What follows belongs to an exercise in optimizing a design on an open flow for small area; a production flow would make more cautious choices.
The RTL was checked by simulation tests, not by an equivalence proof against the original design.
Some runs may be left out. An edit can pass the tests and still lose a function that they never use.

--- design/flow/run.sh ---
#!/bin/bash
# synth_recipe.tcl (not shown) runs the flow's synth.tcl, then flattens the netlist and writes it again
# the make line also repeats each setting of config.mk as NAME=value (left out here)
make -C /OpenROAD-flow-scripts/flow DESIGN_CONFIG=/design/flow/config.mk WORK_HOME=/design/flow/orfs CLKGATE_MAP_FILE= SYNTH_SCRIPT=/design/flow/synth_recipe.tcl finish
--- design/flow/config.mk ---
export PLATFORM = sky130hd
export DESIGN_NAME = synth
export DESIGN_NICKNAME = synth
export VERILOG_FILES = /design/flow/design.v
export SDC_FILE = /design/flow/constraint.sdc
export NUM_CORES = 4
export LEC_CHECK = 0
export CAP_MARGIN = 20
export CORE_MARGIN = 2
export CORE_UTILIZATION = 40
export SLEW_MARGIN = 20
--- design/flow/constraint.sdc ---
create_clock -name core_clock -period 20.0 [get_ports {ctl_clk}]
set_input_delay 4.0000 -clock core_clock [delete_from_list [all_inputs] [get_ports {ctl_clk}]]
set_output_delay 4.0000 -clock core_clock [all_outputs]
set_load 0.01 [all_outputs]
--- design/flow/design.v ---
module half_adder(
    input a,
    input b,
    output y,
    output cout
);
    assign cout = a & b;  
    assign y    = a ^ b;
endmodule
module full_adder(
    input  a,
    input  b,
    input  cin,
    output y,
    output cout
);
    wire xor_ab;
    assign xor_ab   = a ^ b;
    assign y        = xor_ab ^ cin;
    assign cout     = (xor_ab & cin) | (a & b);
endmodule
module rc_adder #(parameter integer C_WIDTH = 32)
(
    input  [C_WIDTH-1:0]a,
    input  [C_WIDTH-1:0]b,
    input               cin,
    output [C_WIDTH:0]  y
);
    wire carry[C_WIDTH-1:0];
    full_adder U_0(
        .a    (a[0]),
        .b    (b[0]),
        .cin  (cin),
        .y    (y[0]),
        .cout (carry[0]));
    generate
        genvar i;
        for(i = 1; i < C_WIDTH; i = i + 1) begin: add_digit
            full_adder U_adder(
                .a    (a[i]),
                .b    (b[i]),
                .cin  (carry[i - 1]),
                .cout (carry[i]),
                .y    (y[i]));
        end
    endgenerate
    assign y[C_WIDTH] = carry[C_WIDTH-1];
endmodule
module cl_adder_4
(
    input  c_in,
    input  [3:0]a,
    input  [3:0]b,
    output [3:0]y,
    output c_out
);
    genvar i;
    for (i = 0; i < 4; i = i+1) begin: add_digit
        wire Q;
        wire G;
        wire C;
        assign add_digit[i].Q = a[i] ^ b[i];
        assign add_digit[i].G = a[i] & b[i];
        if (i == 0) begin
            assign y[i] = add_digit[i].Q ^ c_in;
        end else begin
            assign y[i] = add_digit[i].Q ^ add_digit[i-1].C;
        end
    end
    assign c_out = add_digit[3].C;
    assign add_digit[0].C = add_digit[0].G |
                            c_in           & add_digit[0].Q;
    assign add_digit[1].C = add_digit[1].G | 
                            add_digit[0].G & add_digit[1].Q |
                            c_in           & add_digit[0].Q & add_digit[1].Q;
    assign add_digit[2].C = add_digit[2].G |
                            add_digit[1].G & add_digit[2].Q |
                            add_digit[0].G & add_digit[1].Q & add_digit[2].Q |
                            c_in           & add_digit[0].Q & add_digit[1].Q & add_digit[2].Q;
    assign add_digit[3].C = add_digit[3].G |
                            add_digit[2].G & add_digit[3].Q |
                            add_digit[1].G & add_digit[2].Q & add_digit[3].Q |
                            add_digit[0].G & add_digit[1].Q & add_digit[2].Q & add_digit[3].Q |
                            c_in           & add_digit[0].Q & add_digit[1].Q & add_digit[2].Q & add_digit[3].Q;
endmodule
module cl_adder #(parameter integer C_WIDTH = 32)
(
    input  [C_WIDTH-1:0] a,
    input  [C_WIDTH-1:0] b,
    input                cin,
    output [C_WIDTH:0]   y
);
    genvar i;
    for (i = 0; i < (C_WIDTH/4); i = i+1) begin: add_digit
        wire c_out;
        if (i == 0) begin
            cl_adder_4 U_adder (
                .c_in  (cin),
                .a     (a[(i+1)*4-1:i*4]),
                .b     (b[(i+1)*4-1:i*4]),
                .y     (y[(i+1)*4-1:i*4]),
                .c_out (add_digit[i].c_out)
            );
        end else begin
            cl_adder_4 U_adder (
                .c_in  (add_digit[i-1].c_out),
                .a     (a[(i+1)*4-1:i*4]),
                .b     (b[(i+1)*4-1:i*4]),
                .y     (y[(i+1)*4-1:i*4]),
                .c_out (add_digit[i].c_out)
            );
        end
    end
    if (C_WIDTH % 4) begin
        wire carry[C_WIDTH%4-1:0];
        localparam integer next_digit = (C_WIDTH/4)*4;
        for (i = 0; i < (C_WIDTH % 4); i = i+1) begin
            if (i == 0) begin
                full_adder U_adder(
                    .a    (a[next_digit+i]),
                    .b    (b[next_digit+i]),
                    .cin  (add_digit[C_WIDTH/4-1].c_out),
                    .cout (carry[i]),
                    .y    (y[next_digit+i]));
            end else begin
                full_adder U_adder(
                    .a    (a[next_digit+i]),
                    .b    (b[next_digit+i]),
                    .cin  (carry[i-1]),
                    .cout (carry[i]),
                    .y    (y[next_digit+i]));
            end
        end
        assign y[C_WIDTH] = carry[C_WIDTH%4-1];
    end else begin
        assign y[C_WIDTH] = add_digit[C_WIDTH/4-1].c_out;
    end
endmodule
module ctl_add_sub #
    (
        parameter integer C_WIDTH = 32,
        parameter integer USE_CLA = 1
    )
    (
        input wire [C_WIDTH-1:0]  a,
        input wire [C_WIDTH-1:0]  b,
        input wire                d,
        output wire [C_WIDTH-1:0] y,
        output wire               pos
    );
    wire [C_WIDTH-1:0] neg_b;
    wire [C_WIDTH:0]   rem;
    genvar i;
    for (i = 0; i < C_WIDTH; i = i+1) begin
        assign neg_b[i] = ~b[i];
    end
    if (USE_CLA) begin
        cl_adder #(.C_WIDTH(C_WIDTH)) U_adder (
            .a   (a),
            .b   (neg_b),
            .cin (1'b1),
            .y   (rem)
        );
    end else begin
        rc_adder #(.C_WIDTH(C_WIDTH)) U_adder (
            .a   (a),
            .b   (neg_b),
            .cin (1'b1),
            .y   (rem)
        );
    end
    assign y[C_WIDTH-1:0] = d ? rem[C_WIDTH-1:0] : a;
    assign pos            = rem[C_WIDTH];
endmodule
module radix4_partial_divider #
    (
        parameter integer C_WIDTH  = 32,
        parameter integer NUM_SUBS = 4,
        parameter integer USE_CLA  = 0
    )
    (
        input wire [2*C_WIDTH-1:0]  a,
        input wire [C_WIDTH-1:0]    b,
        output wire [2*C_WIDTH-1:0] q
    );
    genvar i;
    wire [C_WIDTH-1:0] divisor_x1;
    wire [C_WIDTH:0]   divisor_x2;
    wire [C_WIDTH+1:0] divisor_x3;
    assign divisor_x1 = b;
    assign divisor_x2 = {b[C_WIDTH-1:0], 1'b0};
    adder #(.C_WIDTH(C_WIDTH+1), .USE_CLA(USE_CLA)) U_add
        (
            .a ({1'b0, divisor_x1}),
            .b (divisor_x2),
            .y (divisor_x3)
        );
    for (i = NUM_SUBS; i >= 0; i = i-1) begin: div_digit
        wire [C_WIDTH-1:0] rem;
        wire [2:0]         q_1;
        wire [1:0]         q_digit;
        wire [C_WIDTH-1:0] dividend;
        wire [C_WIDTH-1:0] rem_x1;
        wire [C_WIDTH-1:0] rem_x2;
        wire [C_WIDTH-1:0] rem_x3;
        if (i == NUM_SUBS) begin
            assign div_digit[i].rem = a[2*C_WIDTH-1:C_WIDTH];
        end else begin
            assign dividend   = {div_digit[i+1].rem[C_WIDTH-3:0], a[C_WIDTH-2*(NUM_SUBS-i)+1:C_WIDTH-2*(NUM_SUBS-i)]};
            ctl_add_sub #(.C_WIDTH(C_WIDTH), .USE_CLA(USE_CLA)) U_subx1
            (
                .a   (div_digit[i].dividend),
                .b   (divisor_x1),
                .d   (div_digit[i].q_1[0]),
                .y   (div_digit[i].rem_x1),
                .pos (div_digit[i].q_1[0])
            );
            ctl_add_sub #(.C_WIDTH(C_WIDTH), .USE_CLA(USE_CLA)) U_subx2
            (
                .a   (div_digit[i].dividend),
                .b   (divisor_x2[C_WIDTH-1:0]),
                .d   (div_digit[i].q_1[1]),
                .y   (div_digit[i].rem_x2),
                .pos (div_digit[i].q_1[1])
            );
            ctl_add_sub #(.C_WIDTH(C_WIDTH), .USE_CLA(USE_CLA)) U_subx3
            (
                .a   (div_digit[i].dividend),
                .b   (divisor_x3[C_WIDTH-1:0]),
                .d   (div_digit[i].q_1[2]),
                .y   (div_digit[i].rem_x3),
                .pos (div_digit[i].q_1[2])
            );
            assign div_digit[i].rem     = q_1[2] & !divisor_x3[C_WIDTH+1] & !divisor_x3[C_WIDTH]? div_digit[i].rem_x3 :
                                          q_1[1] & !divisor_x2[C_WIDTH] ? div_digit[i].rem_x2 :
                                          q_1[0] ? div_digit[i].rem_x1 :
                                          dividend;
            assign div_digit[i].q_digit = q_1[2] & !divisor_x3[C_WIDTH+1] & !divisor_x3[C_WIDTH] ? 2'h3 :
                                          q_1[1] & !divisor_x2[C_WIDTH] ? 2'h2 :
                                          q_1[0] ? 2'h1 :
                                          2'h0;
        end
    end
    for (i = 0; i < NUM_SUBS; i = i+1) begin: div_result
        assign q[2*i+1:2*i] = div_digit[i].q_digit;
    end
    assign q[2*C_WIDTH-1:2*NUM_SUBS] = { div_digit[0].rem[C_WIDTH-1:0], a[C_WIDTH-2*NUM_SUBS-1:0] };
endmodule
module radix4_divider #
    (
        parameter integer C_WIDTH = 32,
        parameter integer USE_CLA = 0
    )
    (
        input wire  [C_WIDTH-1:0] a,
        input wire  [C_WIDTH-1:0] b,
        output wire [C_WIDTH-1:0] q,
        output wire [C_WIDTH-1:0] r,
        input wire  ctl_clk,
        input wire  trigger,
        output wire ready,
        output wire done,
        input wire  reset
    );
    localparam NUM_SUBS     = 2;
    localparam MUL_ST_RESET = 2'h0;
    localparam MUL_ST_CAL   = 2'h1;
    localparam MUL_ST_DONE  = 2'h2;
    localparam MUL_ST_ERROR = 2'h3;
    wire done_sig;
    reg done_reg;
    reg [C_WIDTH-1: 0] count;
    reg [1:0] state_reg;
    reg [C_WIDTH-1:0] b_reg;
    reg [2*C_WIDTH-1:0] calc_reg;
    reg [C_WIDTH-1:0]   q_reg;
    reg [C_WIDTH-1:0]   r_reg;
    wire [2*C_WIDTH-1:0] part_result;
    wire dummy;
    assign ready = reset && ((state_reg == MUL_ST_RESET) || (state_reg == MUL_ST_DONE));
    always @(posedge ctl_clk) begin
        if (!reset) begin
            state_reg <= MUL_ST_RESET;
        end else begin
            case (state_reg)
                MUL_ST_RESET: begin
                    if (trigger) begin
                        state_reg <= MUL_ST_CAL;
                    end
                end
                MUL_ST_CAL: begin
                    if (done_sig)
                        state_reg <= MUL_ST_DONE;
                end
                MUL_ST_DONE: begin
                    if (trigger) begin
                        state_reg <= MUL_ST_CAL;
                    end else begin
                        state_reg <= MUL_ST_RESET;
                    end
                end
                default: begin
                    state_reg <= MUL_ST_RESET;
                end
            endcase
        end
    end
    assign done_sig = (count >= (C_WIDTH/(2*NUM_SUBS))) ? 1 : 0;
    always @(posedge ctl_clk) begin
        if (!reset) begin
            b_reg <= 0;
            calc_reg <= 0;
        end else begin
            if (ready && trigger) begin
                b_reg <= b;
                calc_reg[2*C_WIDTH-1:C_WIDTH] <= 0;
                calc_reg[C_WIDTH-1:0]         <= a;
            end else if ((state_reg == MUL_ST_CAL) && !done_sig) begin
                b_reg <= b_reg;
                calc_reg <= part_result;
            end else begin
                b_reg    <= b_reg;
                calc_reg <= calc_reg;
            end
        end
    end
    radix4_partial_divider #(.C_WIDTH(C_WIDTH), .NUM_SUBS(NUM_SUBS), .USE_CLA(USE_CLA)) U_part_div (
        .a(calc_reg[2*C_WIDTH-1:0]),
        .b(b_reg),
        .q(part_result)
    );
    always @(posedge ctl_clk) begin
        if (reset && (state_reg == MUL_ST_CAL) && !done_sig) begin
            count <= count + 1;
        end else begin
            count <= 0;
        end
    end
    always @(posedge ctl_clk) begin
        if (!reset) begin
            q_reg    <= 0;
            r_reg    <= 0;
            done_reg <= 0;
        end else begin
            if (done_sig == 1) begin
                q_reg    <= calc_reg[C_WIDTH-1:0];
                r_reg    <= calc_reg[2*C_WIDTH-1:C_WIDTH];
                done_reg <= 1'b1;
            end else begin
                q_reg    <= q_reg;
                done_reg <= 1'b0;
            end
        end
    end
    assign q    = q_reg;
    assign r    = r_reg;
    assign done = done_reg;
endmodule
module radix4_partial_multiplier #
    (
        parameter integer C_WIDTH    = 32,
        parameter integer USE_CLA    = 0,
        parameter integer NUM_ADDER  = 2
    )
    (
        input wire  [C_WIDTH-1:0]             a,
        input wire  [2*NUM_ADDER-1:0]         b,
        output wire [2*NUM_ADDER+C_WIDTH-1:0] y
    );
    genvar i;
    wire [C_WIDTH:0]   a_x2;
    wire [C_WIDTH+1:0] a_x3;
    wire dummy;
    assign a_x2 = { a, 1'b0 };
    adder #(.C_WIDTH(C_WIDTH+1), .USE_CLA(USE_CLA)) U_adder_x3
    (
        .a({1'b0, a}),
        .b(a_x2),
        .y(a_x3)
    );
    for (i = 0; i < NUM_ADDER; i = i+1) begin: mul_digit
        wire [C_WIDTH+2:0] sum;
        wire [C_WIDTH+1:0] a_rad4;
        assign mul_digit[i].a_rad4 = (b[2*i+1:2*i] == 2'b00) ? 0 :
                                     (b[2*i+1:2*i] == 2'b01) ? {2'h0, a} :
                                     (b[2*i+1:2*i] == 2'b10) ? {1'h0, a_x2} :
                                     a_x3;
        if (i == 0) begin
            assign mul_digit[i].sum = { 1'b0, mul_digit[i].a_rad4 };
        end else begin
            adder #(.C_WIDTH(C_WIDTH+2), .USE_CLA(USE_CLA)) U_adder
            (
                .a(mul_digit[i].a_rad4),
                .b({1'h0, mul_digit[i-1].sum[C_WIDTH+2:2]}),
                .y(mul_digit[i].sum)
            );
        end
    end
    for (i = 0; i <= NUM_ADDER; i = i+1) begin: mul_result
        if (i < NUM_ADDER) begin
            assign y[2*i+1:2*i] = mul_digit[i].sum[1:0];
        end else begin
            assign y[C_WIDTH+2*NUM_ADDER-1:2*NUM_ADDER] = mul_digit[NUM_ADDER-1].sum[C_WIDTH+2:2];
        end
    end
endmodule
module radix_multiplier #
    (
        parameter integer C_WIDTH     = 32,
        parameter integer USE_CLA     = 0,
        parameter integer FIXED_POINT = 8
    )
    (
        input wire  [C_WIDTH-1:0] a,
        input wire  [C_WIDTH-1:0] b,
        output wire [C_WIDTH-1:0] y,
        output wire overflow,
        input wire  ctl_clk,
        input wire  trigger,
        output wire ready,
        output wire done,
        input wire  reset
    );
    localparam NUM_ADDER    = 2;
    localparam MUL_ST_RESET = 2'h0;
    localparam MUL_ST_CAL   = 2'h1;
    localparam MUL_ST_DONE  = 2'h2;
    localparam MUL_ST_ERROR = 2'h3;
    wire done_sig;
    reg done_reg;
    reg [C_WIDTH-1: 0] count;
    reg [1:0] state_reg;
    reg [C_WIDTH-1:0] a_reg;
    reg [2*C_WIDTH:0] y_reg;   
    reg [C_WIDTH-1:0] out_reg;
    reg               of_reg;
    wire [C_WIDTH+2*NUM_ADDER-1:0] part_result;
    wire [C_WIDTH+2*NUM_ADDER-1:0] sum;
    wire dummy;
    wire [2*NUM_ADDER-1:0]dummy1;
    assign ready = reset && ((state_reg == MUL_ST_RESET) || (state_reg == MUL_ST_DONE));
    always @(posedge ctl_clk) begin
        if (!reset) begin
            state_reg <= MUL_ST_RESET;
        end else begin
            case (state_reg)
                MUL_ST_RESET: begin
                    if (trigger) begin
                        state_reg <= MUL_ST_CAL;
                    end
                end
                MUL_ST_CAL: begin
                    if (done_sig)
                        state_reg <= MUL_ST_DONE;
                end
                MUL_ST_DONE: begin
                    if (trigger) begin
                        state_reg <= MUL_ST_CAL;
                    end else begin
                        state_reg <= MUL_ST_RESET;
                    end
                end
                default: begin
                    state_reg <= MUL_ST_RESET;
                end
            endcase
        end
    end
    assign done_sig = (count >= (C_WIDTH/(2*NUM_ADDER))) ? 1 : 0;
    if ((C_WIDTH - 2*NUM_ADDER) > 0) begin
        always @(posedge ctl_clk) begin
            if (!reset) begin
                a_reg <= 0;
                y_reg <= 0;
            end else begin
                if (ready && trigger) begin
                    a_reg <= a;
                    y_reg[2*C_WIDTH-1:C_WIDTH] <= 0;
                    y_reg[C_WIDTH-1:0]         <= b;
                end else if ((state_reg == MUL_ST_CAL) && !done_sig) begin
                    a_reg <= a_reg;
                    y_reg[2*C_WIDTH-1:C_WIDTH-2*NUM_ADDER] <= sum;
                    y_reg[C_WIDTH-2*NUM_ADDER-1:0]         <= y_reg[C_WIDTH-1:2*NUM_ADDER];
                end else begin
                    a_reg <= a_reg;
                    y_reg <= y_reg;
                end
            end
        end
    end else begin
        always @(posedge ctl_clk) begin
            if (!reset) begin
                a_reg <= 0;
                y_reg <= 0;
            end else begin
                if (ready && trigger) begin
                    a_reg <= a;
                    y_reg[2*C_WIDTH-1:0] <= 0;
                end else if ((state_reg == MUL_ST_CAL) && !done_sig) begin
                    a_reg <= a_reg;
                    y_reg[2*C_WIDTH-1:C_WIDTH-2*NUM_ADDER] <= sum;
                end else begin
                    a_reg <= a_reg;
                    y_reg <= y_reg;
                end
            end
        end
    end
    radix4_partial_multiplier #(.C_WIDTH(C_WIDTH), .NUM_ADDER(NUM_ADDER), .USE_CLA(USE_CLA)) U_part_mul (
        .a(a_reg),
        .b(y_reg[2*NUM_ADDER-1:0]),
        .y(part_result)
    );
    adder #(.C_WIDTH(C_WIDTH+2*NUM_ADDER), .USE_CLA(USE_CLA)) U_adder (
        .a(part_result),
        .b({ dummy1, y_reg[2*C_WIDTH-1:C_WIDTH] }),
        .y({ dummy,sum })
    );
    assign dummy1 = 0;
    always @(posedge ctl_clk) begin
        if (reset && (state_reg == MUL_ST_CAL) && !done_sig) begin
            count <= count + 1;
        end else begin
            count <= 0;
        end
    end
    always @(posedge ctl_clk) begin
        if (!reset) begin
            out_reg  <= 0;
            of_reg   <= 0;
            done_reg <= 0;
        end else begin
            if (done_sig == 1) begin
                out_reg  <= y_reg[C_WIDTH-1+FIXED_POINT:FIXED_POINT];
                of_reg   <= (y_reg[2*C_WIDTH-1:C_WIDTH+FIXED_POINT] != 0) ? 1'b1 : 1'b0;
                done_reg <= 1'b1;
            end else begin
                out_reg  <= out_reg;
                of_reg   <= of_reg;
                done_reg <= 1'b0;
            end
        end
    end
    assign y        = out_reg;
    assign done     = done_reg;
    assign overflow = of_reg;
endmodule
module sign_converter #
    (
        parameter integer C_WIDTH = 32
    )
    (
        input                sign,
        input [C_WIDTH-1:0]  value_in,
        output [C_WIDTH-1:0] value_out
    );
    wire [C_WIDTH-1:0] negated;
    genvar i;
    for (i = 0; i < C_WIDTH; i = i+1) begin: digit
        wire negated;
        wire carry;
        assign negated = value_in[i] ^ sign;
        if (i == 0) begin
            half_adder U_adder (
                .a    (digit[i].negated),
                .b    (sign),
                .y    (value_out[i]),
                .cout (digit[i].carry)
            );
        end else begin
            half_adder U_adder (
                .a    (digit[i].negated),
                .b    (digit[i-1].carry),
                .y    (value_out[i]),
                .cout (digit[i].carry)
            );
        end
    end
endmodule
module adder #
    (
        parameter integer C_WIDTH = 32,
        parameter integer USE_CLA = 0
    )
    (
        input  [C_WIDTH-1:0] a,
        input  [C_WIDTH-1:0] b,
        output [C_WIDTH:0]   y
    );
    if (USE_CLA) begin
        cl_adder #(.C_WIDTH(C_WIDTH)) U_adder (
            .a   (a),
            .b   (b),
            .cin (1'b0),
            .y   (y)
        );
    end else begin
        rc_adder #(.C_WIDTH(C_WIDTH)) U_adder (
            .a   (a),
            .b   (b),
            .cin (1'b0),
            .y   (y)
        );
    end
endmodule
module subtractor #
    (
        parameter integer C_WIDTH = 32,
        parameter integer USE_CLA = 0
    )
    (
        input  [C_WIDTH-1:0] a,
        input  [C_WIDTH-1:0] b,
        input                sub,
        output [C_WIDTH:0]   y
    );
    wire [C_WIDTH-1:0] neg_b;
    wire [C_WIDTH:0]   sum;
    genvar i;
    for (i = 0; i < C_WIDTH; i = i+1) begin
        assign neg_b[i] = sub ^ b[i];
    end
    if (USE_CLA) begin
        cl_adder #(.C_WIDTH(C_WIDTH)) U_adder (
            .a   (a),
            .b   (neg_b),
            .cin (sub),
            .y   (sum)
        );
    end else begin
        rc_adder #(.C_WIDTH(C_WIDTH)) U_adder (
            .a   (a),
            .b   (neg_b),
            .cin (sub),
            .y   (sum)
        );
    end
    assign y[C_WIDTH-1:0] = sum[C_WIDTH-1:0];
    assign y[C_WIDTH]     = ~sub & sum[C_WIDTH];
endmodule
module multiplier #
    (
        parameter integer C_WIDTH     = 32,
        parameter integer FIXED_POINT = 8,
        parameter integer USE_CLA     = 1,
        parameter integer MUL_TYPE    = 3
    )
    (
        input wire  [C_WIDTH-1:0] a,
        input wire  [C_WIDTH-1:0] b,
        output wire [C_WIDTH-1:0] y,
        input wire  signed_cal,
        input wire  ctl_clk,
        input wire  trigger,
        output wire ready,
        output wire done,
        output wire overflow,
        input wire  reset
    );
    localparam integer max_val = (1 << (C_WIDTH-1)) - 1;
    wire [C_WIDTH-1:0] unsigned_a;
    wire [C_WIDTH-1:0] unsigned_b;
    wire [C_WIDTH-1:0] unsigned_y;
    wire [C_WIDTH-1:0] clipped;
    wire of_sig;
    wire sign;
    sign_converter #(.C_WIDTH(C_WIDTH)) U_sign_a (
        .sign     (a[C_WIDTH-1] & signed_cal),
        .value_in (a),
        .value_out(unsigned_a)
    );
    sign_converter #(.C_WIDTH(C_WIDTH)) U_sign_b (
        .sign     (b[C_WIDTH-1] & signed_cal),
        .value_in (b),
        .value_out(unsigned_b)
    );
    assign sign = (a[C_WIDTH-1] ^ b[C_WIDTH-1]) & signed_cal;
    radix_multiplier #(.C_WIDTH(C_WIDTH), .FIXED_POINT(FIXED_POINT), .USE_CLA(USE_CLA)) U_mul (
        .a(unsigned_a),
        .b(unsigned_b),
        .y(unsigned_y),
        .ctl_clk(ctl_clk),
        .trigger(trigger),
        .ready(ready),
        .done(done),
        .overflow(of_sig),
        .reset(reset)
    );
    assign overflow = of_sig | (signed_cal & unsigned_y[C_WIDTH-1]);
    assign clipped = overflow ? max_val : unsigned_y;
    sign_converter #(.C_WIDTH(C_WIDTH)) U_sign_y (
        .sign     (sign),
        .value_in (clipped),
        .value_out(y)
    );
endmodule
module divider #
    (
        parameter integer C_WIDTH     = 32,
        parameter integer USE_CLA     = 1,
        parameter integer DIV_TYPE    = 0
    )
    (
        input wire  [C_WIDTH-1:0] a,
        input wire  [C_WIDTH-1:0] b,
        output wire [C_WIDTH-1:0] q,
        output wire [C_WIDTH-1:0] r,
        input wire  signed_cal,
        input wire  ctl_clk,
        input wire  trigger,
        output wire ready,
        output wire done,
        input wire  reset
    );
    wire [C_WIDTH-1:0] unsigned_a;
    wire [C_WIDTH-1:0] unsigned_b;
    wire [C_WIDTH-1:0] unsigned_q;
    wire [C_WIDTH-1:0] unsigned_r;
    wire sign;
    sign_converter #(.C_WIDTH(C_WIDTH)) U_sign_a (
        .sign     (a[C_WIDTH-1] & signed_cal),
        .value_in (a),
        .value_out(unsigned_a)
    );
    sign_converter #(.C_WIDTH(C_WIDTH)) U_sign_b (
        .sign     (b[C_WIDTH-1] & signed_cal),
        .value_in (b),
        .value_out(unsigned_b)
    );
    assign sign = (a[C_WIDTH-1] ^ b[C_WIDTH-1]) & signed_cal;
    radix4_divider #(.C_WIDTH(C_WIDTH), .USE_CLA(USE_CLA)) U_div (
        .a(unsigned_a),
        .b(unsigned_b),
        .q(unsigned_q),
        .r(unsigned_r),
        .ctl_clk(ctl_clk),
        .trigger(trigger),
        .ready(ready),
        .done(done),
        .reset(reset)
    );
    sign_converter #(.C_WIDTH(C_WIDTH)) U_sign_q (
        .sign     (sign),
        .value_in (unsigned_q),
        .value_out(q)
    );
    sign_converter #(.C_WIDTH(C_WIDTH)) U_sign_r (
        .sign     (sign),
        .value_in (unsigned_r),
        .value_out(r)
    );
endmodule
module clk_div #(
        parameter integer C_WIDTH = 8
    )
    (
        input                clk_in,
        input                reset,
        input  [C_WIDTH-1:0] div_rate,
        output               clk_out,
        output               rise,
        output               fall
    );
    wire toggle;
    reg [C_WIDTH-1:0] count;
    reg               clk;
    always @(posedge clk_in) begin
        if (!reset) begin
            count <= 0;
            clk   <= 0;
        end else begin
            if (count < ((div_rate >> 1) - 1)) begin
                count <= count+1;
            end else begin
                count <= 0;
                clk   <= ~clk;
            end
        end
    end
    assign clk_out = clk;
    assign toggle = !(count < ((div_rate >> 1) - 1));
    assign rise   = reset && toggle && !clk;
    assign fall   = reset && toggle && clk;
endmodule
module tdm_mul #(
        parameter integer C_WIDTH     = 32,
        parameter integer FIXED_POINT = 8,
        parameter integer MUL_TYPE    = 3,
        parameter integer NUM_UNITS   = 32
    )
    (
        input wire  [C_WIDTH*NUM_UNITS-1:0] multiplicands,
        input wire  [C_WIDTH*NUM_UNITS-1:0] multipliers,
        output wire [C_WIDTH*NUM_UNITS-1:0] products,
        input wire               ctl_clk,
        input wire               ctl_rst,
        input wire               main_clk,
        input wire               main_en,
        input wire               main_rst
    );
    localparam IDX_WIDTH = $clog2(NUM_UNITS);
    localparam STAT_RESET = 2'h0;
    localparam STAT_CALC  = 2'h1;
    localparam STAT_DONE  = 2'h2;
    genvar i;
    reg trig_reg;
    reg [1:0]state_reg;
    reg [IDX_WIDTH-1:0]idx_reg;
    wire done_sig;
    wire calc_done;
    wire trig_sig;
    wire ready_sig;
    wire overflow;
    wire [C_WIDTH-1:0] in_a[NUM_UNITS-1:0];
    wire [C_WIDTH-1:0] in_b[NUM_UNITS-1:0];
    wire [C_WIDTH-1:0] mul_in_a;
    wire [C_WIDTH-1:0] mul_in_b;
    wire [C_WIDTH-1:0] mul_out;
    for (i = 0; i < NUM_UNITS; i = i+1) begin: input_mux
        reg [C_WIDTH-1:0] a;
        reg [C_WIDTH-1:0] b;
        reg [C_WIDTH-1:0] y;
        assign products[C_WIDTH*(i+1)-1:C_WIDTH*i] = input_mux[i].y;
        assign in_a[i] = input_mux[i].a;
        assign in_b[i] = input_mux[i].b;
        always @(posedge ctl_clk) begin
            if (!main_rst) begin
                input_mux[i].a <= 0;
                input_mux[i].b <= 0;
            end else if (main_en) begin
                input_mux[i].a <= multiplicands[C_WIDTH*(i+1)-1:C_WIDTH*i];
                input_mux[i].b <= multipliers  [C_WIDTH*(i+1)-1:C_WIDTH*i];
            end
        end
        always @(posedge ctl_clk) begin
            if (!ctl_rst) begin
                input_mux[i].y <= 0;
            end else begin
                if (calc_done) begin
                    if (idx_reg == i) begin
                        input_mux[i].y <= mul_out;
                    end else begin
                        input_mux[i].y <= input_mux[i].y;
                    end
                end else begin
                    input_mux[i].y <= input_mux[i].y;
                end
            end
        end
    end
    always @(posedge ctl_clk) begin
        if (!ctl_rst) begin
            state_reg <= STAT_RESET;
        end else begin
            case (state_reg)
                STAT_RESET: begin
                    if (main_clk) begin
                        state_reg <= STAT_CALC;
                    end else begin
                        state_reg <= STAT_RESET;
                    end
                end
                STAT_CALC: begin
                    if (done_sig) begin
                        state_reg <= STAT_DONE;
                    end else begin
                        state_reg <= STAT_CALC;
                    end
                end
                STAT_DONE: begin
                    if (main_clk) begin
                        state_reg <= STAT_DONE;
                    end else begin
                        state_reg <= STAT_RESET;
                    end
                end
                default: begin
                    state_reg <= STAT_RESET;
                end
            endcase
        end
    end
    assign done_sig = (idx_reg == (NUM_UNITS - 1)) ? 1 : 0;
    always @(posedge ctl_clk) begin
        if (!ctl_rst) begin
            idx_reg <= 0;
        end else begin
            if (calc_done) begin
                idx_reg <= idx_reg+1;
            end else begin
                idx_reg <= idx_reg;
            end
        end
    end
    assign mul_in_a = in_a[idx_reg];
    assign mul_in_b = in_b[idx_reg];
    always @(posedge ctl_clk) begin
        if (!ctl_rst) begin
            trig_reg <= 1'b0;
        end else begin
            if ((state_reg == STAT_CALC) && ready_sig)begin
                trig_reg <= 1'b1;
            end else begin
                trig_reg <= 1'b0;
            end
        end
    end
    multiplier #(
        .C_WIDTH(C_WIDTH),
        .FIXED_POINT(FIXED_POINT),
        .MUL_TYPE(MUL_TYPE),
        .USE_CLA(1)
    ) U_mul
    (
        .a(mul_in_a),
        .b(mul_in_b),
        .y(mul_out),
        .overflow(overflow),
        .signed_cal(1'b1),
        .ctl_clk(ctl_clk),
        .reset(ctl_rst),
        .trigger(trig_reg),
        .done(calc_done),
        .ready(ready_sig)
    );
endmodule
module tdm_div #(
        parameter integer C_WIDTH     = 32,
        parameter integer DIV_TYPE    = 3,
        parameter integer NUM_UNITS   = 32
    )
    (
        input wire  [C_WIDTH*NUM_UNITS-1:0] dividends,
        input wire  [C_WIDTH*NUM_UNITS-1:0] divisors,
        output wire [C_WIDTH*NUM_UNITS-1:0] quotients,
        output wire [C_WIDTH*NUM_UNITS-1:0] reminders,
        input wire               ctl_clk,
        input wire               ctl_rst,
        input wire               main_clk,
        input wire               main_en,
        input wire               main_rst
    );
    localparam IDX_WIDTH = $clog2(NUM_UNITS);
    localparam STAT_RESET = 2'h0;
    localparam STAT_CALC  = 2'h1;
    localparam STAT_DONE  = 2'h2;
    genvar i;
    reg trig_reg;
    reg [1:0]state_reg;
    reg [IDX_WIDTH-1:0]idx_reg;
    wire done_sig;
    wire calc_done;
    wire trig_sig;
    wire ready_sig;
    wire overflow;
    wire [C_WIDTH-1:0] in_a[NUM_UNITS-1:0];
    wire [C_WIDTH-1:0] in_b[NUM_UNITS-1:0];
    wire [C_WIDTH-1:0] div_in_a;
    wire [C_WIDTH-1:0] div_in_b;
    wire [C_WIDTH-1:0] div_q_out;
    wire [C_WIDTH-1:0] div_r_out;
    for (i = 0; i < NUM_UNITS; i = i+1) begin: input_mux
        reg [C_WIDTH-1:0] a;
        reg [C_WIDTH-1:0] b;
        reg [C_WIDTH-1:0] q;
        reg [C_WIDTH-1:0] r;
        assign quotients[C_WIDTH*(i+1)-1:C_WIDTH*i] = input_mux[i].q;
        assign reminders[C_WIDTH*(i+1)-1:C_WIDTH*i] = input_mux[i].r;
        assign in_a[i] = input_mux[i].a;
        assign in_b[i] = input_mux[i].b;
        always @(posedge ctl_clk) begin
            if (!main_rst) begin
                input_mux[i].a <= 0;
                input_mux[i].b <= 0;
            end else if (main_en) begin
                input_mux[i].a <= dividends[C_WIDTH*(i+1)-1:C_WIDTH*i];
                input_mux[i].b <= divisors [C_WIDTH*(i+1)-1:C_WIDTH*i];
            end
        end
        always @(posedge ctl_clk) begin
            if (!ctl_rst) begin
                input_mux[i].q <= 0;
                input_mux[i].r <= 0;
            end else begin
                if (calc_done) begin
                    if (idx_reg == i) begin
                        input_mux[i].q <= div_q_out;
                        input_mux[i].r <= div_r_out;
                    end else begin
                        input_mux[i].q <= input_mux[i].q;
                        input_mux[i].r <= input_mux[i].r;
                    end
                end else begin
                    input_mux[i].q <= input_mux[i].q;
                    input_mux[i].r <= input_mux[i].r;
                end
            end
        end
    end
    always @(posedge ctl_clk) begin
        if (!ctl_rst) begin
            state_reg <= STAT_RESET;
        end else begin
            case (state_reg)
                STAT_RESET: begin
                    if (main_clk) begin
                        state_reg <= STAT_CALC;
                    end else begin
                        state_reg <= STAT_RESET;
                    end
                end
                STAT_CALC: begin
                    if (done_sig) begin
                        state_reg <= STAT_DONE;
                    end else begin
                        state_reg <= STAT_CALC;
                    end
                end
                STAT_DONE: begin
                    if (main_clk) begin
                        state_reg <= STAT_DONE;
                    end else begin
                        state_reg <= STAT_RESET;
                    end
                end
                default: begin
                    state_reg <= STAT_RESET;
                end
            endcase
        end
    end
    assign done_sig = (idx_reg == (NUM_UNITS - 1)) ? 1 : 0;
    always @(posedge ctl_clk) begin
        if (!ctl_rst) begin
            idx_reg <= 0;
        end else begin
            if (calc_done) begin
                idx_reg <= idx_reg+1;
            end else begin
                idx_reg <= idx_reg;
            end
        end
    end
    assign div_in_a = in_a[idx_reg];
    assign div_in_b = in_b[idx_reg];
    always @(posedge ctl_clk) begin
        if (!ctl_rst) begin
            trig_reg <= 1'b0;
        end else begin
            if ((state_reg == STAT_CALC) && ready_sig)begin
                trig_reg <= 1'b1;
            end else begin
                trig_reg <= 1'b0;
            end
        end
    end
    divider #(
        .C_WIDTH(C_WIDTH),
        .DIV_TYPE(DIV_TYPE),
        .USE_CLA(1)
    ) U_div
    (
        .a(div_in_a),
        .b(div_in_b),
        .q(div_q_out),
        .r(div_r_out),
        .signed_cal(1'b1),
        .ctl_clk(ctl_clk),
        .reset(ctl_rst),
        .trigger(trig_reg),
        .done(calc_done),
        .ready(ready_sig)
    );
endmodule
module reset_gen (
    input  fast_clk,
    input  fast_rst,
    input  slow_clk,
    output slow_rst
    );
    reg rst_reg;
    reg hold;
    always @(posedge fast_clk) begin
        if (!fast_rst) begin
            rst_reg <= 0;
        end else begin
            if (slow_clk | hold) begin
                rst_reg <= rst_reg;
            end else begin
                rst_reg <= 1'b1;
            end
        end
    end
    always @(posedge fast_clk) begin
        if (!fast_rst) begin
            hold <= 1;
        end else begin
            if (!slow_clk) begin
                hold <= hold;
            end else begin
                hold <= 1'b0;
            end
        end
    end
    assign slow_rst = rst_reg;
endmodule
module wave_gen #(
        parameter integer C_WIDTH       = 32,
        parameter integer FIXED_POINT   = 8,
        parameter integer MAX_POWER_IDX = 24
    )
    (
        input                clk_in,
        input                clk_en,
        input                reset,
        input  [1:0]         wave_type,
        input  [C_WIDTH-1:0] gradient,
        output [C_WIDTH-1:0] wave_out
    );
    localparam integer amplitude    = 3;
    localparam integer MAX_IDX      = MAX_POWER_IDX+amplitude;
    localparam integer max_val      = (1 << (MAX_IDX))-1;
    localparam integer max_val_half = (1 << (MAX_IDX-1))-1;
    localparam integer max_val_qtr  = (1 << (MAX_IDX-2))-1;
    localparam integer neg_max      = ~max_val + 1;
    localparam integer neg_max_half = ~max_val_half + 1;
    localparam integer neg_max_qtr  = ~max_val_qtr + 1;
    localparam integer max_val_x3   = ((1 << (MAX_IDX-1)) * 3) - 1;
    localparam integer BITWIDTH     = C_WIDTH - FIXED_POINT;
    reg [C_WIDTH-1:0] phase_reg;
    wire [C_WIDTH-1:0] sqr_out;
    wire [C_WIDTH-1:0] saw_out;
    wire [C_WIDTH-1:0] tri_out;
    wire [C_WIDTH-1:0] tri_first;
    wire [C_WIDTH-1:0] tri_latter;
    wire [C_WIDTH-1:0] grad;
    assign grad = gradient << amplitude;
    always @(posedge clk_in) begin
        if (!reset) begin
            phase_reg <= 0;
        end else if (clk_en) begin
            if (grad == 0) begin
                phase_reg <= 0;
            end else
            if ((phase_reg + grad) >= max_val) begin
                phase_reg <= 0;
            end else begin
                phase_reg <= phase_reg + grad;
            end
        end
    end
    subtractor #(.C_WIDTH(C_WIDTH), .USE_CLA(0)) U_sub_saw (
        .a(phase_reg),
        .b(max_val_half),
        .y(saw_out),
        .sub(1'b1)
    );
    assign sqr_out = phase_reg[MAX_IDX-1] ? max_val_qtr : neg_max_qtr;
    subtractor #(.C_WIDTH(C_WIDTH), .USE_CLA(0)) U_sub_tri1 (
        .a({phase_reg[C_WIDTH-2:0], 1'b0}),  
        .b(max_val_half),
        .y(tri_first),
        .sub(1'b1)
    );
    subtractor #(.C_WIDTH(C_WIDTH), .USE_CLA(0)) U_sub_tri2 (
        .a(max_val_x3),
        .b({phase_reg[C_WIDTH-2:0], 1'b0}),
        .y(tri_latter),
        .sub(1'b1)
    );
    assign tri_out = phase_reg[MAX_IDX-1] ? tri_latter : tri_first;
    assign wave_out = wave_type[1] ?
                      wave_type[0] ? 0       : tri_out :
                      wave_type[0] ? saw_out : sqr_out;
endmodule
module vco #
    (
        parameter integer BITWIDTH    = 24,
        parameter integer FIXED_POINT = 8,
        parameter integer NUM_UNITS   = 32,
        parameter integer FREQ_WIDTH  = 16,
        localparam integer C_WIDTH    = BITWIDTH+FIXED_POINT
    )
    (
        input  [FREQ_WIDTH*NUM_UNITS-1:0] freq_in,
        input  [2*NUM_UNITS-1:0]          wave_type,
        output [C_WIDTH*NUM_UNITS-1:0]    wave_out,
        input                             aud_freq,  
        input                             aud_clk,
        input                             aud_en,
        input                             aud_rst,
        output [C_WIDTH*NUM_UNITS-1:0] dividends,
        output [C_WIDTH*NUM_UNITS-1:0] divisors,
        input  [C_WIDTH*NUM_UNITS-1:0] quotients
    );
    localparam integer MAX_POWER_IDX = 24;  
    wire [BITWIDTH-1:0]           sample_rate;
    wire [C_WIDTH-FREQ_WIDTH-1:0] freq_dummy;
    wire [2*FIXED_POINT-1:0]      fraction;
    genvar i;
    assign sample_rate = aud_freq ? 96000 : 48000;
    assign freq_dummy  = 0;
    assign fraction    = 0;
    for (i = 0; i < NUM_UNITS; i = i+1) begin: gen_units
        assign dividends[C_WIDTH*(i+1)-1:C_WIDTH*i] = {freq_in[FREQ_WIDTH*(i+1)-1:FREQ_WIDTH*i], freq_dummy};
        assign divisors[C_WIDTH*(i+1)-1:C_WIDTH*i]  = {fraction[2*FIXED_POINT-1:0], sample_rate[BITWIDTH-1:FIXED_POINT]};
        wave_gen #(.C_WIDTH(C_WIDTH), .FIXED_POINT(FIXED_POINT), .MAX_POWER_IDX(MAX_POWER_IDX)) U_gen (
            .clk_in(aud_clk),
            .clk_en(aud_en),
            .reset(aud_rst),
            .wave_type(wave_type[2*(i+1)-1:2*i]),
            .gradient(quotients[C_WIDTH*(i+1)-1:C_WIDTH*i]),
            .wave_out(wave_out[C_WIDTH*(i+1)-1:C_WIDTH*i])
        );
    end
endmodule
module env_gen #
    (
        parameter integer FIXED_POINT = 8,
        parameter integer NUM_UNITS   = 32
    )
    (
        input  [FIXED_POINT*NUM_UNITS-1:0] attack_in,   
        input  [FIXED_POINT*NUM_UNITS-1:0] decay_in,    
        input  [FIXED_POINT*NUM_UNITS-1:0] sustain_in,
        input  [FIXED_POINT*NUM_UNITS-1:0] release_in,
        output [FIXED_POINT*NUM_UNITS-1:0] env_out,
        input  [NUM_UNITS-1:0]          trigger,
        output [NUM_UNITS-1:0]          in_use,
        input                           aud_clk,
        input                           aud_en,
        input                           aud_rst
    );
    localparam integer EG_STAT_RESET   = 3'h0;
    localparam integer EG_STAT_ATTACK  = 3'h1;
    localparam integer EG_STAT_DECAY   = 3'h2;
    localparam integer EG_STAT_SUSTAIN = 3'h3;
    localparam integer EG_STAT_RELEASE = 3'h4;
    localparam integer peak_val        = (1 << (2 * FIXED_POINT)) - 1;
    localparam integer release_val     = (1 << FIXED_POINT) - 1;
    genvar i;
    for (i = 0; i < NUM_UNITS; i = i+1) begin: eg_unit
        wire [FIXED_POINT-1:0] attack_sig;
        wire [FIXED_POINT-1:0] decay_sig;
        wire [FIXED_POINT-1:0] sustain_sig;
        wire [FIXED_POINT-1:0] release_sig;
        wire                   trig_sig;
        reg [2*FIXED_POINT+1:0] count;
        reg [2:0]               eg_stat;
        reg                     used_reg;
        assign attack_sig  = attack_in  [FIXED_POINT*(i+1)-1:FIXED_POINT*i];
        assign decay_sig   = decay_in   [FIXED_POINT*(i+1)-1:FIXED_POINT*i];
        assign sustain_sig = sustain_in [FIXED_POINT*(i+1)-1:FIXED_POINT*i];
        assign release_sig = release_in [FIXED_POINT*(i+1)-1:FIXED_POINT*i];
        assign trig_sig    = trigger    [i];
        assign in_use[i]   = used_reg;
        always @(posedge aud_clk) begin
            if (!aud_rst) begin
                eg_stat  <= EG_STAT_RESET;
                count    <= 0;
                used_reg <= 1'b0;
            end else if (aud_en) begin
                case (eg_stat)
                    EG_STAT_RESET: begin
                        if (trig_sig) begin
                            eg_stat  <= EG_STAT_ATTACK;
                            used_reg <= 1'b1;
                        end else begin
                            eg_stat  <= EG_STAT_RESET;
                            used_reg <= 1'b0;
                        end
                        count <= 0;
                    end
                    EG_STAT_ATTACK: begin
                        if ((count + (attack_sig + 1)) >= peak_val) begin
                            eg_stat <= EG_STAT_DECAY;
                            count   <= peak_val;
                        end else begin
                            eg_stat <= EG_STAT_ATTACK;
                            count   <= count + (attack_sig + 1);
                        end
                        used_reg <= 1'b1;
                    end
                    EG_STAT_DECAY: begin
                        if ((count - (decay_sig + 1)) <= (sustain_sig << FIXED_POINT)) begin
                            eg_stat <= EG_STAT_SUSTAIN;
                            count   <= (sustain_sig << FIXED_POINT);
                        end else begin
                            eg_stat <= EG_STAT_DECAY;
                            count   <= count - (decay_sig + 1);
                        end
                        used_reg <= 1'b1;
                    end
                    EG_STAT_SUSTAIN: begin
                        if (!trig_sig) begin
                            eg_stat <= EG_STAT_RELEASE;
                        end else begin
                            eg_stat <= EG_STAT_SUSTAIN;
                        end
                        used_reg <= 1'b1;
                    end
                    EG_STAT_RELEASE: begin
                        if ((count - (release_sig + 1)) <= release_val) begin
                            eg_stat  <= EG_STAT_RESET;
                            count    <= 0;
                            used_reg <= 1'b0;
                        end else begin
                            eg_stat  <= EG_STAT_RELEASE;
                            count    <= count - (release_sig + 1);
                            used_reg <= 1'b1;
                        end
                    end
                    default: begin
                        eg_stat  <= EG_STAT_RESET;
                        count    <= 0;
                        used_reg <= 1'b0;
                    end
                endcase
            end
        end
        assign env_out[FIXED_POINT*(i+1)-1:FIXED_POINT*i] = eg_unit[i].count[2*FIXED_POINT-1:FIXED_POINT];
    end
endmodule
module vca #
    (
        parameter integer  BITWIDTH    = 24,
        parameter integer  FIXED_POINT = 8,
        parameter integer  NUM_UNITS   = 32,
        localparam integer C_WIDTH     = BITWIDTH+FIXED_POINT
    )
    (
        input  [C_WIDTH*NUM_UNITS-1:0]     wave_in,
        input  [FIXED_POINT*NUM_UNITS-1:0] gain_in,
        output [C_WIDTH*NUM_UNITS-1:0]     wave_out,
        output [C_WIDTH*NUM_UNITS-1:0]   multiplicands,
        output [C_WIDTH*NUM_UNITS-1:0]   multipliers,
        input  [C_WIDTH*NUM_UNITS-1:0]   products
    );
    wire [BITWIDTH-1:0] padding;
    genvar i;
    assign multiplicands = wave_in;
    assign padding       = 0;
    for (i = 0; i < NUM_UNITS; i = i+1) begin: gen_units
        assign multipliers [C_WIDTH*(i+1)-1:C_WIDTH*i] = {padding, gain_in[FIXED_POINT*(i+1)-1:FIXED_POINT*i]};
    end
    assign wave_out = products;
endmodule
module aud_mixer #
    (
        parameter integer BITWIDTH    = 24,
        parameter integer AMP_WIDTH   = 16,
        parameter integer FIXED_POINT = 8,
        parameter integer NUM_UNITS   = 128
    )
    (
        input wire  [(BITWIDTH+FIXED_POINT)*NUM_UNITS-1:0] wave_in,
        input wire  [AMP_WIDTH*NUM_UNITS-1:0] amp,
        input wire                           aud_clk,
        input wire                           aud_en,
        input wire                           aud_rst,
        input wire                           ctl_clk,
        input wire                           ctl_rst,
        output wire [BITWIDTH-1:0]           wave_out
    );
    localparam C_WIDTH    = BITWIDTH+FIXED_POINT;
    localparam IDX_WIDTH  = $clog2(NUM_UNITS);
    localparam STAT_RESET = 2'h0;
    localparam STAT_CALC  = 2'h1;
    localparam STAT_DONE  = 2'h2;
    localparam MAX_VAL    = (1 << (C_WIDTH-1)) - 1;
    genvar i;
    genvar j;
    reg                         trig_reg;
    reg [1:0]                   state_reg;
    reg [IDX_WIDTH-1:0]         idx_reg;
    reg [C_WIDTH+IDX_WIDTH-1:0] accum;
    reg [BITWIDTH-1:0]          wave_out_reg;
    wire done_sig;
    wire calc_done;
    wire trig_sig;
    wire ready_sig;
    wire [C_WIDTH-1:0] in_a[NUM_UNITS-1:0];
    wire [C_WIDTH-1:0] in_b[NUM_UNITS-1:0];
    wire [C_WIDTH-1:0] mul_in_a;
    wire [C_WIDTH-1:0] mul_in_b;
    wire [C_WIDTH-1:0] mul_out;
    wire [C_WIDTH-AMP_WIDTH-1:0] dummy;
    wire [IDX_WIDTH-1:0]        sign_ext;
    wire overflow;
    wire overflow_dummy;
    assign dummy = 0;
    for (i = 0; i < NUM_UNITS; i = i+1) begin: input_mux
        reg [C_WIDTH-1:0] y;
        assign in_a[i] = wave_in [C_WIDTH*(i+1)-1:C_WIDTH*i];
        assign in_b[i] = { dummy, amp [AMP_WIDTH*(i+1)-1:AMP_WIDTH*i] };
    end
    always @(posedge ctl_clk) begin
        if (!ctl_rst) begin
            accum <= 0;
        end else begin
            if (calc_done) begin
                accum <= accum + {sign_ext, mul_out};
            end else begin
                if ((state_reg == STAT_RESET) && (aud_clk)) begin
                    accum <= 0;
                end else begin
                    accum <= accum;
                end
            end
        end
    end
    always @(posedge ctl_clk) begin
        if (!aud_rst) begin
            wave_out_reg <= 0;
        end else if (aud_en) begin
            wave_out_reg <= accum[C_WIDTH-1:FIXED_POINT];
        end
    end
    assign wave_out = wave_out_reg;
    for (j = 0; j < IDX_WIDTH; j = j+1) begin
        assign sign_ext[j] = mul_out[C_WIDTH-1];
    end
    always @(posedge ctl_clk) begin
        if (!ctl_rst) begin
            state_reg <= STAT_RESET;
        end else begin
            case (state_reg)
                STAT_RESET: begin
                    if (aud_clk) begin
                        state_reg <= STAT_CALC;
                    end else begin
                        state_reg <= STAT_RESET;
                    end
                end
                STAT_CALC: begin
                    if (done_sig) begin
                        state_reg <= STAT_DONE;
                    end else begin
                        state_reg <= STAT_CALC;
                    end
                end
                STAT_DONE: begin
                    if (aud_clk) begin
                        state_reg <= STAT_DONE;
                    end else begin
                        state_reg <= STAT_RESET;
                    end
                end
                default: begin
                    state_reg <= STAT_RESET;
                end
            endcase
        end
    end
    assign done_sig = (idx_reg == (NUM_UNITS - 1)) ? 1 : 0;
    always @(posedge ctl_clk) begin
        if (!ctl_rst) begin
            idx_reg <= 0;
        end else begin
            if (calc_done) begin
                idx_reg <= idx_reg+1;
            end else begin
                idx_reg <= idx_reg;
            end
        end
    end
    assign mul_in_a = in_a[idx_reg];
    assign mul_in_b = in_b[idx_reg];
    always @(posedge ctl_clk) begin
        if (!ctl_rst) begin
            trig_reg <= 1'b0;
        end else begin
            if ((state_reg == STAT_CALC) && ready_sig)begin
                trig_reg <= 1'b1;
            end else begin
                trig_reg <= 1'b0;
            end
        end
    end
    multiplier #(
        .C_WIDTH(C_WIDTH),
        .FIXED_POINT(FIXED_POINT),
        .MUL_TYPE(3),
        .USE_CLA(1)
    ) U_mul
    (
        .a(mul_in_a),
        .b(mul_in_b),
        .y(mul_out),
        .signed_cal(1'b1),
        .ctl_clk(ctl_clk),
        .reset(ctl_rst),
        .trigger(trig_reg),
        .done(calc_done),
        .ready(ready_sig),
        .overflow(overflow_dummy)
    );
endmodule
module i2s_tx_mod #
    (
        parameter integer BITWIDTH = 24
    )
    (
        input  wire [BITWIDTH-1:0] wave_in_l,
        input  wire [BITWIDTH-1:0] wave_in_r,
        input  wire                ctl_clk,
        input  wire                ctl_rst,
        input  wire                aud_freq,
        output wire                aud_clk,
        output wire                aud_en,
        output wire                aud_rst,
        output wire                i2s_mclk,
        output wire                i2s_bclk,
        output wire                i2s_lrck,
        output wire                i2s_tx
    );
    localparam integer MCLK_RATE = 4;  
    localparam integer C_WIDTH = 32;
    wire mclk;
    wire bclk;
    wire bclk_rst;
    wire bclk_rise;
    wire bclk_fall;
    wire [5:0]  bclk_div_rate;
    wire [11:0] aud_clk_rate;
    wire [C_WIDTH-BITWIDTH-1:0]dummy;
    reg [C_WIDTH-1:0] wave_l_reg;
    reg [C_WIDTH-1:0] wave_r_reg;
    reg               chg_reg;
    reg               aclk_chg;
    assign aud_clk_rate  = aud_freq ? 12'd1024 : 12'd2048;
    assign bclk_div_rate = aud_freq ? 6'd16 : 6'd32;
    clk_div #(.C_WIDTH(4)) U_mclk (
        .clk_in   (ctl_clk),
        .reset    (ctl_rst),
        .div_rate (4'd4),
        .clk_out  (mclk),
        .rise     (),
        .fall     ()
    );
    clk_div #(.C_WIDTH(6)) U_bclk (
        .clk_in   (ctl_clk),
        .reset    (ctl_rst),
        .div_rate (bclk_div_rate),
        .clk_out  (bclk),
        .rise     (bclk_rise),
        .fall     (bclk_fall)
    );
    clk_div #(.C_WIDTH(12)) U_clkdiv (
        .clk_in   (ctl_clk),
        .reset    (ctl_rst),
        .div_rate (aud_clk_rate),
        .clk_out  (aud_clk),
        .rise     (aud_en),
        .fall     ()
    );
    reset_gen U_audrst (
        .fast_clk (ctl_clk),
        .fast_rst (ctl_rst),
        .slow_clk (aud_clk),
        .slow_rst (aud_rst)
    );
    reset_gen U_bclkrst (
        .fast_clk (ctl_clk),
        .fast_rst (ctl_rst),
        .slow_clk (bclk),
        .slow_rst (bclk_rst)
    );
    assign i2s_lrck = aud_clk;
    assign i2s_mclk = mclk;
    assign i2s_bclk = bclk;
    assign dummy    = 0;
    always @(posedge ctl_clk) begin
        if (!aud_rst) begin
            chg_reg  <= 0;
            aclk_chg <= 0;
        end else if (bclk_rise) begin
            chg_reg  <= i2s_lrck;
            aclk_chg <= i2s_lrck ^ chg_reg;
        end
    end
    always @(posedge ctl_clk) begin
        if (!bclk_rst) begin
            wave_l_reg <= 0;
            wave_r_reg <= 0;
        end else if (bclk_fall) begin
            if (aclk_chg && !i2s_lrck) begin
                wave_l_reg <= {wave_in_l, dummy};
                wave_r_reg <= {wave_in_r, dummy};
            end else begin
                wave_l_reg <= {wave_l_reg[C_WIDTH-2:0], wave_l_reg[C_WIDTH-1]};
                wave_r_reg <= {wave_r_reg[C_WIDTH-2:0], wave_r_reg[C_WIDTH-1]};
            end
        end
    end
    assign i2s_tx = aud_clk ? wave_r_reg[C_WIDTH-1] : wave_l_reg[C_WIDTH-1];
endmodule
module synth #(
    parameter integer BITWIDTH    = 24,
    parameter integer FIXED_POINT = 8,
    parameter integer FREQ_WIDTH  = 16,
    parameter integer AMP_WIDTH   = 16,
    parameter integer NUM_UNITS   = 8
    )
    (
        input  wire                            aud_freq,  
        input  wire [NUM_UNITS-1:0]            trigger,
        output wire [NUM_UNITS-1:0]            ch_in_use,
        input  wire [FREQ_WIDTH*NUM_UNITS-1:0] vco_freq_in,
        input  wire [2*NUM_UNITS-1:0]          vco_wave_type,
        input  wire [FIXED_POINT*NUM_UNITS-1:0] vca_attack_in,
        input  wire [FIXED_POINT*NUM_UNITS-1:0] vca_decay_in,
        input  wire [FIXED_POINT*NUM_UNITS-1:0] vca_sustain_in,
        input  wire [FIXED_POINT*NUM_UNITS-1:0] vca_release_in,
        input  wire [AMP_WIDTH*NUM_UNITS-1:0]   amp_in_l,
        input  wire [AMP_WIDTH*NUM_UNITS-1:0]   amp_in_r,
        output wire i2s_mclk,
        output wire i2s_bclk,
        output wire i2s_lrck,
        output wire i2s_tx,
        input  wire ctl_clk,
        input  wire ctl_rst
    );
    localparam integer C_WIDTH    = BITWIDTH + FIXED_POINT;
    wire aud_clk;
    wire aud_en;
    wire aud_rst;
    wire [C_WIDTH*NUM_UNITS-1:0] vco_out;
    wire [C_WIDTH*NUM_UNITS-1:0] vca_out;
    wire [FIXED_POINT*NUM_UNITS-1:0] vca_eg_out;
    wire [C_WIDTH*NUM_UNITS-1:0] multiplicands;
    wire [C_WIDTH*NUM_UNITS-1:0] multipliers;
    wire [C_WIDTH*NUM_UNITS-1:0] products;
    wire [C_WIDTH*NUM_UNITS-1:0] dividends;
    wire [C_WIDTH*NUM_UNITS-1:0] divisors;
    wire [C_WIDTH*NUM_UNITS-1:0] quotients;
    wire [C_WIDTH*NUM_UNITS-1:0] reminders;
    wire [BITWIDTH-1:0] wave_out_l;
    wire [BITWIDTH-1:0] wave_out_r;
    tdm_mul #(
        .C_WIDTH     (C_WIDTH),
        .FIXED_POINT (FIXED_POINT),
        .MUL_TYPE    (3),
        .NUM_UNITS   (NUM_UNITS)
    ) U_mul (
        .multiplicands (multiplicands),
        .multipliers   (multipliers),
        .products      (products),
        .ctl_clk       (ctl_clk),
        .ctl_rst       (ctl_rst),
        .main_clk      (aud_clk),
        .main_en       (aud_en),
        .main_rst      (aud_rst)
    );
    tdm_div #(
        .C_WIDTH   (C_WIDTH),
        .DIV_TYPE  (3),
        .NUM_UNITS (NUM_UNITS)
    ) U_div (
        .dividends (dividends),
        .divisors  (divisors),
        .quotients (quotients),
        .reminders (reminders),
        .ctl_clk   (ctl_clk),
        .ctl_rst   (ctl_rst),
        .main_clk  (aud_clk),
        .main_en   (aud_en),
        .main_rst  (aud_rst)
    );
    vco #(
        .BITWIDTH    (BITWIDTH),
        .FIXED_POINT (FIXED_POINT),
        .NUM_UNITS   (NUM_UNITS),
        .FREQ_WIDTH  (FREQ_WIDTH)
    ) U_vco (
        .freq_in   (vco_freq_in),
        .wave_type (vco_wave_type),
        .aud_clk   (ctl_clk),
        .aud_en    (aud_en),
        .aud_rst   (aud_rst),
        .aud_freq  (aud_freq),
        .wave_out  (vco_out),
        .dividends     (dividends),
        .divisors      (divisors),
        .quotients     (quotients)
    );
    vca #(
        .BITWIDTH    (BITWIDTH),
        .FIXED_POINT (FIXED_POINT),
        .NUM_UNITS   (NUM_UNITS)
    ) U_vca (
        .wave_in  (vco_out),
        .gain_in  (vca_eg_out),
        .wave_out (vca_out),
        .multiplicands (multiplicands[C_WIDTH*NUM_UNITS-1:0]),
        .multipliers   (multipliers[C_WIDTH*NUM_UNITS-1:0]),
        .products      (products[C_WIDTH*NUM_UNITS-1:0])
    );
    env_gen #(.FIXED_POINT(FIXED_POINT), .NUM_UNITS(NUM_UNITS)) U_vca_eg (
        .attack_in  (vca_attack_in),
        .decay_in   (vca_decay_in),
        .sustain_in (vca_sustain_in),
        .release_in (vca_release_in),
        .env_out    (vca_eg_out),
        .trigger    (trigger),
        .in_use     (ch_in_use),
        .aud_clk    (ctl_clk),
        .aud_en     (aud_en),
        .aud_rst    (aud_rst)
    );
    aud_mixer #(.BITWIDTH(BITWIDTH), .AMP_WIDTH(AMP_WIDTH), .FIXED_POINT(FIXED_POINT), .NUM_UNITS(NUM_UNITS)) U_mix_l (
        .wave_in  (vca_out),
        .amp      (amp_in_l),
        .aud_clk  (aud_clk),
        .aud_en   (aud_en),
        .aud_rst  (aud_rst),
        .ctl_clk  (ctl_clk),
        .ctl_rst  (ctl_rst),
        .wave_out (wave_out_l)
    );
    aud_mixer #(.BITWIDTH(BITWIDTH), .AMP_WIDTH(AMP_WIDTH), .FIXED_POINT(FIXED_POINT), .NUM_UNITS(NUM_UNITS)) U_mix_r (
        .wave_in  (vca_out),
        .amp      (amp_in_r),
        .aud_clk  (aud_clk),
        .aud_en   (aud_en),
        .aud_rst  (aud_rst),
        .ctl_clk  (ctl_clk),
        .ctl_rst  (ctl_rst),
        .wave_out (wave_out_r)
    );
    i2s_tx_mod #(.BITWIDTH(BITWIDTH)) U_i2s (
        .wave_in_l (wave_out_l),
        .wave_in_r (wave_out_r),
        .ctl_clk   (ctl_clk),
        .ctl_rst   (ctl_rst),
        .aud_clk   (aud_clk),
        .aud_en    (aud_en),
        .aud_rst   (aud_rst),
        .aud_freq  (aud_freq),
        .i2s_mclk  (i2s_mclk),
        .i2s_bclk  (i2s_bclk),
        .i2s_lrck  (i2s_lrck),
        .i2s_tx    (i2s_tx)
    );
endmodule
Fig. 1: run 1, met1 routing
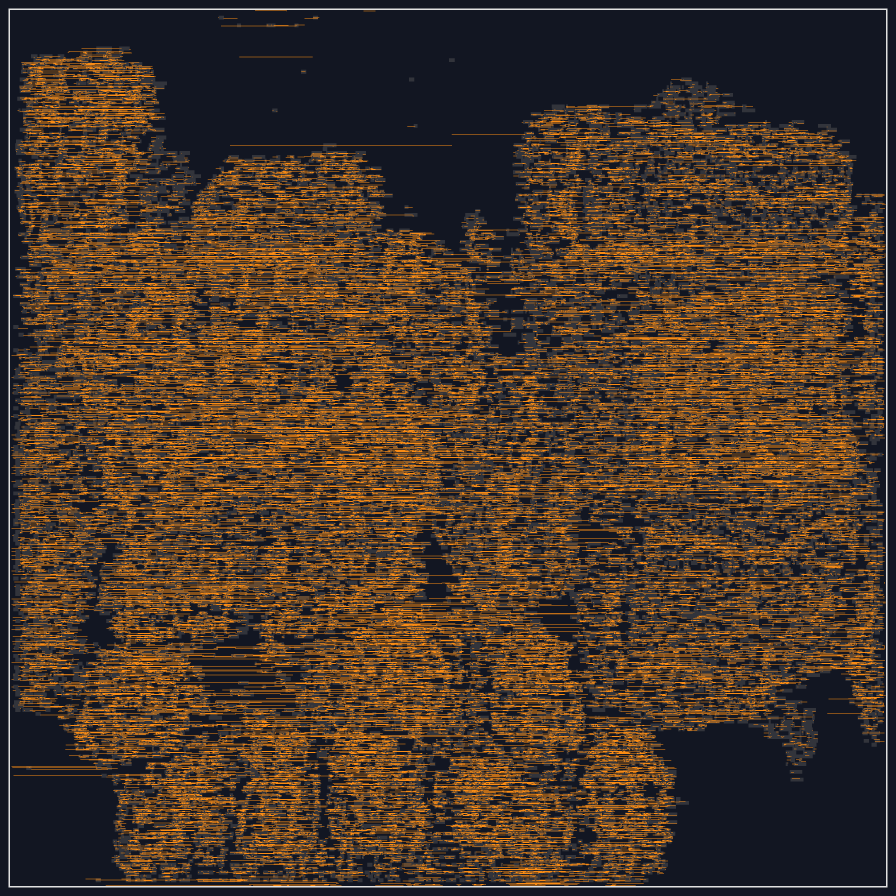
- longest straight run: 162 um
- main direction: horizontal
- nets with wire on the layer: 19,996

Fig. 2: run 1, metal 2
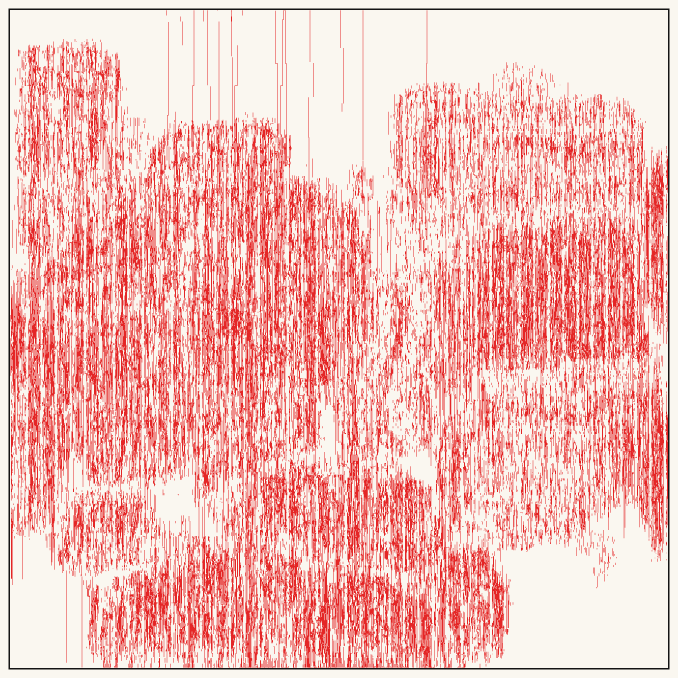
- share of all routed wire: 45%
- longest straight run: 203 um
- main direction: vertical

==> results.json, run 1 <==
{
  "die_w_um": 616,
  "synth-seq-cells": 2191,
  "yosysUniqueCellTypes": 100,
  "finalCritPeriodShare_pct": 73.9,
  "holdWs_ps": 424,
  "numCtsBuffers": 266,
  "ctsHoldBuffers": 0,
  "drt-wirelength-per-cell_um": 21.0,
  "ys.flop_type": "dfxtp_1",
  "grt_start_max_net_pins": 231,
  "fill_cells": 36900,
  "first_global_vias": 130000,
  "fmaxAchievable_mhz": 67.7,
  "drc": 0,
  "status": "no timing/DRC/antenna violations",
  "initial_utilization_pct": 40.2,
  "startpoint_type": "register",
  "postCtsSetupRepairBufs": 0,
  "setup_tns_ps": 0,
  "mostFrequentLayoutCell": "nand2_1",
  "core_area_mm2": 0.372,
  "largest_reg_flops": 256,
  "grt_pass1_wl_um": 775000,
  "overflow": 0,
  "rows": 224,
  "cp_max_fo": 26,
  "post-dp-hpwl_um": 360000,
  "place.gp.congestion": 0.936,
  "maxSlewViolCount": 0,
  "synth_edf_count": 0,
  "cts_root_buf": "clkbuf_16",
  "final_cell_mix": "nand2_1 (3,011), dfxtp_1 (2,185), a21oi_1 (1,647)",
  "cp_data_required_time_ps": 20770,
  "crit_path_end_kind": "register",
  "path_common_cell": "ha_1",
  "ys_top_cells_by_area": "dfxtp_1 (29%), ha_1 (12%), nand2_1 (7.6%), a21oi_1 (5.5%), xnor2_1 (5.5%)",
  "dieArea_mm2": 0.379,
  "hold_viol_final": 0,
  "syn_inst": 18900,
  "yosys_warnings": 18,
  "cts_resized": 0,
  "port_buffers": 678,
  "hp-class": "reg -> reg",
  "fin_ws_ps": 5230,
  "cap_violations": 0,
  "route.vias.total": 138000
}
Fig. 3: run 1, met3 routing
Bar = 200 um.
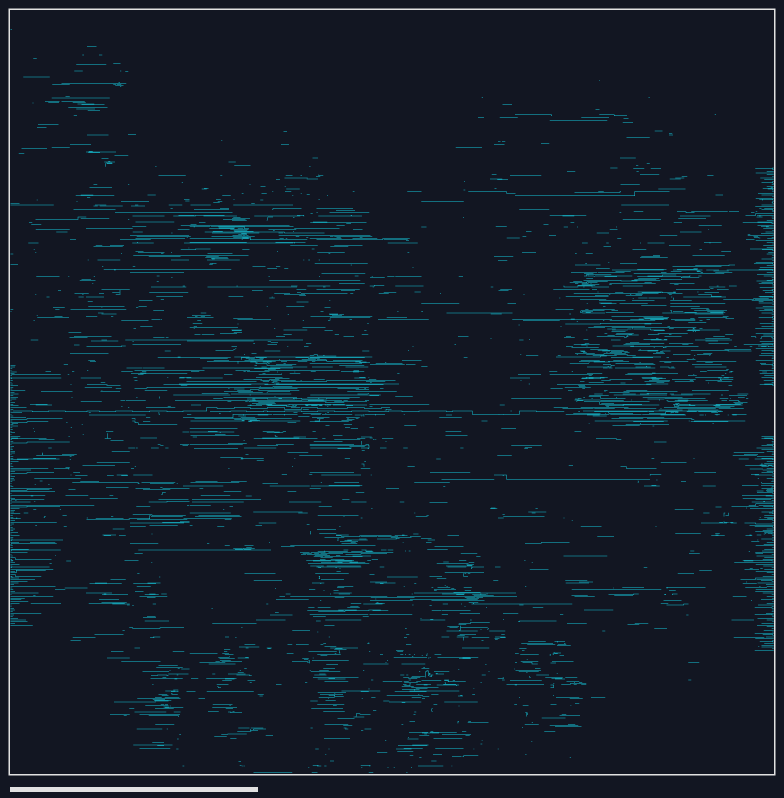
- nets with wire on the layer: 1,590
- wire length on this layer: 32.4 mm
- longest straight run: 143 um
- share of all routed wire: 6.4%

-- run 1: worst paths after layout --
| path | startpoint | endpoint | slack, ps | depth (start not counted) |
|---|---|---|---|---|
| setup / recovery | U_div.U_div.U_div.b_reg[5] | U_div.U_div.U_div.calc_reg[49] | 5230 | 57 |
| hold / removal | U_mul.U_mul.U_mul.state_reg[1] | U_mul.U_mul.U_mul.state_reg[1] | 420 | 1 |
| setup reg to reg | U_div.U_div.U_div.b_reg[5] | U_div.U_div.U_div.calc_reg[49] | 5230 | 57 |
| hold reg to reg | U_mul.U_mul.U_mul.state_reg[1] | U_mul.U_mul.U_mul.state_reg[1] | 420 | 1 |
-- run 1: routing by layer --
layer | GRT usage (%) | vias up | share of wire, %
met5 | 0 | - | 0.011
met4 | 11.8 | 8 | 5.0
met3 | 3.37 | 1000 | 6.4
met2 | 41.8 | 4503 | 45
met1 | 33.2 | 65000 | 43
li1 | - | 67400 | -
-- run 1: synthesized netlist by cell type (299+ instances only) --
cell / instances
nor2_1: 1502
dfxtp_1: 2191
mux2_2: 314
inv_1: 555
xor2_1: 355
a211oi_1: 299
nand2_1: 3019
a21oi_1: 1648
a22o_1: 346
xnor2_1: 941
o21ai_0: 771
nand3_1: 456
clkbuf_1: 1063
nor3_1: 414
ha_1: 1395
-- run 1: final cells by class --
cell class	instances	area, um^2	share of cell area (%)
flip-flops and latches	2191	43900	25.9
inverters	562	2120	1.25
diodes	26	65.1	0.0384
well taps	4972	6220	3.67
repair buffers	929	8760	5.17
clock inverters	89	1070	0.631
multi-input cells	15000	99700	58.8
clock buffers	374	7680	4.53
-- run 1: per-stage QoR --
step	utilization (%)	cell area [um^2]
6_report	45.5	169000
5_1_grt	45.5	169000
4_1_cts	45.5	169000
3_5_place_dp	43.1	161000
3_3_place_gp	43.1	161000
2_1_floorplan	-	150000
-- run 1: cell families after synthesis --
kind of cell               count (synthesis)  synth area share (%)
DFF                                     2191                  29.3
and+or+nand+nor                         6650                  19.8
buffers and inverters                   1815                  4.70
adders and majority gates               1520                  13.3
other                                      1               0.00250
xor gates and xnor gates                1296                  7.58
muxes                                    504                  3.64
AOI/OAI and AO/OA                       4926                  21.7
-- run 1: critical path, delay by kind of cell, from the launching register on --
| kind | cells | cell delay, ps |
|---|---|---|
| xor gates and xnor gates | 1 | 190 |
| AOI/OAI and AO/OA | 12 | 2360 |
| DFF | 1 | 390 |
| and+or+nand+nor | 21 | 5370 |
| adders and majority gates | 20 | 5340 |
| buffers and inverters | 3 | 970 |
--- run 2 (changed files replaced; the others as in run 1) ---
==> design/flow/design.v <==
module synth #(
    parameter integer BITWIDTH    = 24,
    parameter integer FIXED_POINT = 8,
    parameter integer FREQ_WIDTH  = 16,
    parameter integer AMP_WIDTH   = 16,
    parameter integer NUM_UNITS   = 8
    )
    (
        input  wire                            aud_freq,  
        input  wire [NUM_UNITS-1:0]            trigger,
        output wire [NUM_UNITS-1:0]            ch_in_use,
        input  wire [FREQ_WIDTH*NUM_UNITS-1:0] vco_freq_in,
        input  wire [2*NUM_UNITS-1:0]          vco_wave_type,
        input  wire [FIXED_POINT*NUM_UNITS-1:0] vca_attack_in,
        input  wire [FIXED_POINT*NUM_UNITS-1:0] vca_decay_in,
        input  wire [FIXED_POINT*NUM_UNITS-1:0] vca_sustain_in,
        input  wire [FIXED_POINT*NUM_UNITS-1:0] vca_release_in,
        input  wire [AMP_WIDTH*NUM_UNITS-1:0]   amp_in_l,
        input  wire [AMP_WIDTH*NUM_UNITS-1:0]   amp_in_r,
        output wire i2s_mclk,
        output wire i2s_bclk,
        output wire i2s_lrck,
        output wire i2s_tx,
        input  wire ctl_clk,
        input  wire ctl_rst
    );
    reg       mcnt;
    reg       mclk_r;
    always @(posedge ctl_clk) begin
        if (!ctl_rst) begin
            mcnt   <= 1'b0;
            mclk_r <= 1'b0;
        end else if (!mcnt) begin
            mcnt   <= 1'b1;
        end else begin
            mcnt   <= 1'b0;
            mclk_r <= ~mclk_r;
        end
    end
    reg [3:0] bcnt;
    reg       bclk_r;
    wire      btog      = aud_freq ? (bcnt >= 4'd7) : (bcnt >= 4'd15);
    wire      bclk_rise = ctl_rst && btog && !bclk_r;
    wire      bclk_fall = ctl_rst && btog && bclk_r;
    always @(posedge ctl_clk) begin
        if (!ctl_rst) begin
            bcnt   <= 4'd0;
            bclk_r <= 1'b0;
        end else if (!btog) begin
            bcnt   <= bcnt + 4'd1;
        end else begin
            bcnt   <= 4'd0;
            bclk_r <= ~bclk_r;
        end
    end
    reg [9:0] acnt;
    reg       lrck_r;
    wire      atog   = aud_freq ? (acnt >= 10'd511) : (acnt == 10'd1023);
    wire      aud_en = ctl_rst && atog && !lrck_r;
    always @(posedge ctl_clk) begin
        if (!ctl_rst) begin
            acnt   <= 10'd0;
            lrck_r <= 1'b0;
        end else if (!atog) begin
            acnt   <= acnt + 10'd1;
        end else begin
            acnt   <= 10'd0;
            lrck_r <= ~lrck_r;
        end
    end
    reg ahold, arst;
    always @(posedge ctl_clk) begin
        if (!ctl_rst) begin
            arst  <= 1'b0;
            ahold <= 1'b1;
        end else begin
            if (!(lrck_r | ahold)) arst <= 1'b1;
            if (lrck_r) ahold <= 1'b0;
        end
    end
    reg bhold, brst;
    always @(posedge ctl_clk) begin
        if (!ctl_rst) begin
            brst  <= 1'b0;
            bhold <= 1'b1;
        end else begin
            if (!(bclk_r | bhold)) brst <= 1'b1;
            if (bclk_r) bhold <= 1'b0;
        end
    end
    assign i2s_mclk = mclk_r;
    assign i2s_bclk = bclk_r;
    assign i2s_lrck = lrck_r;
    reg       act;
    reg [5:0] u;
    reg [2:0] vi;
    always @(posedge ctl_clk) begin
        if (!ctl_rst) begin
            act <= 1'b0;
            u   <= 6'd0;
            vi  <= 3'd0;
        end else if (!act) begin
            u  <= 6'd0;
            vi <= 3'd0;
            if (!lrck_r && acnt == 10'd39) act <= 1'b1;
        end else if (u == 6'd48) begin
            u  <= 6'd0;
            vi <= vi + 3'd1;
            if (vi == 3'd7) act <= 1'b0;
        end else begin
            u <= u + 6'd1;
        end
    end
    wire p0  = act && (u == 6'd0);
    wire p24 = act && (u == 6'd24);
    wire p40 = act && (u == 6'd40);
    wire p48 = act && (u == 6'd48);
    reg  [8*27-1:0] ring_p;    
    reg  [8*16-1:0] ring_f;    
    reg  [8*21-1:0] ring_e;    
    reg  [8*27-1:0] ring_y0;   
    reg  [8*27-1:0] ring_y1;   
    wire [26:0] hp  = ring_p [8*27-1 -: 27];
    wire [15:0] hf  = ring_f [8*16-1 -: 16];
    wire [20:0] he  = ring_e [8*21-1 -: 21];
    wire [26:0] hy0 = ring_y0[8*27-1 -: 27];
    wire [26:0] hy1 = ring_y1[8*27-1 -: 27];
    wire [26:0] p_new;
    wire [20:0] e_new;
    wire [26:0] y_new;
    wire [15:0] f_live = vco_freq_in[16*vi +: 16];
    wire [26:0] in_p  = ahold ? 27'd0 : (p48 ? p_new  : hp);
    wire [15:0] in_f  = ahold ? 16'd0 : (p24 ? f_live : hf);
    wire [20:0] in_e  = ahold ? 21'd0 : (p40 ? e_new  : he);
    wire [26:0] in_y0 = ahold ? 27'd0 : (p0  ? hy1    : hy0);
    wire [26:0] in_y1 = ahold ? 27'd0 : (p48 ? y_new  : hy1);
    always @(posedge ctl_clk) begin
        ring_p  <= {ring_p [7*27-1:0], in_p};
        ring_f  <= {ring_f [7*16-1:0], in_f};
        ring_e  <= {ring_e [7*21-1:0], in_e};
        ring_y0 <= {ring_y0[7*27-1:0], in_y0};
        ring_y1 <= {ring_y1[7*27-1:0], in_y1};
    end
    reg  [25:0] mq;
    reg  [25:0] acc;
    reg  [7:0]  lo;
    reg  [7:0]  greg;
    reg         sgn;
    reg  [25:0] w_mag;
    reg         w_neg;
    reg         w_addg;
    wire [1:0]  wt = vco_wave_type[2*vi +: 2];
    always @(*) begin
        w_addg = 1'b0;
        case (wt)
            2'd0: begin
                w_mag = 26'h1FFFFFF;
                w_neg = !hp[26];
            end
            2'd1: begin
                w_mag  = hp[26] ? hp[25:0] : ~hp[25:0];
                w_neg  = !hp[26];
                w_addg = hp[26];
            end
            2'd2: begin
                w_mag = {hp[24:0] ^ {25{~hp[25]}}, 1'b1};
                w_neg = (hp[26] == hp[25]);
            end
            default: begin
                w_mag = 26'd0;
                w_neg = 1'b0;
            end
        endcase
    end
    wire [7:0]  gain   = he[15:8];
    wire [3:0]  j      = u[3:0] - 4'd1;
    wire        ch_r   = (u >= 6'd17);
    wire        ampbit = ch_r ? amp_in_r[{vi, j}] : amp_in_l[{vi, j}];
    wire        mbit   = (u >= 6'd1 && u <= 6'd32) ? ampbit :
                         (u >= 6'd41 && u <= 6'd48) ? greg[0] : 1'b0;
    wire [25:0] ain    = (u == 6'd1 || u == 6'd17) ? 26'd0 : acc;
    wire [26:0] msum   = {1'b0, ain} + {1'b0, (mbit ? mq : 26'd0)};
    always @(posedge ctl_clk) begin
        if (p0) begin
            mq  <= hy0[25:0];
            sgn <= hy0[26];
        end else if (p40) begin
            mq  <= w_mag;
            sgn <= w_neg;
        end
        acc  <= p40 ? {18'd0, (w_addg ? gain : 8'd0)} : msum[26:1];
        lo   <= {msum[0], lo[7:1]};
        greg <= p40 ? gain : {1'b0, greg[7:1]};
    end
    assign y_new = {sgn, msum[26:1]};
    reg  [31:0] accl, accr;
    wire        clip  = |acc[25:23];
    wire [30:0] t31   = clip ? 31'h7FFFFFFF : {acc[22:0], lo};
    wire [31:0] base  = (vi == 3'd0) ? 32'd0 : ((u == 6'd33) ? accr : accl);
    wire [31:0] addv  = base + ({1'b0, t31} ^ {32{sgn}}) + {31'd0, sgn};
    always @(posedge ctl_clk) begin
        if (act && u == 6'd17) accl <= addv;
        if (act && u == 6'd33) accr <= addv;
    end
    reg         af_lat;
    always @(posedge ctl_clk) begin
        if (aud_en) af_lat <= aud_freq;
    end
    reg  [8:0]  rem;
    reg  [23:0] dq;
    reg         dneg;
    wire [15:0] absf = hf[15] ? (~hf + 16'd1) : hf;
    wire [9:0]  dvs  = af_lat ? 10'd375 : 10'd187;
    wire [9:0]  r2   = {rem, dq[23]};
    wire        qb   = (r2 >= dvs);
    wire [9:0]  r2s  = r2 - dvs;
    always @(posedge ctl_clk) begin
        if (p24) begin
            rem  <= {1'b0, absf[15:8]};
            dq   <= {absf[7:0], 16'd0};
            dneg <= hf[15];
        end else begin
            rem  <= qb ? r2s[8:0] : r2[8:0];
            dq   <= {dq[22:0], qb};
        end
    end
    wire [23:0] q     = {dq[22:0], qb};
    wire [26:0] g     = {q, 3'b000};
    wire [27:0] psum  = {1'b0, hp} + ({1'b0, g} ^ {28{dneg}}) + {27'd0, dneg};
    wire        pwrap = dneg ? psum[27] : (psum[27] | (&psum[26:0]));
    assign p_new = ((q == 24'd0) || pwrap) ? 27'd0 : psum[26:0];
    wire [2:0]  es   = he[20:18];
    wire [17:0] ec   = he[17:0];
    wire        trg  = trigger[vi];
    wire [7:0]  e_at = vca_attack_in [8*vi +: 8];
    wire [7:0]  e_de = vca_decay_in  [8*vi +: 8];
    wire [7:0]  e_su = vca_sustain_in[8*vi +: 8];
    wire [7:0]  e_re = vca_release_in[8*vi +: 8];
    wire        e_add = (es == 3'd1);
    wire [7:0]  e_x   = e_add ? e_at : ((es == 3'd2) ? e_de : e_re);
    wire [18:0] e_sum = {1'b0, ec} + {1'b0, {10'd0, e_x} ^ {18{~e_add}}} + {18'd0, e_add};
    reg  [2:0]  es_n;
    reg  [17:0] ec_n;
    always @(*) begin
        es_n = 3'd0;
        ec_n = 18'd0;
        case (es)
            3'd0: begin
                es_n = trg ? 3'd1 : 3'd0;
            end
            3'd1: begin
                if (e_sum[17:0] >= 18'd65535) begin
                    es_n = 3'd2;
                    ec_n = 18'd65535;
                end else begin
                    es_n = 3'd1;
                    ec_n = e_sum[17:0];
                end
            end
            3'd2: begin
                if (e_sum[18] && (e_sum[17:0] <= {2'b00, e_su, 8'd0})) begin
                    es_n = 3'd3;
                    ec_n = {2'b00, e_su, 8'd0};
                end else begin
                    es_n = 3'd2;
                    ec_n = e_sum[17:0];
                end
            end
            3'd3: begin
                es_n = trg ? 3'd3 : 3'd4;
                ec_n = ec;
            end
            3'd4: begin
                if (e_sum[18] && (e_sum[17:0] <= 18'd255)) begin
                    es_n = 3'd0;
                    ec_n = 18'd0;
                end else begin
                    es_n = 3'd4;
                    ec_n = e_sum[17:0];
                end
            end
            default: begin
                es_n = 3'd0;
                ec_n = 18'd0;
            end
        endcase
    end
    assign e_new = {es_n, ec_n};
    reg [7:0] used_next;
    reg [7:0] used;
    always @(posedge ctl_clk) begin
        if (p40) used_next[vi] <= (es_n != 3'd0);
        if (!arst) used <= 8'd0;
        else if (aud_en) used <= used_next;
    end
    assign ch_in_use = used;
    reg        chg_reg, aclk_chg;
    reg [31:0] wl, wr;
    always @(posedge ctl_clk) begin
        if (!arst) begin
            chg_reg  <= 1'b0;
            aclk_chg <= 1'b0;
        end else if (bclk_rise) begin
            chg_reg  <= lrck_r;
            aclk_chg <= lrck_r ^ chg_reg;
        end
    end
    always @(posedge ctl_clk) begin
        if (!brst) begin
            wl <= 32'd0;
            wr <= 32'd0;
        end else if (bclk_fall) begin
            if (aclk_chg && !lrck_r) begin
                wl <= {accl[31:8], 8'd0};
                wr <= {accr[31:8], 8'd0};
            end else begin
                wl <= {wl[30:0], wl[31]};
                wr <= {wr[30:0], wr[31]};
            end
        end
    end
    assign i2s_tx = lrck_r ? wr[31] : wl[31];
endmodule
==> results.json, run 2 <==
{
  "first_global_vias": 30400,
  "r2r-end": "ring_e[2]",
  "fmaxAchievable_mhz": 99.6,
  "rrSetupSlack_ps": 11370,
  "synth.most_common_cell": "dfxtp_1",
  "die_w_um": 338,
  "cp_num_buf_inv": 1,
  "holdPathEnd": "ring_y0[79]",
  "grt_start_max_net_pins": 113,
  "port_buffers": 678,
  "syn_inst": 3878,
  "rsz0062_at_grt": "no",
  "hold_viol_final": 0,
  "drt-wirelength-per-cell_um": 22.4,
  "setup_tns_ps": 0,
  "status": "no timing/DRC/antenna violations",
  "ys_top_cells_by_area": "dfxtp_1 (51%), mux4_2 (9.4%), edfxtp_1 (6.8%), nand2_1 (4.1%), ha_1 (3.6%)",
  "place.gp.congestion": 0.955,
  "dieArea_mm2": 0.114,
  "postCtsSetupRepairBufs": 0,
  "mostFrequentLayoutCell": "dfxtp_1",
  "cp_max_fo": 9,
  "holdWs_ps": 317,
  "overflow": 0,
  "cts_root_buf": "clkbuf_16",
  "finalCritPeriodShare_pct": 50.2,
  "drc": 0,
  "rows": 122,
  "yosysUniqueCellTypes": 88,
  "cts_resized": 0,
  "ctsHoldBuffers": 0,
  "fin_ws_ps": 9960,
  "core_area_mm2": 0.111,
  "synth-seq-cells": 1226,
  "crit_path_end_kind": "register",
  "cp_top_family": "compound AO/OA/AOI/OAI gates",
  "hp-class": "reg -> reg",
  "final_cell_mix": "dfxtp_1 (1,119), clkdlybuf4s50_1 (678), nand2_1 (484)",
  "initial_utilization_pct": 40.3,
  "startpoint_type": "input port",
  "numCtsBuffers": 116,
  "grt_pass1_wl_um": 199000,
  "tightest_slew_ps": 1090,
  "maxSlewViolCount": 0,
  "critPathSlowestCell": "clkdlybuf4s50_1",
  "critical_path_depth": 24,
  "post-dp-hpwl_um": 105000,
  "synth_edf_count": 101,
  "yosys_warnings": 1,
  "synth_common_cells": "dfxtp_1 (1,125), nand2_1 (486), nor2_1 (242)",
  "ys.flop_type": "dfxtp_1"
}
## run 2: worst reg2reg max path: cells and delay by family (launching register included)
kind | cells | cell delay [ps]
AO/OA/AOI/OAI | 10 | 2530
adder cells (fa/ha/maj) | 2 | 620
buffers and inverters | 2 | 1540
flip-flops | 1 | 900
multiplexers | 1 | 700
AND/OR/NAND/NOR | 9 | 2180
## run 2: worst max-delay path by stage
stage                startpoint  slack (ps)        end
3_5_place_dp   vca_attack_in[6]        9170  ring_e[2]
6_report       vca_attack_in[6]        9960  ring_e[2]
5_1_grt        vca_attack_in[6]        9580  ring_e[1]
3_3_place_gp   vca_attack_in[6]        9250  ring_e[6]
2_1_floorplan  vca_decay_in[42]       11240  ring_e[1]
4_1_cts        vca_attack_in[6]        9890  ring_e[2]
## run 2: logic make-up (layout without fill, tap and decap cells)
family                     count (synthesis)  in the layout  share of synthesized area [%]
muxes                                    236            236                           10.5
xor gates and xnor gates                 230            230                           4.52
DFF                                     1226           1226                           57.4
adders and majority gates                132            132                           3.77
buffers and inverters                    256            993                           2.24
other                                      0             16                              0
AOI/OAI and AO/OA                        673            673                           10.1
and+or+nand+nor                         1125           1125                           11.5
## run 2: layout make-up
cell class,instances,area [um^2]
Tap cell,1488,1860
Timing Repair Buffer,716,7070
Antenna cell,16,40.0
Sequential cell,1226,25600
Multi-Input combinational cell,2396,18100
Fill cell,9840,53700
Clock buffer,156,3350
Clock inverter,60,617
Inverter,61,229
## run 2: routing by layer
metal	track usage, %	routed length (um)	share of wire (%)	vias up
met2	39.0	64100	47	828
met4	9.35	5440	4.0	14
li1	-	-	-	15000
met3	4.09	6850	5.0	195
met1	31.2	60400	44	14900
met5	0	91	0.066	-
## run 2: per-stage QoR
| stage | util [%] | instance area (um^2) | instances |
|---|---|---|---|
| floorplan | - | 44600 | 3878 |
| global placement | 47.8 | 52800 | 5887 |
| detailed placement | 47.8 | 52800 | 5887 |
| CTS | 51.4 | 56800 | 6103 |
| global route | 51.4 | 56800 | 6112 |
| finish | 51.4 | 56800 | 6119 |
Fig. 4: run 2, met1 routing
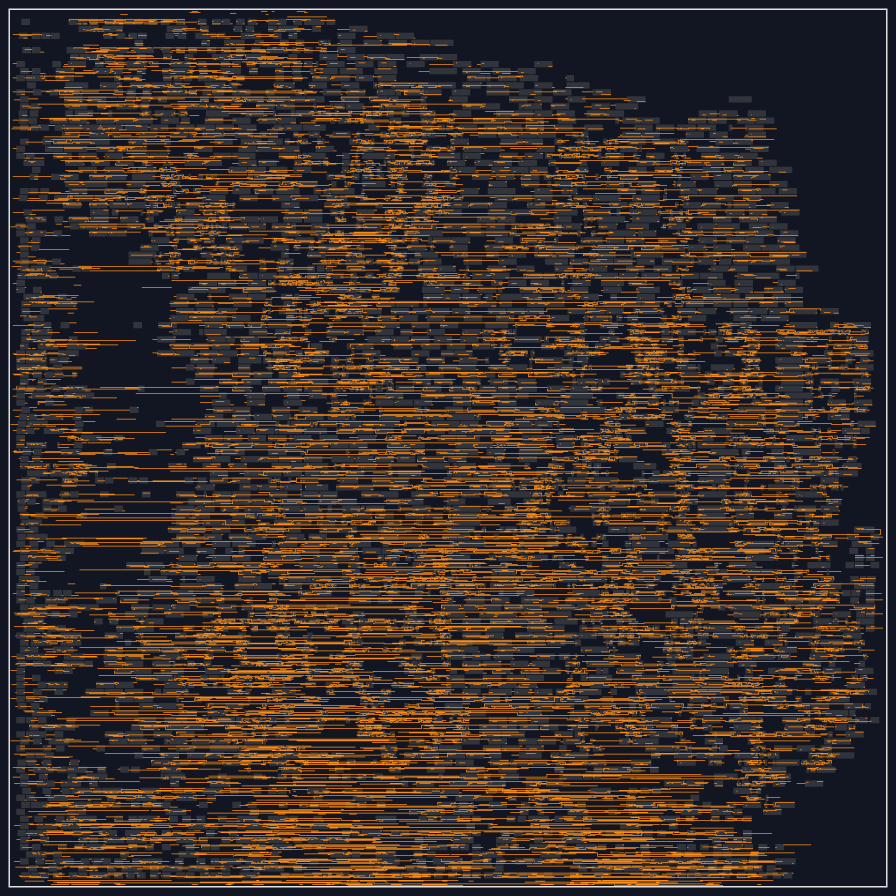
WL final: 137,000 um
via count: 30,900
met1 usage: 31.2%

Fig. 5: run 2, signal wires on met4
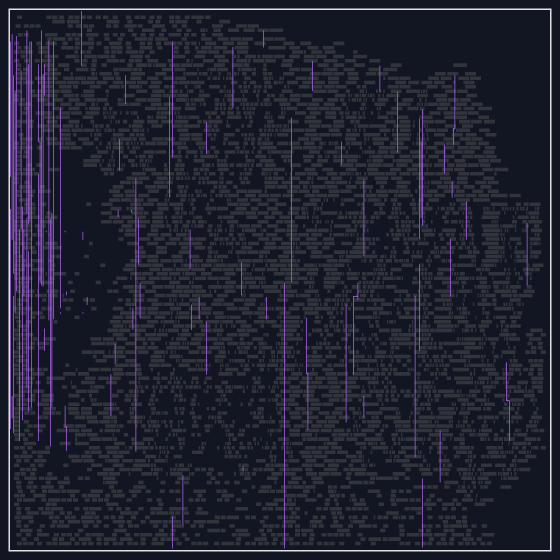
- nets with wire on the layer: 59
- main direction: vertical

Fig. 6: run 2, metal 2
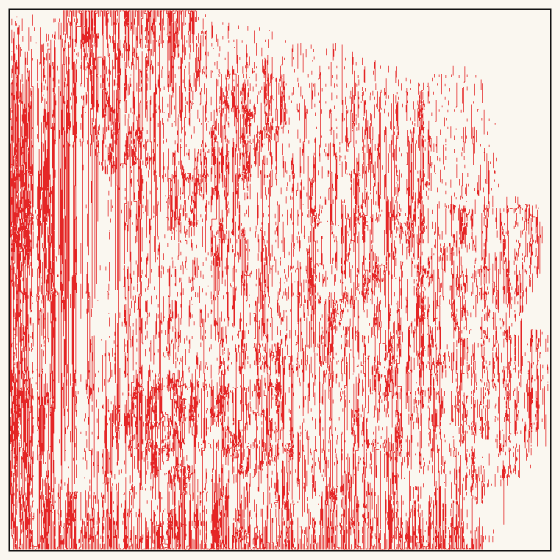
GR Layer Usage met2: 39.0%

==> run 3: changes to the inputs <==
--- a/design/flow/design.v
+++ b/design/flow/design.v
@@ -129,11 +129,11 @@
     wire [20:0] e_new;
     wire [26:0] y_new;
     wire [15:0] f_live = vco_freq_in[16*vi +: 16];
-    wire [26:0] in_p  = ahold ? 27'd0 : (p48 ? p_new  : hp);
-    wire [15:0] in_f  = ahold ? 16'd0 : (p24 ? f_live : hf);
-    wire [20:0] in_e  = ahold ? 21'd0 : (p40 ? e_new  : he);
-    wire [26:0] in_y0 = ahold ? 27'd0 : (p0  ? hy1    : hy0);
-    wire [26:0] in_y1 = ahold ? 27'd0 : (p48 ? y_new  : hy1);
+    wire [26:0] in_p  = p48 ? (ahold ? 27'd0 : p_new)  : hp;
+    wire [15:0] in_f  = p24 ? (ahold ? 16'd0 : f_live) : hf;
+    wire [20:0] in_e  = p40 ? (ahold ? 21'd0 : e_new)  : he;
+    wire [26:0] in_y0 = p0  ? (ahold ? 27'd0 : hy1)    : hy0;
+    wire [26:0] in_y1 = p48 ? (ahold ? 27'd0 : y_new)  : hy1;
     always @(posedge ctl_clk) begin
         ring_p  <= {ring_p [7*27-1:0], in_p};
         ring_f  <= {ring_f [7*16-1:0], in_f};
@@ -144,7 +144,6 @@
     reg  [25:0] mq;
     reg  [25:0] acc;
     reg  [7:0]  lo;
-    reg  [7:0]  greg;
     reg         sgn;
     reg  [25:0] w_mag;
     reg         w_neg;
@@ -177,7 +176,7 @@
     wire        ch_r   = (u >= 6'd17);
     wire        ampbit = ch_r ? amp_in_r[{vi, j}] : amp_in_l[{vi, j}];
     wire        mbit   = (u >= 6'd1 && u <= 6'd32) ? ampbit :
-                         (u >= 6'd41 && u <= 6'd48) ? greg[0] : 1'b0;
+                         (u >= 6'd41 && u <= 6'd48) ? lo[0] : 1'b0;
     wire [25:0] ain    = (u == 6'd1 || u == 6'd17) ? 26'd0 : acc;
     wire [26:0] msum   = {1'b0, ain} + {1'b0, (mbit ? mq : 26'd0)};
     always @(posedge ctl_clk) begin
@@ -189,8 +188,7 @@
             sgn <= w_neg;
         end
         acc  <= p40 ? {18'd0, (w_addg ? gain : 8'd0)} : msum[26:1];
-        lo   <= {msum[0], lo[7:1]};
-        greg <= p40 ? gain : {1'b0, greg[7:1]};
+        lo   <= p40 ? gain : {msum[0], lo[7:1]};
     end
     assign y_new = {sgn, msum[26:1]};
     reg  [31:0] accl, accr;
@@ -295,7 +293,6 @@
     end
     assign ch_in_use = used;
     reg        chg_reg, aclk_chg;
-    reg [31:0] wl, wr;
     always @(posedge ctl_clk) begin
         if (!arst) begin
             chg_reg  <= 1'b0;
@@ -305,19 +302,22 @@
             aclk_chg <= lrck_r ^ chg_reg;
         end
     end
+    reg [31:0] wl;
+    reg [24:0] wr;
+    wire       wload = bclk_fall && aclk_chg && !lrck_r;
     always @(posedge ctl_clk) begin
         if (!brst) begin
             wl <= 32'd0;
-            wr <= 32'd0;
-        end else if (bclk_fall) begin
-            if (aclk_chg && !lrck_r) begin
+            wr <= 25'd0;
+        end else begin
+            if (wload) begin
                 wl <= {accl[31:8], 8'd0};
-                wr <= {accr[31:8], 8'd0};
+                wr <= {1'b0, accr[31:8]};
             end else begin
-                wl <= {wl[30:0], wl[31]};
-                wr <= {wr[30:0], wr[31]};
+                if (bclk_fall) wl <= {wl[30:0], wl[31]};
+                if (bclk_fall && lrck_r) wr <= {wr[23:0], 1'b0};
             end
         end
     end
-    assign i2s_tx = lrck_r ? wr[31] : wl[31];
+    assign i2s_tx = lrck_r ? wr[24] : wl[31];
 endmodule
--- a/design/flow/config.mk
+++ b/design/flow/config.mk
@@ -5,6 +5,7 @@
 export SDC_FILE = /design/flow/constraint.sdc
 export NUM_CORES = 4
 export LEC_CHECK = 0
+export ABC_AREA = 1
 export CAP_MARGIN = 20
 export CORE_MARGIN = 2
 export CORE_UTILIZATION = 40
==> results.json, run 3 <==
{
  "finalCritPeriodShare_pct": 47.4,
  "cts_resized": 0,
  "ctsHoldBuffers": 0,
  "cap_violations": 0,
  "rsz0062_at_grt": "no",
  "maxSlewViolCount": 0,
  "synth_common_cells": "dfxtp_1 (1,110), nand2_1 (831), nor2_1 (504)",
  "critical_path_depth": 33,
  "rrSetupSlack_ps": 11460,
  "final_cell_mix": "dfxtp_1 (1,105), nand2_1 (830), clkdlybuf4s50_1 (678)",
  "ys_top_cells_by_area": "dfxtp_1 (50%), nand2_1 (7.0%), edfxtp_1 (6.8%), o21ai_0 (5.4%), nor2_1 (4.2%)",
  "synth-seq-cells": 1211,
  "syn_inst": 4994,
  "status": "no timing/DRC/antenna violations",
  "yosysUniqueCellTypes": 64,
  "placed_area_mm2": 0.0527,
  "cp_data_required_time_ps": 20540,
  "grt_pass1_wl_um": 201000,
  "cp_top_family": "compound AO/OA/AOI/OAI gates",
  "cp_num_buf_inv": 2,
  "hp-class": "reg -> reg",
  "setup_tns_ps": 0,
  "dieArea_mm2": 0.114,
  "place.gp.congestion": 0.956,
  "cp-endpoint": "ring_y1[25]",
  "drt-wirelength-per-cell_um": 18.8,
  "hold_viol_final": 0,
  "r2r_cells": 41,
  "crit_path_end_kind": "register",
  "critPathLaunch": "amp_in_r[88]",
  "startpoint_type": "input port",
  "r2r-end": "ring_y1[25]",
  "synth_edf_count": 101,
  "die_w_um": 338,
  "worstReg2RegStart": "u[0]",
  "path_common_cell": "nand2_1",
  "port_buffers": 678,
  "yosys_warnings": 1,
  "numCtsBuffers": 113,
  "first_global_vias": 34200,
  "tightest_slew_ps": 1210,
  "final_cell_area_mm2": 0.0568,
  "cts_root_buf": "clkbuf_16",
  "post-dp-hpwl_um": 99500,
  "postCtsSetupRepairBufs": 0
}
run 3: changes by cell type after synthesis, moves of 65 or more:
cell	delta
nor2b_1	-83
nand2_1	+345
a21oi_1	+65
inv_1	+320
mux4_2	-185
o21ai_0	+338
o22ai_1	+115
nand3_1	+159
nor2_1	+262
run 3: final cells by class:
type,instances,area (um^2)
fillers,10300,53900
flip-flops and latches,1211,25300
multi-input cells,3144,17000
repair buffers,720,7110
clock buffers,161,3340
well taps,1488,1860
inverters,402,1520
clock inverters,49,714
diodes,6,15.0
run 3: logic make-up (layout without fill, tap and decap cells):
kind of cell	Yosys count	after routing	share of synthesized area [%]
DFF	1211	1211	56.6
AOI/OAI and AO/OA	1067	1067	13.7
adders and majority gates	132	132	3.77
and+or+nand+nor	1725	1725	16.0
xor gates and xnor gates	214	214	4.27
buffers and inverters	639	1332	5.48
muxes	6	6	0.135
other	0	6	0
run 3: per-stage QoR:
stage	worst slack [ps]	hold WS [ps]	util (%)	cells
after global routing	10180	313	51.3	7179
after global placement	10070	310	47.6	6965
final	10510	309	51.3	7181
after floorplan	11630	310	-	4994
after detailed placement	10100	312	47.6	6965
after CTS	10800	311	51.3	7175
run 3: worst min path at each step:
stage	start	to
after floorplan	ring_e[79]	ring_e[100]
after global placement	ring_p[150]	ring_p[177]
after detailed placement	ring_e[92]	ring_e[113]
after CTS	ring_e[103]	ring_e[124]
after global routing	ring_e[11]	ring_e[32]
final	ring_e[30]	ring_e[51]
run 3: worst register-to-register path, delay by kind of cell (launching register included):
kind	cells	cell delay [ps]
AO/OA/AOI/OAI	10	2120
adder cells (fa/ha/maj)	3	750
flip-flops	1	670
buffers and inverters	6	2150
AND/OR/NAND/NOR	22	2750
run 3: metal layers:
| layer | wire, um | track usage, % |
|---|---|---|
| met1 | 61500 | 31.2 |
| met2 | 60600 | 36.7 |
| met3 | 8620 | 4.78 |
| met4 | 3930 | 7.14 |
| met5 | 0 | 0 |
Fig. 7: run 3, signal wires on met4
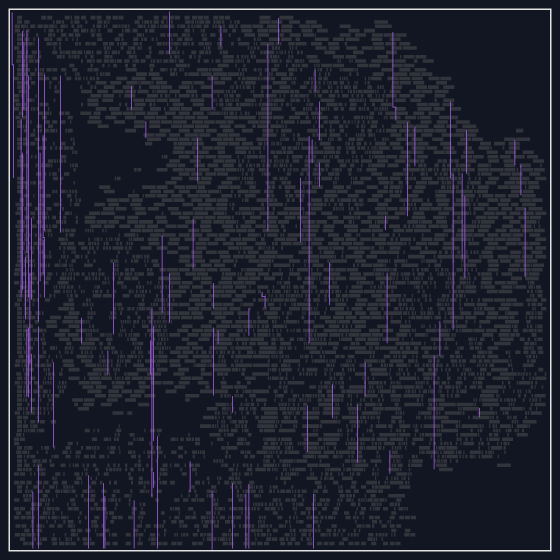
- wire length on this layer: 3,930 um
- longest straight run: 178 um
- nets with wire on the layer: 55
- main direction: vertical
- share of all routed wire: 2.9%
via count: 35,800
WL final: 135,000 um

Fig. 8: run 3, met3 routing
Bar = 100 um.
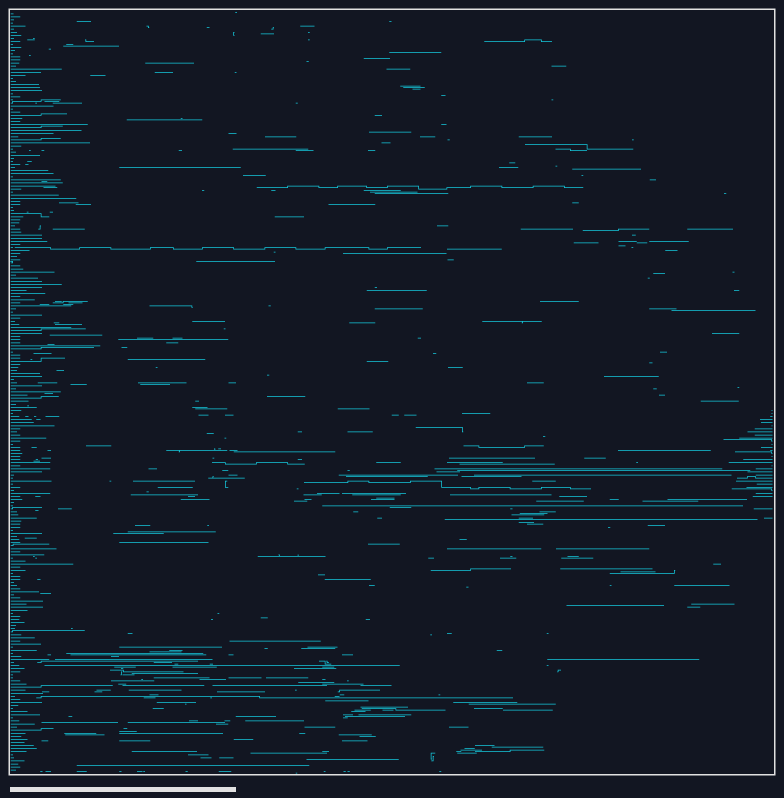
- main direction: horizontal
- nets with wire on the layer: 505
- wire length on this layer: 8,620 um
- share of all routed wire: 6.4%

Fig. 9: run 3, metal 2
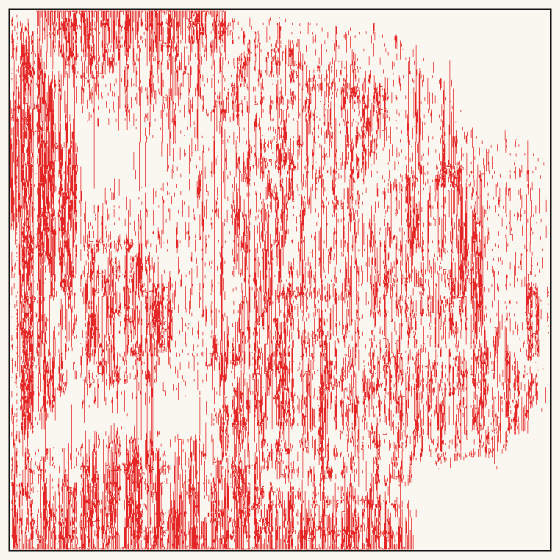
GR Layer Usage met2: 36.7%

==> run 4: changes to the inputs <==
==> design/flow/flow/run.sh (new file) <==
#!/bin/bash
# Layout: the standard flow (standard.sh) with two changes:
#  - synthesis: flow/my_synth.tcl wraps synth_recipe.tcl, changing only the
#    ABC mapping script; adders are left to ABC (no ADDER_MAP_FILE),
#  - port buffers: every input and output port still gets a buffer, made
#    from sky130_fd_sc_hd__buf_1.
set -euo pipefail
W=$(pwd)
export FLOW_WORK=$W
export BUFFER_PORTS_ARGS="-buffer_cell sky130_fd_sc_hd__buf_1"
sed -e "s#SYNTH_SCRIPT=[^ ]*synth_recipe.tcl#SYNTH_SCRIPT=$W/flow/my_synth.tcl ADDER_MAP_FILE=#" standard.sh > my_standard.sh
grep -q "my_synth.tcl" my_standard.sh
bash my_standard.sh > standard.log 2>&1
==> design/flow/flow/my_synth.tcl (new file) <==
# The standard flow's synthesis (synth_recipe.tcl, sourced below) with one change: ABC maps
# the combinational logic with yosys's default ABC script, without the flow's
# area/speed script, delay target or driver/load constraints. Registers and
# everything before and after ABC are as in the standard synthesis.
proc abc {args} {
  set out {}
  set skip 0
  foreach a $args {
    if {$skip} { set skip 0; continue }
    if {$a eq "-script" || $a eq "-D" || $a eq "-constr"} { set skip 1; continue }
    lappend out $a
  }
  yosys abc {*}$out
}
source $::env(FLOW_WORK)/synth_recipe.tcl
==> design/flow/standard.sh (new file) <==
#!/bin/bash
# synth_recipe.tcl (not shown) runs the flow's synth.tcl, then flattens the netlist and writes it again
# the make line also repeats each setting of config.mk as NAME=value (left out here)
make -C /OpenROAD-flow-scripts/flow DESIGN_CONFIG=/design/flow/config.mk WORK_HOME=/design/flow/orfs CLKGATE_MAP_FILE= SYNTH_SCRIPT=/design/flow/synth_recipe.tcl "${@:-finish}"
--- a/design/flow/config.mk
+++ b/design/flow/config.mk
@@ -5,8 +5,9 @@
 export SDC_FILE = /design/flow/constraint.sdc
 export NUM_CORES = 4
 export LEC_CHECK = 0
-export ABC_AREA = 1
 export CAP_MARGIN = 20
 export CORE_MARGIN = 2
 export CORE_UTILIZATION = 40
+export CTS_CLUSTER_DIAMETER = 100
+export CTS_CLUSTER_SIZE = 24
 export SLEW_MARGIN = 20
removed: design/flow/run.sh
==> results.json, run 4 <==
{
  "final_cell_mix": "dfxtp_1 (1,109), buf_1 (678), nand2_1 (526)",
  "rsz0062_at_grt": "no",
  "cp_max_fo": 37,
  "crit_path_end_kind": "register",
  "setup_tns_ps": 0,
  "post-dp-hpwl_um": 102000,
  "synth.most_common_cell": "dfxtp_1",
  "cp_num_buf_inv": 2,
  "final_cell_area_mm2": 0.0466,
  "mostFrequentLayoutCell": "dfxtp_1",
  "synth_edf_count": 101,
  "hold_depth": 0,
  "rows": 116,
  "ys_top_cells_by_area": "dfxtp_1 (55%), edfxtp_1 (7.6%), nand2_1 (4.9%), nor2_1 (3.3%), a21oi_1 (3.2%)",
  "initial_utilization_pct": 40.3,
  "ctsHoldBuffers": 0,
  "hp-class": "reg -> reg",
  "overflow": 0,
  "fill_cells": 9531,
  "rrSetupSlack_ps": 9790,
  "tightest_slew_ps": 1240,
  "r2r-end": "ring_y1[24]",
  "synth_common_cells": "dfxtp_1 (1,110), nand2_1 (529), nor2_1 (355)",
  "core_area_mm2": 0.0997,
  "yosysUniqueCellTypes": 67,
  "cap_violations": 0,
  "status": "no timing/DRC/antenna violations",
  "critPathSlowestCell": "a2111oi_0"
}
run 4: changes by cell type after synthesis, sizes merged, moves of 59 or more:
cell,before,now
nand3,270,52
a22o,1,75
ha,128,0
o21ai,502,242
and2,1,60
xnor2,78,144
nor2,508,355
clkbuf,202,0
inv,393,0
nand2,846,529
run 4: metrics by stage:
stage	worst slack, ps
finish	8910
global route	8390
CTS	9050
detailed placement	8360
global placement	8620
floorplan	8090
run 4: kinds of logic after synthesis:
logic type	Yosys count	share of synthesized area, %
mux	50	1.91
flops	1211	62.9
buf+inv	47	0.440
compound gates	971	15.7
fa+ha+maj	7	0.175
simple gates	1186	12.8
xor+xnor	279	6.09
run 4: worst max-delay path by stage:
stage                       end  cells past startpoint  slack, ps
global placement    ring_y1[24]                     27       8620
global route        ring_y1[24]                     28       8390
finish              ring_y1[24]                     28       8910
detailed placement  ring_y1[24]                     28       8360
floorplan           ring_y1[24]                     25       8090
CTS                 ring_y1[24]                     28       9050
run 4: layout make-up:
cell class	instances	area [um^2]	area share [%]
multi-input cells	2493	14800	31.8
well taps	1298	1620	3.48
inverters	47	176	0.379
diodes	23	57.6	0.124
repair buffers	747	3060	6.57
flip-flops and latches	1211	25300	54.2
clock inverters	7	82.6	0.177
clock buffers	78	1520	3.25
run 4: per-layer routing:
layer / global-route usage [%] / share of wire (%) / up-vias
li1: - / - / 15000
met1: 36.0 / 46 / 14900
met2: 40.7 / 45 / 922
met3: 3.55 / 5.3 / 162
met4: 8.14 / 3.3 / 10
met5: 0 / 0.051 / -
Fig. 10: run 4, metal 2
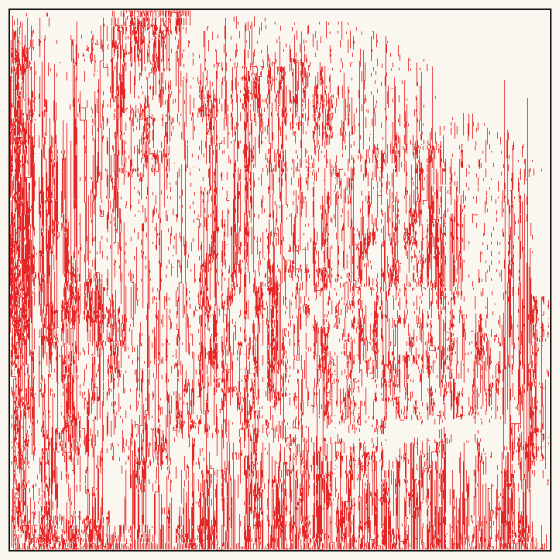
- wire length on this layer: 60.7 mm
- nets with wire on the layer: 4,272
- longest straight run: 174 um
- main direction: vertical
- share of all routed wire: 45%
via count: 31,000
WL final: 135,000 um
GR Layer Usage met2: 40.7%

Fig. 11: run 4, clock wiring as the flow saved it
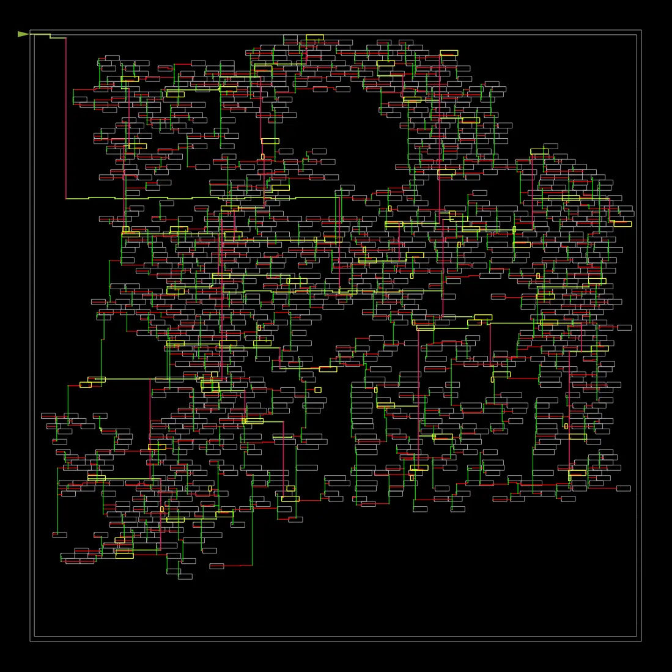
clock sink total: 1,211
CTS buffer count: 57
Seq cells: 1,211
skew final: 30.2 ps

Fig. 12: run 4, met1 routing
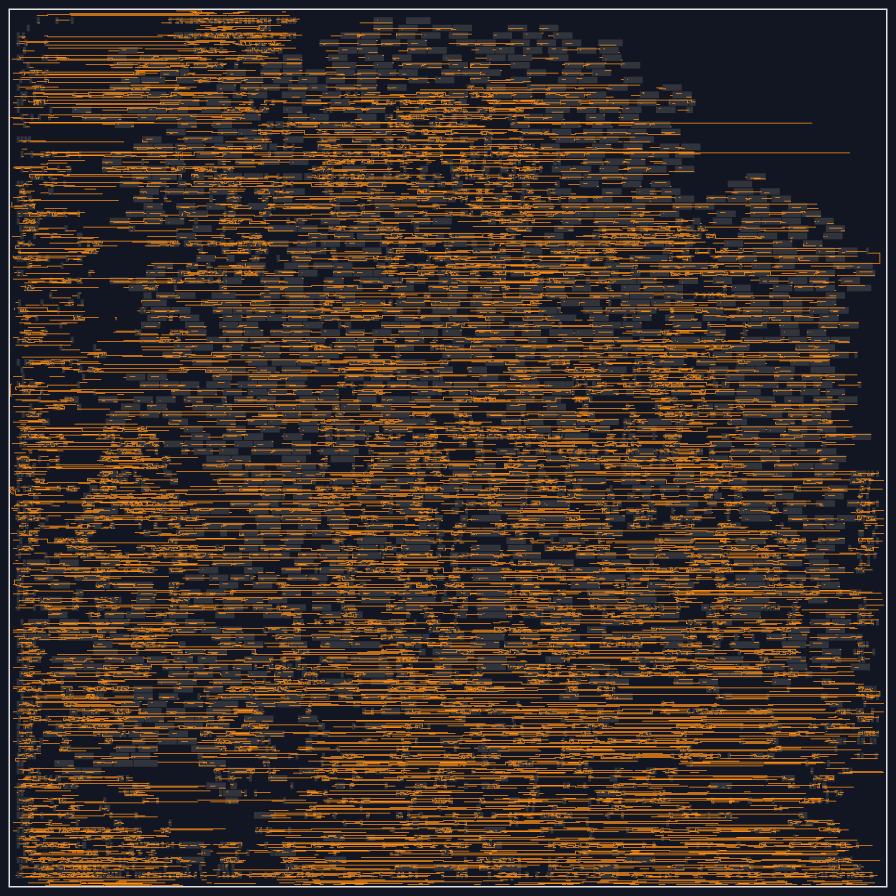
- share of all routed wire: 46%
- nets with wire on the layer: 4,913
- longest straight run: 169 um
- wire length on this layer: 62.8 mm

==> run 5: changes to the inputs <==
--- a/design/flow/config.mk
+++ b/design/flow/config.mk
@@ -8,6 +8,4 @@
 export CAP_MARGIN = 20
 export CORE_MARGIN = 2
 export CORE_UTILIZATION = 40
-export CTS_CLUSTER_DIAMETER = 100
-export CTS_CLUSTER_SIZE = 24
 export SLEW_MARGIN = 20
==> results.json, run 5 <==
{
  "final_cell_mix": "dfxtp_1 (1,109), buf_1 (678), nand2_1 (526)",
  "ys.flop_type": "dfxtp_1",
  "cp_max_fo": 37,
  "tightest_slew_ps": 1190,
  "crit_path_end_kind": "register",
  "cts_resized": 0,
  "synthAdderAreaFrac_pct": 0.175,
  "hold_viol_final": 0,
  "synth_compound_area_share_pct": 15.7,
  "grt_pass1_wl_um": 197000,
  "synth_top_family_by_area": "compound AO/OA/AOI/OAI gates",
  "synthXorXnorAreaFrac_pct": 6.09,
  "synth_edf_count": 101,
  "synth-seq-cells": 1211,
  "synth.most_common_cell": "dfxtp_1",
  "synth-simple-area-share_pct": 12.8,
  "grt.busiest_layer": "met2",
  "die_w_um": 321,
  "rsz0062_at_grt": "no",
  "core_area_mm2": 0.0997,
  "skew_ps": 39.2,
  "cts_root_buf": "clkbuf_16",
  "yosysUniqueCellTypes": 67,
  "rows": 116,
  "status": "no timing/DRC/antenna violations",
  "syn_inst": 3751,
  "ys_top_cells_by_area": "dfxtp_1 (55%), edfxtp_1 (7.6%), nand2_1 (4.9%), nor2_1 (3.3%), a21oi_1 (3.2%)",
  "cp_data_required_time_ps": 20600,
  "finalNonFillerCells": 6028,
  "overflow": 0,
  "cts_num_sinks": 1211,
  "port_buffers": 678,
  "fmaxAchievable_mhz": 91.0,
  "postCtsSetupRepairBufs": 0,
  "post-dp-hpwl_um": 102000,
  "synth_common_cells": "dfxtp_1 (1,110), nand2_1 (529), nor2_1 (355)",
  "placed_area_mm2": 0.0449,
  "dieArea_mm2": 0.103,
  "numCtsBuffers": 112
}
[run 5: cell counts after synthesis]
No cell type changed its count.
[run 5: worst paths after layout]
kind | from | end | slack (ps) | cells past startpoint
max | amp_in_l[108] | ring_y1[24] | 9010 | 28
min | ring_y1[139] | ring_y1[166] | 290 | 0
max reg2reg | u[5] | ring_y1[24] | 9790 | 29
min reg2reg | ring_y1[139] | ring_y1[166] | 290 | 0
[run 5: area by class of cell]
class,count,area [um^2]
multi-input cells,2493,14800
well taps,1298,1620
flip-flops and latches,1211,25300
repair buffers,747,3060
diodes,21,52.6
fillers,9273,50600
clock inverters,47,626
clock buffers,164,3530
inverters,47,176
[run 5: kinds of logic after synthesis]
kind of cell,Yosys count
AOI/OAI and AO/OA,971
DFF,1211
adders and majority gates,7
buffers and inverters,47
and+or+nand+nor,1186
xor gates and xnor gates,279
muxes,50
[run 5: critical path, stage by stage]
cell	delay [ps]
buf_1	90
nand3_1	180
a32o_1	340
a2111oi_0	620
a311oi_1	100
a31oi_1	200
o22ai_1	90
and2_0	190
o31ai_4	240
buf_4	410
nand4_1	250
maj3_1	450
maj3_1	410
nor2b_1	180
o21a_1	170
o21a_1	160
o21a_1	170
o311a_1	210
o2111ai_1	210
a211oi_1	470
o21ai_0	210
a211oi_1	590
o211ai_1	210
a2111oi_0	570
o2111a_1	310
o21ai_0	140
and3_1	220
o31ai_1	170
[run 5: metrics by stage]
stage	hold slack, ps	setup WS [ps]	util, %
after floorplan	310	8090	-
after global placement	310	8620	45.1
after detailed placement	312	8360	45.1
after CTS	308	9100	49.2
after global routing	308	8450	49.3
final	293	9010	49.3
[run 5: routing by layer]
layer | share of wire, % | routed length, um
met1 | 46 | 62800
met2 | 45 | 61500
met3 | 5.5 | 7480
met4 | 3.4 | 4610
met5 | 0.038 | 52
Fig. 13: run 5, metal 2
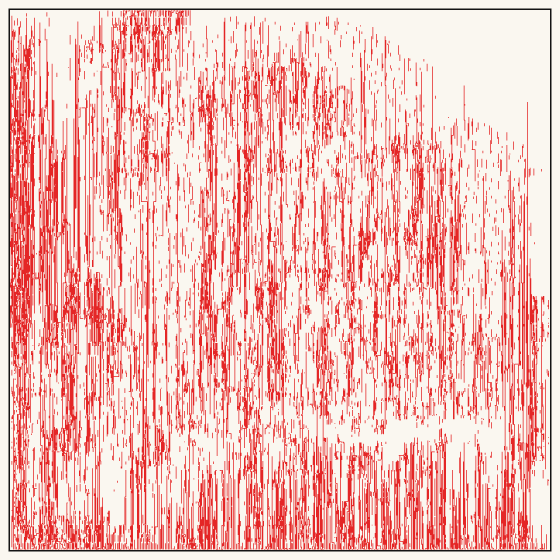
GR Layer Usage met2: 41.3%
via count: 31,500
WL final: 136,000 um

Fig. 14: run 5, met3 routing
Bar = 100 um.
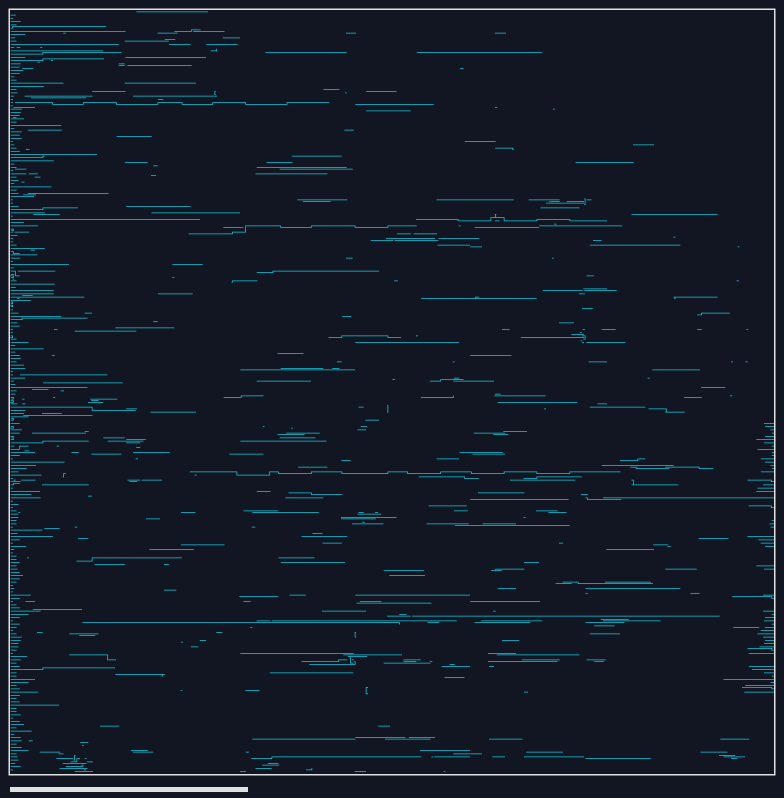
- longest straight run: 133 um
- wire length on this layer: 7,480 um
- nets with wire on the layer: 519
- share of all routed wire: 5.5%
- main direction: horizontal

Fig. 15: run 5, met1 routing
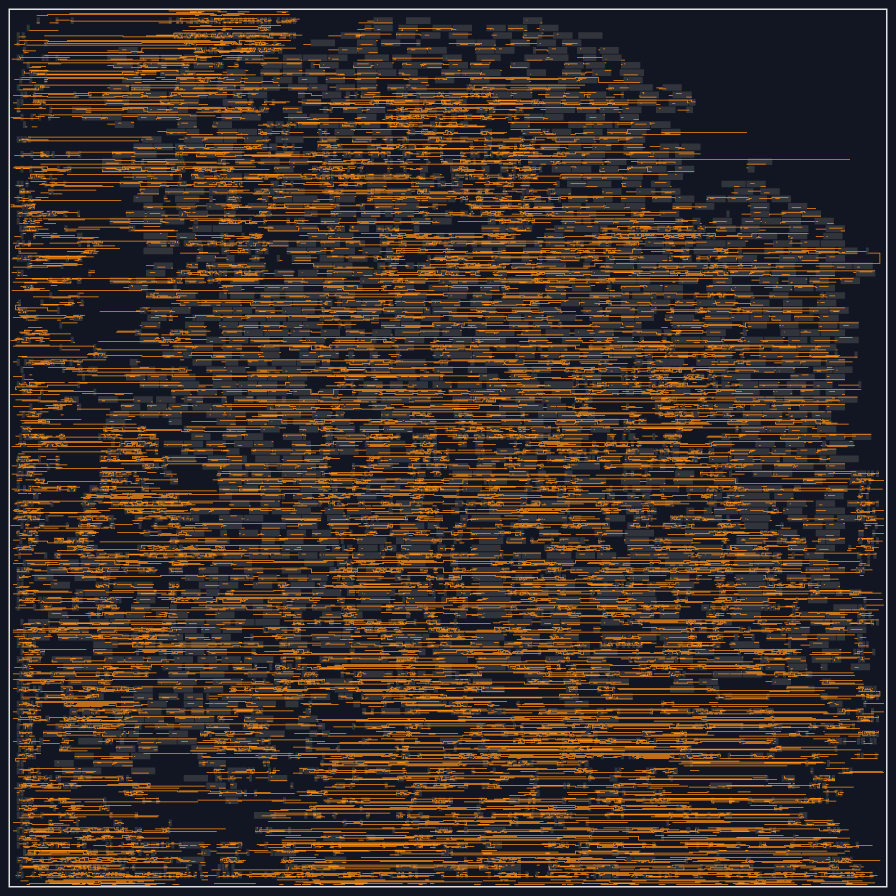
met1 usage: 36.2%

==> run 6: changes to the inputs <==
--- a/design/flow/config.mk
+++ b/design/flow/config.mk
@@ -8,4 +8,6 @@
 export CAP_MARGIN = 20
 export CORE_MARGIN = 2
 export CORE_UTILIZATION = 40
+export CTS_CLUSTER_DIAMETER = 120
+export CTS_CLUSTER_SIZE = 30
 export SLEW_MARGIN = 20
==> results.json, run 6 <==
{
  "critPathLaunch": "amp_in_l[108]",
  "post-dp-hpwl_um": 102000,
  "cts_resized": 0,
  "first_global_vias": 29300,
  "syn_inst": 3751,
  "r2r_cells": 30,
  "setup_tns_ps": 0,
  "cp_max_fo": 37,
  "cp-endpoint": "ring_y1[24]",
  "mostFrequentLayoutCell": "dfxtp_1",
  "tightest_slew_ps": 1090,
  "yosys_warnings": 1,
  "core_area_mm2": 0.0997,
  "maxSlewViolCount": 0,
  "status": "no timing/DRC/antenna violations",
  "cts_num_sinks": 1211,
  "fin_util_pct": 46.4,
  "finalCritPeriodShare_pct": 55.5,
  "grt_start_max_net_pins": 55,
  "grt_pass1_wl_um": 194000,
  "cap_violations": 0,
  "cp_data_required_time_ps": 20540,
  "synth_common_cells": "dfxtp_1 (1,110), nand2_1 (529), nor2_1 (355)",
  "fill_cells": 9580,
  "final_cell_mix": "dfxtp_1 (1,109), buf_1 (678), nand2_1 (526)",
  "fmaxAchievable_mhz": 90.0,
  "yosysUniqueCellTypes": 67,
  "r2r-end": "ring_y1[24]",
  "rows": 116,
  "ys.flop_type": "dfxtp_1",
  "initial_utilization_pct": 40.3,
  "hold_viol_final": 0,
  "postCtsSetupRepairBufs": 0,
  "synth_edf_count": 101,
  "drc": 0
}
run 6: final cells by class:
type | count | area, um^2 | area share, %
antenna | 19 | 47.5 | 0.103
clock buffer | 65 | 1240 | 2.69
clock inverter | 2 | 28.8 | 0.0622
inverter | 47 | 176 | 0.381
multi-input combinational | 2493 | 14800 | 32.0
sequential | 1211 | 25300 | 54.6
tap | 1298 | 1620 | 3.51
timing repair buffer | 747 | 3060 | 6.62
run 6: worst min path at each step:
stage | start | cells past startpoint | slack (ps) | end
6_report | ring_e[138] | 0 | 310 | ring_e[159]
3_3_place_gp | ring_p[155] | 0 | 310 | ring_p[182]
4_1_cts | ring_e[40] | 0 | 310 | ring_e[61]
2_1_floorplan | ring_e[79] | 0 | 310 | ring_e[100]
5_1_grt | ring_e[47] | 0 | 320 | ring_e[68]
3_5_place_dp | ring_e[131] | 0 | 310 | ring_e[152]
run 6: per-layer routing:
| metal | routed length [um] | track usage (%) | vias up | share of wire (%) |
|---|---|---|---|---|
| li1 | - | - | 15000 | - |
| met1 | 62700 | 36.1 | 14700 | 47 |
| met2 | 60500 | 40.7 | 906 | 45 |
| met3 | 7140 | 3.29 | 163 | 5.3 |
| met4 | 4190 | 7.65 | 10 | 3.1 |
| met5 | 66 | 0 | - | 0.049 |
run 6: kinds of logic (layout without fill, tap and decap cells):
family	count (synthesis)	count (layout)	synth area share, %
AO/OA/AOI/OAI	971	971	15.7
XOR/XNOR	279	279	6.09
adder cells (fa/ha/maj)	7	7	0.175
buffers and inverters	47	861	0.440
flip-flops	1211	1211	62.9
multiplexers	50	50	1.91
other	0	19	0
AND/OR/NAND/NOR	1186	1186	12.8
run 6: critical path, cell delays in order:
cell	delay, ps
buf_1	90
nand3_1	180
a32o_1	340
a2111oi_0	620
a311oi_1	100
a31oi_1	200
o22ai_1	90
and2_0	190
o31ai_4	240
buf_4	410
nand4_1	250
maj3_1	450
maj3_1	400
nor2b_1	180
o21a_1	170
o21a_1	160
o21a_1	170
o311a_1	210
o2111ai_1	210
a211oi_1	500
o21ai_0	220
a211oi_1	600
o211ai_1	220
a2111oi_0	580
o2111a_1	310
o21ai_0	140
and3_1	220
o31ai_1	170
run 6: through the flow:
stage               area, um^2  std cells
detailed placement       44900       5796
CTS                      46200       5863
floorplan                40100       3751
global route             46300       5878
global placement         44900       5796
finish                   46300       5882
Fig. 16: run 6, metal 2
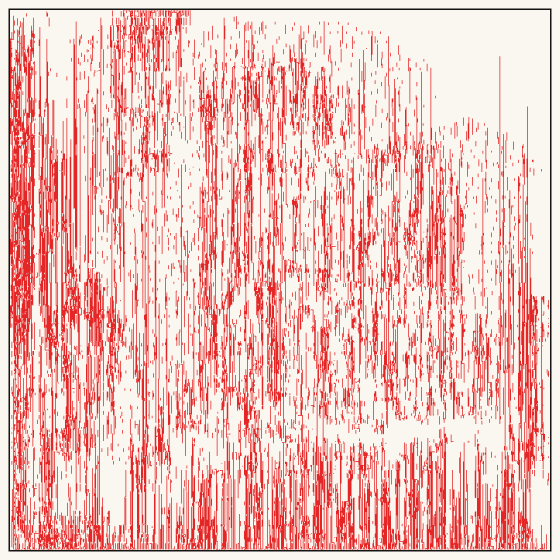
- nets with wire on the layer: 4,263
- share of all routed wire: 45%
- longest straight run: 167 um
GR Layer Usage met2: 40.7%
WL final: 135,000 um
via count: 30,800

Fig. 17: run 6, met3 routing
Bar = 100 um.
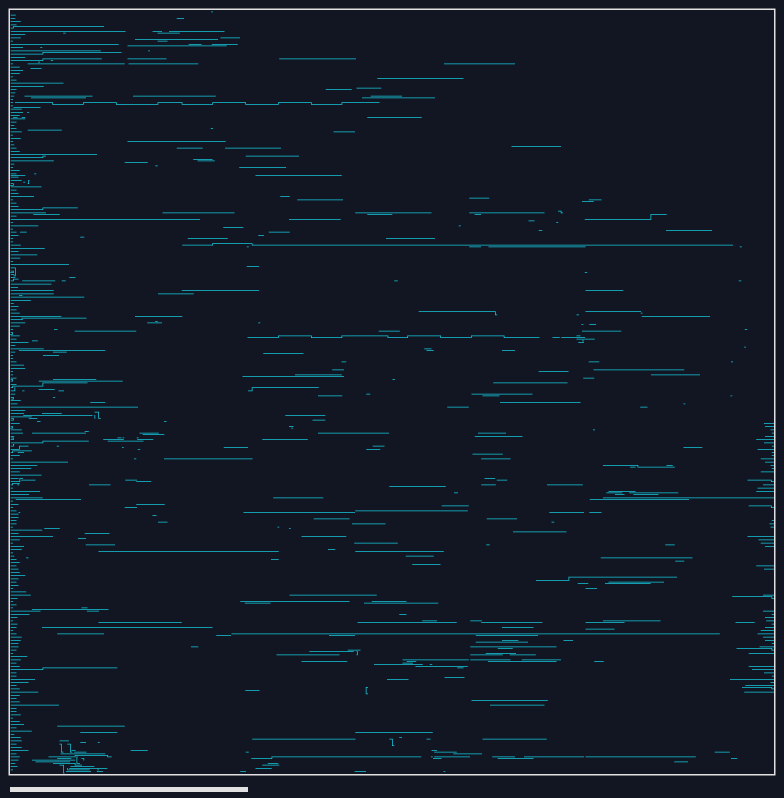
GR Util met3: 3.29%

Fig. 18: run 6, met1 routing
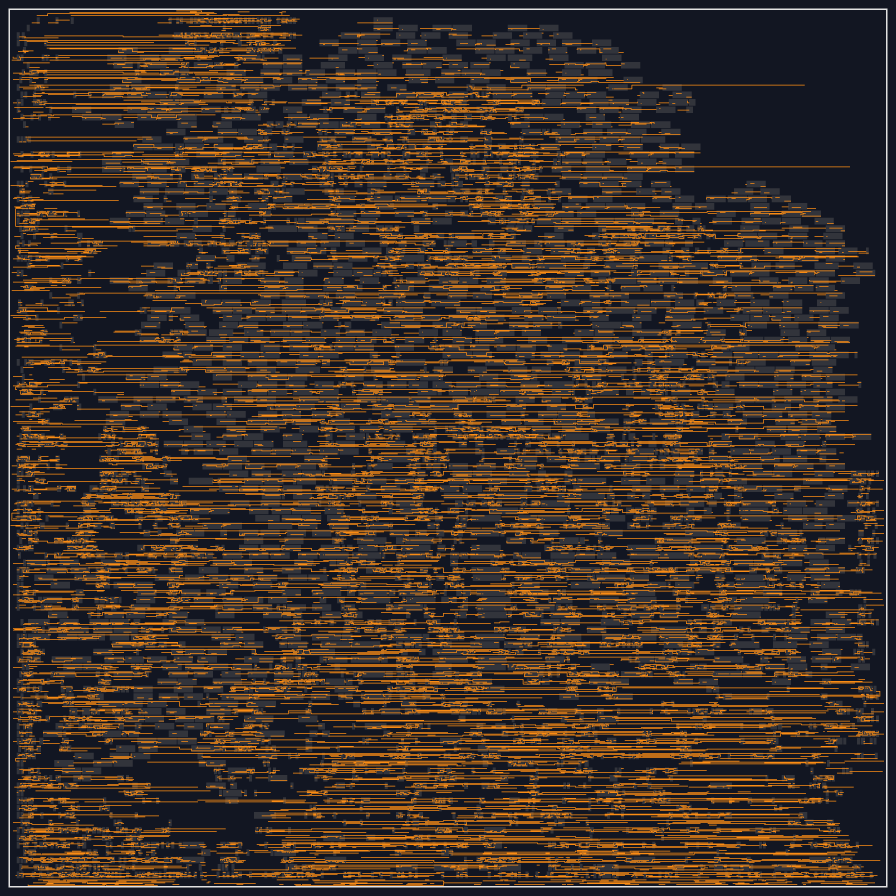
- nets with wire on the layer: 4,898
- share of all routed wire: 47%
- wire length on this layer: 62.7 mm
- main direction: horizontal
- longest straight run: 147 um

==> run 7: changes to the inputs <==
--- a/design/flow/design.v
+++ b/design/flow/design.v
@@ -284,12 +284,14 @@
         endcase
     end
     assign e_new = {es_n, ec_n};
-    reg [7:0] used_next;
     reg [7:0] used;
+    integer   k;
     always @(posedge ctl_clk) begin
-        if (p40) used_next[vi] <= (es_n != 3'd0);
         if (!arst) used <= 8'd0;
-        else if (aud_en) used <= used_next;
+        else if (aud_en) begin
+            for (k = 0; k < 8; k = k + 1)
+                used[(14 - k) % 8] <= (ring_e[21*k+18 +: 3] != 3'd0);
+        end
     end
     assign ch_in_use = used;
     reg        chg_reg, aclk_chg;
--- a/design/flow/config.mk
+++ b/design/flow/config.mk
@@ -7,7 +7,7 @@
 export LEC_CHECK = 0
 export CAP_MARGIN = 20
 export CORE_MARGIN = 2
-export CORE_UTILIZATION = 40
-export CTS_CLUSTER_DIAMETER = 120
-export CTS_CLUSTER_SIZE = 30
+export CORE_UTILIZATION = 55
+export CTS_CLUSTER_DIAMETER = 100
+export CTS_CLUSTER_SIZE = 24
 export SLEW_MARGIN = 20
==> results.json, run 7 <==
{
  "fin_util_pct": 64.1,
  "cap_violations": 0,
  "synth-seq-cells": 1203,
  "worstReg2RegStart": "u[0]",
  "dieArea_mm2": 0.0749,
  "place.gp.congestion": 1.13,
  "hp-class": "reg -> reg",
  "ys_top_cells_by_area": "dfxtp_1 (56%), edfxtp_1 (7.0%), nand2_1 (4.8%), xor2_1 (3.3%), o21ai_0 (3.2%)",
  "slowest_delay_ps": 690,
  "rsz0062_at_grt": "no",
  "r2r_cells": 28,
  "fill_cells": 5894,
  "finalCritPeriodShare_pct": 51.9,
  "cp_top_family": "compound AO/OA/AOI/OAI gates",
  "yosys_warnings": 1,
  "finalNonFillerCells": 5494,
  "synth_common_cells": "dfxtp_1 (1,110), nand2_1 (508), nor2_1 (280)",
  "synth.most_common_cell": "dfxtp_1",
  "grt_start_max_net_pins": 87,
  "cts_resized": 0,
  "postCtsSetupRepairBufs": 0,
  "synth_edf_count": 93,
  "startpoint_type": "input port",
  "fmaxAchievable_mhz": 96.3,
  "drc": 0,
  "setup_tns_ps": 0,
  "post-dp-hpwl_um": 100000,
  "pre_cts_slack_ps": 9290,
  "rows": 98,
  "ys.flop_type": "dfxtp_1",
  "critPathSlowestCell": "nor4b_1",
  "r2r-end": "ring_y1[24]",
  "syn_inst": 3698,
  "port_buffers": 678,
  "initial_utilization_pct": 55.8,
  "dp.cells": 5391,
  "skew_ps": 36.5,
  "core_area_mm2": 0.0717,
  "die_w_um": 274,
  "crit_path_end_kind": "register",
  "holdPathEnd": "ring_y1[140]",
  "yosysUniqueCellTypes": 68,
  "hold_depth": 0,
  "grt_pass1_wl_um": 190000,
  "mostFrequentLayoutCell": "dfxtp_1",
  "maxSlewViolCount": 0,
  "cp_data_required_time_ps": 20540,
  "hold_viol_final": 0,
  "status": "no timing/DRC/antenna violations",
  "hold_start": "ring_y1[113]"
}
==> run 7: cell types whose count changed after synthesis, moves of 11 or more <==
| cell | previous run | this run |
|---|---|---|
| a21boi_0 | 2 | 14 |
| a21oi_1 | 260 | 213 |
| a22oi_1 | 24 | 8 |
| a31oi_1 | 47 | 60 |
| nand2_1 | 529 | 508 |
| nor2_1 | 355 | 280 |
| nor3_1 | 49 | 71 |
| o21ai_0 | 242 | 253 |
| o32a_1 | 7 | 20 |
| xnor2_1 | 144 | 130 |
| xor2_1 | 135 | 149 |
==> run 7: worst max path at each step <==
stage                      start           to  slack [ps]  cells past startpoint
finish              amp_in_r[31]  ring_y1[24]        9610                     24
global route        amp_in_l[76]  ring_y1[24]        9220                     25
global placement    amp_in_r[76]  ring_y1[24]        9390                     25
CTS                 amp_in_r[76]  ring_y1[24]        9940                     25
detailed placement  amp_in_r[76]  ring_y1[24]        9290                     25
floorplan                   u[0]  ring_y1[24]        7430                     25
==> run 7: logic make-up after synthesis <==
group | count (synthesis) | share of synthesized area [%]
AND/OR/NAND/NOR | 1133 | 12.6
adder cells (fa/ha/maj) | 7 | 0.175
buffers and inverters | 49 | 0.460
XOR/XNOR | 279 | 6.11
AO/OA/AOI/OAI | 984 | 16.3
multiplexers | 43 | 1.80
flip-flops | 1203 | 62.5
==> run 7: per-layer routing <==
metal / wire length (um) / global-route usage [%] / vias up / part of all wire (%)
met4: 5820 / 14.1 / 6 / 4.4
met5: 162 / 1.28 / - / 0.12
li1: - / - / 15000 / -
met2: 56800 / 50.9 / 1490 / 43
met3: 11900 / 9.14 / 286 / 9.0
met1: 57900 / 47.5 / 15300 / 44
==> run 7: layout make-up <==
cell class | instances | area (um^2) | area share (%)
Antenna cell | 23 | 57.6 | 0.125
Clock buffer | 75 | 1490 | 3.25
Clock inverter | 5 | 72.6 | 0.158
Inverter | 49 | 184 | 0.400
Multi-Input combinational cell | 2446 | 14900 | 32.4
Sequential cell | 1203 | 25000 | 54.4
Tap cell | 950 | 1190 | 2.59
Timing Repair Buffer | 743 | 3040 | 6.61
==> run 7: stage by stage <==
stage          cell area (um^2)  hold WS, ps
2_1_floorplan             40000          310
3_3_place_gp              44300          310
3_5_place_dp              44300          312
4_1_cts                   45900          305
5_1_grt                   45900          304
6_report                  46000          301
Fig. 19: run 7, clock wiring as the flow saved it
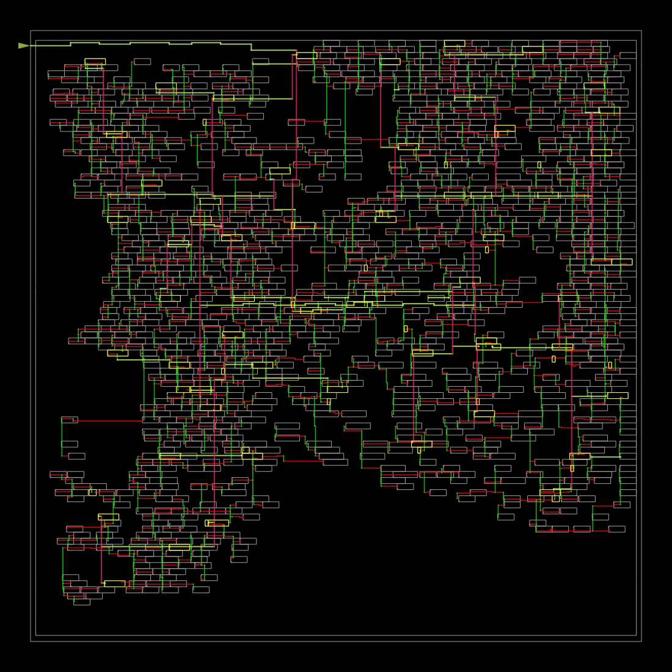
Clk Latency, worst-skew pair: 660 ps
CTS buffer count: 56
final-layout clock buffer total: 75
clock sink total: 1,203

Fig. 20: run 7, metal 2
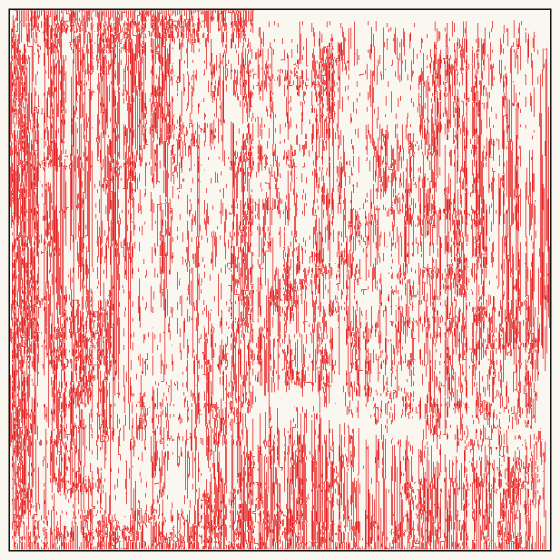
WL final: 133,000 um
via count: 32,000
GR Layer Usage met2: 50.9%

Fig. 21: run 7, signal wires on met4
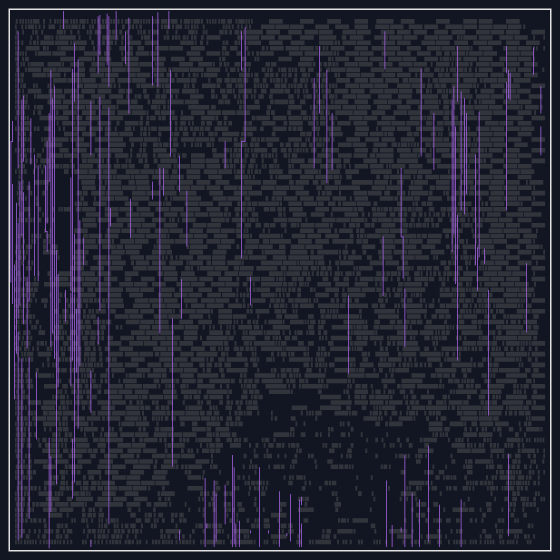

==> run 8: changes to the inputs <==
--- a/design/flow/config.mk
+++ b/design/flow/config.mk
@@ -7,7 +7,7 @@
 export LEC_CHECK = 0
 export CAP_MARGIN = 20
 export CORE_MARGIN = 2
-export CORE_UTILIZATION = 55
+export CORE_UTILIZATION = 40
 export CTS_CLUSTER_DIAMETER = 100
 export CTS_CLUSTER_SIZE = 24
 export SLEW_MARGIN = 20
==> results.json, run 8 <==
{
  "post-dp-hpwl_um": 112000,
  "synth_common_cells": "dfxtp_1 (1,110), nand2_1 (508), nor2_1 (280)",
  "overflow": 0,
  "cp_max_fo": 5,
  "placed_area_mm2": 0.0448,
  "finalCritPeriodShare_pct": 51.3,
  "hold_viol_final": 0,
  "die_w_um": 320,
  "fill_cells": 9453,
  "syn_inst": 3698,
  "ys.flop_type": "dfxtp_1",
  "rows": 115,
  "fmaxAchievable_mhz": 97.5,
  "cts_root_buf": "clkbuf_16",
  "final_cell_area_mm2": 0.0464,
  "cts_resized": 0,
  "first_global_vias": 29800,
  "startpoint_type": "input port",
  "postCtsSetupRepairBufs": 0,
  "core_area_mm2": 0.0987,
  "place.gp.congestion": 1.08,
  "cts_num_sinks": 1203,
  "grt_start_max_net_pins": 70,
  "dp.cells": 5733,
  "final_cell_mix": "dfxtp_1 (1,107), buf_1 (678), nand2_1 (504)",
  "numCtsBuffers": 56,
  "crit_path_end_kind": "register",
  "dieArea_mm2": 0.103,
  "drc": 0,
  "cap_violations": 0,
  "status": "no timing/DRC/antenna violations",
  "yosysUniqueCellTypes": 68,
  "synth-seq-cells": 1203,
  "rsz0062_at_grt": "no",
  "synth.most_common_cell": "dfxtp_1",
  "maxSlewViolCount": 0,
  "fin_ws_ps": 9740,
  "cp_data_required_time_ps": 20550
}
## run 8: area by class of cell
| class | count | area [um^2] | area share [%] |
|---|---|---|---|
| clock buffer | 72 | 1460 | 3.15 |
| antenna | 27 | 67.6 | 0.146 |
| multi-input combinational | 2446 | 14900 | 32.1 |
| inverter | 49 | 184 | 0.396 |
| tap | 1287 | 1610 | 3.47 |
| timing repair buffer | 748 | 3080 | 6.64 |
| clock inverter | 7 | 86.3 | 0.186 |
| sequential | 1203 | 25000 | 53.9 |
## run 8: kinds of logic after synthesis
kind of cell	Yosys count	synth area share [%]
flops	1203	62.5
compound gates	984	16.3
simple gates	1133	12.6
mux	43	1.80
xor+xnor	279	6.11
fa+ha+maj	7	0.175
buf+inv	49	0.460
## run 8: final timing paths
path                      from            to  slack [ps]  cells after the start
setup / recovery  amp_in_l[76]   ring_y1[24]        9740                     25
hold / removal     ring_y0[81]  ring_y0[108]         310                      0
setup reg to reg          u[0]   ring_y1[24]       10740                     28
hold reg to reg    ring_y0[81]  ring_y0[108]         310                      0
## run 8: layer usage
metal	global-route usage, %	vias to the layer above	part of all wire [%]
met5	0	-	0
met1	39.1	15100	46
met4	9.56	0	3.6
met3	4.39	210	6.2
li1	-	15000	-
met2	42.8	1120	44
## run 8: critical path, cell delays in order
cell and delay, ps:
buf_1 100, nand3_1 200, a32o_1 390, a2111o_1 420, o311ai_0 110, a21oi_1 110
a2111oi_0 540, a221oi_1 320, nor4b_1 670, maj3_1 320, and2_0 180, o21ai_0 120
a21boi_0 290, o21a_1 170, o21ai_0 110, a311oi_1 370, o311a_1 320, o2111ai_1 180
a31oi_1 400, o2111ai_1 210, a311oi_1 410, o2111a_1 270, o21ai_0 150, a21o_1 200
a32o_1 250
## run 8: metrics by stage
step | hold WS (ps) | util, %
5_1_grt | 304 | 47.0
4_1_cts | 310 | 46.9
3_5_place_dp | 312 | 45.4
6_report | 315 | 47.0
3_3_place_gp | 310 | 45.4
2_1_floorplan | 310 | -
Fig. 22: run 8, metal 2
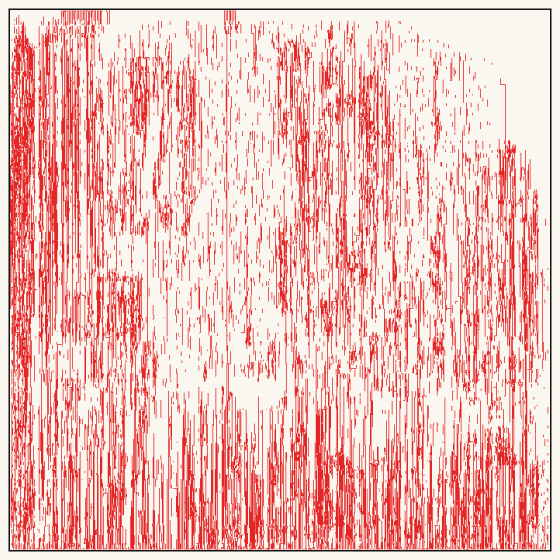
via count: 31,400
WL final: 145,000 um
GR Layer Usage met2: 42.8%

Fig. 23: run 8, met1 routing
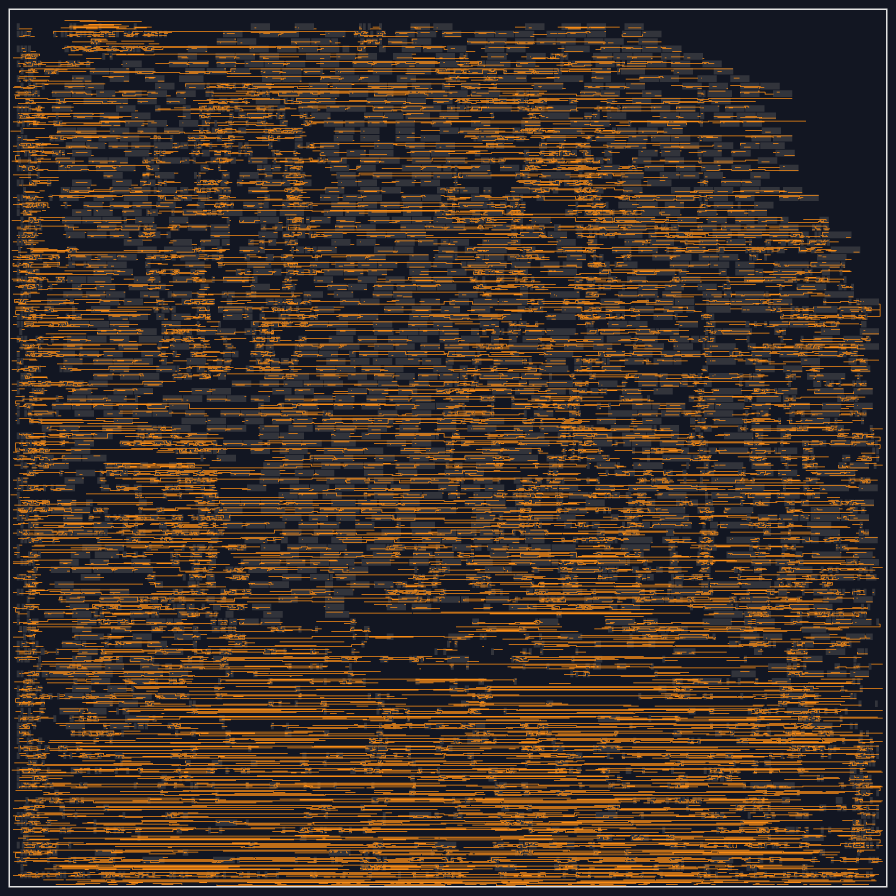
- wire length on this layer: 67.4 mm
- longest straight run: 152 um
- share of all routed wire: 46%
- nets with wire on the layer: 4,863
- main direction: horizontal
met1 usage: 39.1%

Fig. 24: run 8, signal wires on met4
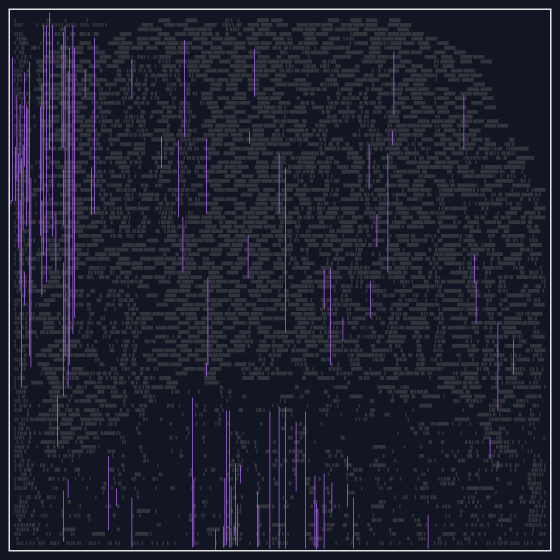
- main direction: vertical
- nets with wire on the layer: 71
- longest straight run: 188 um
- share of all routed wire: 3.6%

==> run 9: changes to the inputs <==
--- a/design/flow/design.v
+++ b/design/flow/design.v
@@ -111,8 +111,10 @@
             u <= u + 6'd1;
         end
     end
+    wire [7:0] voh = 8'd1 << vi;    
+    integer    av;
     wire p0  = act && (u == 6'd0);
-    wire p24 = act && (u == 6'd24);
+    wire p16 = act && (u == 6'd16);
     wire p40 = act && (u == 6'd40);
     wire p48 = act && (u == 6'd48);
     reg  [8*27-1:0] ring_p;    
@@ -128,9 +130,9 @@
     wire [26:0] p_new;
     wire [20:0] e_new;
     wire [26:0] y_new;
-    wire [15:0] f_live = vco_freq_in[16*vi +: 16];
-    wire [26:0] in_p  = p48 ? (ahold ? 27'd0 : p_new)  : hp;
-    wire [15:0] in_f  = p24 ? (ahold ? 16'd0 : f_live) : hf;
+    reg  [15:0] f_live;
+    wire [26:0] in_p  = p40 ? (ahold ? 27'd0 : p_new)  : hp;
+    wire [15:0] in_f  = p16 ? (ahold ? 16'd0 : f_live) : hf;
     wire [20:0] in_e  = p40 ? (ahold ? 21'd0 : e_new)  : he;
     wire [26:0] in_y0 = p0  ? (ahold ? 27'd0 : hy1)    : hy0;
     wire [26:0] in_y1 = p48 ? (ahold ? 27'd0 : y_new)  : hy1;
@@ -148,7 +150,7 @@
     reg  [25:0] w_mag;
     reg         w_neg;
     reg         w_addg;
-    wire [1:0]  wt = vco_wave_type[2*vi +: 2];
+    reg  [1:0]  wt;
     always @(*) begin
         w_addg = 1'b0;
         case (wt)
@@ -172,13 +174,55 @@
         endcase
     end
     wire [7:0]  gain   = he[15:8];
-    wire [3:0]  j      = u[3:0] - 4'd1;
-    wire        ch_r   = (u >= 6'd17);
-    wire        ampbit = ch_r ? amp_in_r[{vi, j}] : amp_in_l[{vi, j}];
-    wire        mbit   = (u >= 6'd1 && u <= 6'd32) ? ampbit :
+    wire        sel_acc = act && (u == 6'd17 || u == 6'd34);
+    wire        sel_p   = p40;
+    wire        ch_r   = (u >= 6'd18);
+    wire [3:0]  j      = ch_r ? (u[3:0] - 4'd2) : (u[3:0] - 4'd1);
+    reg  [15:0] amp_l_v, amp_r_v;
+    always @(*) begin
+        amp_l_v = 16'd0;
+        amp_r_v = 16'd0;
+        for (av = 0; av < 8; av = av + 1) begin
+            amp_l_v = amp_l_v | (amp_in_l[16*av +: 16] & {16{voh[av]}});
+            amp_r_v = amp_r_v | (amp_in_r[16*av +: 16] & {16{voh[av]}});
+        end
+    end
+    always @(*) begin
+        f_live = 16'd0;
+        wt     = 2'd0;
+        trg    = 1'b0;
+        e_at   = 8'd0;
+        e_de   = 8'd0;
+        e_su   = 8'd0;
+        e_re   = 8'd0;
+        for (av = 0; av < 8; av = av + 1) begin
+            f_live = f_live | (vco_freq_in   [16*av +: 16] & {16{voh[av]}});
+            wt     = wt     | (vco_wave_type [2*av +: 2]   & {2{voh[av]}});
+            trg    = trg    | (trigger[av] & voh[av]);
+            e_at   = e_at   | (vca_attack_in [8*av +: 8]   & {8{voh[av]}});
+            e_de   = e_de   | (vca_decay_in  [8*av +: 8]   & {8{voh[av]}});
+            e_su   = e_su   | (vca_sustain_in[8*av +: 8]   & {8{voh[av]}});
+            e_re   = e_re   | (vca_release_in[8*av +: 8]   & {8{voh[av]}});
+        end
+    end
+    wire [15:0] amp_v  = ch_r ? amp_r_v : amp_l_v;
+    wire        ampbit = amp_v[j];
+    wire        mbit   = ((u >= 6'd1 && u <= 6'd16) || (u >= 6'd18 && u <= 6'd33)) ? ampbit :
                          (u >= 6'd41 && u <= 6'd48) ? lo[0] : 1'b0;
-    wire [25:0] ain    = (u == 6'd1 || u == 6'd17) ? 26'd0 : acc;
-    wire [26:0] msum   = {1'b0, ain} + {1'b0, (mbit ? mq : 26'd0)};
+    wire [25:0] ain    = (u == 6'd1 || u == 6'd18) ? 26'd0 : acc;
+    wire [31:0] base;
+    wire [30:0] t31;
+    wire [23:0] q;
+    wire        dneg_w;
+    wire [26:0] g      = {q, 3'b000};
+    wire [31:0] op_a   = sel_acc ? base :
+                         sel_p   ? {5'd0, hp} : {6'd0, ain};
+    wire [31:0] op_b   = sel_acc ? ({1'b0, t31} ^ {32{sgn}}) :
+                         sel_p   ? {4'd0, {1'b0, g} ^ {28{dneg_w}}} :
+                                   {6'd0, (mbit ? mq : 26'd0)};
+    wire        op_c   = sel_acc ? sgn : (sel_p ? dneg_w : 1'b0);
+    wire [31:0] sum    = op_a + op_b + {31'd0, op_c};
+    wire [26:0] msum   = sum[26:0];
     always @(posedge ctl_clk) begin
         if (p0) begin
             mq  <= hy0[25:0];
@@ -193,12 +237,11 @@
     assign y_new = {sgn, msum[26:1]};
     reg  [31:0] accl, accr;
     wire        clip  = |acc[25:23];
-    wire [30:0] t31   = clip ? 31'h7FFFFFFF : {acc[22:0], lo};
-    wire [31:0] base  = (vi == 3'd0) ? 32'd0 : ((u == 6'd33) ? accr : accl);
-    wire [31:0] addv  = base + ({1'b0, t31} ^ {32{sgn}}) + {31'd0, sgn};
+    assign      t31   = clip ? 31'h7FFFFFFF : {acc[22:0], lo};
+    assign      base  = (vi == 3'd0) ? 32'd0 : ((u == 6'd34) ? accr : accl);
     always @(posedge ctl_clk) begin
-        if (act && u == 6'd17) accl <= addv;
-        if (act && u == 6'd33) accr <= addv;
+        if (act && u == 6'd17) accl <= sum;
+        if (act && u == 6'd34) accr <= sum;
     end
     reg         af_lat;
     always @(posedge ctl_clk) begin
@@ -213,7 +256,7 @@
     wire        qb   = (r2 >= dvs);
     wire [9:0]  r2s  = r2 - dvs;
     always @(posedge ctl_clk) begin
-        if (p24) begin
+        if (p16) begin
             rem  <= {1'b0, absf[15:8]};
             dq   <= {absf[7:0], 16'd0};
             dneg <= hf[15];
@@ -222,18 +265,18 @@
             dq   <= {dq[22:0], qb};
         end
     end
-    wire [23:0] q     = {dq[22:0], qb};
-    wire [26:0] g     = {q, 3'b000};
-    wire [27:0] psum  = {1'b0, hp} + ({1'b0, g} ^ {28{dneg}}) + {27'd0, dneg};
+    assign q      = {dq[22:0], qb};
+    assign dneg_w = dneg;
+    wire [27:0] psum  = sum[27:0];
     wire        pwrap = dneg ? psum[27] : (psum[27] | (&psum[26:0]));
     assign p_new = ((q == 24'd0) || pwrap) ? 27'd0 : psum[26:0];
     wire [2:0]  es   = he[20:18];
     wire [17:0] ec   = he[17:0];
-    wire        trg  = trigger[vi];
-    wire [7:0]  e_at = vca_attack_in [8*vi +: 8];
-    wire [7:0]  e_de = vca_decay_in  [8*vi +: 8];
-    wire [7:0]  e_su = vca_sustain_in[8*vi +: 8];
-    wire [7:0]  e_re = vca_release_in[8*vi +: 8];
+    reg         trg;
+    reg  [7:0]  e_at;
+    reg  [7:0]  e_de;
+    reg  [7:0]  e_su;
+    reg  [7:0]  e_re;
     wire        e_add = (es == 3'd1);
     wire [7:0]  e_x   = e_add ? e_at : ((es == 3'd2) ? e_de : e_re);
     wire [18:0] e_sum = {1'b0, ec} + {1'b0, {10'd0, e_x} ^ {18{~e_add}}} + {18'd0, e_add};
==> results.json, run 9 <==
{
  "status": "no timing/DRC/antenna violations",
  "synth_top_family_by_area": "compound AO/OA/AOI/OAI gates",
  "initial_utilization_pct": 40.2,
  "synthAdderAreaFrac_pct": 0.105,
  "hp-class": "reg -> reg",
  "synth_compound_area_share_pct": 17.6,
  "rows": 113,
  "pre_cts_slack_ps": 7320,
  "grt_pass1_wl_um": 206000,
  "ys.flop_type": "dfxtp_1",
  "fin_ws_ps": 7680,
  "cp_data_required_time_ps": 20520,
  "insertion_delay_ps": 660,
  "drc": 0,
  "route.vias.total": 30200,
  "slowest_delay_ps": 1040,
  "rsz0062_at_grt": "no",
  "cap_violations": 0,
  "numCtsBuffers": 56,
  "cp_num_buf_inv": 3,
  "die_w_um": 312,
  "post-dp-hpwl_um": 110000,
  "cts_num_sinks": 1203,
  "yosys_warnings": 1,
  "fmaxAchievable_mhz": 81.2,
  "final_cell_mix": "dfxtp_1 (1,109), buf_1 (678), nand2_1 (409)",
  "ys_top_cells_by_area": "dfxtp_1 (58%), edfxtp_1 (7.3%), nand2_1 (4.1%), a222oi_1 (3.4%), o21ai_0 (3.0%)",
  "syn_inst": 3333,
  "hold_start": "ring_e[69]",
  "overflow": 0,
  "path_common_cell": "a311oi_1",
  "crit_path_end_kind": "register",
  "synthXorXnorAreaFrac_pct": 3.63,
  "yosysUniqueCellTypes": 65,
  "ios": 679,
  "core_area_mm2": 0.0946,
  "place.gp.congestion": 0.949,
  "synth-seq-cells": 1203,
  "mostFrequentLayoutCell": "dfxtp_1",
  "tightest_slew_ps": 1300,
  "critPathLaunch": "amp_in_l[125]",
  "synthMuxAreaShare_pct": 0.898,
  "cp_max_fo": 26,
  "grt_start_max_net_pins": 83,
  "dieArea_mm2": 0.0975,
  "critPathSlowestCell": "a2111oi_1",
  "synth-simple-area-share_pct": 11.5,
  "port_buffers": 678,
  "synth.most_common_cell": "dfxtp_1",
  "ctsHoldBuffers": 0,
  "cts_resized": 0,
  "finalCritPeriodShare_pct": 61.6,
  "startpoint_type": "input port",
  "cts_root_buf": "clkbuf_16",
  "synth_edf_count": 93,
  "hold_viol_final": 0,
  "cp_top_family": "compound AO/OA/AOI/OAI gates"
}
run 9: worst register-to-register path, delay by kind of cell (launching register included):
family / cells / cell delay [ps]
compound gates: 21 / 6210
xor+xnor: 1 / 270
buf+inv: 5 / 2220
flops: 1 / 550
simple gates: 4 / 1130
run 9: layout make-up:
| class | instances | area, um^2 |
|---|---|---|
| Antenna cell | 9 | 22.5 |
| Clock buffer | 76 | 1510 |
| Clock inverter | 4 | 61.3 |
| Fill cell | 9049 | 50200 |
| Inverter | 46 | 173 |
| Multi-Input combinational cell | 2084 | 12900 |
| Sequential cell | 1203 | 25000 |
| Tap cell | 1265 | 1580 |
| Timing Repair Buffer | 746 | 3070 |
run 9: cells by family (layout without fill, tap and decap cells):
kind of cell,Yosys count,count (layout)
other cells,0,9
flops,1203,1203
fa+ha+maj,4,4
simple gates,956,956
mux,34,34
buf+inv,46,872
compound gates,934,934
xor+xnor,156,156
run 9: path summary, 6_finish.rpt:
path | depth (start not counted) | endpoint | slack, ps
worst max register to register | 31 | ring_p[10] | 9490
worst min-delay path | 0 | ring_e[90] | 320
worst min register to register | 0 | ring_e[90] | 320
worst max-delay path | 30 | ring_p[10] | 7680
run 9: per-layer routing:
metal | up-vias | global-route usage (%) | part of all wire, %
li1 | 14000 | - | -
met1 | 14700 | 43.5 | 47
met2 | 1271 | 44.5 | 43
met3 | 191 | 3.52 | 6.7
met4 | 10 | 7.74 | 2.7
met5 | - | 0 | 0.046
run 9: stage by stage:
| step | util, % | hold WS [ps] | std cells | cell area (um^2) |
|---|---|---|---|---|
| floorplan | - | 310 | 3333 | 38000 |
| global placement | 45.2 | 310 | 5343 | 42800 |
| detailed placement | 45.2 | 312 | 5343 | 42800 |
| CTS | 46.9 | 313 | 5423 | 44300 |
| global route | 46.9 | 320 | 5431 | 44400 |
| finish | 46.9 | 316 | 5433 | 44400 |
Fig. 25: run 9, clock wiring as the flow saved it
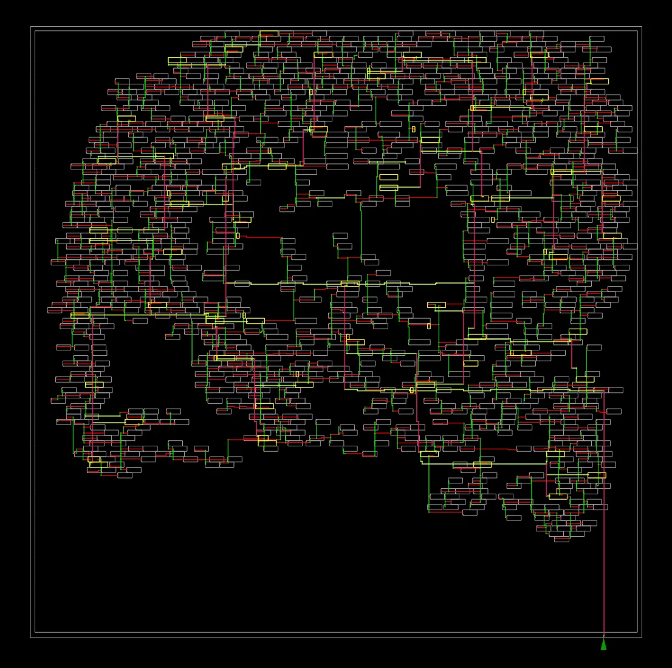
final-layout clock buffer total: 76
Seq cells: 1,203
skew final: 30.7 ps

Fig. 26: run 9, met3 routing
Bar = 100 um.
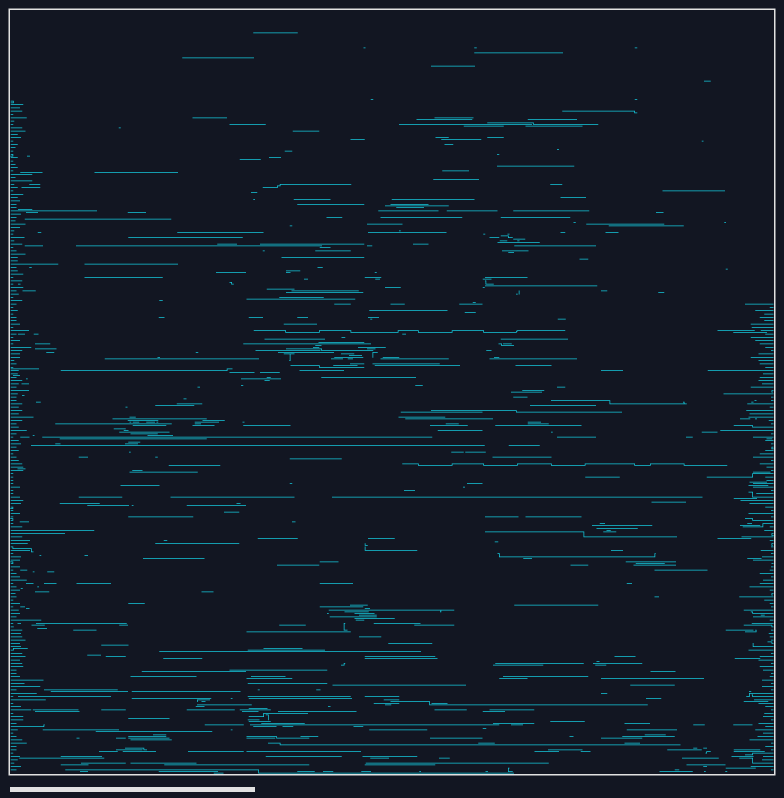
- main direction: horizontal
- nets with wire on the layer: 641

Fig. 27: run 9, met1 routing
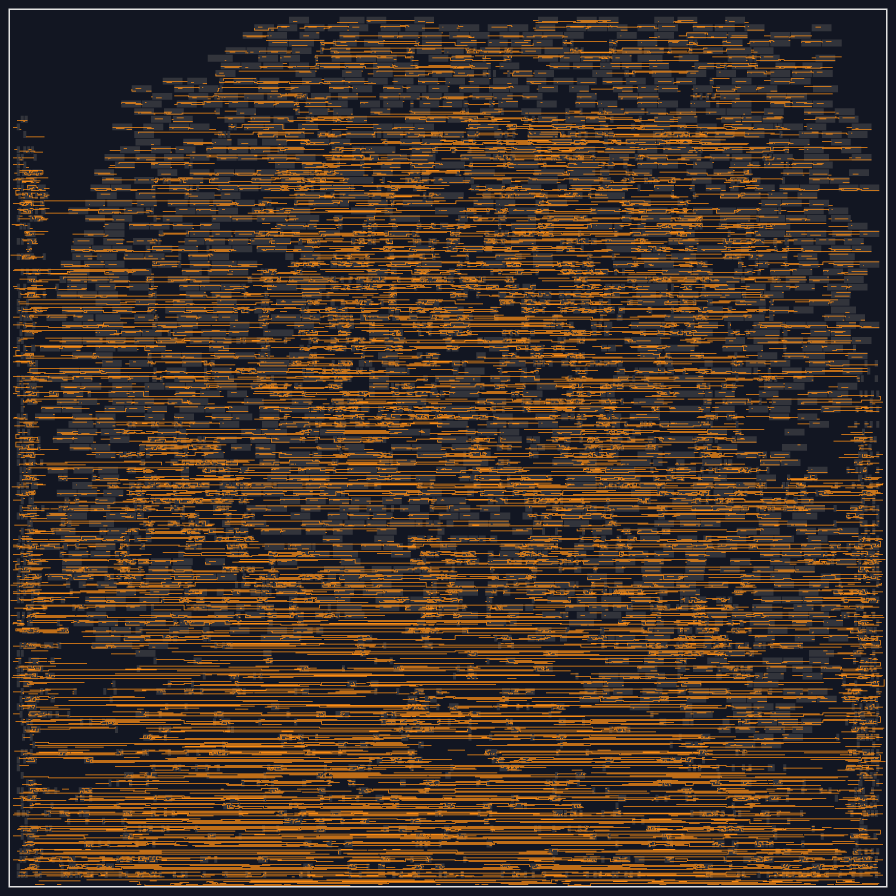
- longest straight run: 164 um
- share of all routed wire: 47%
- nets with wire on the layer: 4,531
- wire length on this layer: 69.6 mm
- main direction: horizontal

==> run 10: changes to the inputs <==
--- a/design/flow/flow/run.sh
+++ b/design/flow/flow/run.sh
@@ -1,7 +1,8 @@
 #!/bin/bash
 # Layout: the standard flow (standard.sh) with two changes:
 #  - synthesis: flow/my_synth.tcl wraps synth_recipe.tcl, changing only the
-#    ABC mapping script; adders are left to ABC (no ADDER_MAP_FILE),
+#    ABC mapping script (flow/amap.abc); adders are left to ABC (no
+#    ADDER_MAP_FILE),
 #  - port buffers: every input and output port still gets a buffer, made
 #    from sky130_fd_sc_hd__buf_1.
 set -euo pipefail
==> design/flow/flow/amap.abc (new file) <==
strash
&get -n
&fraig -x
&put
scorr
dc2
strash
dch -f
amap -m
==> design/flow/flow/my_synth.tcl (replaced) <==
# The standard flow's synthesis (synth_recipe.tcl, sourced below) with one change: ABC maps
# the combinational logic with flow/amap.abc (area-oriented amap mapping),
# without the flow's area/speed script, delay target or driver/load
# constraints. Registers and everything before and after ABC are as in the
# standard synthesis.
proc abc {args} {
  set out [list -script $::env(FLOW_WORK)/flow/amap.abc]
  set skip 0
  foreach a $args {
    if {$skip} { set skip 0; continue }
    if {$a eq "-script" || $a eq "-D" || $a eq "-constr"} { set skip 1; continue }
    lappend out $a
  }
  yosys abc {*}$out
}
source $::env(FLOW_WORK)/synth_recipe.tcl
==> results.json, run 10 <==
{
  "status": "no timing/DRC/antenna violations",
  "ctsHoldBuffers": 0,
  "cp_top_family": "compound AO/OA/AOI/OAI gates",
  "place.gp.congestion": 1.02,
  "synth-seq-cells": 1203,
  "ys.flop_type": "dfxtp_1",
  "maxSlewViolCount": 0,
  "ys_top_cells_by_area": "dfxtp_1 (60%), edfxtp_1 (7.5%), o22ai_1 (3.4%), a222oi_1 (3.1%), nor2_1 (3.1%)",
  "finalCritPeriodShare_pct": 66.8,
  "overflow": 0,
  "core_area_mm2": 0.0918,
  "slowest_delay_ps": 500,
  "drc": 0,
  "fmaxAchievable_mhz": 74.9,
  "postCtsSetupRepairBufs": 0,
  "rsz0062_at_grt": "no",
  "cts_num_sinks": 1203,
  "grt_start_max_net_pins": 104,
  "synth.most_common_cell": "dfxtp_1",
  "skew_ps": 23.6,
  "synth_common_cells": "dfxtp_1 (1,110), nor2_1 (303), nand2_1 (271)",
  "tightest_slew_ps": 1120,
  "cts_resized": 0,
  "numCtsBuffers": 56,
  "critPathSlowestCell": "buf_1",
  "multi_input_area_mm2": 0.0115,
  "fill_cells": 8650,
  "cp_data_required_time_ps": 20560,
  "insertion_delay_ps": 640,
  "setup_tns_ps": 0,
  "yosys_warnings": 1,
  "post-dp-hpwl_um": 98100,
  "initial_utilization_pct": 40.4,
  "cp_num_buf_inv": 4,
  "rows": 111
}
-- run 10: worst paths after layout --
path / from / to / slack (ps) / depth (start not counted)
worst max-delay path: amp_in_r[81] / ring_p[13] / 6650 / 51
worst min register to register: ring_p[187] / ring_p[214] / 320 / 0
worst max register to register: vi[1] / ring_p[13] / 8390 / 57
worst min-delay path: ring_p[187] / ring_p[214] / 320 / 0
-- run 10: layout make-up --
class	instances	share of cell area [%]
Clock inverter	5	0.104
Antenna cell	10	0.0576
Tap cell	1243	3.58
Inverter	210	1.81
Multi-Input combinational cell	1904	26.4
Sequential cell	1203	57.6
Clock buffer	74	3.43
Timing Repair Buffer	743	7.08
-- run 10: worst register-to-register path, delay by kind of cell (launching register included) --
kind | cells | cell delay (ps)
flops | 1 | 520
compound gates | 30 | 5820
buf+inv | 6 | 2060
simple gates | 21 | 3140
-- run 10: cells by family after synthesis --
kind of cell	share of synthesized area, %
buffers and inverters	2.12
xor gates and xnor gates	0.0236
DFF	67.4
and+or+nand+nor	9.09
AOI/OAI and AO/OA	21.3
muxes	0.0303
-- run 10: stage by stage --
stage	cells	util, %	setup slack, ps
3_5_place_dp	5302	45.6	6530
4_1_cts	5381	47.3	7160
5_1_grt	5387	47.3	5880
2_1_floorplan	3317	-	4170
6_report	5392	47.3	6650
3_3_place_gp	5302	45.6	6590
-- run 10: layer usage --
metal  global-route usage, %  wire [um]  vias up
met5                       0         69        -
met3                    5.41      10400      221
met1                    35.6      56700    14400
li1                        -          -    14100
met2                    43.5      60000     1374
met4                    11.0       5700       10
Fig. 28: run 10, metal 2
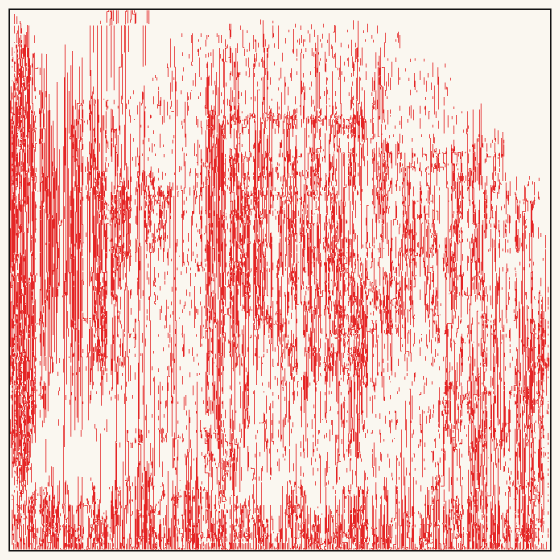
- wire length on this layer: 60.0 mm
- nets with wire on the layer: 4,058

Fig. 29: run 10, signal wires on met4
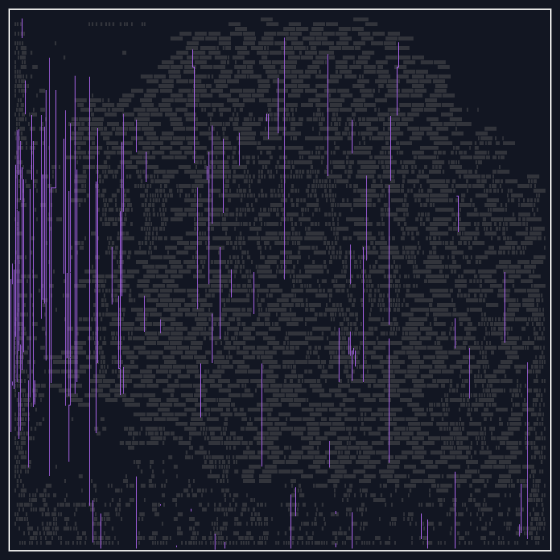
WL final: 133,000 um
via count: 30,200

Fig. 30: run 10, met1 routing
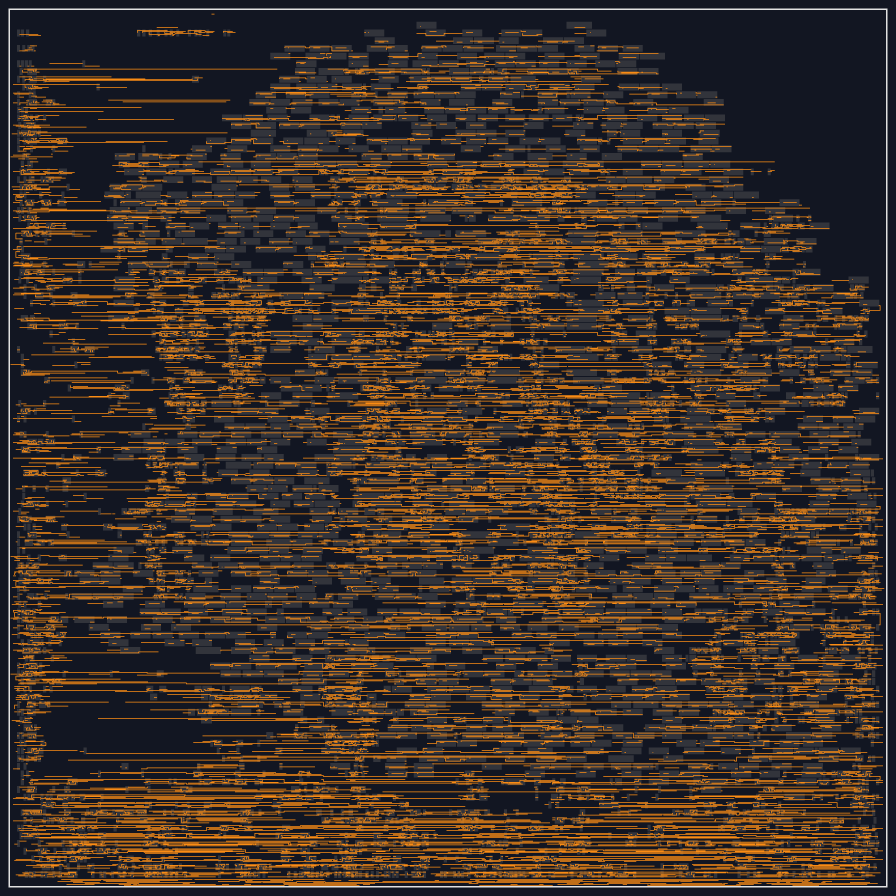
- main direction: horizontal
- wire length on this layer: 56.7 mm
- share of all routed wire: 43%
- nets with wire on the layer: 4,510

==> run 11: changes to the inputs <==
--- a/design/flow/design.v
+++ b/design/flow/design.v
@@ -78,16 +78,6 @@
             if (lrck_r) ahold <= 1'b0;
         end
     end
-    reg bhold, brst;
-    always @(posedge ctl_clk) begin
-        if (!ctl_rst) begin
-            brst  <= 1'b0;
-            bhold <= 1'b1;
-        end else begin
-            if (!(bclk_r | bhold)) brst <= 1'b1;
-            if (bclk_r) bhold <= 1'b0;
-        end
-    end
     assign i2s_mclk = mclk_r;
     assign i2s_bclk = bclk_r;
     assign i2s_lrck = lrck_r;
@@ -111,7 +101,7 @@
             u <= u + 6'd1;
         end
     end
-    wire [7:0] voh = 8'd1 << vi;    
+    wire [7:0] voh = ahold ? 8'd0 : (8'd1 << vi);
     integer    av;
     wire p0  = act && (u == 6'd0);
     wire p16 = act && (u == 6'd16);
@@ -131,8 +121,8 @@
     wire [20:0] e_new;
     wire [26:0] y_new;
     reg  [15:0] f_live;
-    wire [26:0] in_p  = p40 ? (ahold ? 27'd0 : p_new)  : hp;
-    wire [15:0] in_f  = p16 ? (ahold ? 16'd0 : f_live) : hf;
+    wire [26:0] in_p  = p40 ? p_new  : hp;
+    wire [15:0] in_f  = p16 ? f_live : hf;
     wire [20:0] in_e  = p40 ? (ahold ? 21'd0 : e_new)  : he;
     wire [26:0] in_y0 = p0  ? (ahold ? 27'd0 : hy1)    : hy0;
     wire [26:0] in_y1 = p48 ? (ahold ? 27'd0 : y_new)  : hy1;
@@ -269,7 +259,7 @@
     assign dneg_w = dneg;
     wire [27:0] psum  = sum[27:0];
     wire        pwrap = dneg ? psum[27] : (psum[27] | (&psum[26:0]));
-    assign p_new = ((q == 24'd0) || pwrap) ? 27'd0 : psum[26:0];
+    assign p_new = (ahold || (q == 24'd0) || pwrap) ? 27'd0 : psum[26:0];
     wire [2:0]  es   = he[20:18];
     wire [17:0] ec   = he[17:0];
     reg         trg;
@@ -349,20 +339,18 @@
     end
     reg [31:0] wl;
     reg [24:0] wr;
+    reg        wvalid;
     wire       wload = bclk_fall && aclk_chg && !lrck_r;
     always @(posedge ctl_clk) begin
-        if (!brst) begin
-            wl <= 32'd0;
-            wr <= 25'd0;
+        if (wload) begin
+            wl <= {accl[31:8], 8'd0};
+            wr <= {1'b0, accr[31:8]};
         end else begin
-            if (wload) begin
-                wl <= {accl[31:8], 8'd0};
-                wr <= {1'b0, accr[31:8]};
-            end else begin
-                if (bclk_fall) wl <= {wl[30:0], wl[31]};
-                if (bclk_fall && lrck_r) wr <= {wr[23:0], 1'b0};
-            end
+            if (bclk_fall) wl <= {wl[30:0], wl[31]};
+            if (bclk_fall && lrck_r) wr <= {wr[23:0], 1'b0};
         end
+        if (!arst) wvalid <= 1'b0;
+        else if (wload) wvalid <= 1'b1;
     end
-    assign i2s_tx = lrck_r ? wr[24] : wl[31];
+    assign i2s_tx = wvalid && (lrck_r ? wr[24] : wl[31]);
 endmodule
==> design/flow/config.mk (replaced) <==
export PLATFORM = sky130hd
export DESIGN_NAME = synth
export DESIGN_NICKNAME = synth
export VERILOG_FILES = /design/flow/design.v
export SDC_FILE = /design/flow/constraint.sdc
export NUM_CORES = 4
export LEC_CHECK = 0
export CAP_MARGIN = 5
export CORE_MARGIN = 2
export CORE_UTILIZATION = 40
export CTS_CLUSTER_DIAMETER = 100
export CTS_CLUSTER_SIZE = 24
export SLEW_MARGIN = 5
==> results.json, run 11 <==
{
  "dp.cells": 5126,
  "hold_depth": 0,
  "synth-simple-area-share_pct": 7.99,
  "syn_inst": 3139,
  "synth_compound_area_share_pct": 20.9,
  "core_area_mm2": 0.0918,
  "rrSetupSlack_ps": 7030,
  "synth.most_common_cell": "dfxtp_1",
  "drt-wirelength-per-cell_um": 27.6,
  "synthXorXnorAreaFrac_pct": 0.0473,
  "setup_tns_ps": 0,
  "place.gp.congestion": 1.00,
  "finalCritPeriodShare_pct": 66.7,
  "dieArea_mm2": 0.0951,
  "die_w_um": 308,
  "crit_path_end_kind": "register",
  "vias_per_cell": 5.73,
  "numCtsBuffers": 56,
  "synth_edf_count": 141,
  "cp_data_required_time_ps": 20520,
  "yosysUniqueCellTypes": 51,
  "ys_top_cells_by_area": "dfxtp_1 (57%), edfxtp_1 (11%), a222oi_1 (4.2%), nor2_1 (3.3%), a221oi_1 (2.4%)",
  "startpoint_type": "input port",
  "synth-seq-cells": 1202,
  "r2r-end": "ring_p[15]",
  "cts_resized": 0,
  "grt_pass1_wl_um": 200000,
  "maxSlewViolCount": 0,
  "critPathSlowestCell": "o41ai_1",
  "final_cell_mix": "dfxtp_1 (1,061), buf_1 (678), nor2_1 (311)",
  "synth_top_family_by_area": "compound AO/OA/AOI/OAI gates",
  "tightest_slew_ps": 1260,
  "grt_start_max_net_pins": 116,
  "ctsHoldBuffers": 0,
  "post-dp-hpwl_um": 105000,
  "r2r_cells": 57,
  "ys.flop_type": "dfxtp_1",
  "drc": 0,
  "rows": 111,
  "hold_start": "ring_p[71]",
  "mostFrequentLayoutCell": "dfxtp_1",
  "hold_viol_final": 0,
  "hp-class": "reg -> reg",
  "first_global_vias": 27500,
  "initial_utilization_pct": 40.4,
  "holdPathEnd": "ring_p[98]",
  "synth_common_cells": "dfxtp_1 (1,061), nor2_1 (325), clkinv_1 (224)",
  "slowest_delay_ps": 820,
  "synthAdderAreaFrac_pct": 0,
  "worstReg2RegStart": "u[1]",
  "status": "no timing/DRC/antenna violations",
  "cap_violations": 0,
  "cts_root_buf": "clkbuf_16",
  "fmaxAchievable_mhz": 75.0
}
-- run 11: cell count changes after synthesis, moves of 26 or more --
cell and delta:
dfxtp_1 -49, o32ai_1 +26, edfxtp_1 +48, a21oi_1 -49, o22ai_1 -67, nand2_1 -70, o21ai_0 -62, a222oi_1 +40
a22oi_1 -36
-- run 11: cells by family after synthesis --
kind of cell | after synthesis
buf+inv | 224
simple gates | 697
flops | 1202
compound gates | 1012
mux | 2
xor+xnor | 2
-- run 11: area by class of cell --
type                    count  area [um^2]
fillers                  8515        48300
flip-flops and latches   1202        25500
multi-input cells        1713        10900
repair buffers            745         3060
well taps                1243         1560
clock buffers              77         1520
inverters                 224          841
clock inverters             4         71.3
diodes                     23         57.6
-- run 11: worst max path at each step --
stage / to / slack (ps)
after floorplan: ring_p[0] / 3800
after global placement: ring_p[10] / 6110
after detailed placement: ring_p[9] / 6290
after CTS: ring_p[9] / 6910
after global routing: ring_p[5] / 6020
final: ring_p[15] / 6670
-- run 11: stage by stage --
step / hold slack [ps] / setup slack, ps / instance area (um^2) / utilization (%)
floorplan: 310 / 3800 / 37100 / -
CTS: 305 / 6910 / 43400 / 47.3
global route: 306 / 6020 / 43400 / 47.3
finish: 294 / 6670 / 43500 / 47.3
global placement: 310 / 6110 / 41800 / 45.5
detailed placement: 312 / 6290 / 41800 / 45.5
-- run 11: critical path, delay by kind of cell --
family	cells	cell delay, ps
AO/OA/AOI/OAI	27	6380
AND/OR/NAND/NOR	15	2280
buffers and inverters	5	1150
-- run 11: routing by layer --
layer	up-vias	track usage [%]	part of all wire [%]
li1	13700	-	-
met1	14500	40.6	44
met2	1551	42.7	42
met3	235	8.66	10
met4	8	12.6	4.3
met5	-	0	0.042
Fig. 31: run 11, met1 routing
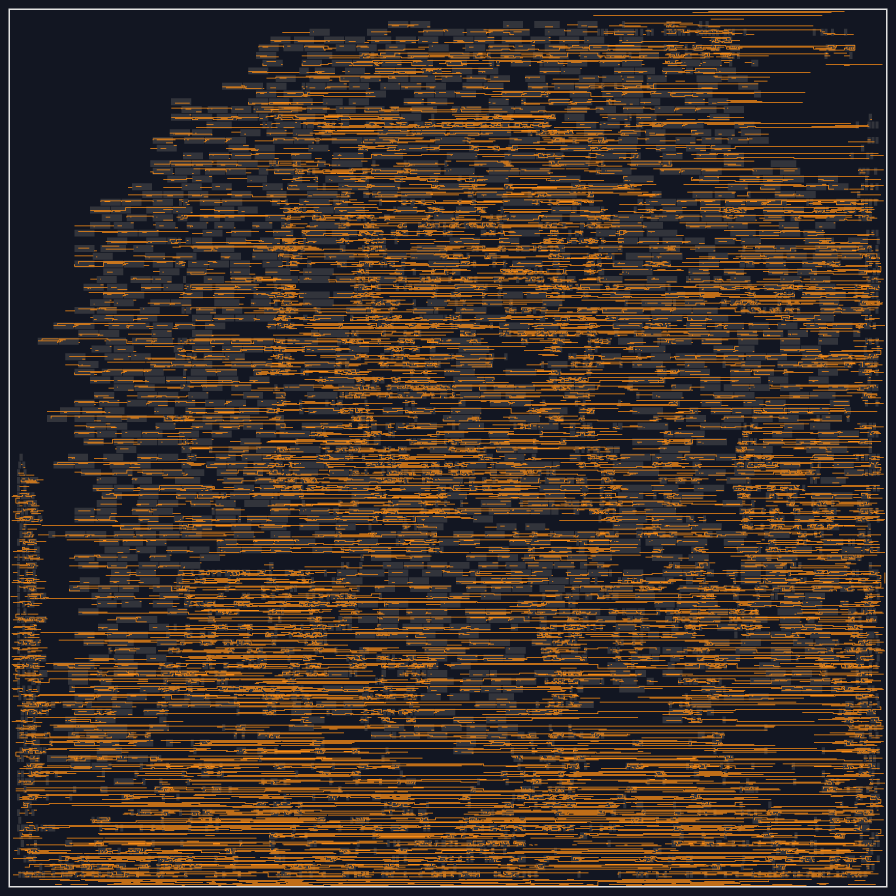
- wire length on this layer: 62.8 mm
- longest straight run: 125 um
- share of all routed wire: 44%
- nets with wire on the layer: 4,381
- main direction: horizontal
via count: 30,000
met1 usage: 40.6%
WL final: 144,000 um

Fig. 32: run 11, clock wiring as the flow saved it
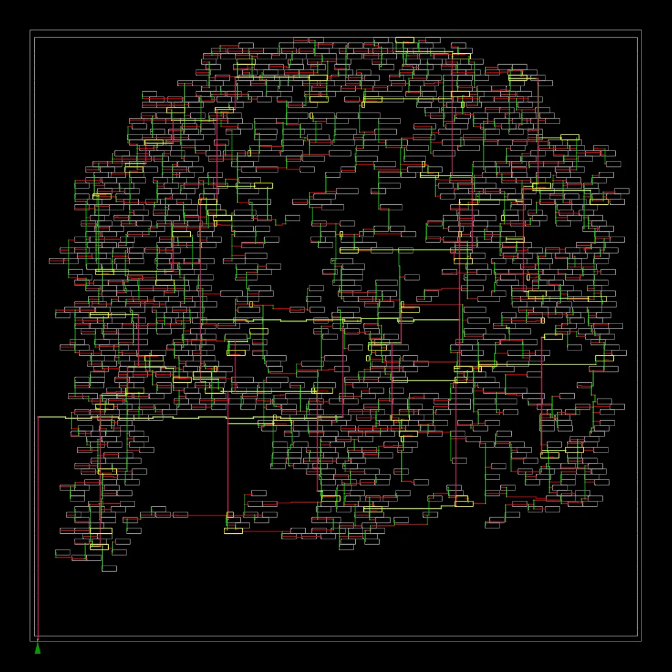
Seq cells: 1,202
clock sink total: 1,202
Clk Latency, worst-skew pair: 670 ps
skew final: 47.0 ps

Fig. 33: run 11, met3 routing
Bar = 100 um.
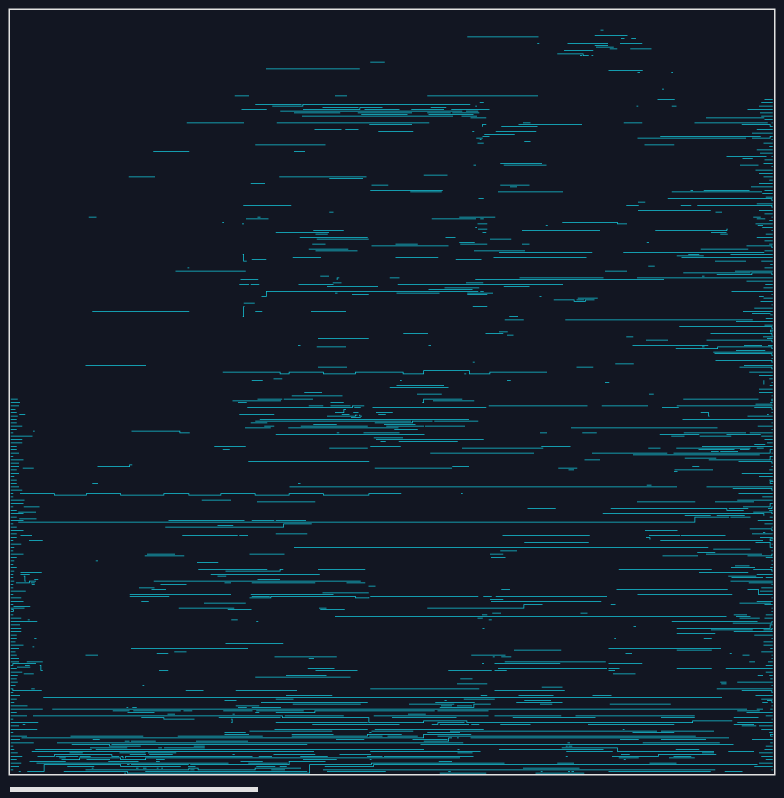
- nets with wire on the layer: 700
- longest straight run: 280 um
- main direction: horizontal
- share of all routed wire: 10%

==> run 12: changes to the inputs <==
--- a/design/flow/config.mk
+++ b/design/flow/config.mk
@@ -5,9 +5,9 @@
 export SDC_FILE = /design/flow/constraint.sdc
 export NUM_CORES = 4
 export LEC_CHECK = 0
-export CAP_MARGIN = 5
+export CAP_MARGIN = 20
 export CORE_MARGIN = 2
 export CORE_UTILIZATION = 40
 export CTS_CLUSTER_DIAMETER = 100
 export CTS_CLUSTER_SIZE = 24
-export SLEW_MARGIN = 5
+export SLEW_MARGIN = 20
==> results.json, run 12 <==
{
  "status": "no timing/DRC/antenna violations",
  "synth-seq-cells": 1202,
  "cap_violations": 0,
  "mostFrequentLayoutCell": "dfxtp_1",
  "synth_edf_count": 141,
  "hold_viol_final": 0,
  "drt-wirelength-per-cell_um": 27.6,
  "synthXorXnorAreaFrac_pct": 0.0473,
  "rsz0062_at_grt": "no",
  "dieArea_mm2": 0.0951,
  "dp.cells": 5126,
  "synthAdderAreaFrac_pct": 0,
  "fill_cells": 8513,
  "synth_compound_area_share_pct": 20.9,
  "grt_start_max_net_pins": 116,
  "hold_start": "ring_p[71]",
  "ys_top_cells_by_area": "dfxtp_1 (57%), edfxtp_1 (11%), a222oi_1 (4.2%), nor2_1 (3.3%), a221oi_1 (2.4%)",
  "initial_utilization_pct": 40.4,
  "startpoint_type": "input port",
  "synth_common_cells": "dfxtp_1 (1,061), nor2_1 (325), clkinv_1 (224)",
  "setup_tns_ps": 0,
  "insertion_delay_ps": 670,
  "pre_cts_slack_ps": 6300,
  "synth-simple-area-share_pct": 7.99,
  "synth_top_family_by_area": "compound AO/OA/AOI/OAI gates",
  "drc": 0,
  "critPathSlowestCell": "o41ai_1",
  "port_buffers": 678,
  "numCtsBuffers": 56,
  "synth.most_common_cell": "dfxtp_1",
  "grt_pass1_wl_um": 200000,
  "postCtsSetupRepairBufs": 0,
  "fin_ws_ps": 6700
}
-- run 12: area by class of cell --
class | count | area [um^2] | area share [%]
inverter | 224 | 841 | 1.93
multi-input combinational | 1713 | 10900 | 25.0
sequential | 1202 | 25500 | 58.6
antenna | 18 | 45.0 | 0.104
tap | 1243 | 1560 | 3.58
clock buffer | 77 | 1520 | 3.50
timing repair buffer | 746 | 3070 | 7.07
clock inverter | 4 | 71.3 | 0.164
-- run 12: per-layer routing --
metal / track usage [%] / vias up / part of all wire (%)
met2: 42.7 / 1593 / 42
met1: 40.6 / 14500 / 43
li1: - / 13700 / -
met3: 8.66 / 233 / 10
met5: 0 / - / 0.032
met4: 12.6 / 6 / 4.2
-- run 12: cells by family after synthesis --
group / after synthesis
xor gates and xnor gates: 2
buffers and inverters: 224
and+or+nand+nor: 697
muxes: 2
DFF: 1202
AOI/OAI and AO/OA: 1012
-- run 12: critical path: cells and delay by family --
kind,cells,cell delay (ps)
AOI/OAI and AO/OA,27,6320
and+or+nand+nor,15,2270
buffers and inverters,5,1180
-- run 12: through the flow --
| step | util, % | hold slack, ps |
|---|---|---|
| after floorplan | - | 310 |
| after global placement | 45.5 | 310 |
| after detailed placement | 45.5 | 312 |
| after CTS | 47.3 | 305 |
| after global routing | 47.3 | 306 |
| final | 47.3 | 294 |
-- run 12: final timing paths --
kind                                   end  slack [ps]  cells after the start
worst max-delay path            ring_p[15]        6700                     47
worst min-delay path            ring_p[98]         290                      0
worst max register to register  ring_p[15]        7240                     53
worst min register to register  ring_p[98]         290                      0
Fig. 34: run 12, metal 2
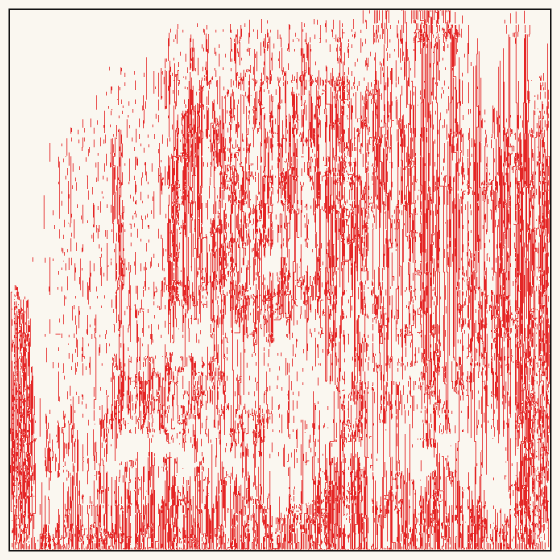
WL final: 144,000 um
GR Layer Usage met2: 42.7%
via count: 30,000

Fig. 35: run 12, met3 routing
Bar = 100 um.
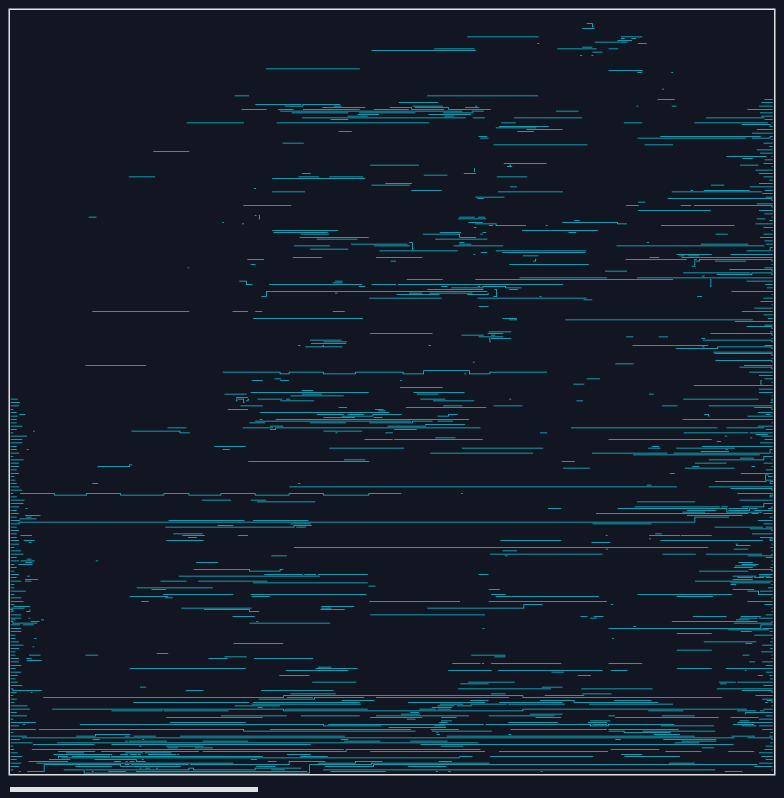
- share of all routed wire: 10%
- nets with wire on the layer: 691
- main direction: horizontal
- wire length on this layer: 15,000 um
- longest straight run: 288 um
GR Util met3: 8.66%

Fig. 36: run 12, clock wiring as the flow saved it
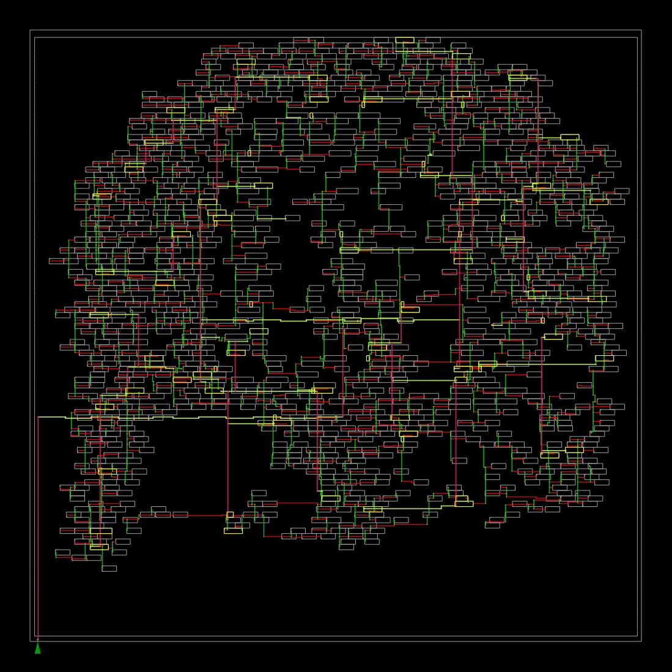
final-layout clock buffer total: 77
skew final: 49.0 ps

==> run 13: changes to the inputs <==
--- a/design/flow/config.mk
+++ b/design/flow/config.mk
@@ -10,4 +10,6 @@
 export CORE_UTILIZATION = 40
 export CTS_CLUSTER_DIAMETER = 100
 export CTS_CLUSTER_SIZE = 24
+export GPL_ROUTABILITY_DRIVEN = 0
+export GPL_TIMING_DRIVEN = 0
 export SLEW_MARGIN = 20
==> results.json, run 13 <==
{
  "synth_common_cells": "dfxtp_1 (1,061), nor2_1 (325), clkinv_1 (224)",
  "finalNonFillerCells": 5251,
  "core_area_mm2": 0.0918,
  "ys.flop_type": "dfxtp_1",
  "initial_utilization_pct": 40.4,
  "fin_util_pct": 48.2,
  "dp.cells": 5145,
  "finalCritPeriodShare_pct": 73.7,
  "yosysUniqueCellTypes": 51,
  "first_global_vias": 28000,
  "grt_start_max_net_pins": 85,
  "cap_violations": 0,
  "cp_max_fo": 26,
  "mostFrequentLayoutCell": "dfxtp_1",
  "overflow": 0,
  "ys_top_cells_by_area": "dfxtp_1 (57%), edfxtp_1 (11%), a222oi_1 (4.2%), nor2_1 (3.3%), a221oi_1 (2.4%)",
  "slowest_delay_ps": 820,
  "yosys_warnings": 1,
  "crit_path_end_kind": "register",
  "cts_resized": 0,
  "startpoint_type": "input port",
  "port_buffers": 678,
  "synthAdderAreaFrac_pct": 0,
  "drt-wirelength-per-cell_um": 26.0,
  "rows": 111,
  "status": "no timing/DRC/antenna violations",
  "tightest_slew_ps": 1210,
  "synthXorXnorAreaFrac_pct": 0.0473,
  "final_cell_area_mm2": 0.0442,
  "holdWs_ps": 310,
  "die_w_um": 308,
  "critPathSlowestCell": "a21o_1",
  "path_common_cell": "a21oi_1",
  "postCtsSetupRepairBufs": 0,
  "synthMuxAreaShare_pct": 0.0574,
  "hold_viol_final": 0,
  "rsz0062_at_grt": "no",
  "cts_root_buf": "clkbuf_16",
  "vias_per_cell": 5.80,
  "fill_cells": 8382,
  "ctsHoldBuffers": 0,
  "drc": 0,
  "placed_area_mm2": 0.0426
}
-- run 13: cell counts after synthesis --
No cell type changed its count.
-- run 13: worst paths after layout --
check / from / end / slack (ps) / depth (start not counted)
min reg2reg: ring_y1[115] / ring_y1[142] / 310 / 0
min: ring_y1[115] / ring_y1[142] / 310 / 0
max: amp_in_r[16] / ring_p[6] / 5250 / 49
max reg2reg: u[1] / ring_p[6] / 5620 / 54
-- run 13: layout make-up --
type                    instances  area, um^2  area share, %
inverters                     224         857           1.94
diodes                         29        72.6          0.164
flip-flops and latches       1202       25500           57.6
well taps                    1243        1560           3.52
clock inverters                 2        46.3          0.105
clock buffers                  75        1520           3.43
multi-input cells            1713       10900           24.8
repair buffers                763        3730           8.44
-- run 13: cells by family after synthesis --
group,Yosys count
mux,2
xor+xnor,2
simple gates,697
compound gates,1012
buf+inv,224
flops,1202
-- run 13: metal layers --
layer | wire length [um] | global-route usage, %
met5 | 384 | 2.53
met1 | 58900 | 38.3
met2 | 54600 | 39.1
met3 | 16200 | 9.89
met4 | 6460 | 11.9
-- run 13: critical path, delay by kind of cell --
family	cells	cell delay (ps)
buffers and inverters	5	1440
AOI/OAI and AO/OA	27	6790
and+or+nand+nor	17	2950
Fig. 37: run 13, met3 routing
Bar = 100 um.
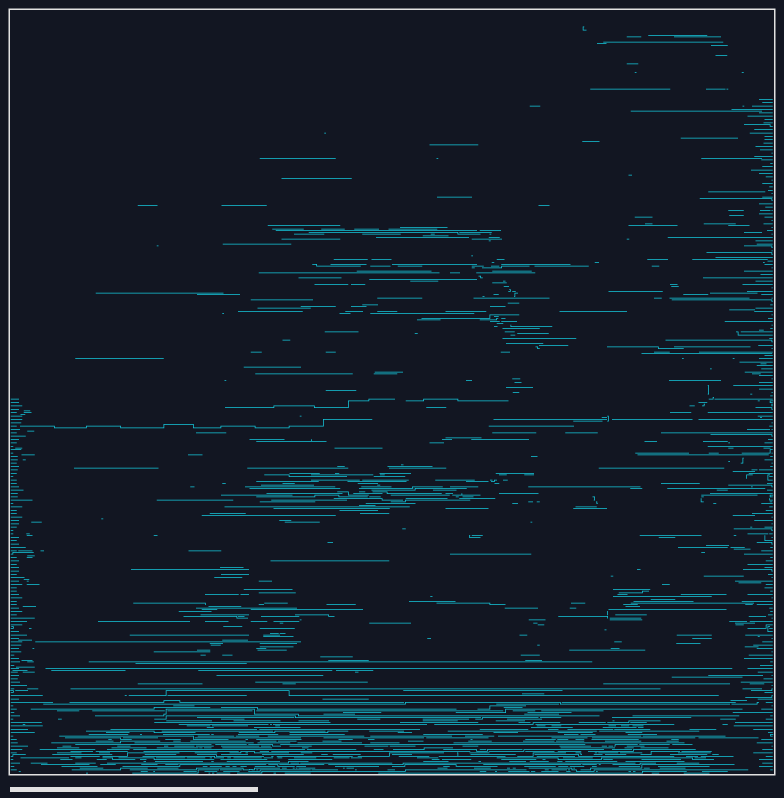
via count: 30,400
WL final: 137,000 um

Fig. 38: run 13, clock wiring as the flow saved it
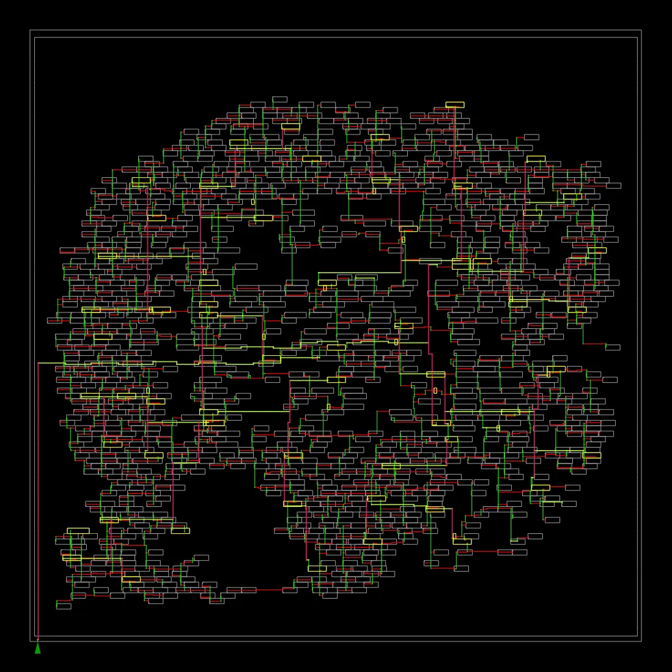
skew final: 36.7 ps
Clk Latency, worst-skew pair: 660 ps

Fig. 39: run 13, signal wires on met4
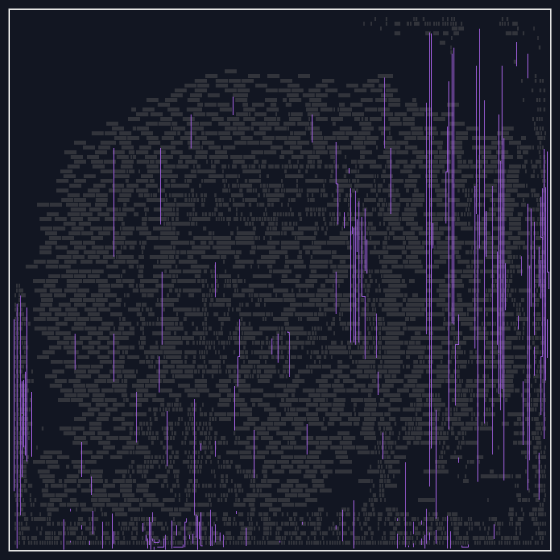

==> run 14: changes to the inputs <==
--- a/design/flow/design.v
+++ b/design/flow/design.v
@@ -104,8 +104,8 @@
     wire [7:0] voh = ahold ? 8'd0 : (8'd1 << vi);
     integer    av;
     wire p0  = act && (u == 6'd0);
-    wire p16 = act && (u == 6'd16);
-    wire p40 = act && (u == 6'd40);
+    wire p8  = act && (u == 6'd8);
+    wire p24 = act && (u == 6'd24);
     wire p48 = act && (u == 6'd48);
     reg  [8*27-1:0] ring_p;    
     reg  [8*16-1:0] ring_f;    
@@ -121,11 +121,11 @@
     wire [20:0] e_new;
     wire [26:0] y_new;
     reg  [15:0] f_live;
-    wire [26:0] in_p  = p40 ? p_new  : hp;
-    wire [15:0] in_f  = p16 ? f_live : hf;
-    wire [20:0] in_e  = p40 ? (ahold ? 21'd0 : e_new)  : he;
-    wire [26:0] in_y0 = p0  ? (ahold ? 27'd0 : hy1)    : hy0;
-    wire [26:0] in_y1 = p48 ? (ahold ? 27'd0 : y_new)  : hy1;
+    wire [26:0] in_p  = p48 ? p_new  : hp;
+    wire [15:0] in_f  = p24 ? f_live : hf;
+    wire [20:0] in_e  = p0  ? (ahold ? 21'd0 : e_new)  : he;
+    wire [26:0] in_y0 = p8  ? (ahold ? 27'd0 : hy1)    : hy0;
+    wire [26:0] in_y1 = p8  ? (ahold ? 27'd0 : y_new)  : hy1;
     always @(posedge ctl_clk) begin
         ring_p  <= {ring_p [7*27-1:0], in_p};
         ring_f  <= {ring_f [7*16-1:0], in_f};
@@ -164,10 +164,11 @@
         endcase
     end
     wire [7:0]  gain   = he[15:8];
-    wire        sel_acc = act && (u == 6'd17 || u == 6'd34);
-    wire        sel_p   = p40;
-    wire        ch_r   = (u >= 6'd18);
-    wire [3:0]  j      = ch_r ? (u[3:0] - 4'd2) : (u[3:0] - 4'd1);
+    wire        sel_env = p0;
+    wire        sel_acc = act && (u == 6'd25 || u == 6'd42);
+    wire        sel_p   = p48;
+    wire        ch_r   = (u >= 6'd26);
+    wire [3:0]  j      = ch_r ? (u[3:0] - 4'd10) : (u[3:0] - 4'd9);
     reg  [15:0] amp_l_v, amp_r_v;
     always @(*) begin
         amp_l_v = 16'd0;
@@ -197,41 +198,46 @@
     end
     wire [15:0] amp_v  = ch_r ? amp_r_v : amp_l_v;
     wire        ampbit = amp_v[j];
-    wire        mbit   = ((u >= 6'd1 && u <= 6'd16) || (u >= 6'd18 && u <= 6'd33)) ? ampbit :
-                         (u >= 6'd41 && u <= 6'd48) ? lo[0] : 1'b0;
-    wire [25:0] ain    = (u == 6'd1 || u == 6'd18) ? 26'd0 : acc;
+    wire        mbit   = ((u >= 6'd9 && u <= 6'd24) || (u >= 6'd26 && u <= 6'd41)) ? ampbit :
+                         (u >= 6'd1 && u <= 6'd8) ? lo[0] : 1'b0;
+    wire [25:0] ain    = (u == 6'd9 || u == 6'd26) ? 26'd0 : acc;
+    wire [17:0] env_a;
+    wire [17:0] env_b;
+    wire        env_c;
     wire [31:0] base;
     wire [30:0] t31;
     wire [23:0] q;
     wire        dneg_w;
     wire [26:0] g      = {q, 3'b000};
     wire [31:0] op_a   = sel_acc ? base :
-                         sel_p   ? {5'd0, hp} : {6'd0, ain};
+                         sel_p   ? {5'd0, hp} :
+                         sel_env ? {14'd0, env_a} : {6'd0, ain};
     wire [31:0] op_b   = sel_acc ? ({1'b0, t31} ^ {32{sgn}}) :
                          sel_p   ? {4'd0, {1'b0, g} ^ {28{dneg_w}}} :
+                         sel_env ? {14'd0, env_b} :
                                    {6'd0, (mbit ? mq : 26'd0)};
-    wire        op_c   = sel_acc ? sgn : (sel_p ? dneg_w : 1'b0);
+    wire        op_c   = sel_acc ? sgn : sel_p ? dneg_w : sel_env ? env_c : 1'b0;
     wire [31:0] sum    = op_a + op_b + {31'd0, op_c};
     wire [26:0] msum   = sum[26:0];
     always @(posedge ctl_clk) begin
         if (p0) begin
-            mq  <= hy0[25:0];
-            sgn <= hy0[26];
-        end else if (p40) begin
             mq  <= w_mag;
             sgn <= w_neg;
+        end else if (p8) begin
+            mq  <= hy0[25:0];
+            sgn <= hy0[26];
         end
-        acc  <= p40 ? {18'd0, (w_addg ? gain : 8'd0)} : msum[26:1];
-        lo   <= p40 ? gain : {msum[0], lo[7:1]};
+        acc  <= p0 ? {18'd0, (w_addg ? gain : 8'd0)} : msum[26:1];
+        lo   <= p0 ? gain : {msum[0], lo[7:1]};
     end
     assign y_new = {sgn, msum[26:1]};
     reg  [31:0] accl, accr;
     wire        clip  = |acc[25:23];
     assign      t31   = clip ? 31'h7FFFFFFF : {acc[22:0], lo};
-    assign      base  = (vi == 3'd0) ? 32'd0 : ((u == 6'd34) ? accr : accl);
+    assign      base  = (vi == 3'd0) ? 32'd0 : ((u == 6'd42) ? accr : accl);
     always @(posedge ctl_clk) begin
-        if (act && u == 6'd17) accl <= sum;
-        if (act && u == 6'd34) accr <= sum;
+        if (act && u == 6'd25) accl <= sum;
+        if (act && u == 6'd42) accr <= sum;
     end
     reg         af_lat;
     always @(posedge ctl_clk) begin
@@ -246,7 +252,7 @@
     wire        qb   = (r2 >= dvs);
     wire [9:0]  r2s  = r2 - dvs;
     always @(posedge ctl_clk) begin
-        if (p16) begin
+        if (p24) begin
             rem  <= {1'b0, absf[15:8]};
             dq   <= {absf[7:0], 16'd0};
             dneg <= hf[15];
@@ -269,7 +275,10 @@
     reg  [7:0]  e_re;
     wire        e_add = (es == 3'd1);
     wire [7:0]  e_x   = e_add ? e_at : ((es == 3'd2) ? e_de : e_re);
-    wire [18:0] e_sum = {1'b0, ec} + {1'b0, {10'd0, e_x} ^ {18{~e_add}}} + {18'd0, e_add};
+    assign env_a = ec;
+    assign env_b = {10'd0, e_x} ^ {18{~e_add}};
+    assign env_c = e_add;
+    wire [18:0] e_sum = sum[18:0];
     reg  [2:0]  es_n;
     reg  [17:0] ec_n;
     always @(*) begin
==> design/flow/flow/amap.abc (replaced) <==
strash
dc2
strash
dc2
strash
dch -f
amap -m
--- a/design/flow/config.mk
+++ b/design/flow/config.mk
@@ -8,8 +8,7 @@
 export CAP_MARGIN = 20
 export CORE_MARGIN = 2
 export CORE_UTILIZATION = 40
+export CTS_BUF_LIST = sky130_fd_sc_hd__clkbuf_4 sky130_fd_sc_hd__clkbuf_8 sky130_fd_sc_hd__clkbuf_16
 export CTS_CLUSTER_DIAMETER = 100
 export CTS_CLUSTER_SIZE = 24
-export GPL_ROUTABILITY_DRIVEN = 0
-export GPL_TIMING_DRIVEN = 0
 export SLEW_MARGIN = 20
==> results.json, run 14 <==
{
  "maxSlewViolCount": 0,
  "crit_path_end_kind": "register",
  "vias_per_cell": 5.68,
  "syn_inst": 3075,
  "cap_violations": 0,
  "drt-wirelength-per-cell_um": 23.2,
  "finalCritPeriodShare_pct": 74.2,
  "rsz0062_at_grt": "no",
  "setup_tns_ps": 0,
  "die_w_um": 306,
  "fin_util_pct": 47.4,
  "port_buffers": 678,
  "cts_num_sinks": 1202,
  "hp-class": "reg -> reg",
  "tightest_slew_ps": 1180,
  "overflow": 0,
  "yosys_warnings": 1,
  "first_global_vias": 26300,
  "ys.flop_type": "dfxtp_1",
  "numCtsBuffers": 56,
  "ys_top_cells_by_area": "dfxtp_1 (58%), edfxtp_1 (12%), a222oi_1 (3.8%), o22ai_1 (3.4%), nor2_1 (2.9%)",
  "yosysUniqueCellTypes": 49,
  "cp_num_buf_inv": 6,
  "status": "no timing/DRC/antenna violations",
  "mostFrequentLayoutCell": "dfxtp_1",
  "cts_root_buf": "clkbuf_16",
  "ios": 679,
  "path_common_cell": "nor2_1",
  "fmaxAchievable_mhz": 67.4,
  "final_cell_mix": "dfxtp_1 (1,061), buf_1 (678), nor2_1 (274)",
  "drc": 0,
  "dieArea_mm2": 0.0939,
  "synth_common_cells": "dfxtp_1 (1,061), nor2_1 (282), clkinv_1 (251)",
  "synth.most_common_cell": "dfxtp_1",
  "final-seq-area_mm2": 0.0255,
  "postCtsSetupRepairBufs": 0
}
[run 14: changes by cell type after synthesis, moves of 30 or more]
cell / before / now
a32o_1: 55 / 25
o22ai_1: 134 / 198
nand2_1: 201 / 146
nor2_1: 325 / 282
a21oi_1: 109 / 72
a221oi_1: 100 / 66
[run 14: final cells by class]
cell class	count	area share [%]
well taps	1176	3.44
clock buffers	73	3.57
multi-input cells	1614	24.0
diodes	11	0.0643
repair buffers	740	7.03
flip-flops and latches	1202	59.5
clock inverters	5	0.169
inverters	251	2.20
[run 14: per-layer routing]
layer  routed length [um]  share of wire, %  GRT usage (%)  vias to the layer above
li1                     -                 -              -                    13300
met3                11500               9.8           5.83                      255
met4                 4810               4.1           9.48                       18
met1                49700                42           32.5                    13700
met2                51400                44           36.5                     1552
met5                  120              0.10              0                        -
[run 14: through the flow]
step | cell area [um^2] | hold slack (ps) | setup WS [ps]
3_3_place_gp | 41200 | 309 | 4980
3_5_place_dp | 41200 | 312 | 4800
2_1_floorplan | 36600 | 310 | 2740
5_1_grt | 42800 | 326 | 3560
4_1_cts | 42800 | 317 | 5370
6_report | 42800 | 313 | 5150
[run 14: worst paths after layout]
| path | from | to | slack (ps) | cells after the start |
|---|---|---|---|---|
| min | ring_y1[16] | ring_y1[43] | 310 | 0 |
| max | amp_in_l[75] | ring_p[24] | 5150 | 61 |
| max reg2reg | ahold | ring_p[24] | 6370 | 65 |
| min reg2reg | ring_y1[16] | ring_y1[43] | 310 | 0 |
[run 14: cell families after synthesis]
group                  share of synthesized area, %
AOI/OAI and AO/OA                              19.9
buffers and inverters                          2.66
DFF                                            69.6
and+or+nand+nor                                7.84
[run 14: worst reg2reg max path, delay by kind of cell (launching register included)]
family | cells | cell delay [ps]
AOI/OAI and AO/OA | 29 | 6630
and+or+nand+nor | 28 | 4020
buffers and inverters | 8 | 2290
DFF | 1 | 590
Fig. 40: run 14, clock wiring as the flow saved it
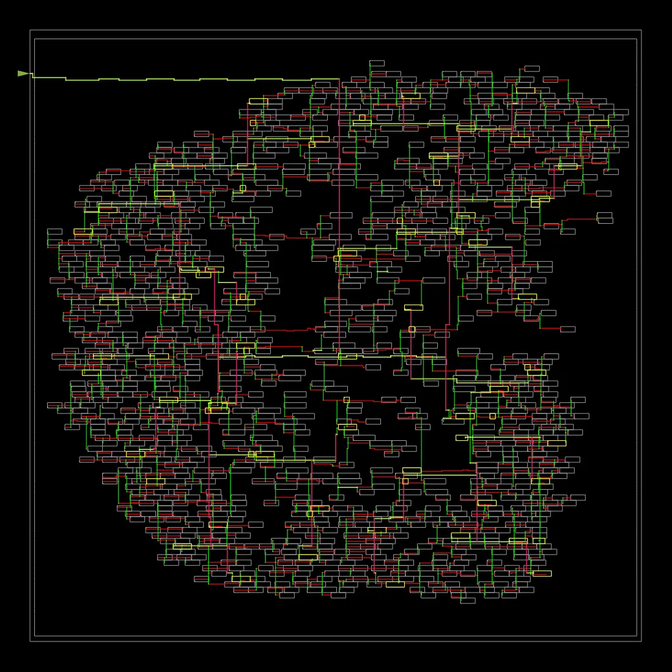
Clk Latency, worst-skew pair: 670 ps
final-layout clock buffer total: 73
skew final: 44.8 ps

Fig. 41: run 14, met1 routing
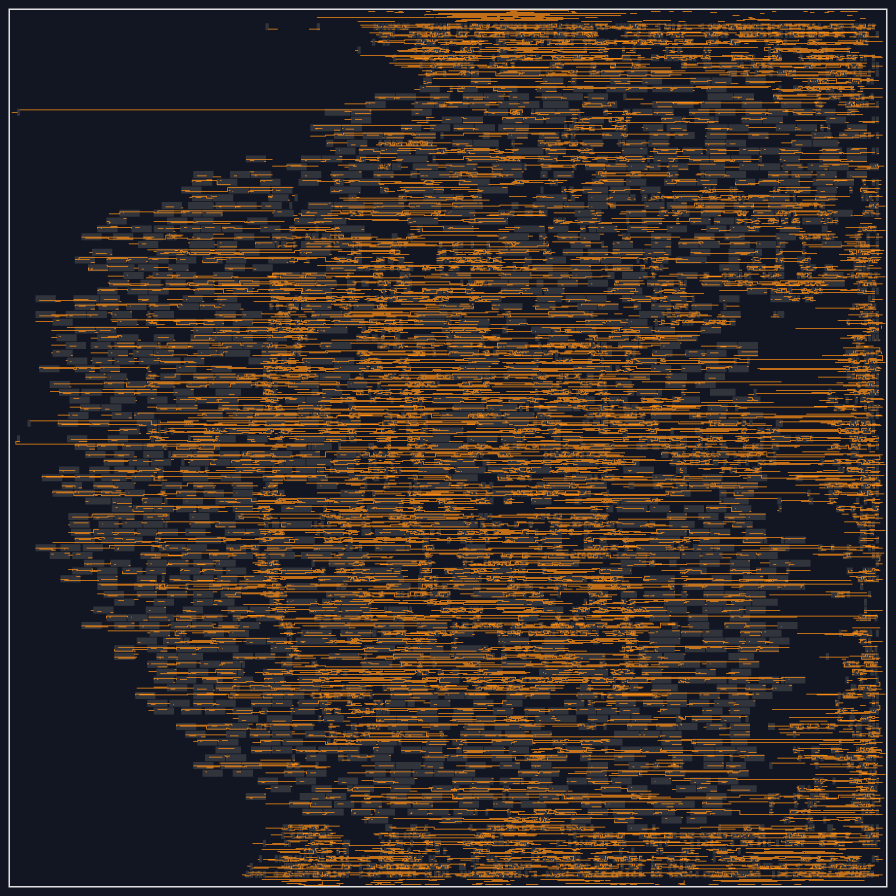
- main direction: horizontal
- share of all routed wire: 42%
- longest straight run: 141 um
- nets with wire on the layer: 4,247
- wire length on this layer: 49.7 mm
via count: 28,800
WL final: 118,000 um

Fig. 42: run 14, metal 2
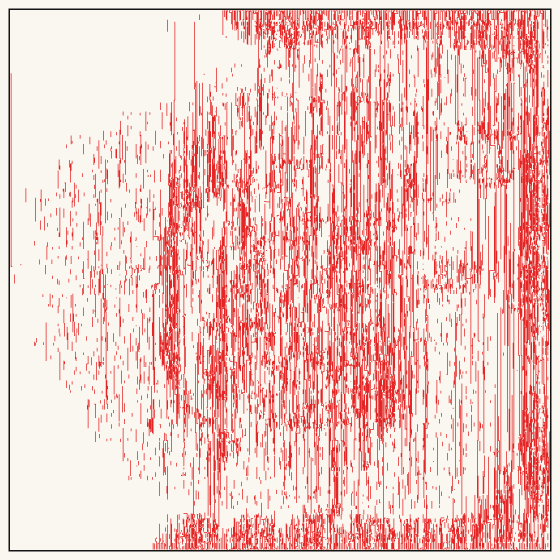
GR Layer Usage met2: 36.5%

==> run 15: changes to the inputs <==
--- a/design/flow/config.mk
+++ b/design/flow/config.mk
@@ -8,7 +8,6 @@
 export CAP_MARGIN = 20
 export CORE_MARGIN = 2
 export CORE_UTILIZATION = 40
-export CTS_BUF_LIST = sky130_fd_sc_hd__clkbuf_4 sky130_fd_sc_hd__clkbuf_8 sky130_fd_sc_hd__clkbuf_16
 export CTS_CLUSTER_DIAMETER = 100
 export CTS_CLUSTER_SIZE = 24
 export SLEW_MARGIN = 20
==> results.json, run 15 <==
{
  "path_common_cell": "nor2_1",
  "hold_viol_final": 0,
  "synth_common_cells": "dfxtp_1 (1,061), nor2_1 (282), clkinv_1 (251)",
  "synth.most_common_cell": "dfxtp_1",
  "ys.flop_type": "dfxtp_1",
  "port_buffers": 678,
  "synth_edf_count": 141,
  "fmaxAchievable_mhz": 66.9,
  "tightest_slew_ps": 1100,
  "setup_tns_ps": 0,
  "postCtsSetupRepairBufs": 0,
  "numCtsBuffers": 56,
  "holdPathEnd": "ring_y1[43]",
  "core_area_mm2": 0.0903,
  "finalCritPeriodShare_pct": 74.7,
  "r2r_cells": 65,
  "post-dp-hpwl_um": 84600,
  "status": "no timing/DRC/antenna violations",
  "cap_violations": 0,
  "syn_inst": 3075,
  "ios": 679,
  "overflow": 0,
  "slowest_delay_ps": 720,
  "fin_util_pct": 47.4,
  "cp_data_required_time_ps": 20520,
  "fin_ws_ps": 5060,
  "yosys_warnings": 1,
  "worstReg2RegStart": "ahold",
  "mostFrequentLayoutCell": "dfxtp_1",
  "hp-class": "reg -> reg",
  "critPathSlowestCell": "clkinv_1",
  "crit_path_end_kind": "register",
  "hold_depth": 0,
  "grt_pass1_wl_um": 169000,
  "drc": 0,
  "r2r-end": "ring_p[17]",
  "yosysUniqueCellTypes": 49,
  "rows": 110,
  "initial_utilization_pct": 40.5,
  "cts_root_buf": "clkbuf_16",
  "first_global_vias": 26300,
  "cts_num_sinks": 1202,
  "final_cell_mix": "dfxtp_1 (1,061), buf_1 (678), nor2_1 (274)"
}
[run 15: worst max-delay path, delay by kind of cell]
family	cells	cell delay (ps)
compound gates	29	6540
buf+inv	6	1340
simple gates	26	3570
[run 15: per-layer routing]
layer / GRT usage, % / vias up / routed length, um
li1: - / 13300 / -
met1: 32.5 / 13800 / 49700
met2: 36.6 / 1561 / 51600
met3: 5.92 / 226 / 11500
met4: 9.20 / 18 / 4480
met5: 0 / - / 104
[run 15: worst max-delay path by stage]
| stage | startpoint | to | slack (ps) | cells after the start |
|---|---|---|---|---|
| 6_report | amp_in_l[75] | ring_p[17] | 5060 | 61 |
| 3_3_place_gp | amp_in_l[75] | ring_p[4] | 4980 | 61 |
| 3_5_place_dp | amp_in_l[75] | ring_p[11] | 4800 | 61 |
| 2_1_floorplan | vi[0] | ring_p[0] | 2740 | 57 |
| 4_1_cts | amp_in_l[75] | ring_p[17] | 5370 | 61 |
| 5_1_grt | amp_in_l[75] | ring_p[17] | 3560 | 61 |
[run 15: kinds of logic after synthesis]
logic type | synth area share [%]
AO/OA/AOI/OAI | 19.9
buffers and inverters | 2.66
flip-flops | 69.6
AND/OR/NAND/NOR | 7.84
[run 15: cell type report]
| type | instances | area (um^2) | share of cell area, % |
|---|---|---|---|
| inverters | 251 | 942 | 2.20 |
| diodes | 12 | 30.0 | 0.0702 |
| flip-flops and latches | 1202 | 25500 | 59.6 |
| clock inverters | 5 | 72.6 | 0.170 |
| repair buffers | 740 | 3010 | 7.04 |
| multi-input cells | 1614 | 10300 | 24.1 |
| clock buffers | 73 | 1470 | 3.43 |
| well taps | 1176 | 1470 | 3.44 |
[run 15: per-stage QoR]
step / cells / area [um^2]
3_5_place_dp: 4982 / 41200
5_1_grt: 5071 / 42800
2_1_floorplan: 3075 / 36600
4_1_cts: 5060 / 42700
6_report: 5073 / 42800
3_3_place_gp: 4982 / 41200
Fig. 43: run 15, met1 routing
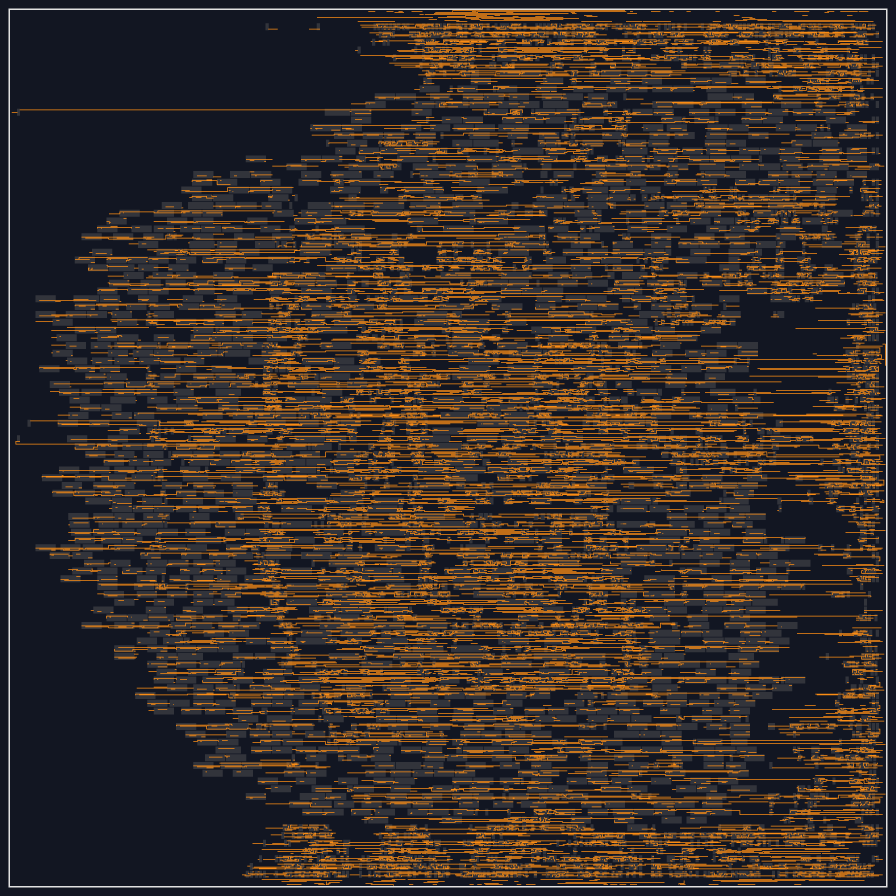
- nets with wire on the layer: 4,252
- longest straight run: 141 um
- wire length on this layer: 49.7 mm
WL final: 117,000 um
met1 usage: 32.5%

Fig. 44: run 15, met3 routing
Bar = 100 um.
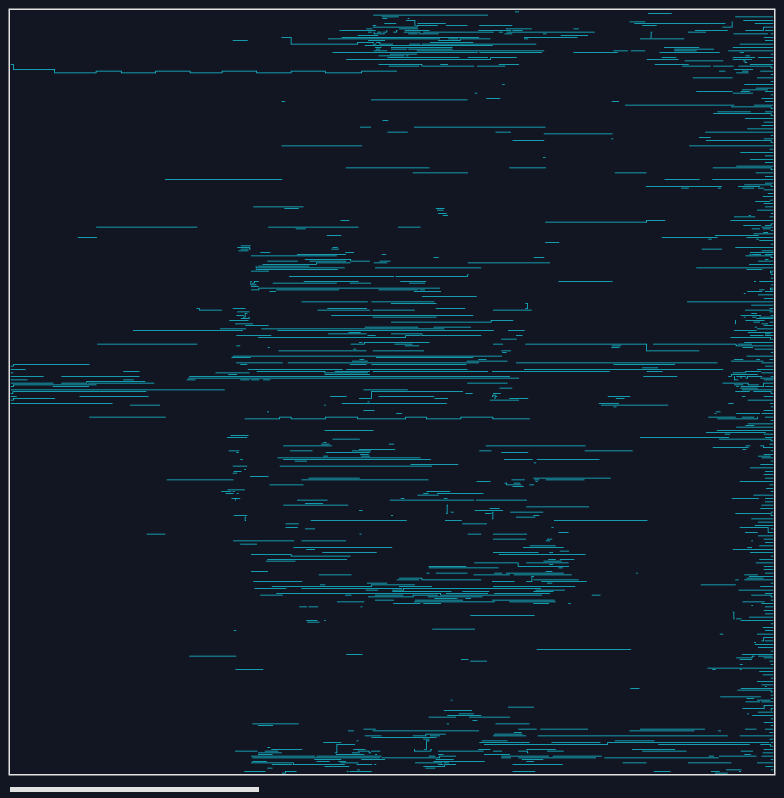
GR Util met3: 5.92%
via count: 28,900

Fig. 45: run 15, clock wiring as the flow saved it
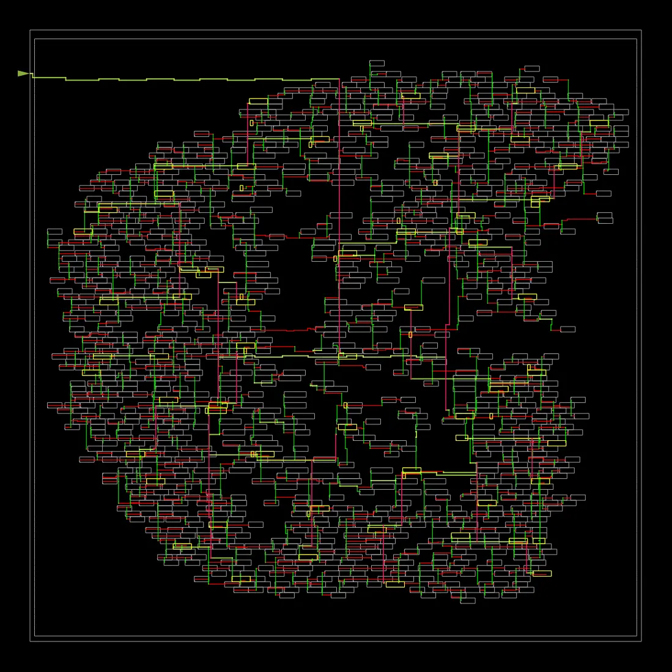
skew final: 41.1 ps


==> gallery <==
Met3 routing.
Bar = 100 um.
panel A
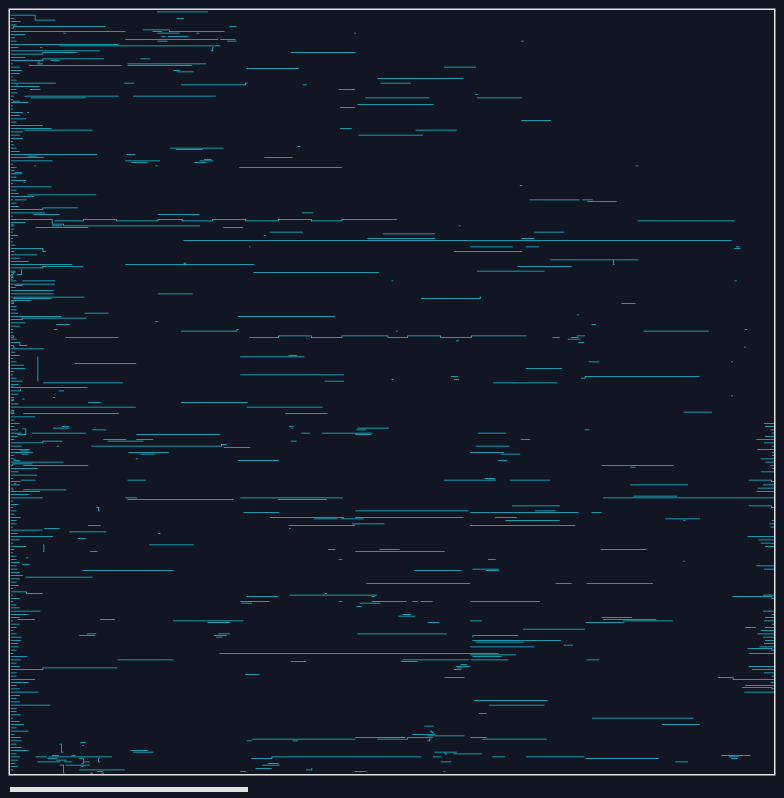
panel B
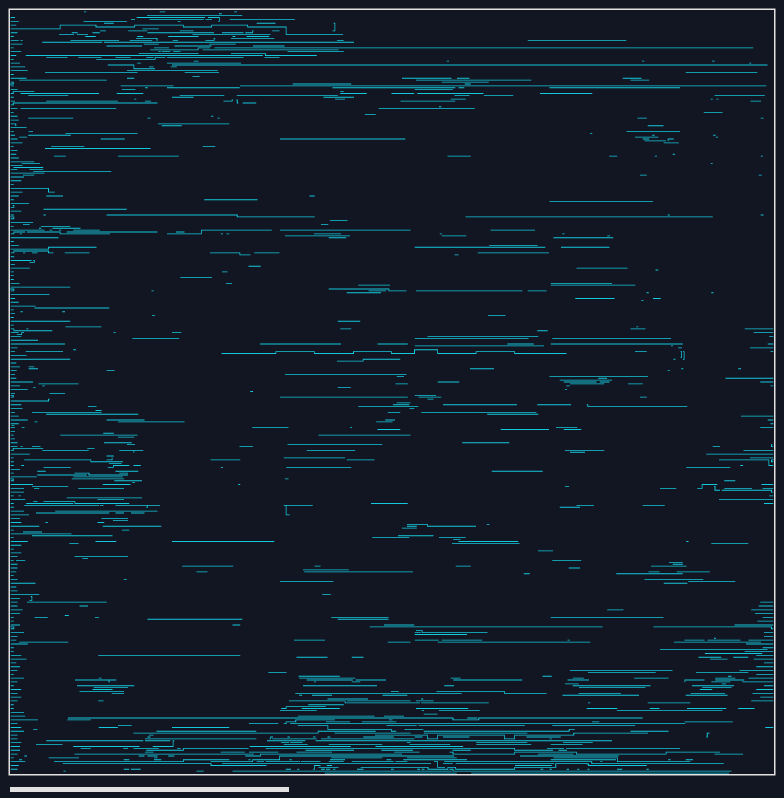
panel C
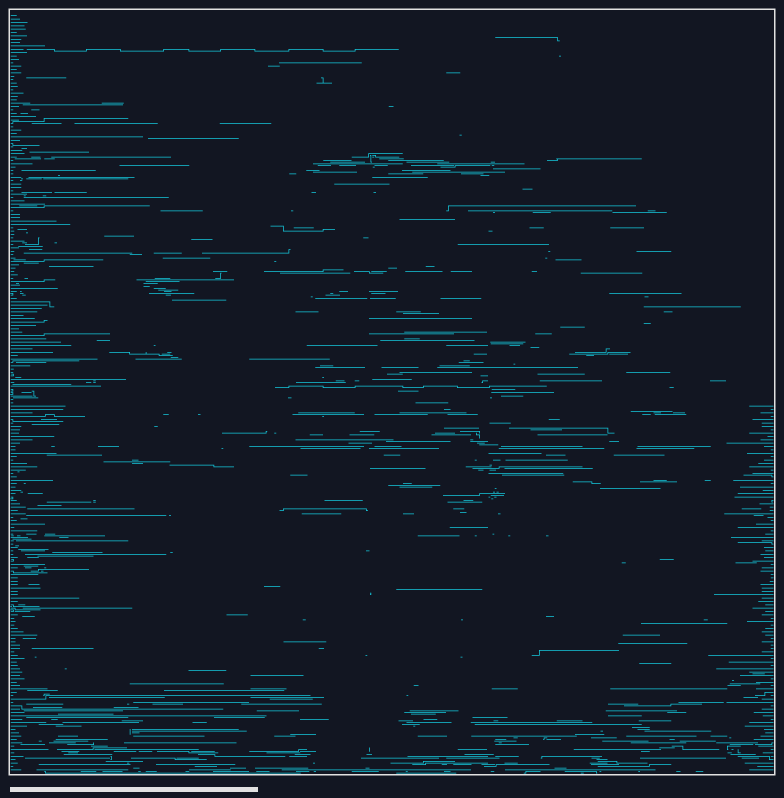
panel D
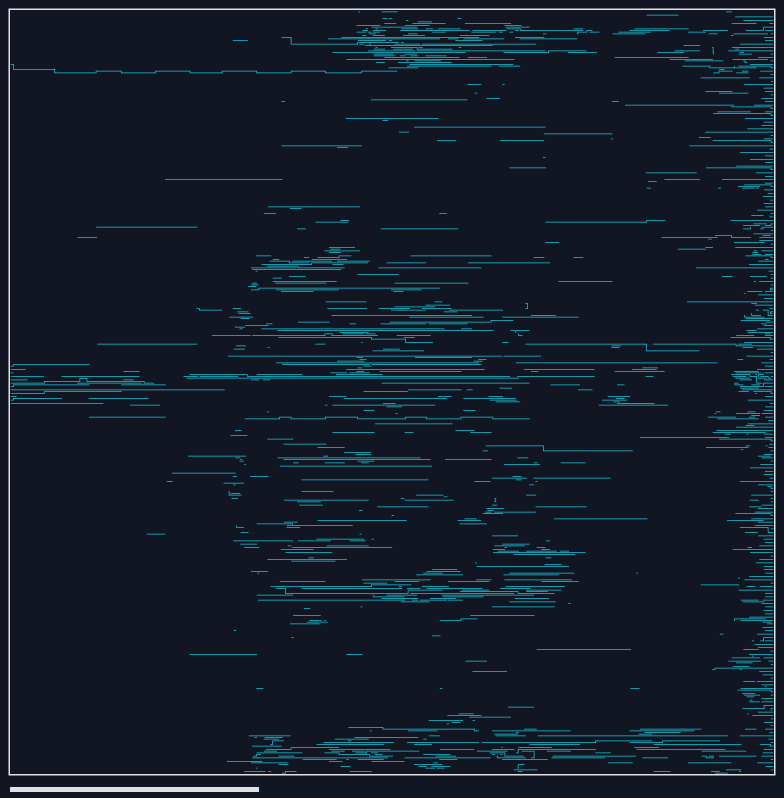
The one with the smallest die is panel B.
panel D -> run 14
panel B -> run 7
panel A -> run 4
panel C -> run 10

Key to panel B:
- nets with wire on the layer: 671
- wire length on this layer: 11,900 um
- share of all routed wire: 9.0%
- main direction: horizontal


## Gallery

Metal 2.
(a)
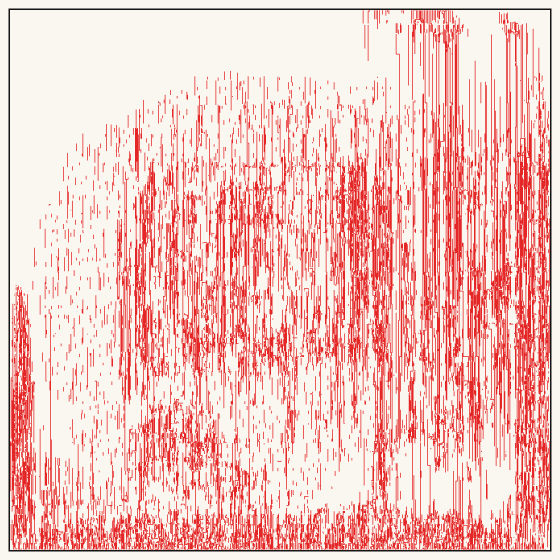
(b)
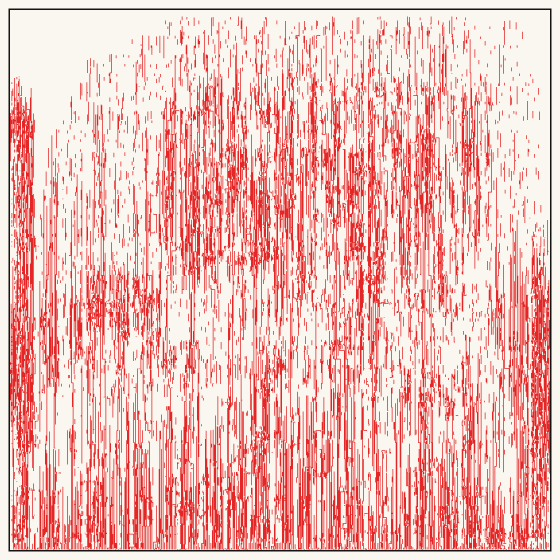
(c)
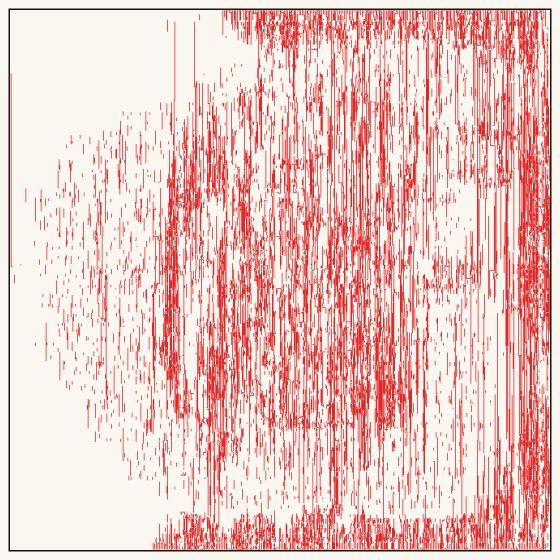
(b) is run 9.
(c) is run 15.
(a) is run 13.

Key to (a):
- main direction: vertical
- wire length on this layer: 54.6 mm
- longest straight run: 163 um
- nets with wire on the layer: 3,987

-- re-timing with driven ports --
Ports are ideal in the flow. The routed layouts listed here were re-timed in OpenROAD.
Step 1 assumes that a clkbuf_16 drives the clock port and a buf_2 every other input.
Step 2 moves the port delays by t, midway between the first and last clock arrival at a register: inputs arrive t later, outputs are due t later. That takes back most of the time a late clock gives input paths.
Slacks: no drivers / after step 1 / after step 2; pairs: no drivers / after step 1.
| run | t (ns) | setup WS [ns] | clock arrival spread, ns | worst data-port slew with drivers (ns) | cell pins on the clock port's net |
|---|---|---|---|---|---|
| run 1 | 1.014 | 5.227 / 5.227 / 5.227 | 0.075 / 0.075 | 0.37 | 1 |
| run 2 | 0.742 | 9.959 / 9.979 / 9.237 | 0.030 / 0.029 | 0.28 | 1 |
| run 3 | 0.749 | 10.513 / 10.557 / 9.808 | 0.024 / 0.024 | 0.12 | 1 |
| run 4 | 0.710 | 8.913 / 8.960 / 8.250 | 0.033 / 0.033 | 0.21 | 1 |
| run 5 | 0.752 | 9.011 / 9.059 / 8.307 | 0.043 / 0.044 | 0.21 | 1 |
| run 6 | 0.696 | 8.892 / 8.942 / 8.246 | 0.040 / 0.040 | 0.20 | 1 |
| run 7 | 0.718 | 9.614 / 9.649 / 8.932 | 0.041 / 0.041 | 0.18 | 1 |
| run 8 | 0.709 | 9.744 / 9.789 / 9.081 | 0.044 / 0.043 | 0.23 | 1 |
| run 9 | 0.721 | 7.681 / 7.738 / 7.017 | 0.036 / 0.036 | 0.28 | 1 |
| run 10 | 0.697 | 6.645 / 6.692 / 5.995 | 0.031 / 0.032 | 0.22 | 1 |
| run 11 | 0.718 | 6.667 / 6.696 / 5.978 | 0.049 / 0.048 | 0.20 | 1 |
| run 12 | 0.718 | 6.696 / 6.735 / 6.017 | 0.050 / 0.051 | 0.19 | 1 |
| run 13 | 0.714 | 5.250 / 5.282 / 4.568 | 0.037 / 0.037 | 0.22 | 1 |
| run 14 | 0.718 | 5.152 / 5.194 / 4.476 | 0.046 / 0.046 | 0.16 | 1 |
| run 15 | 0.716 | 5.059 / 5.101 / 4.385 | 0.042 / 0.042 | 0.17 | 1 |
After both steps every run listed still meets setup and hold. For run 2, which loses most, drivers alone change the setup slack by +0.020 ns; drivers and shift together by -0.722 ns.
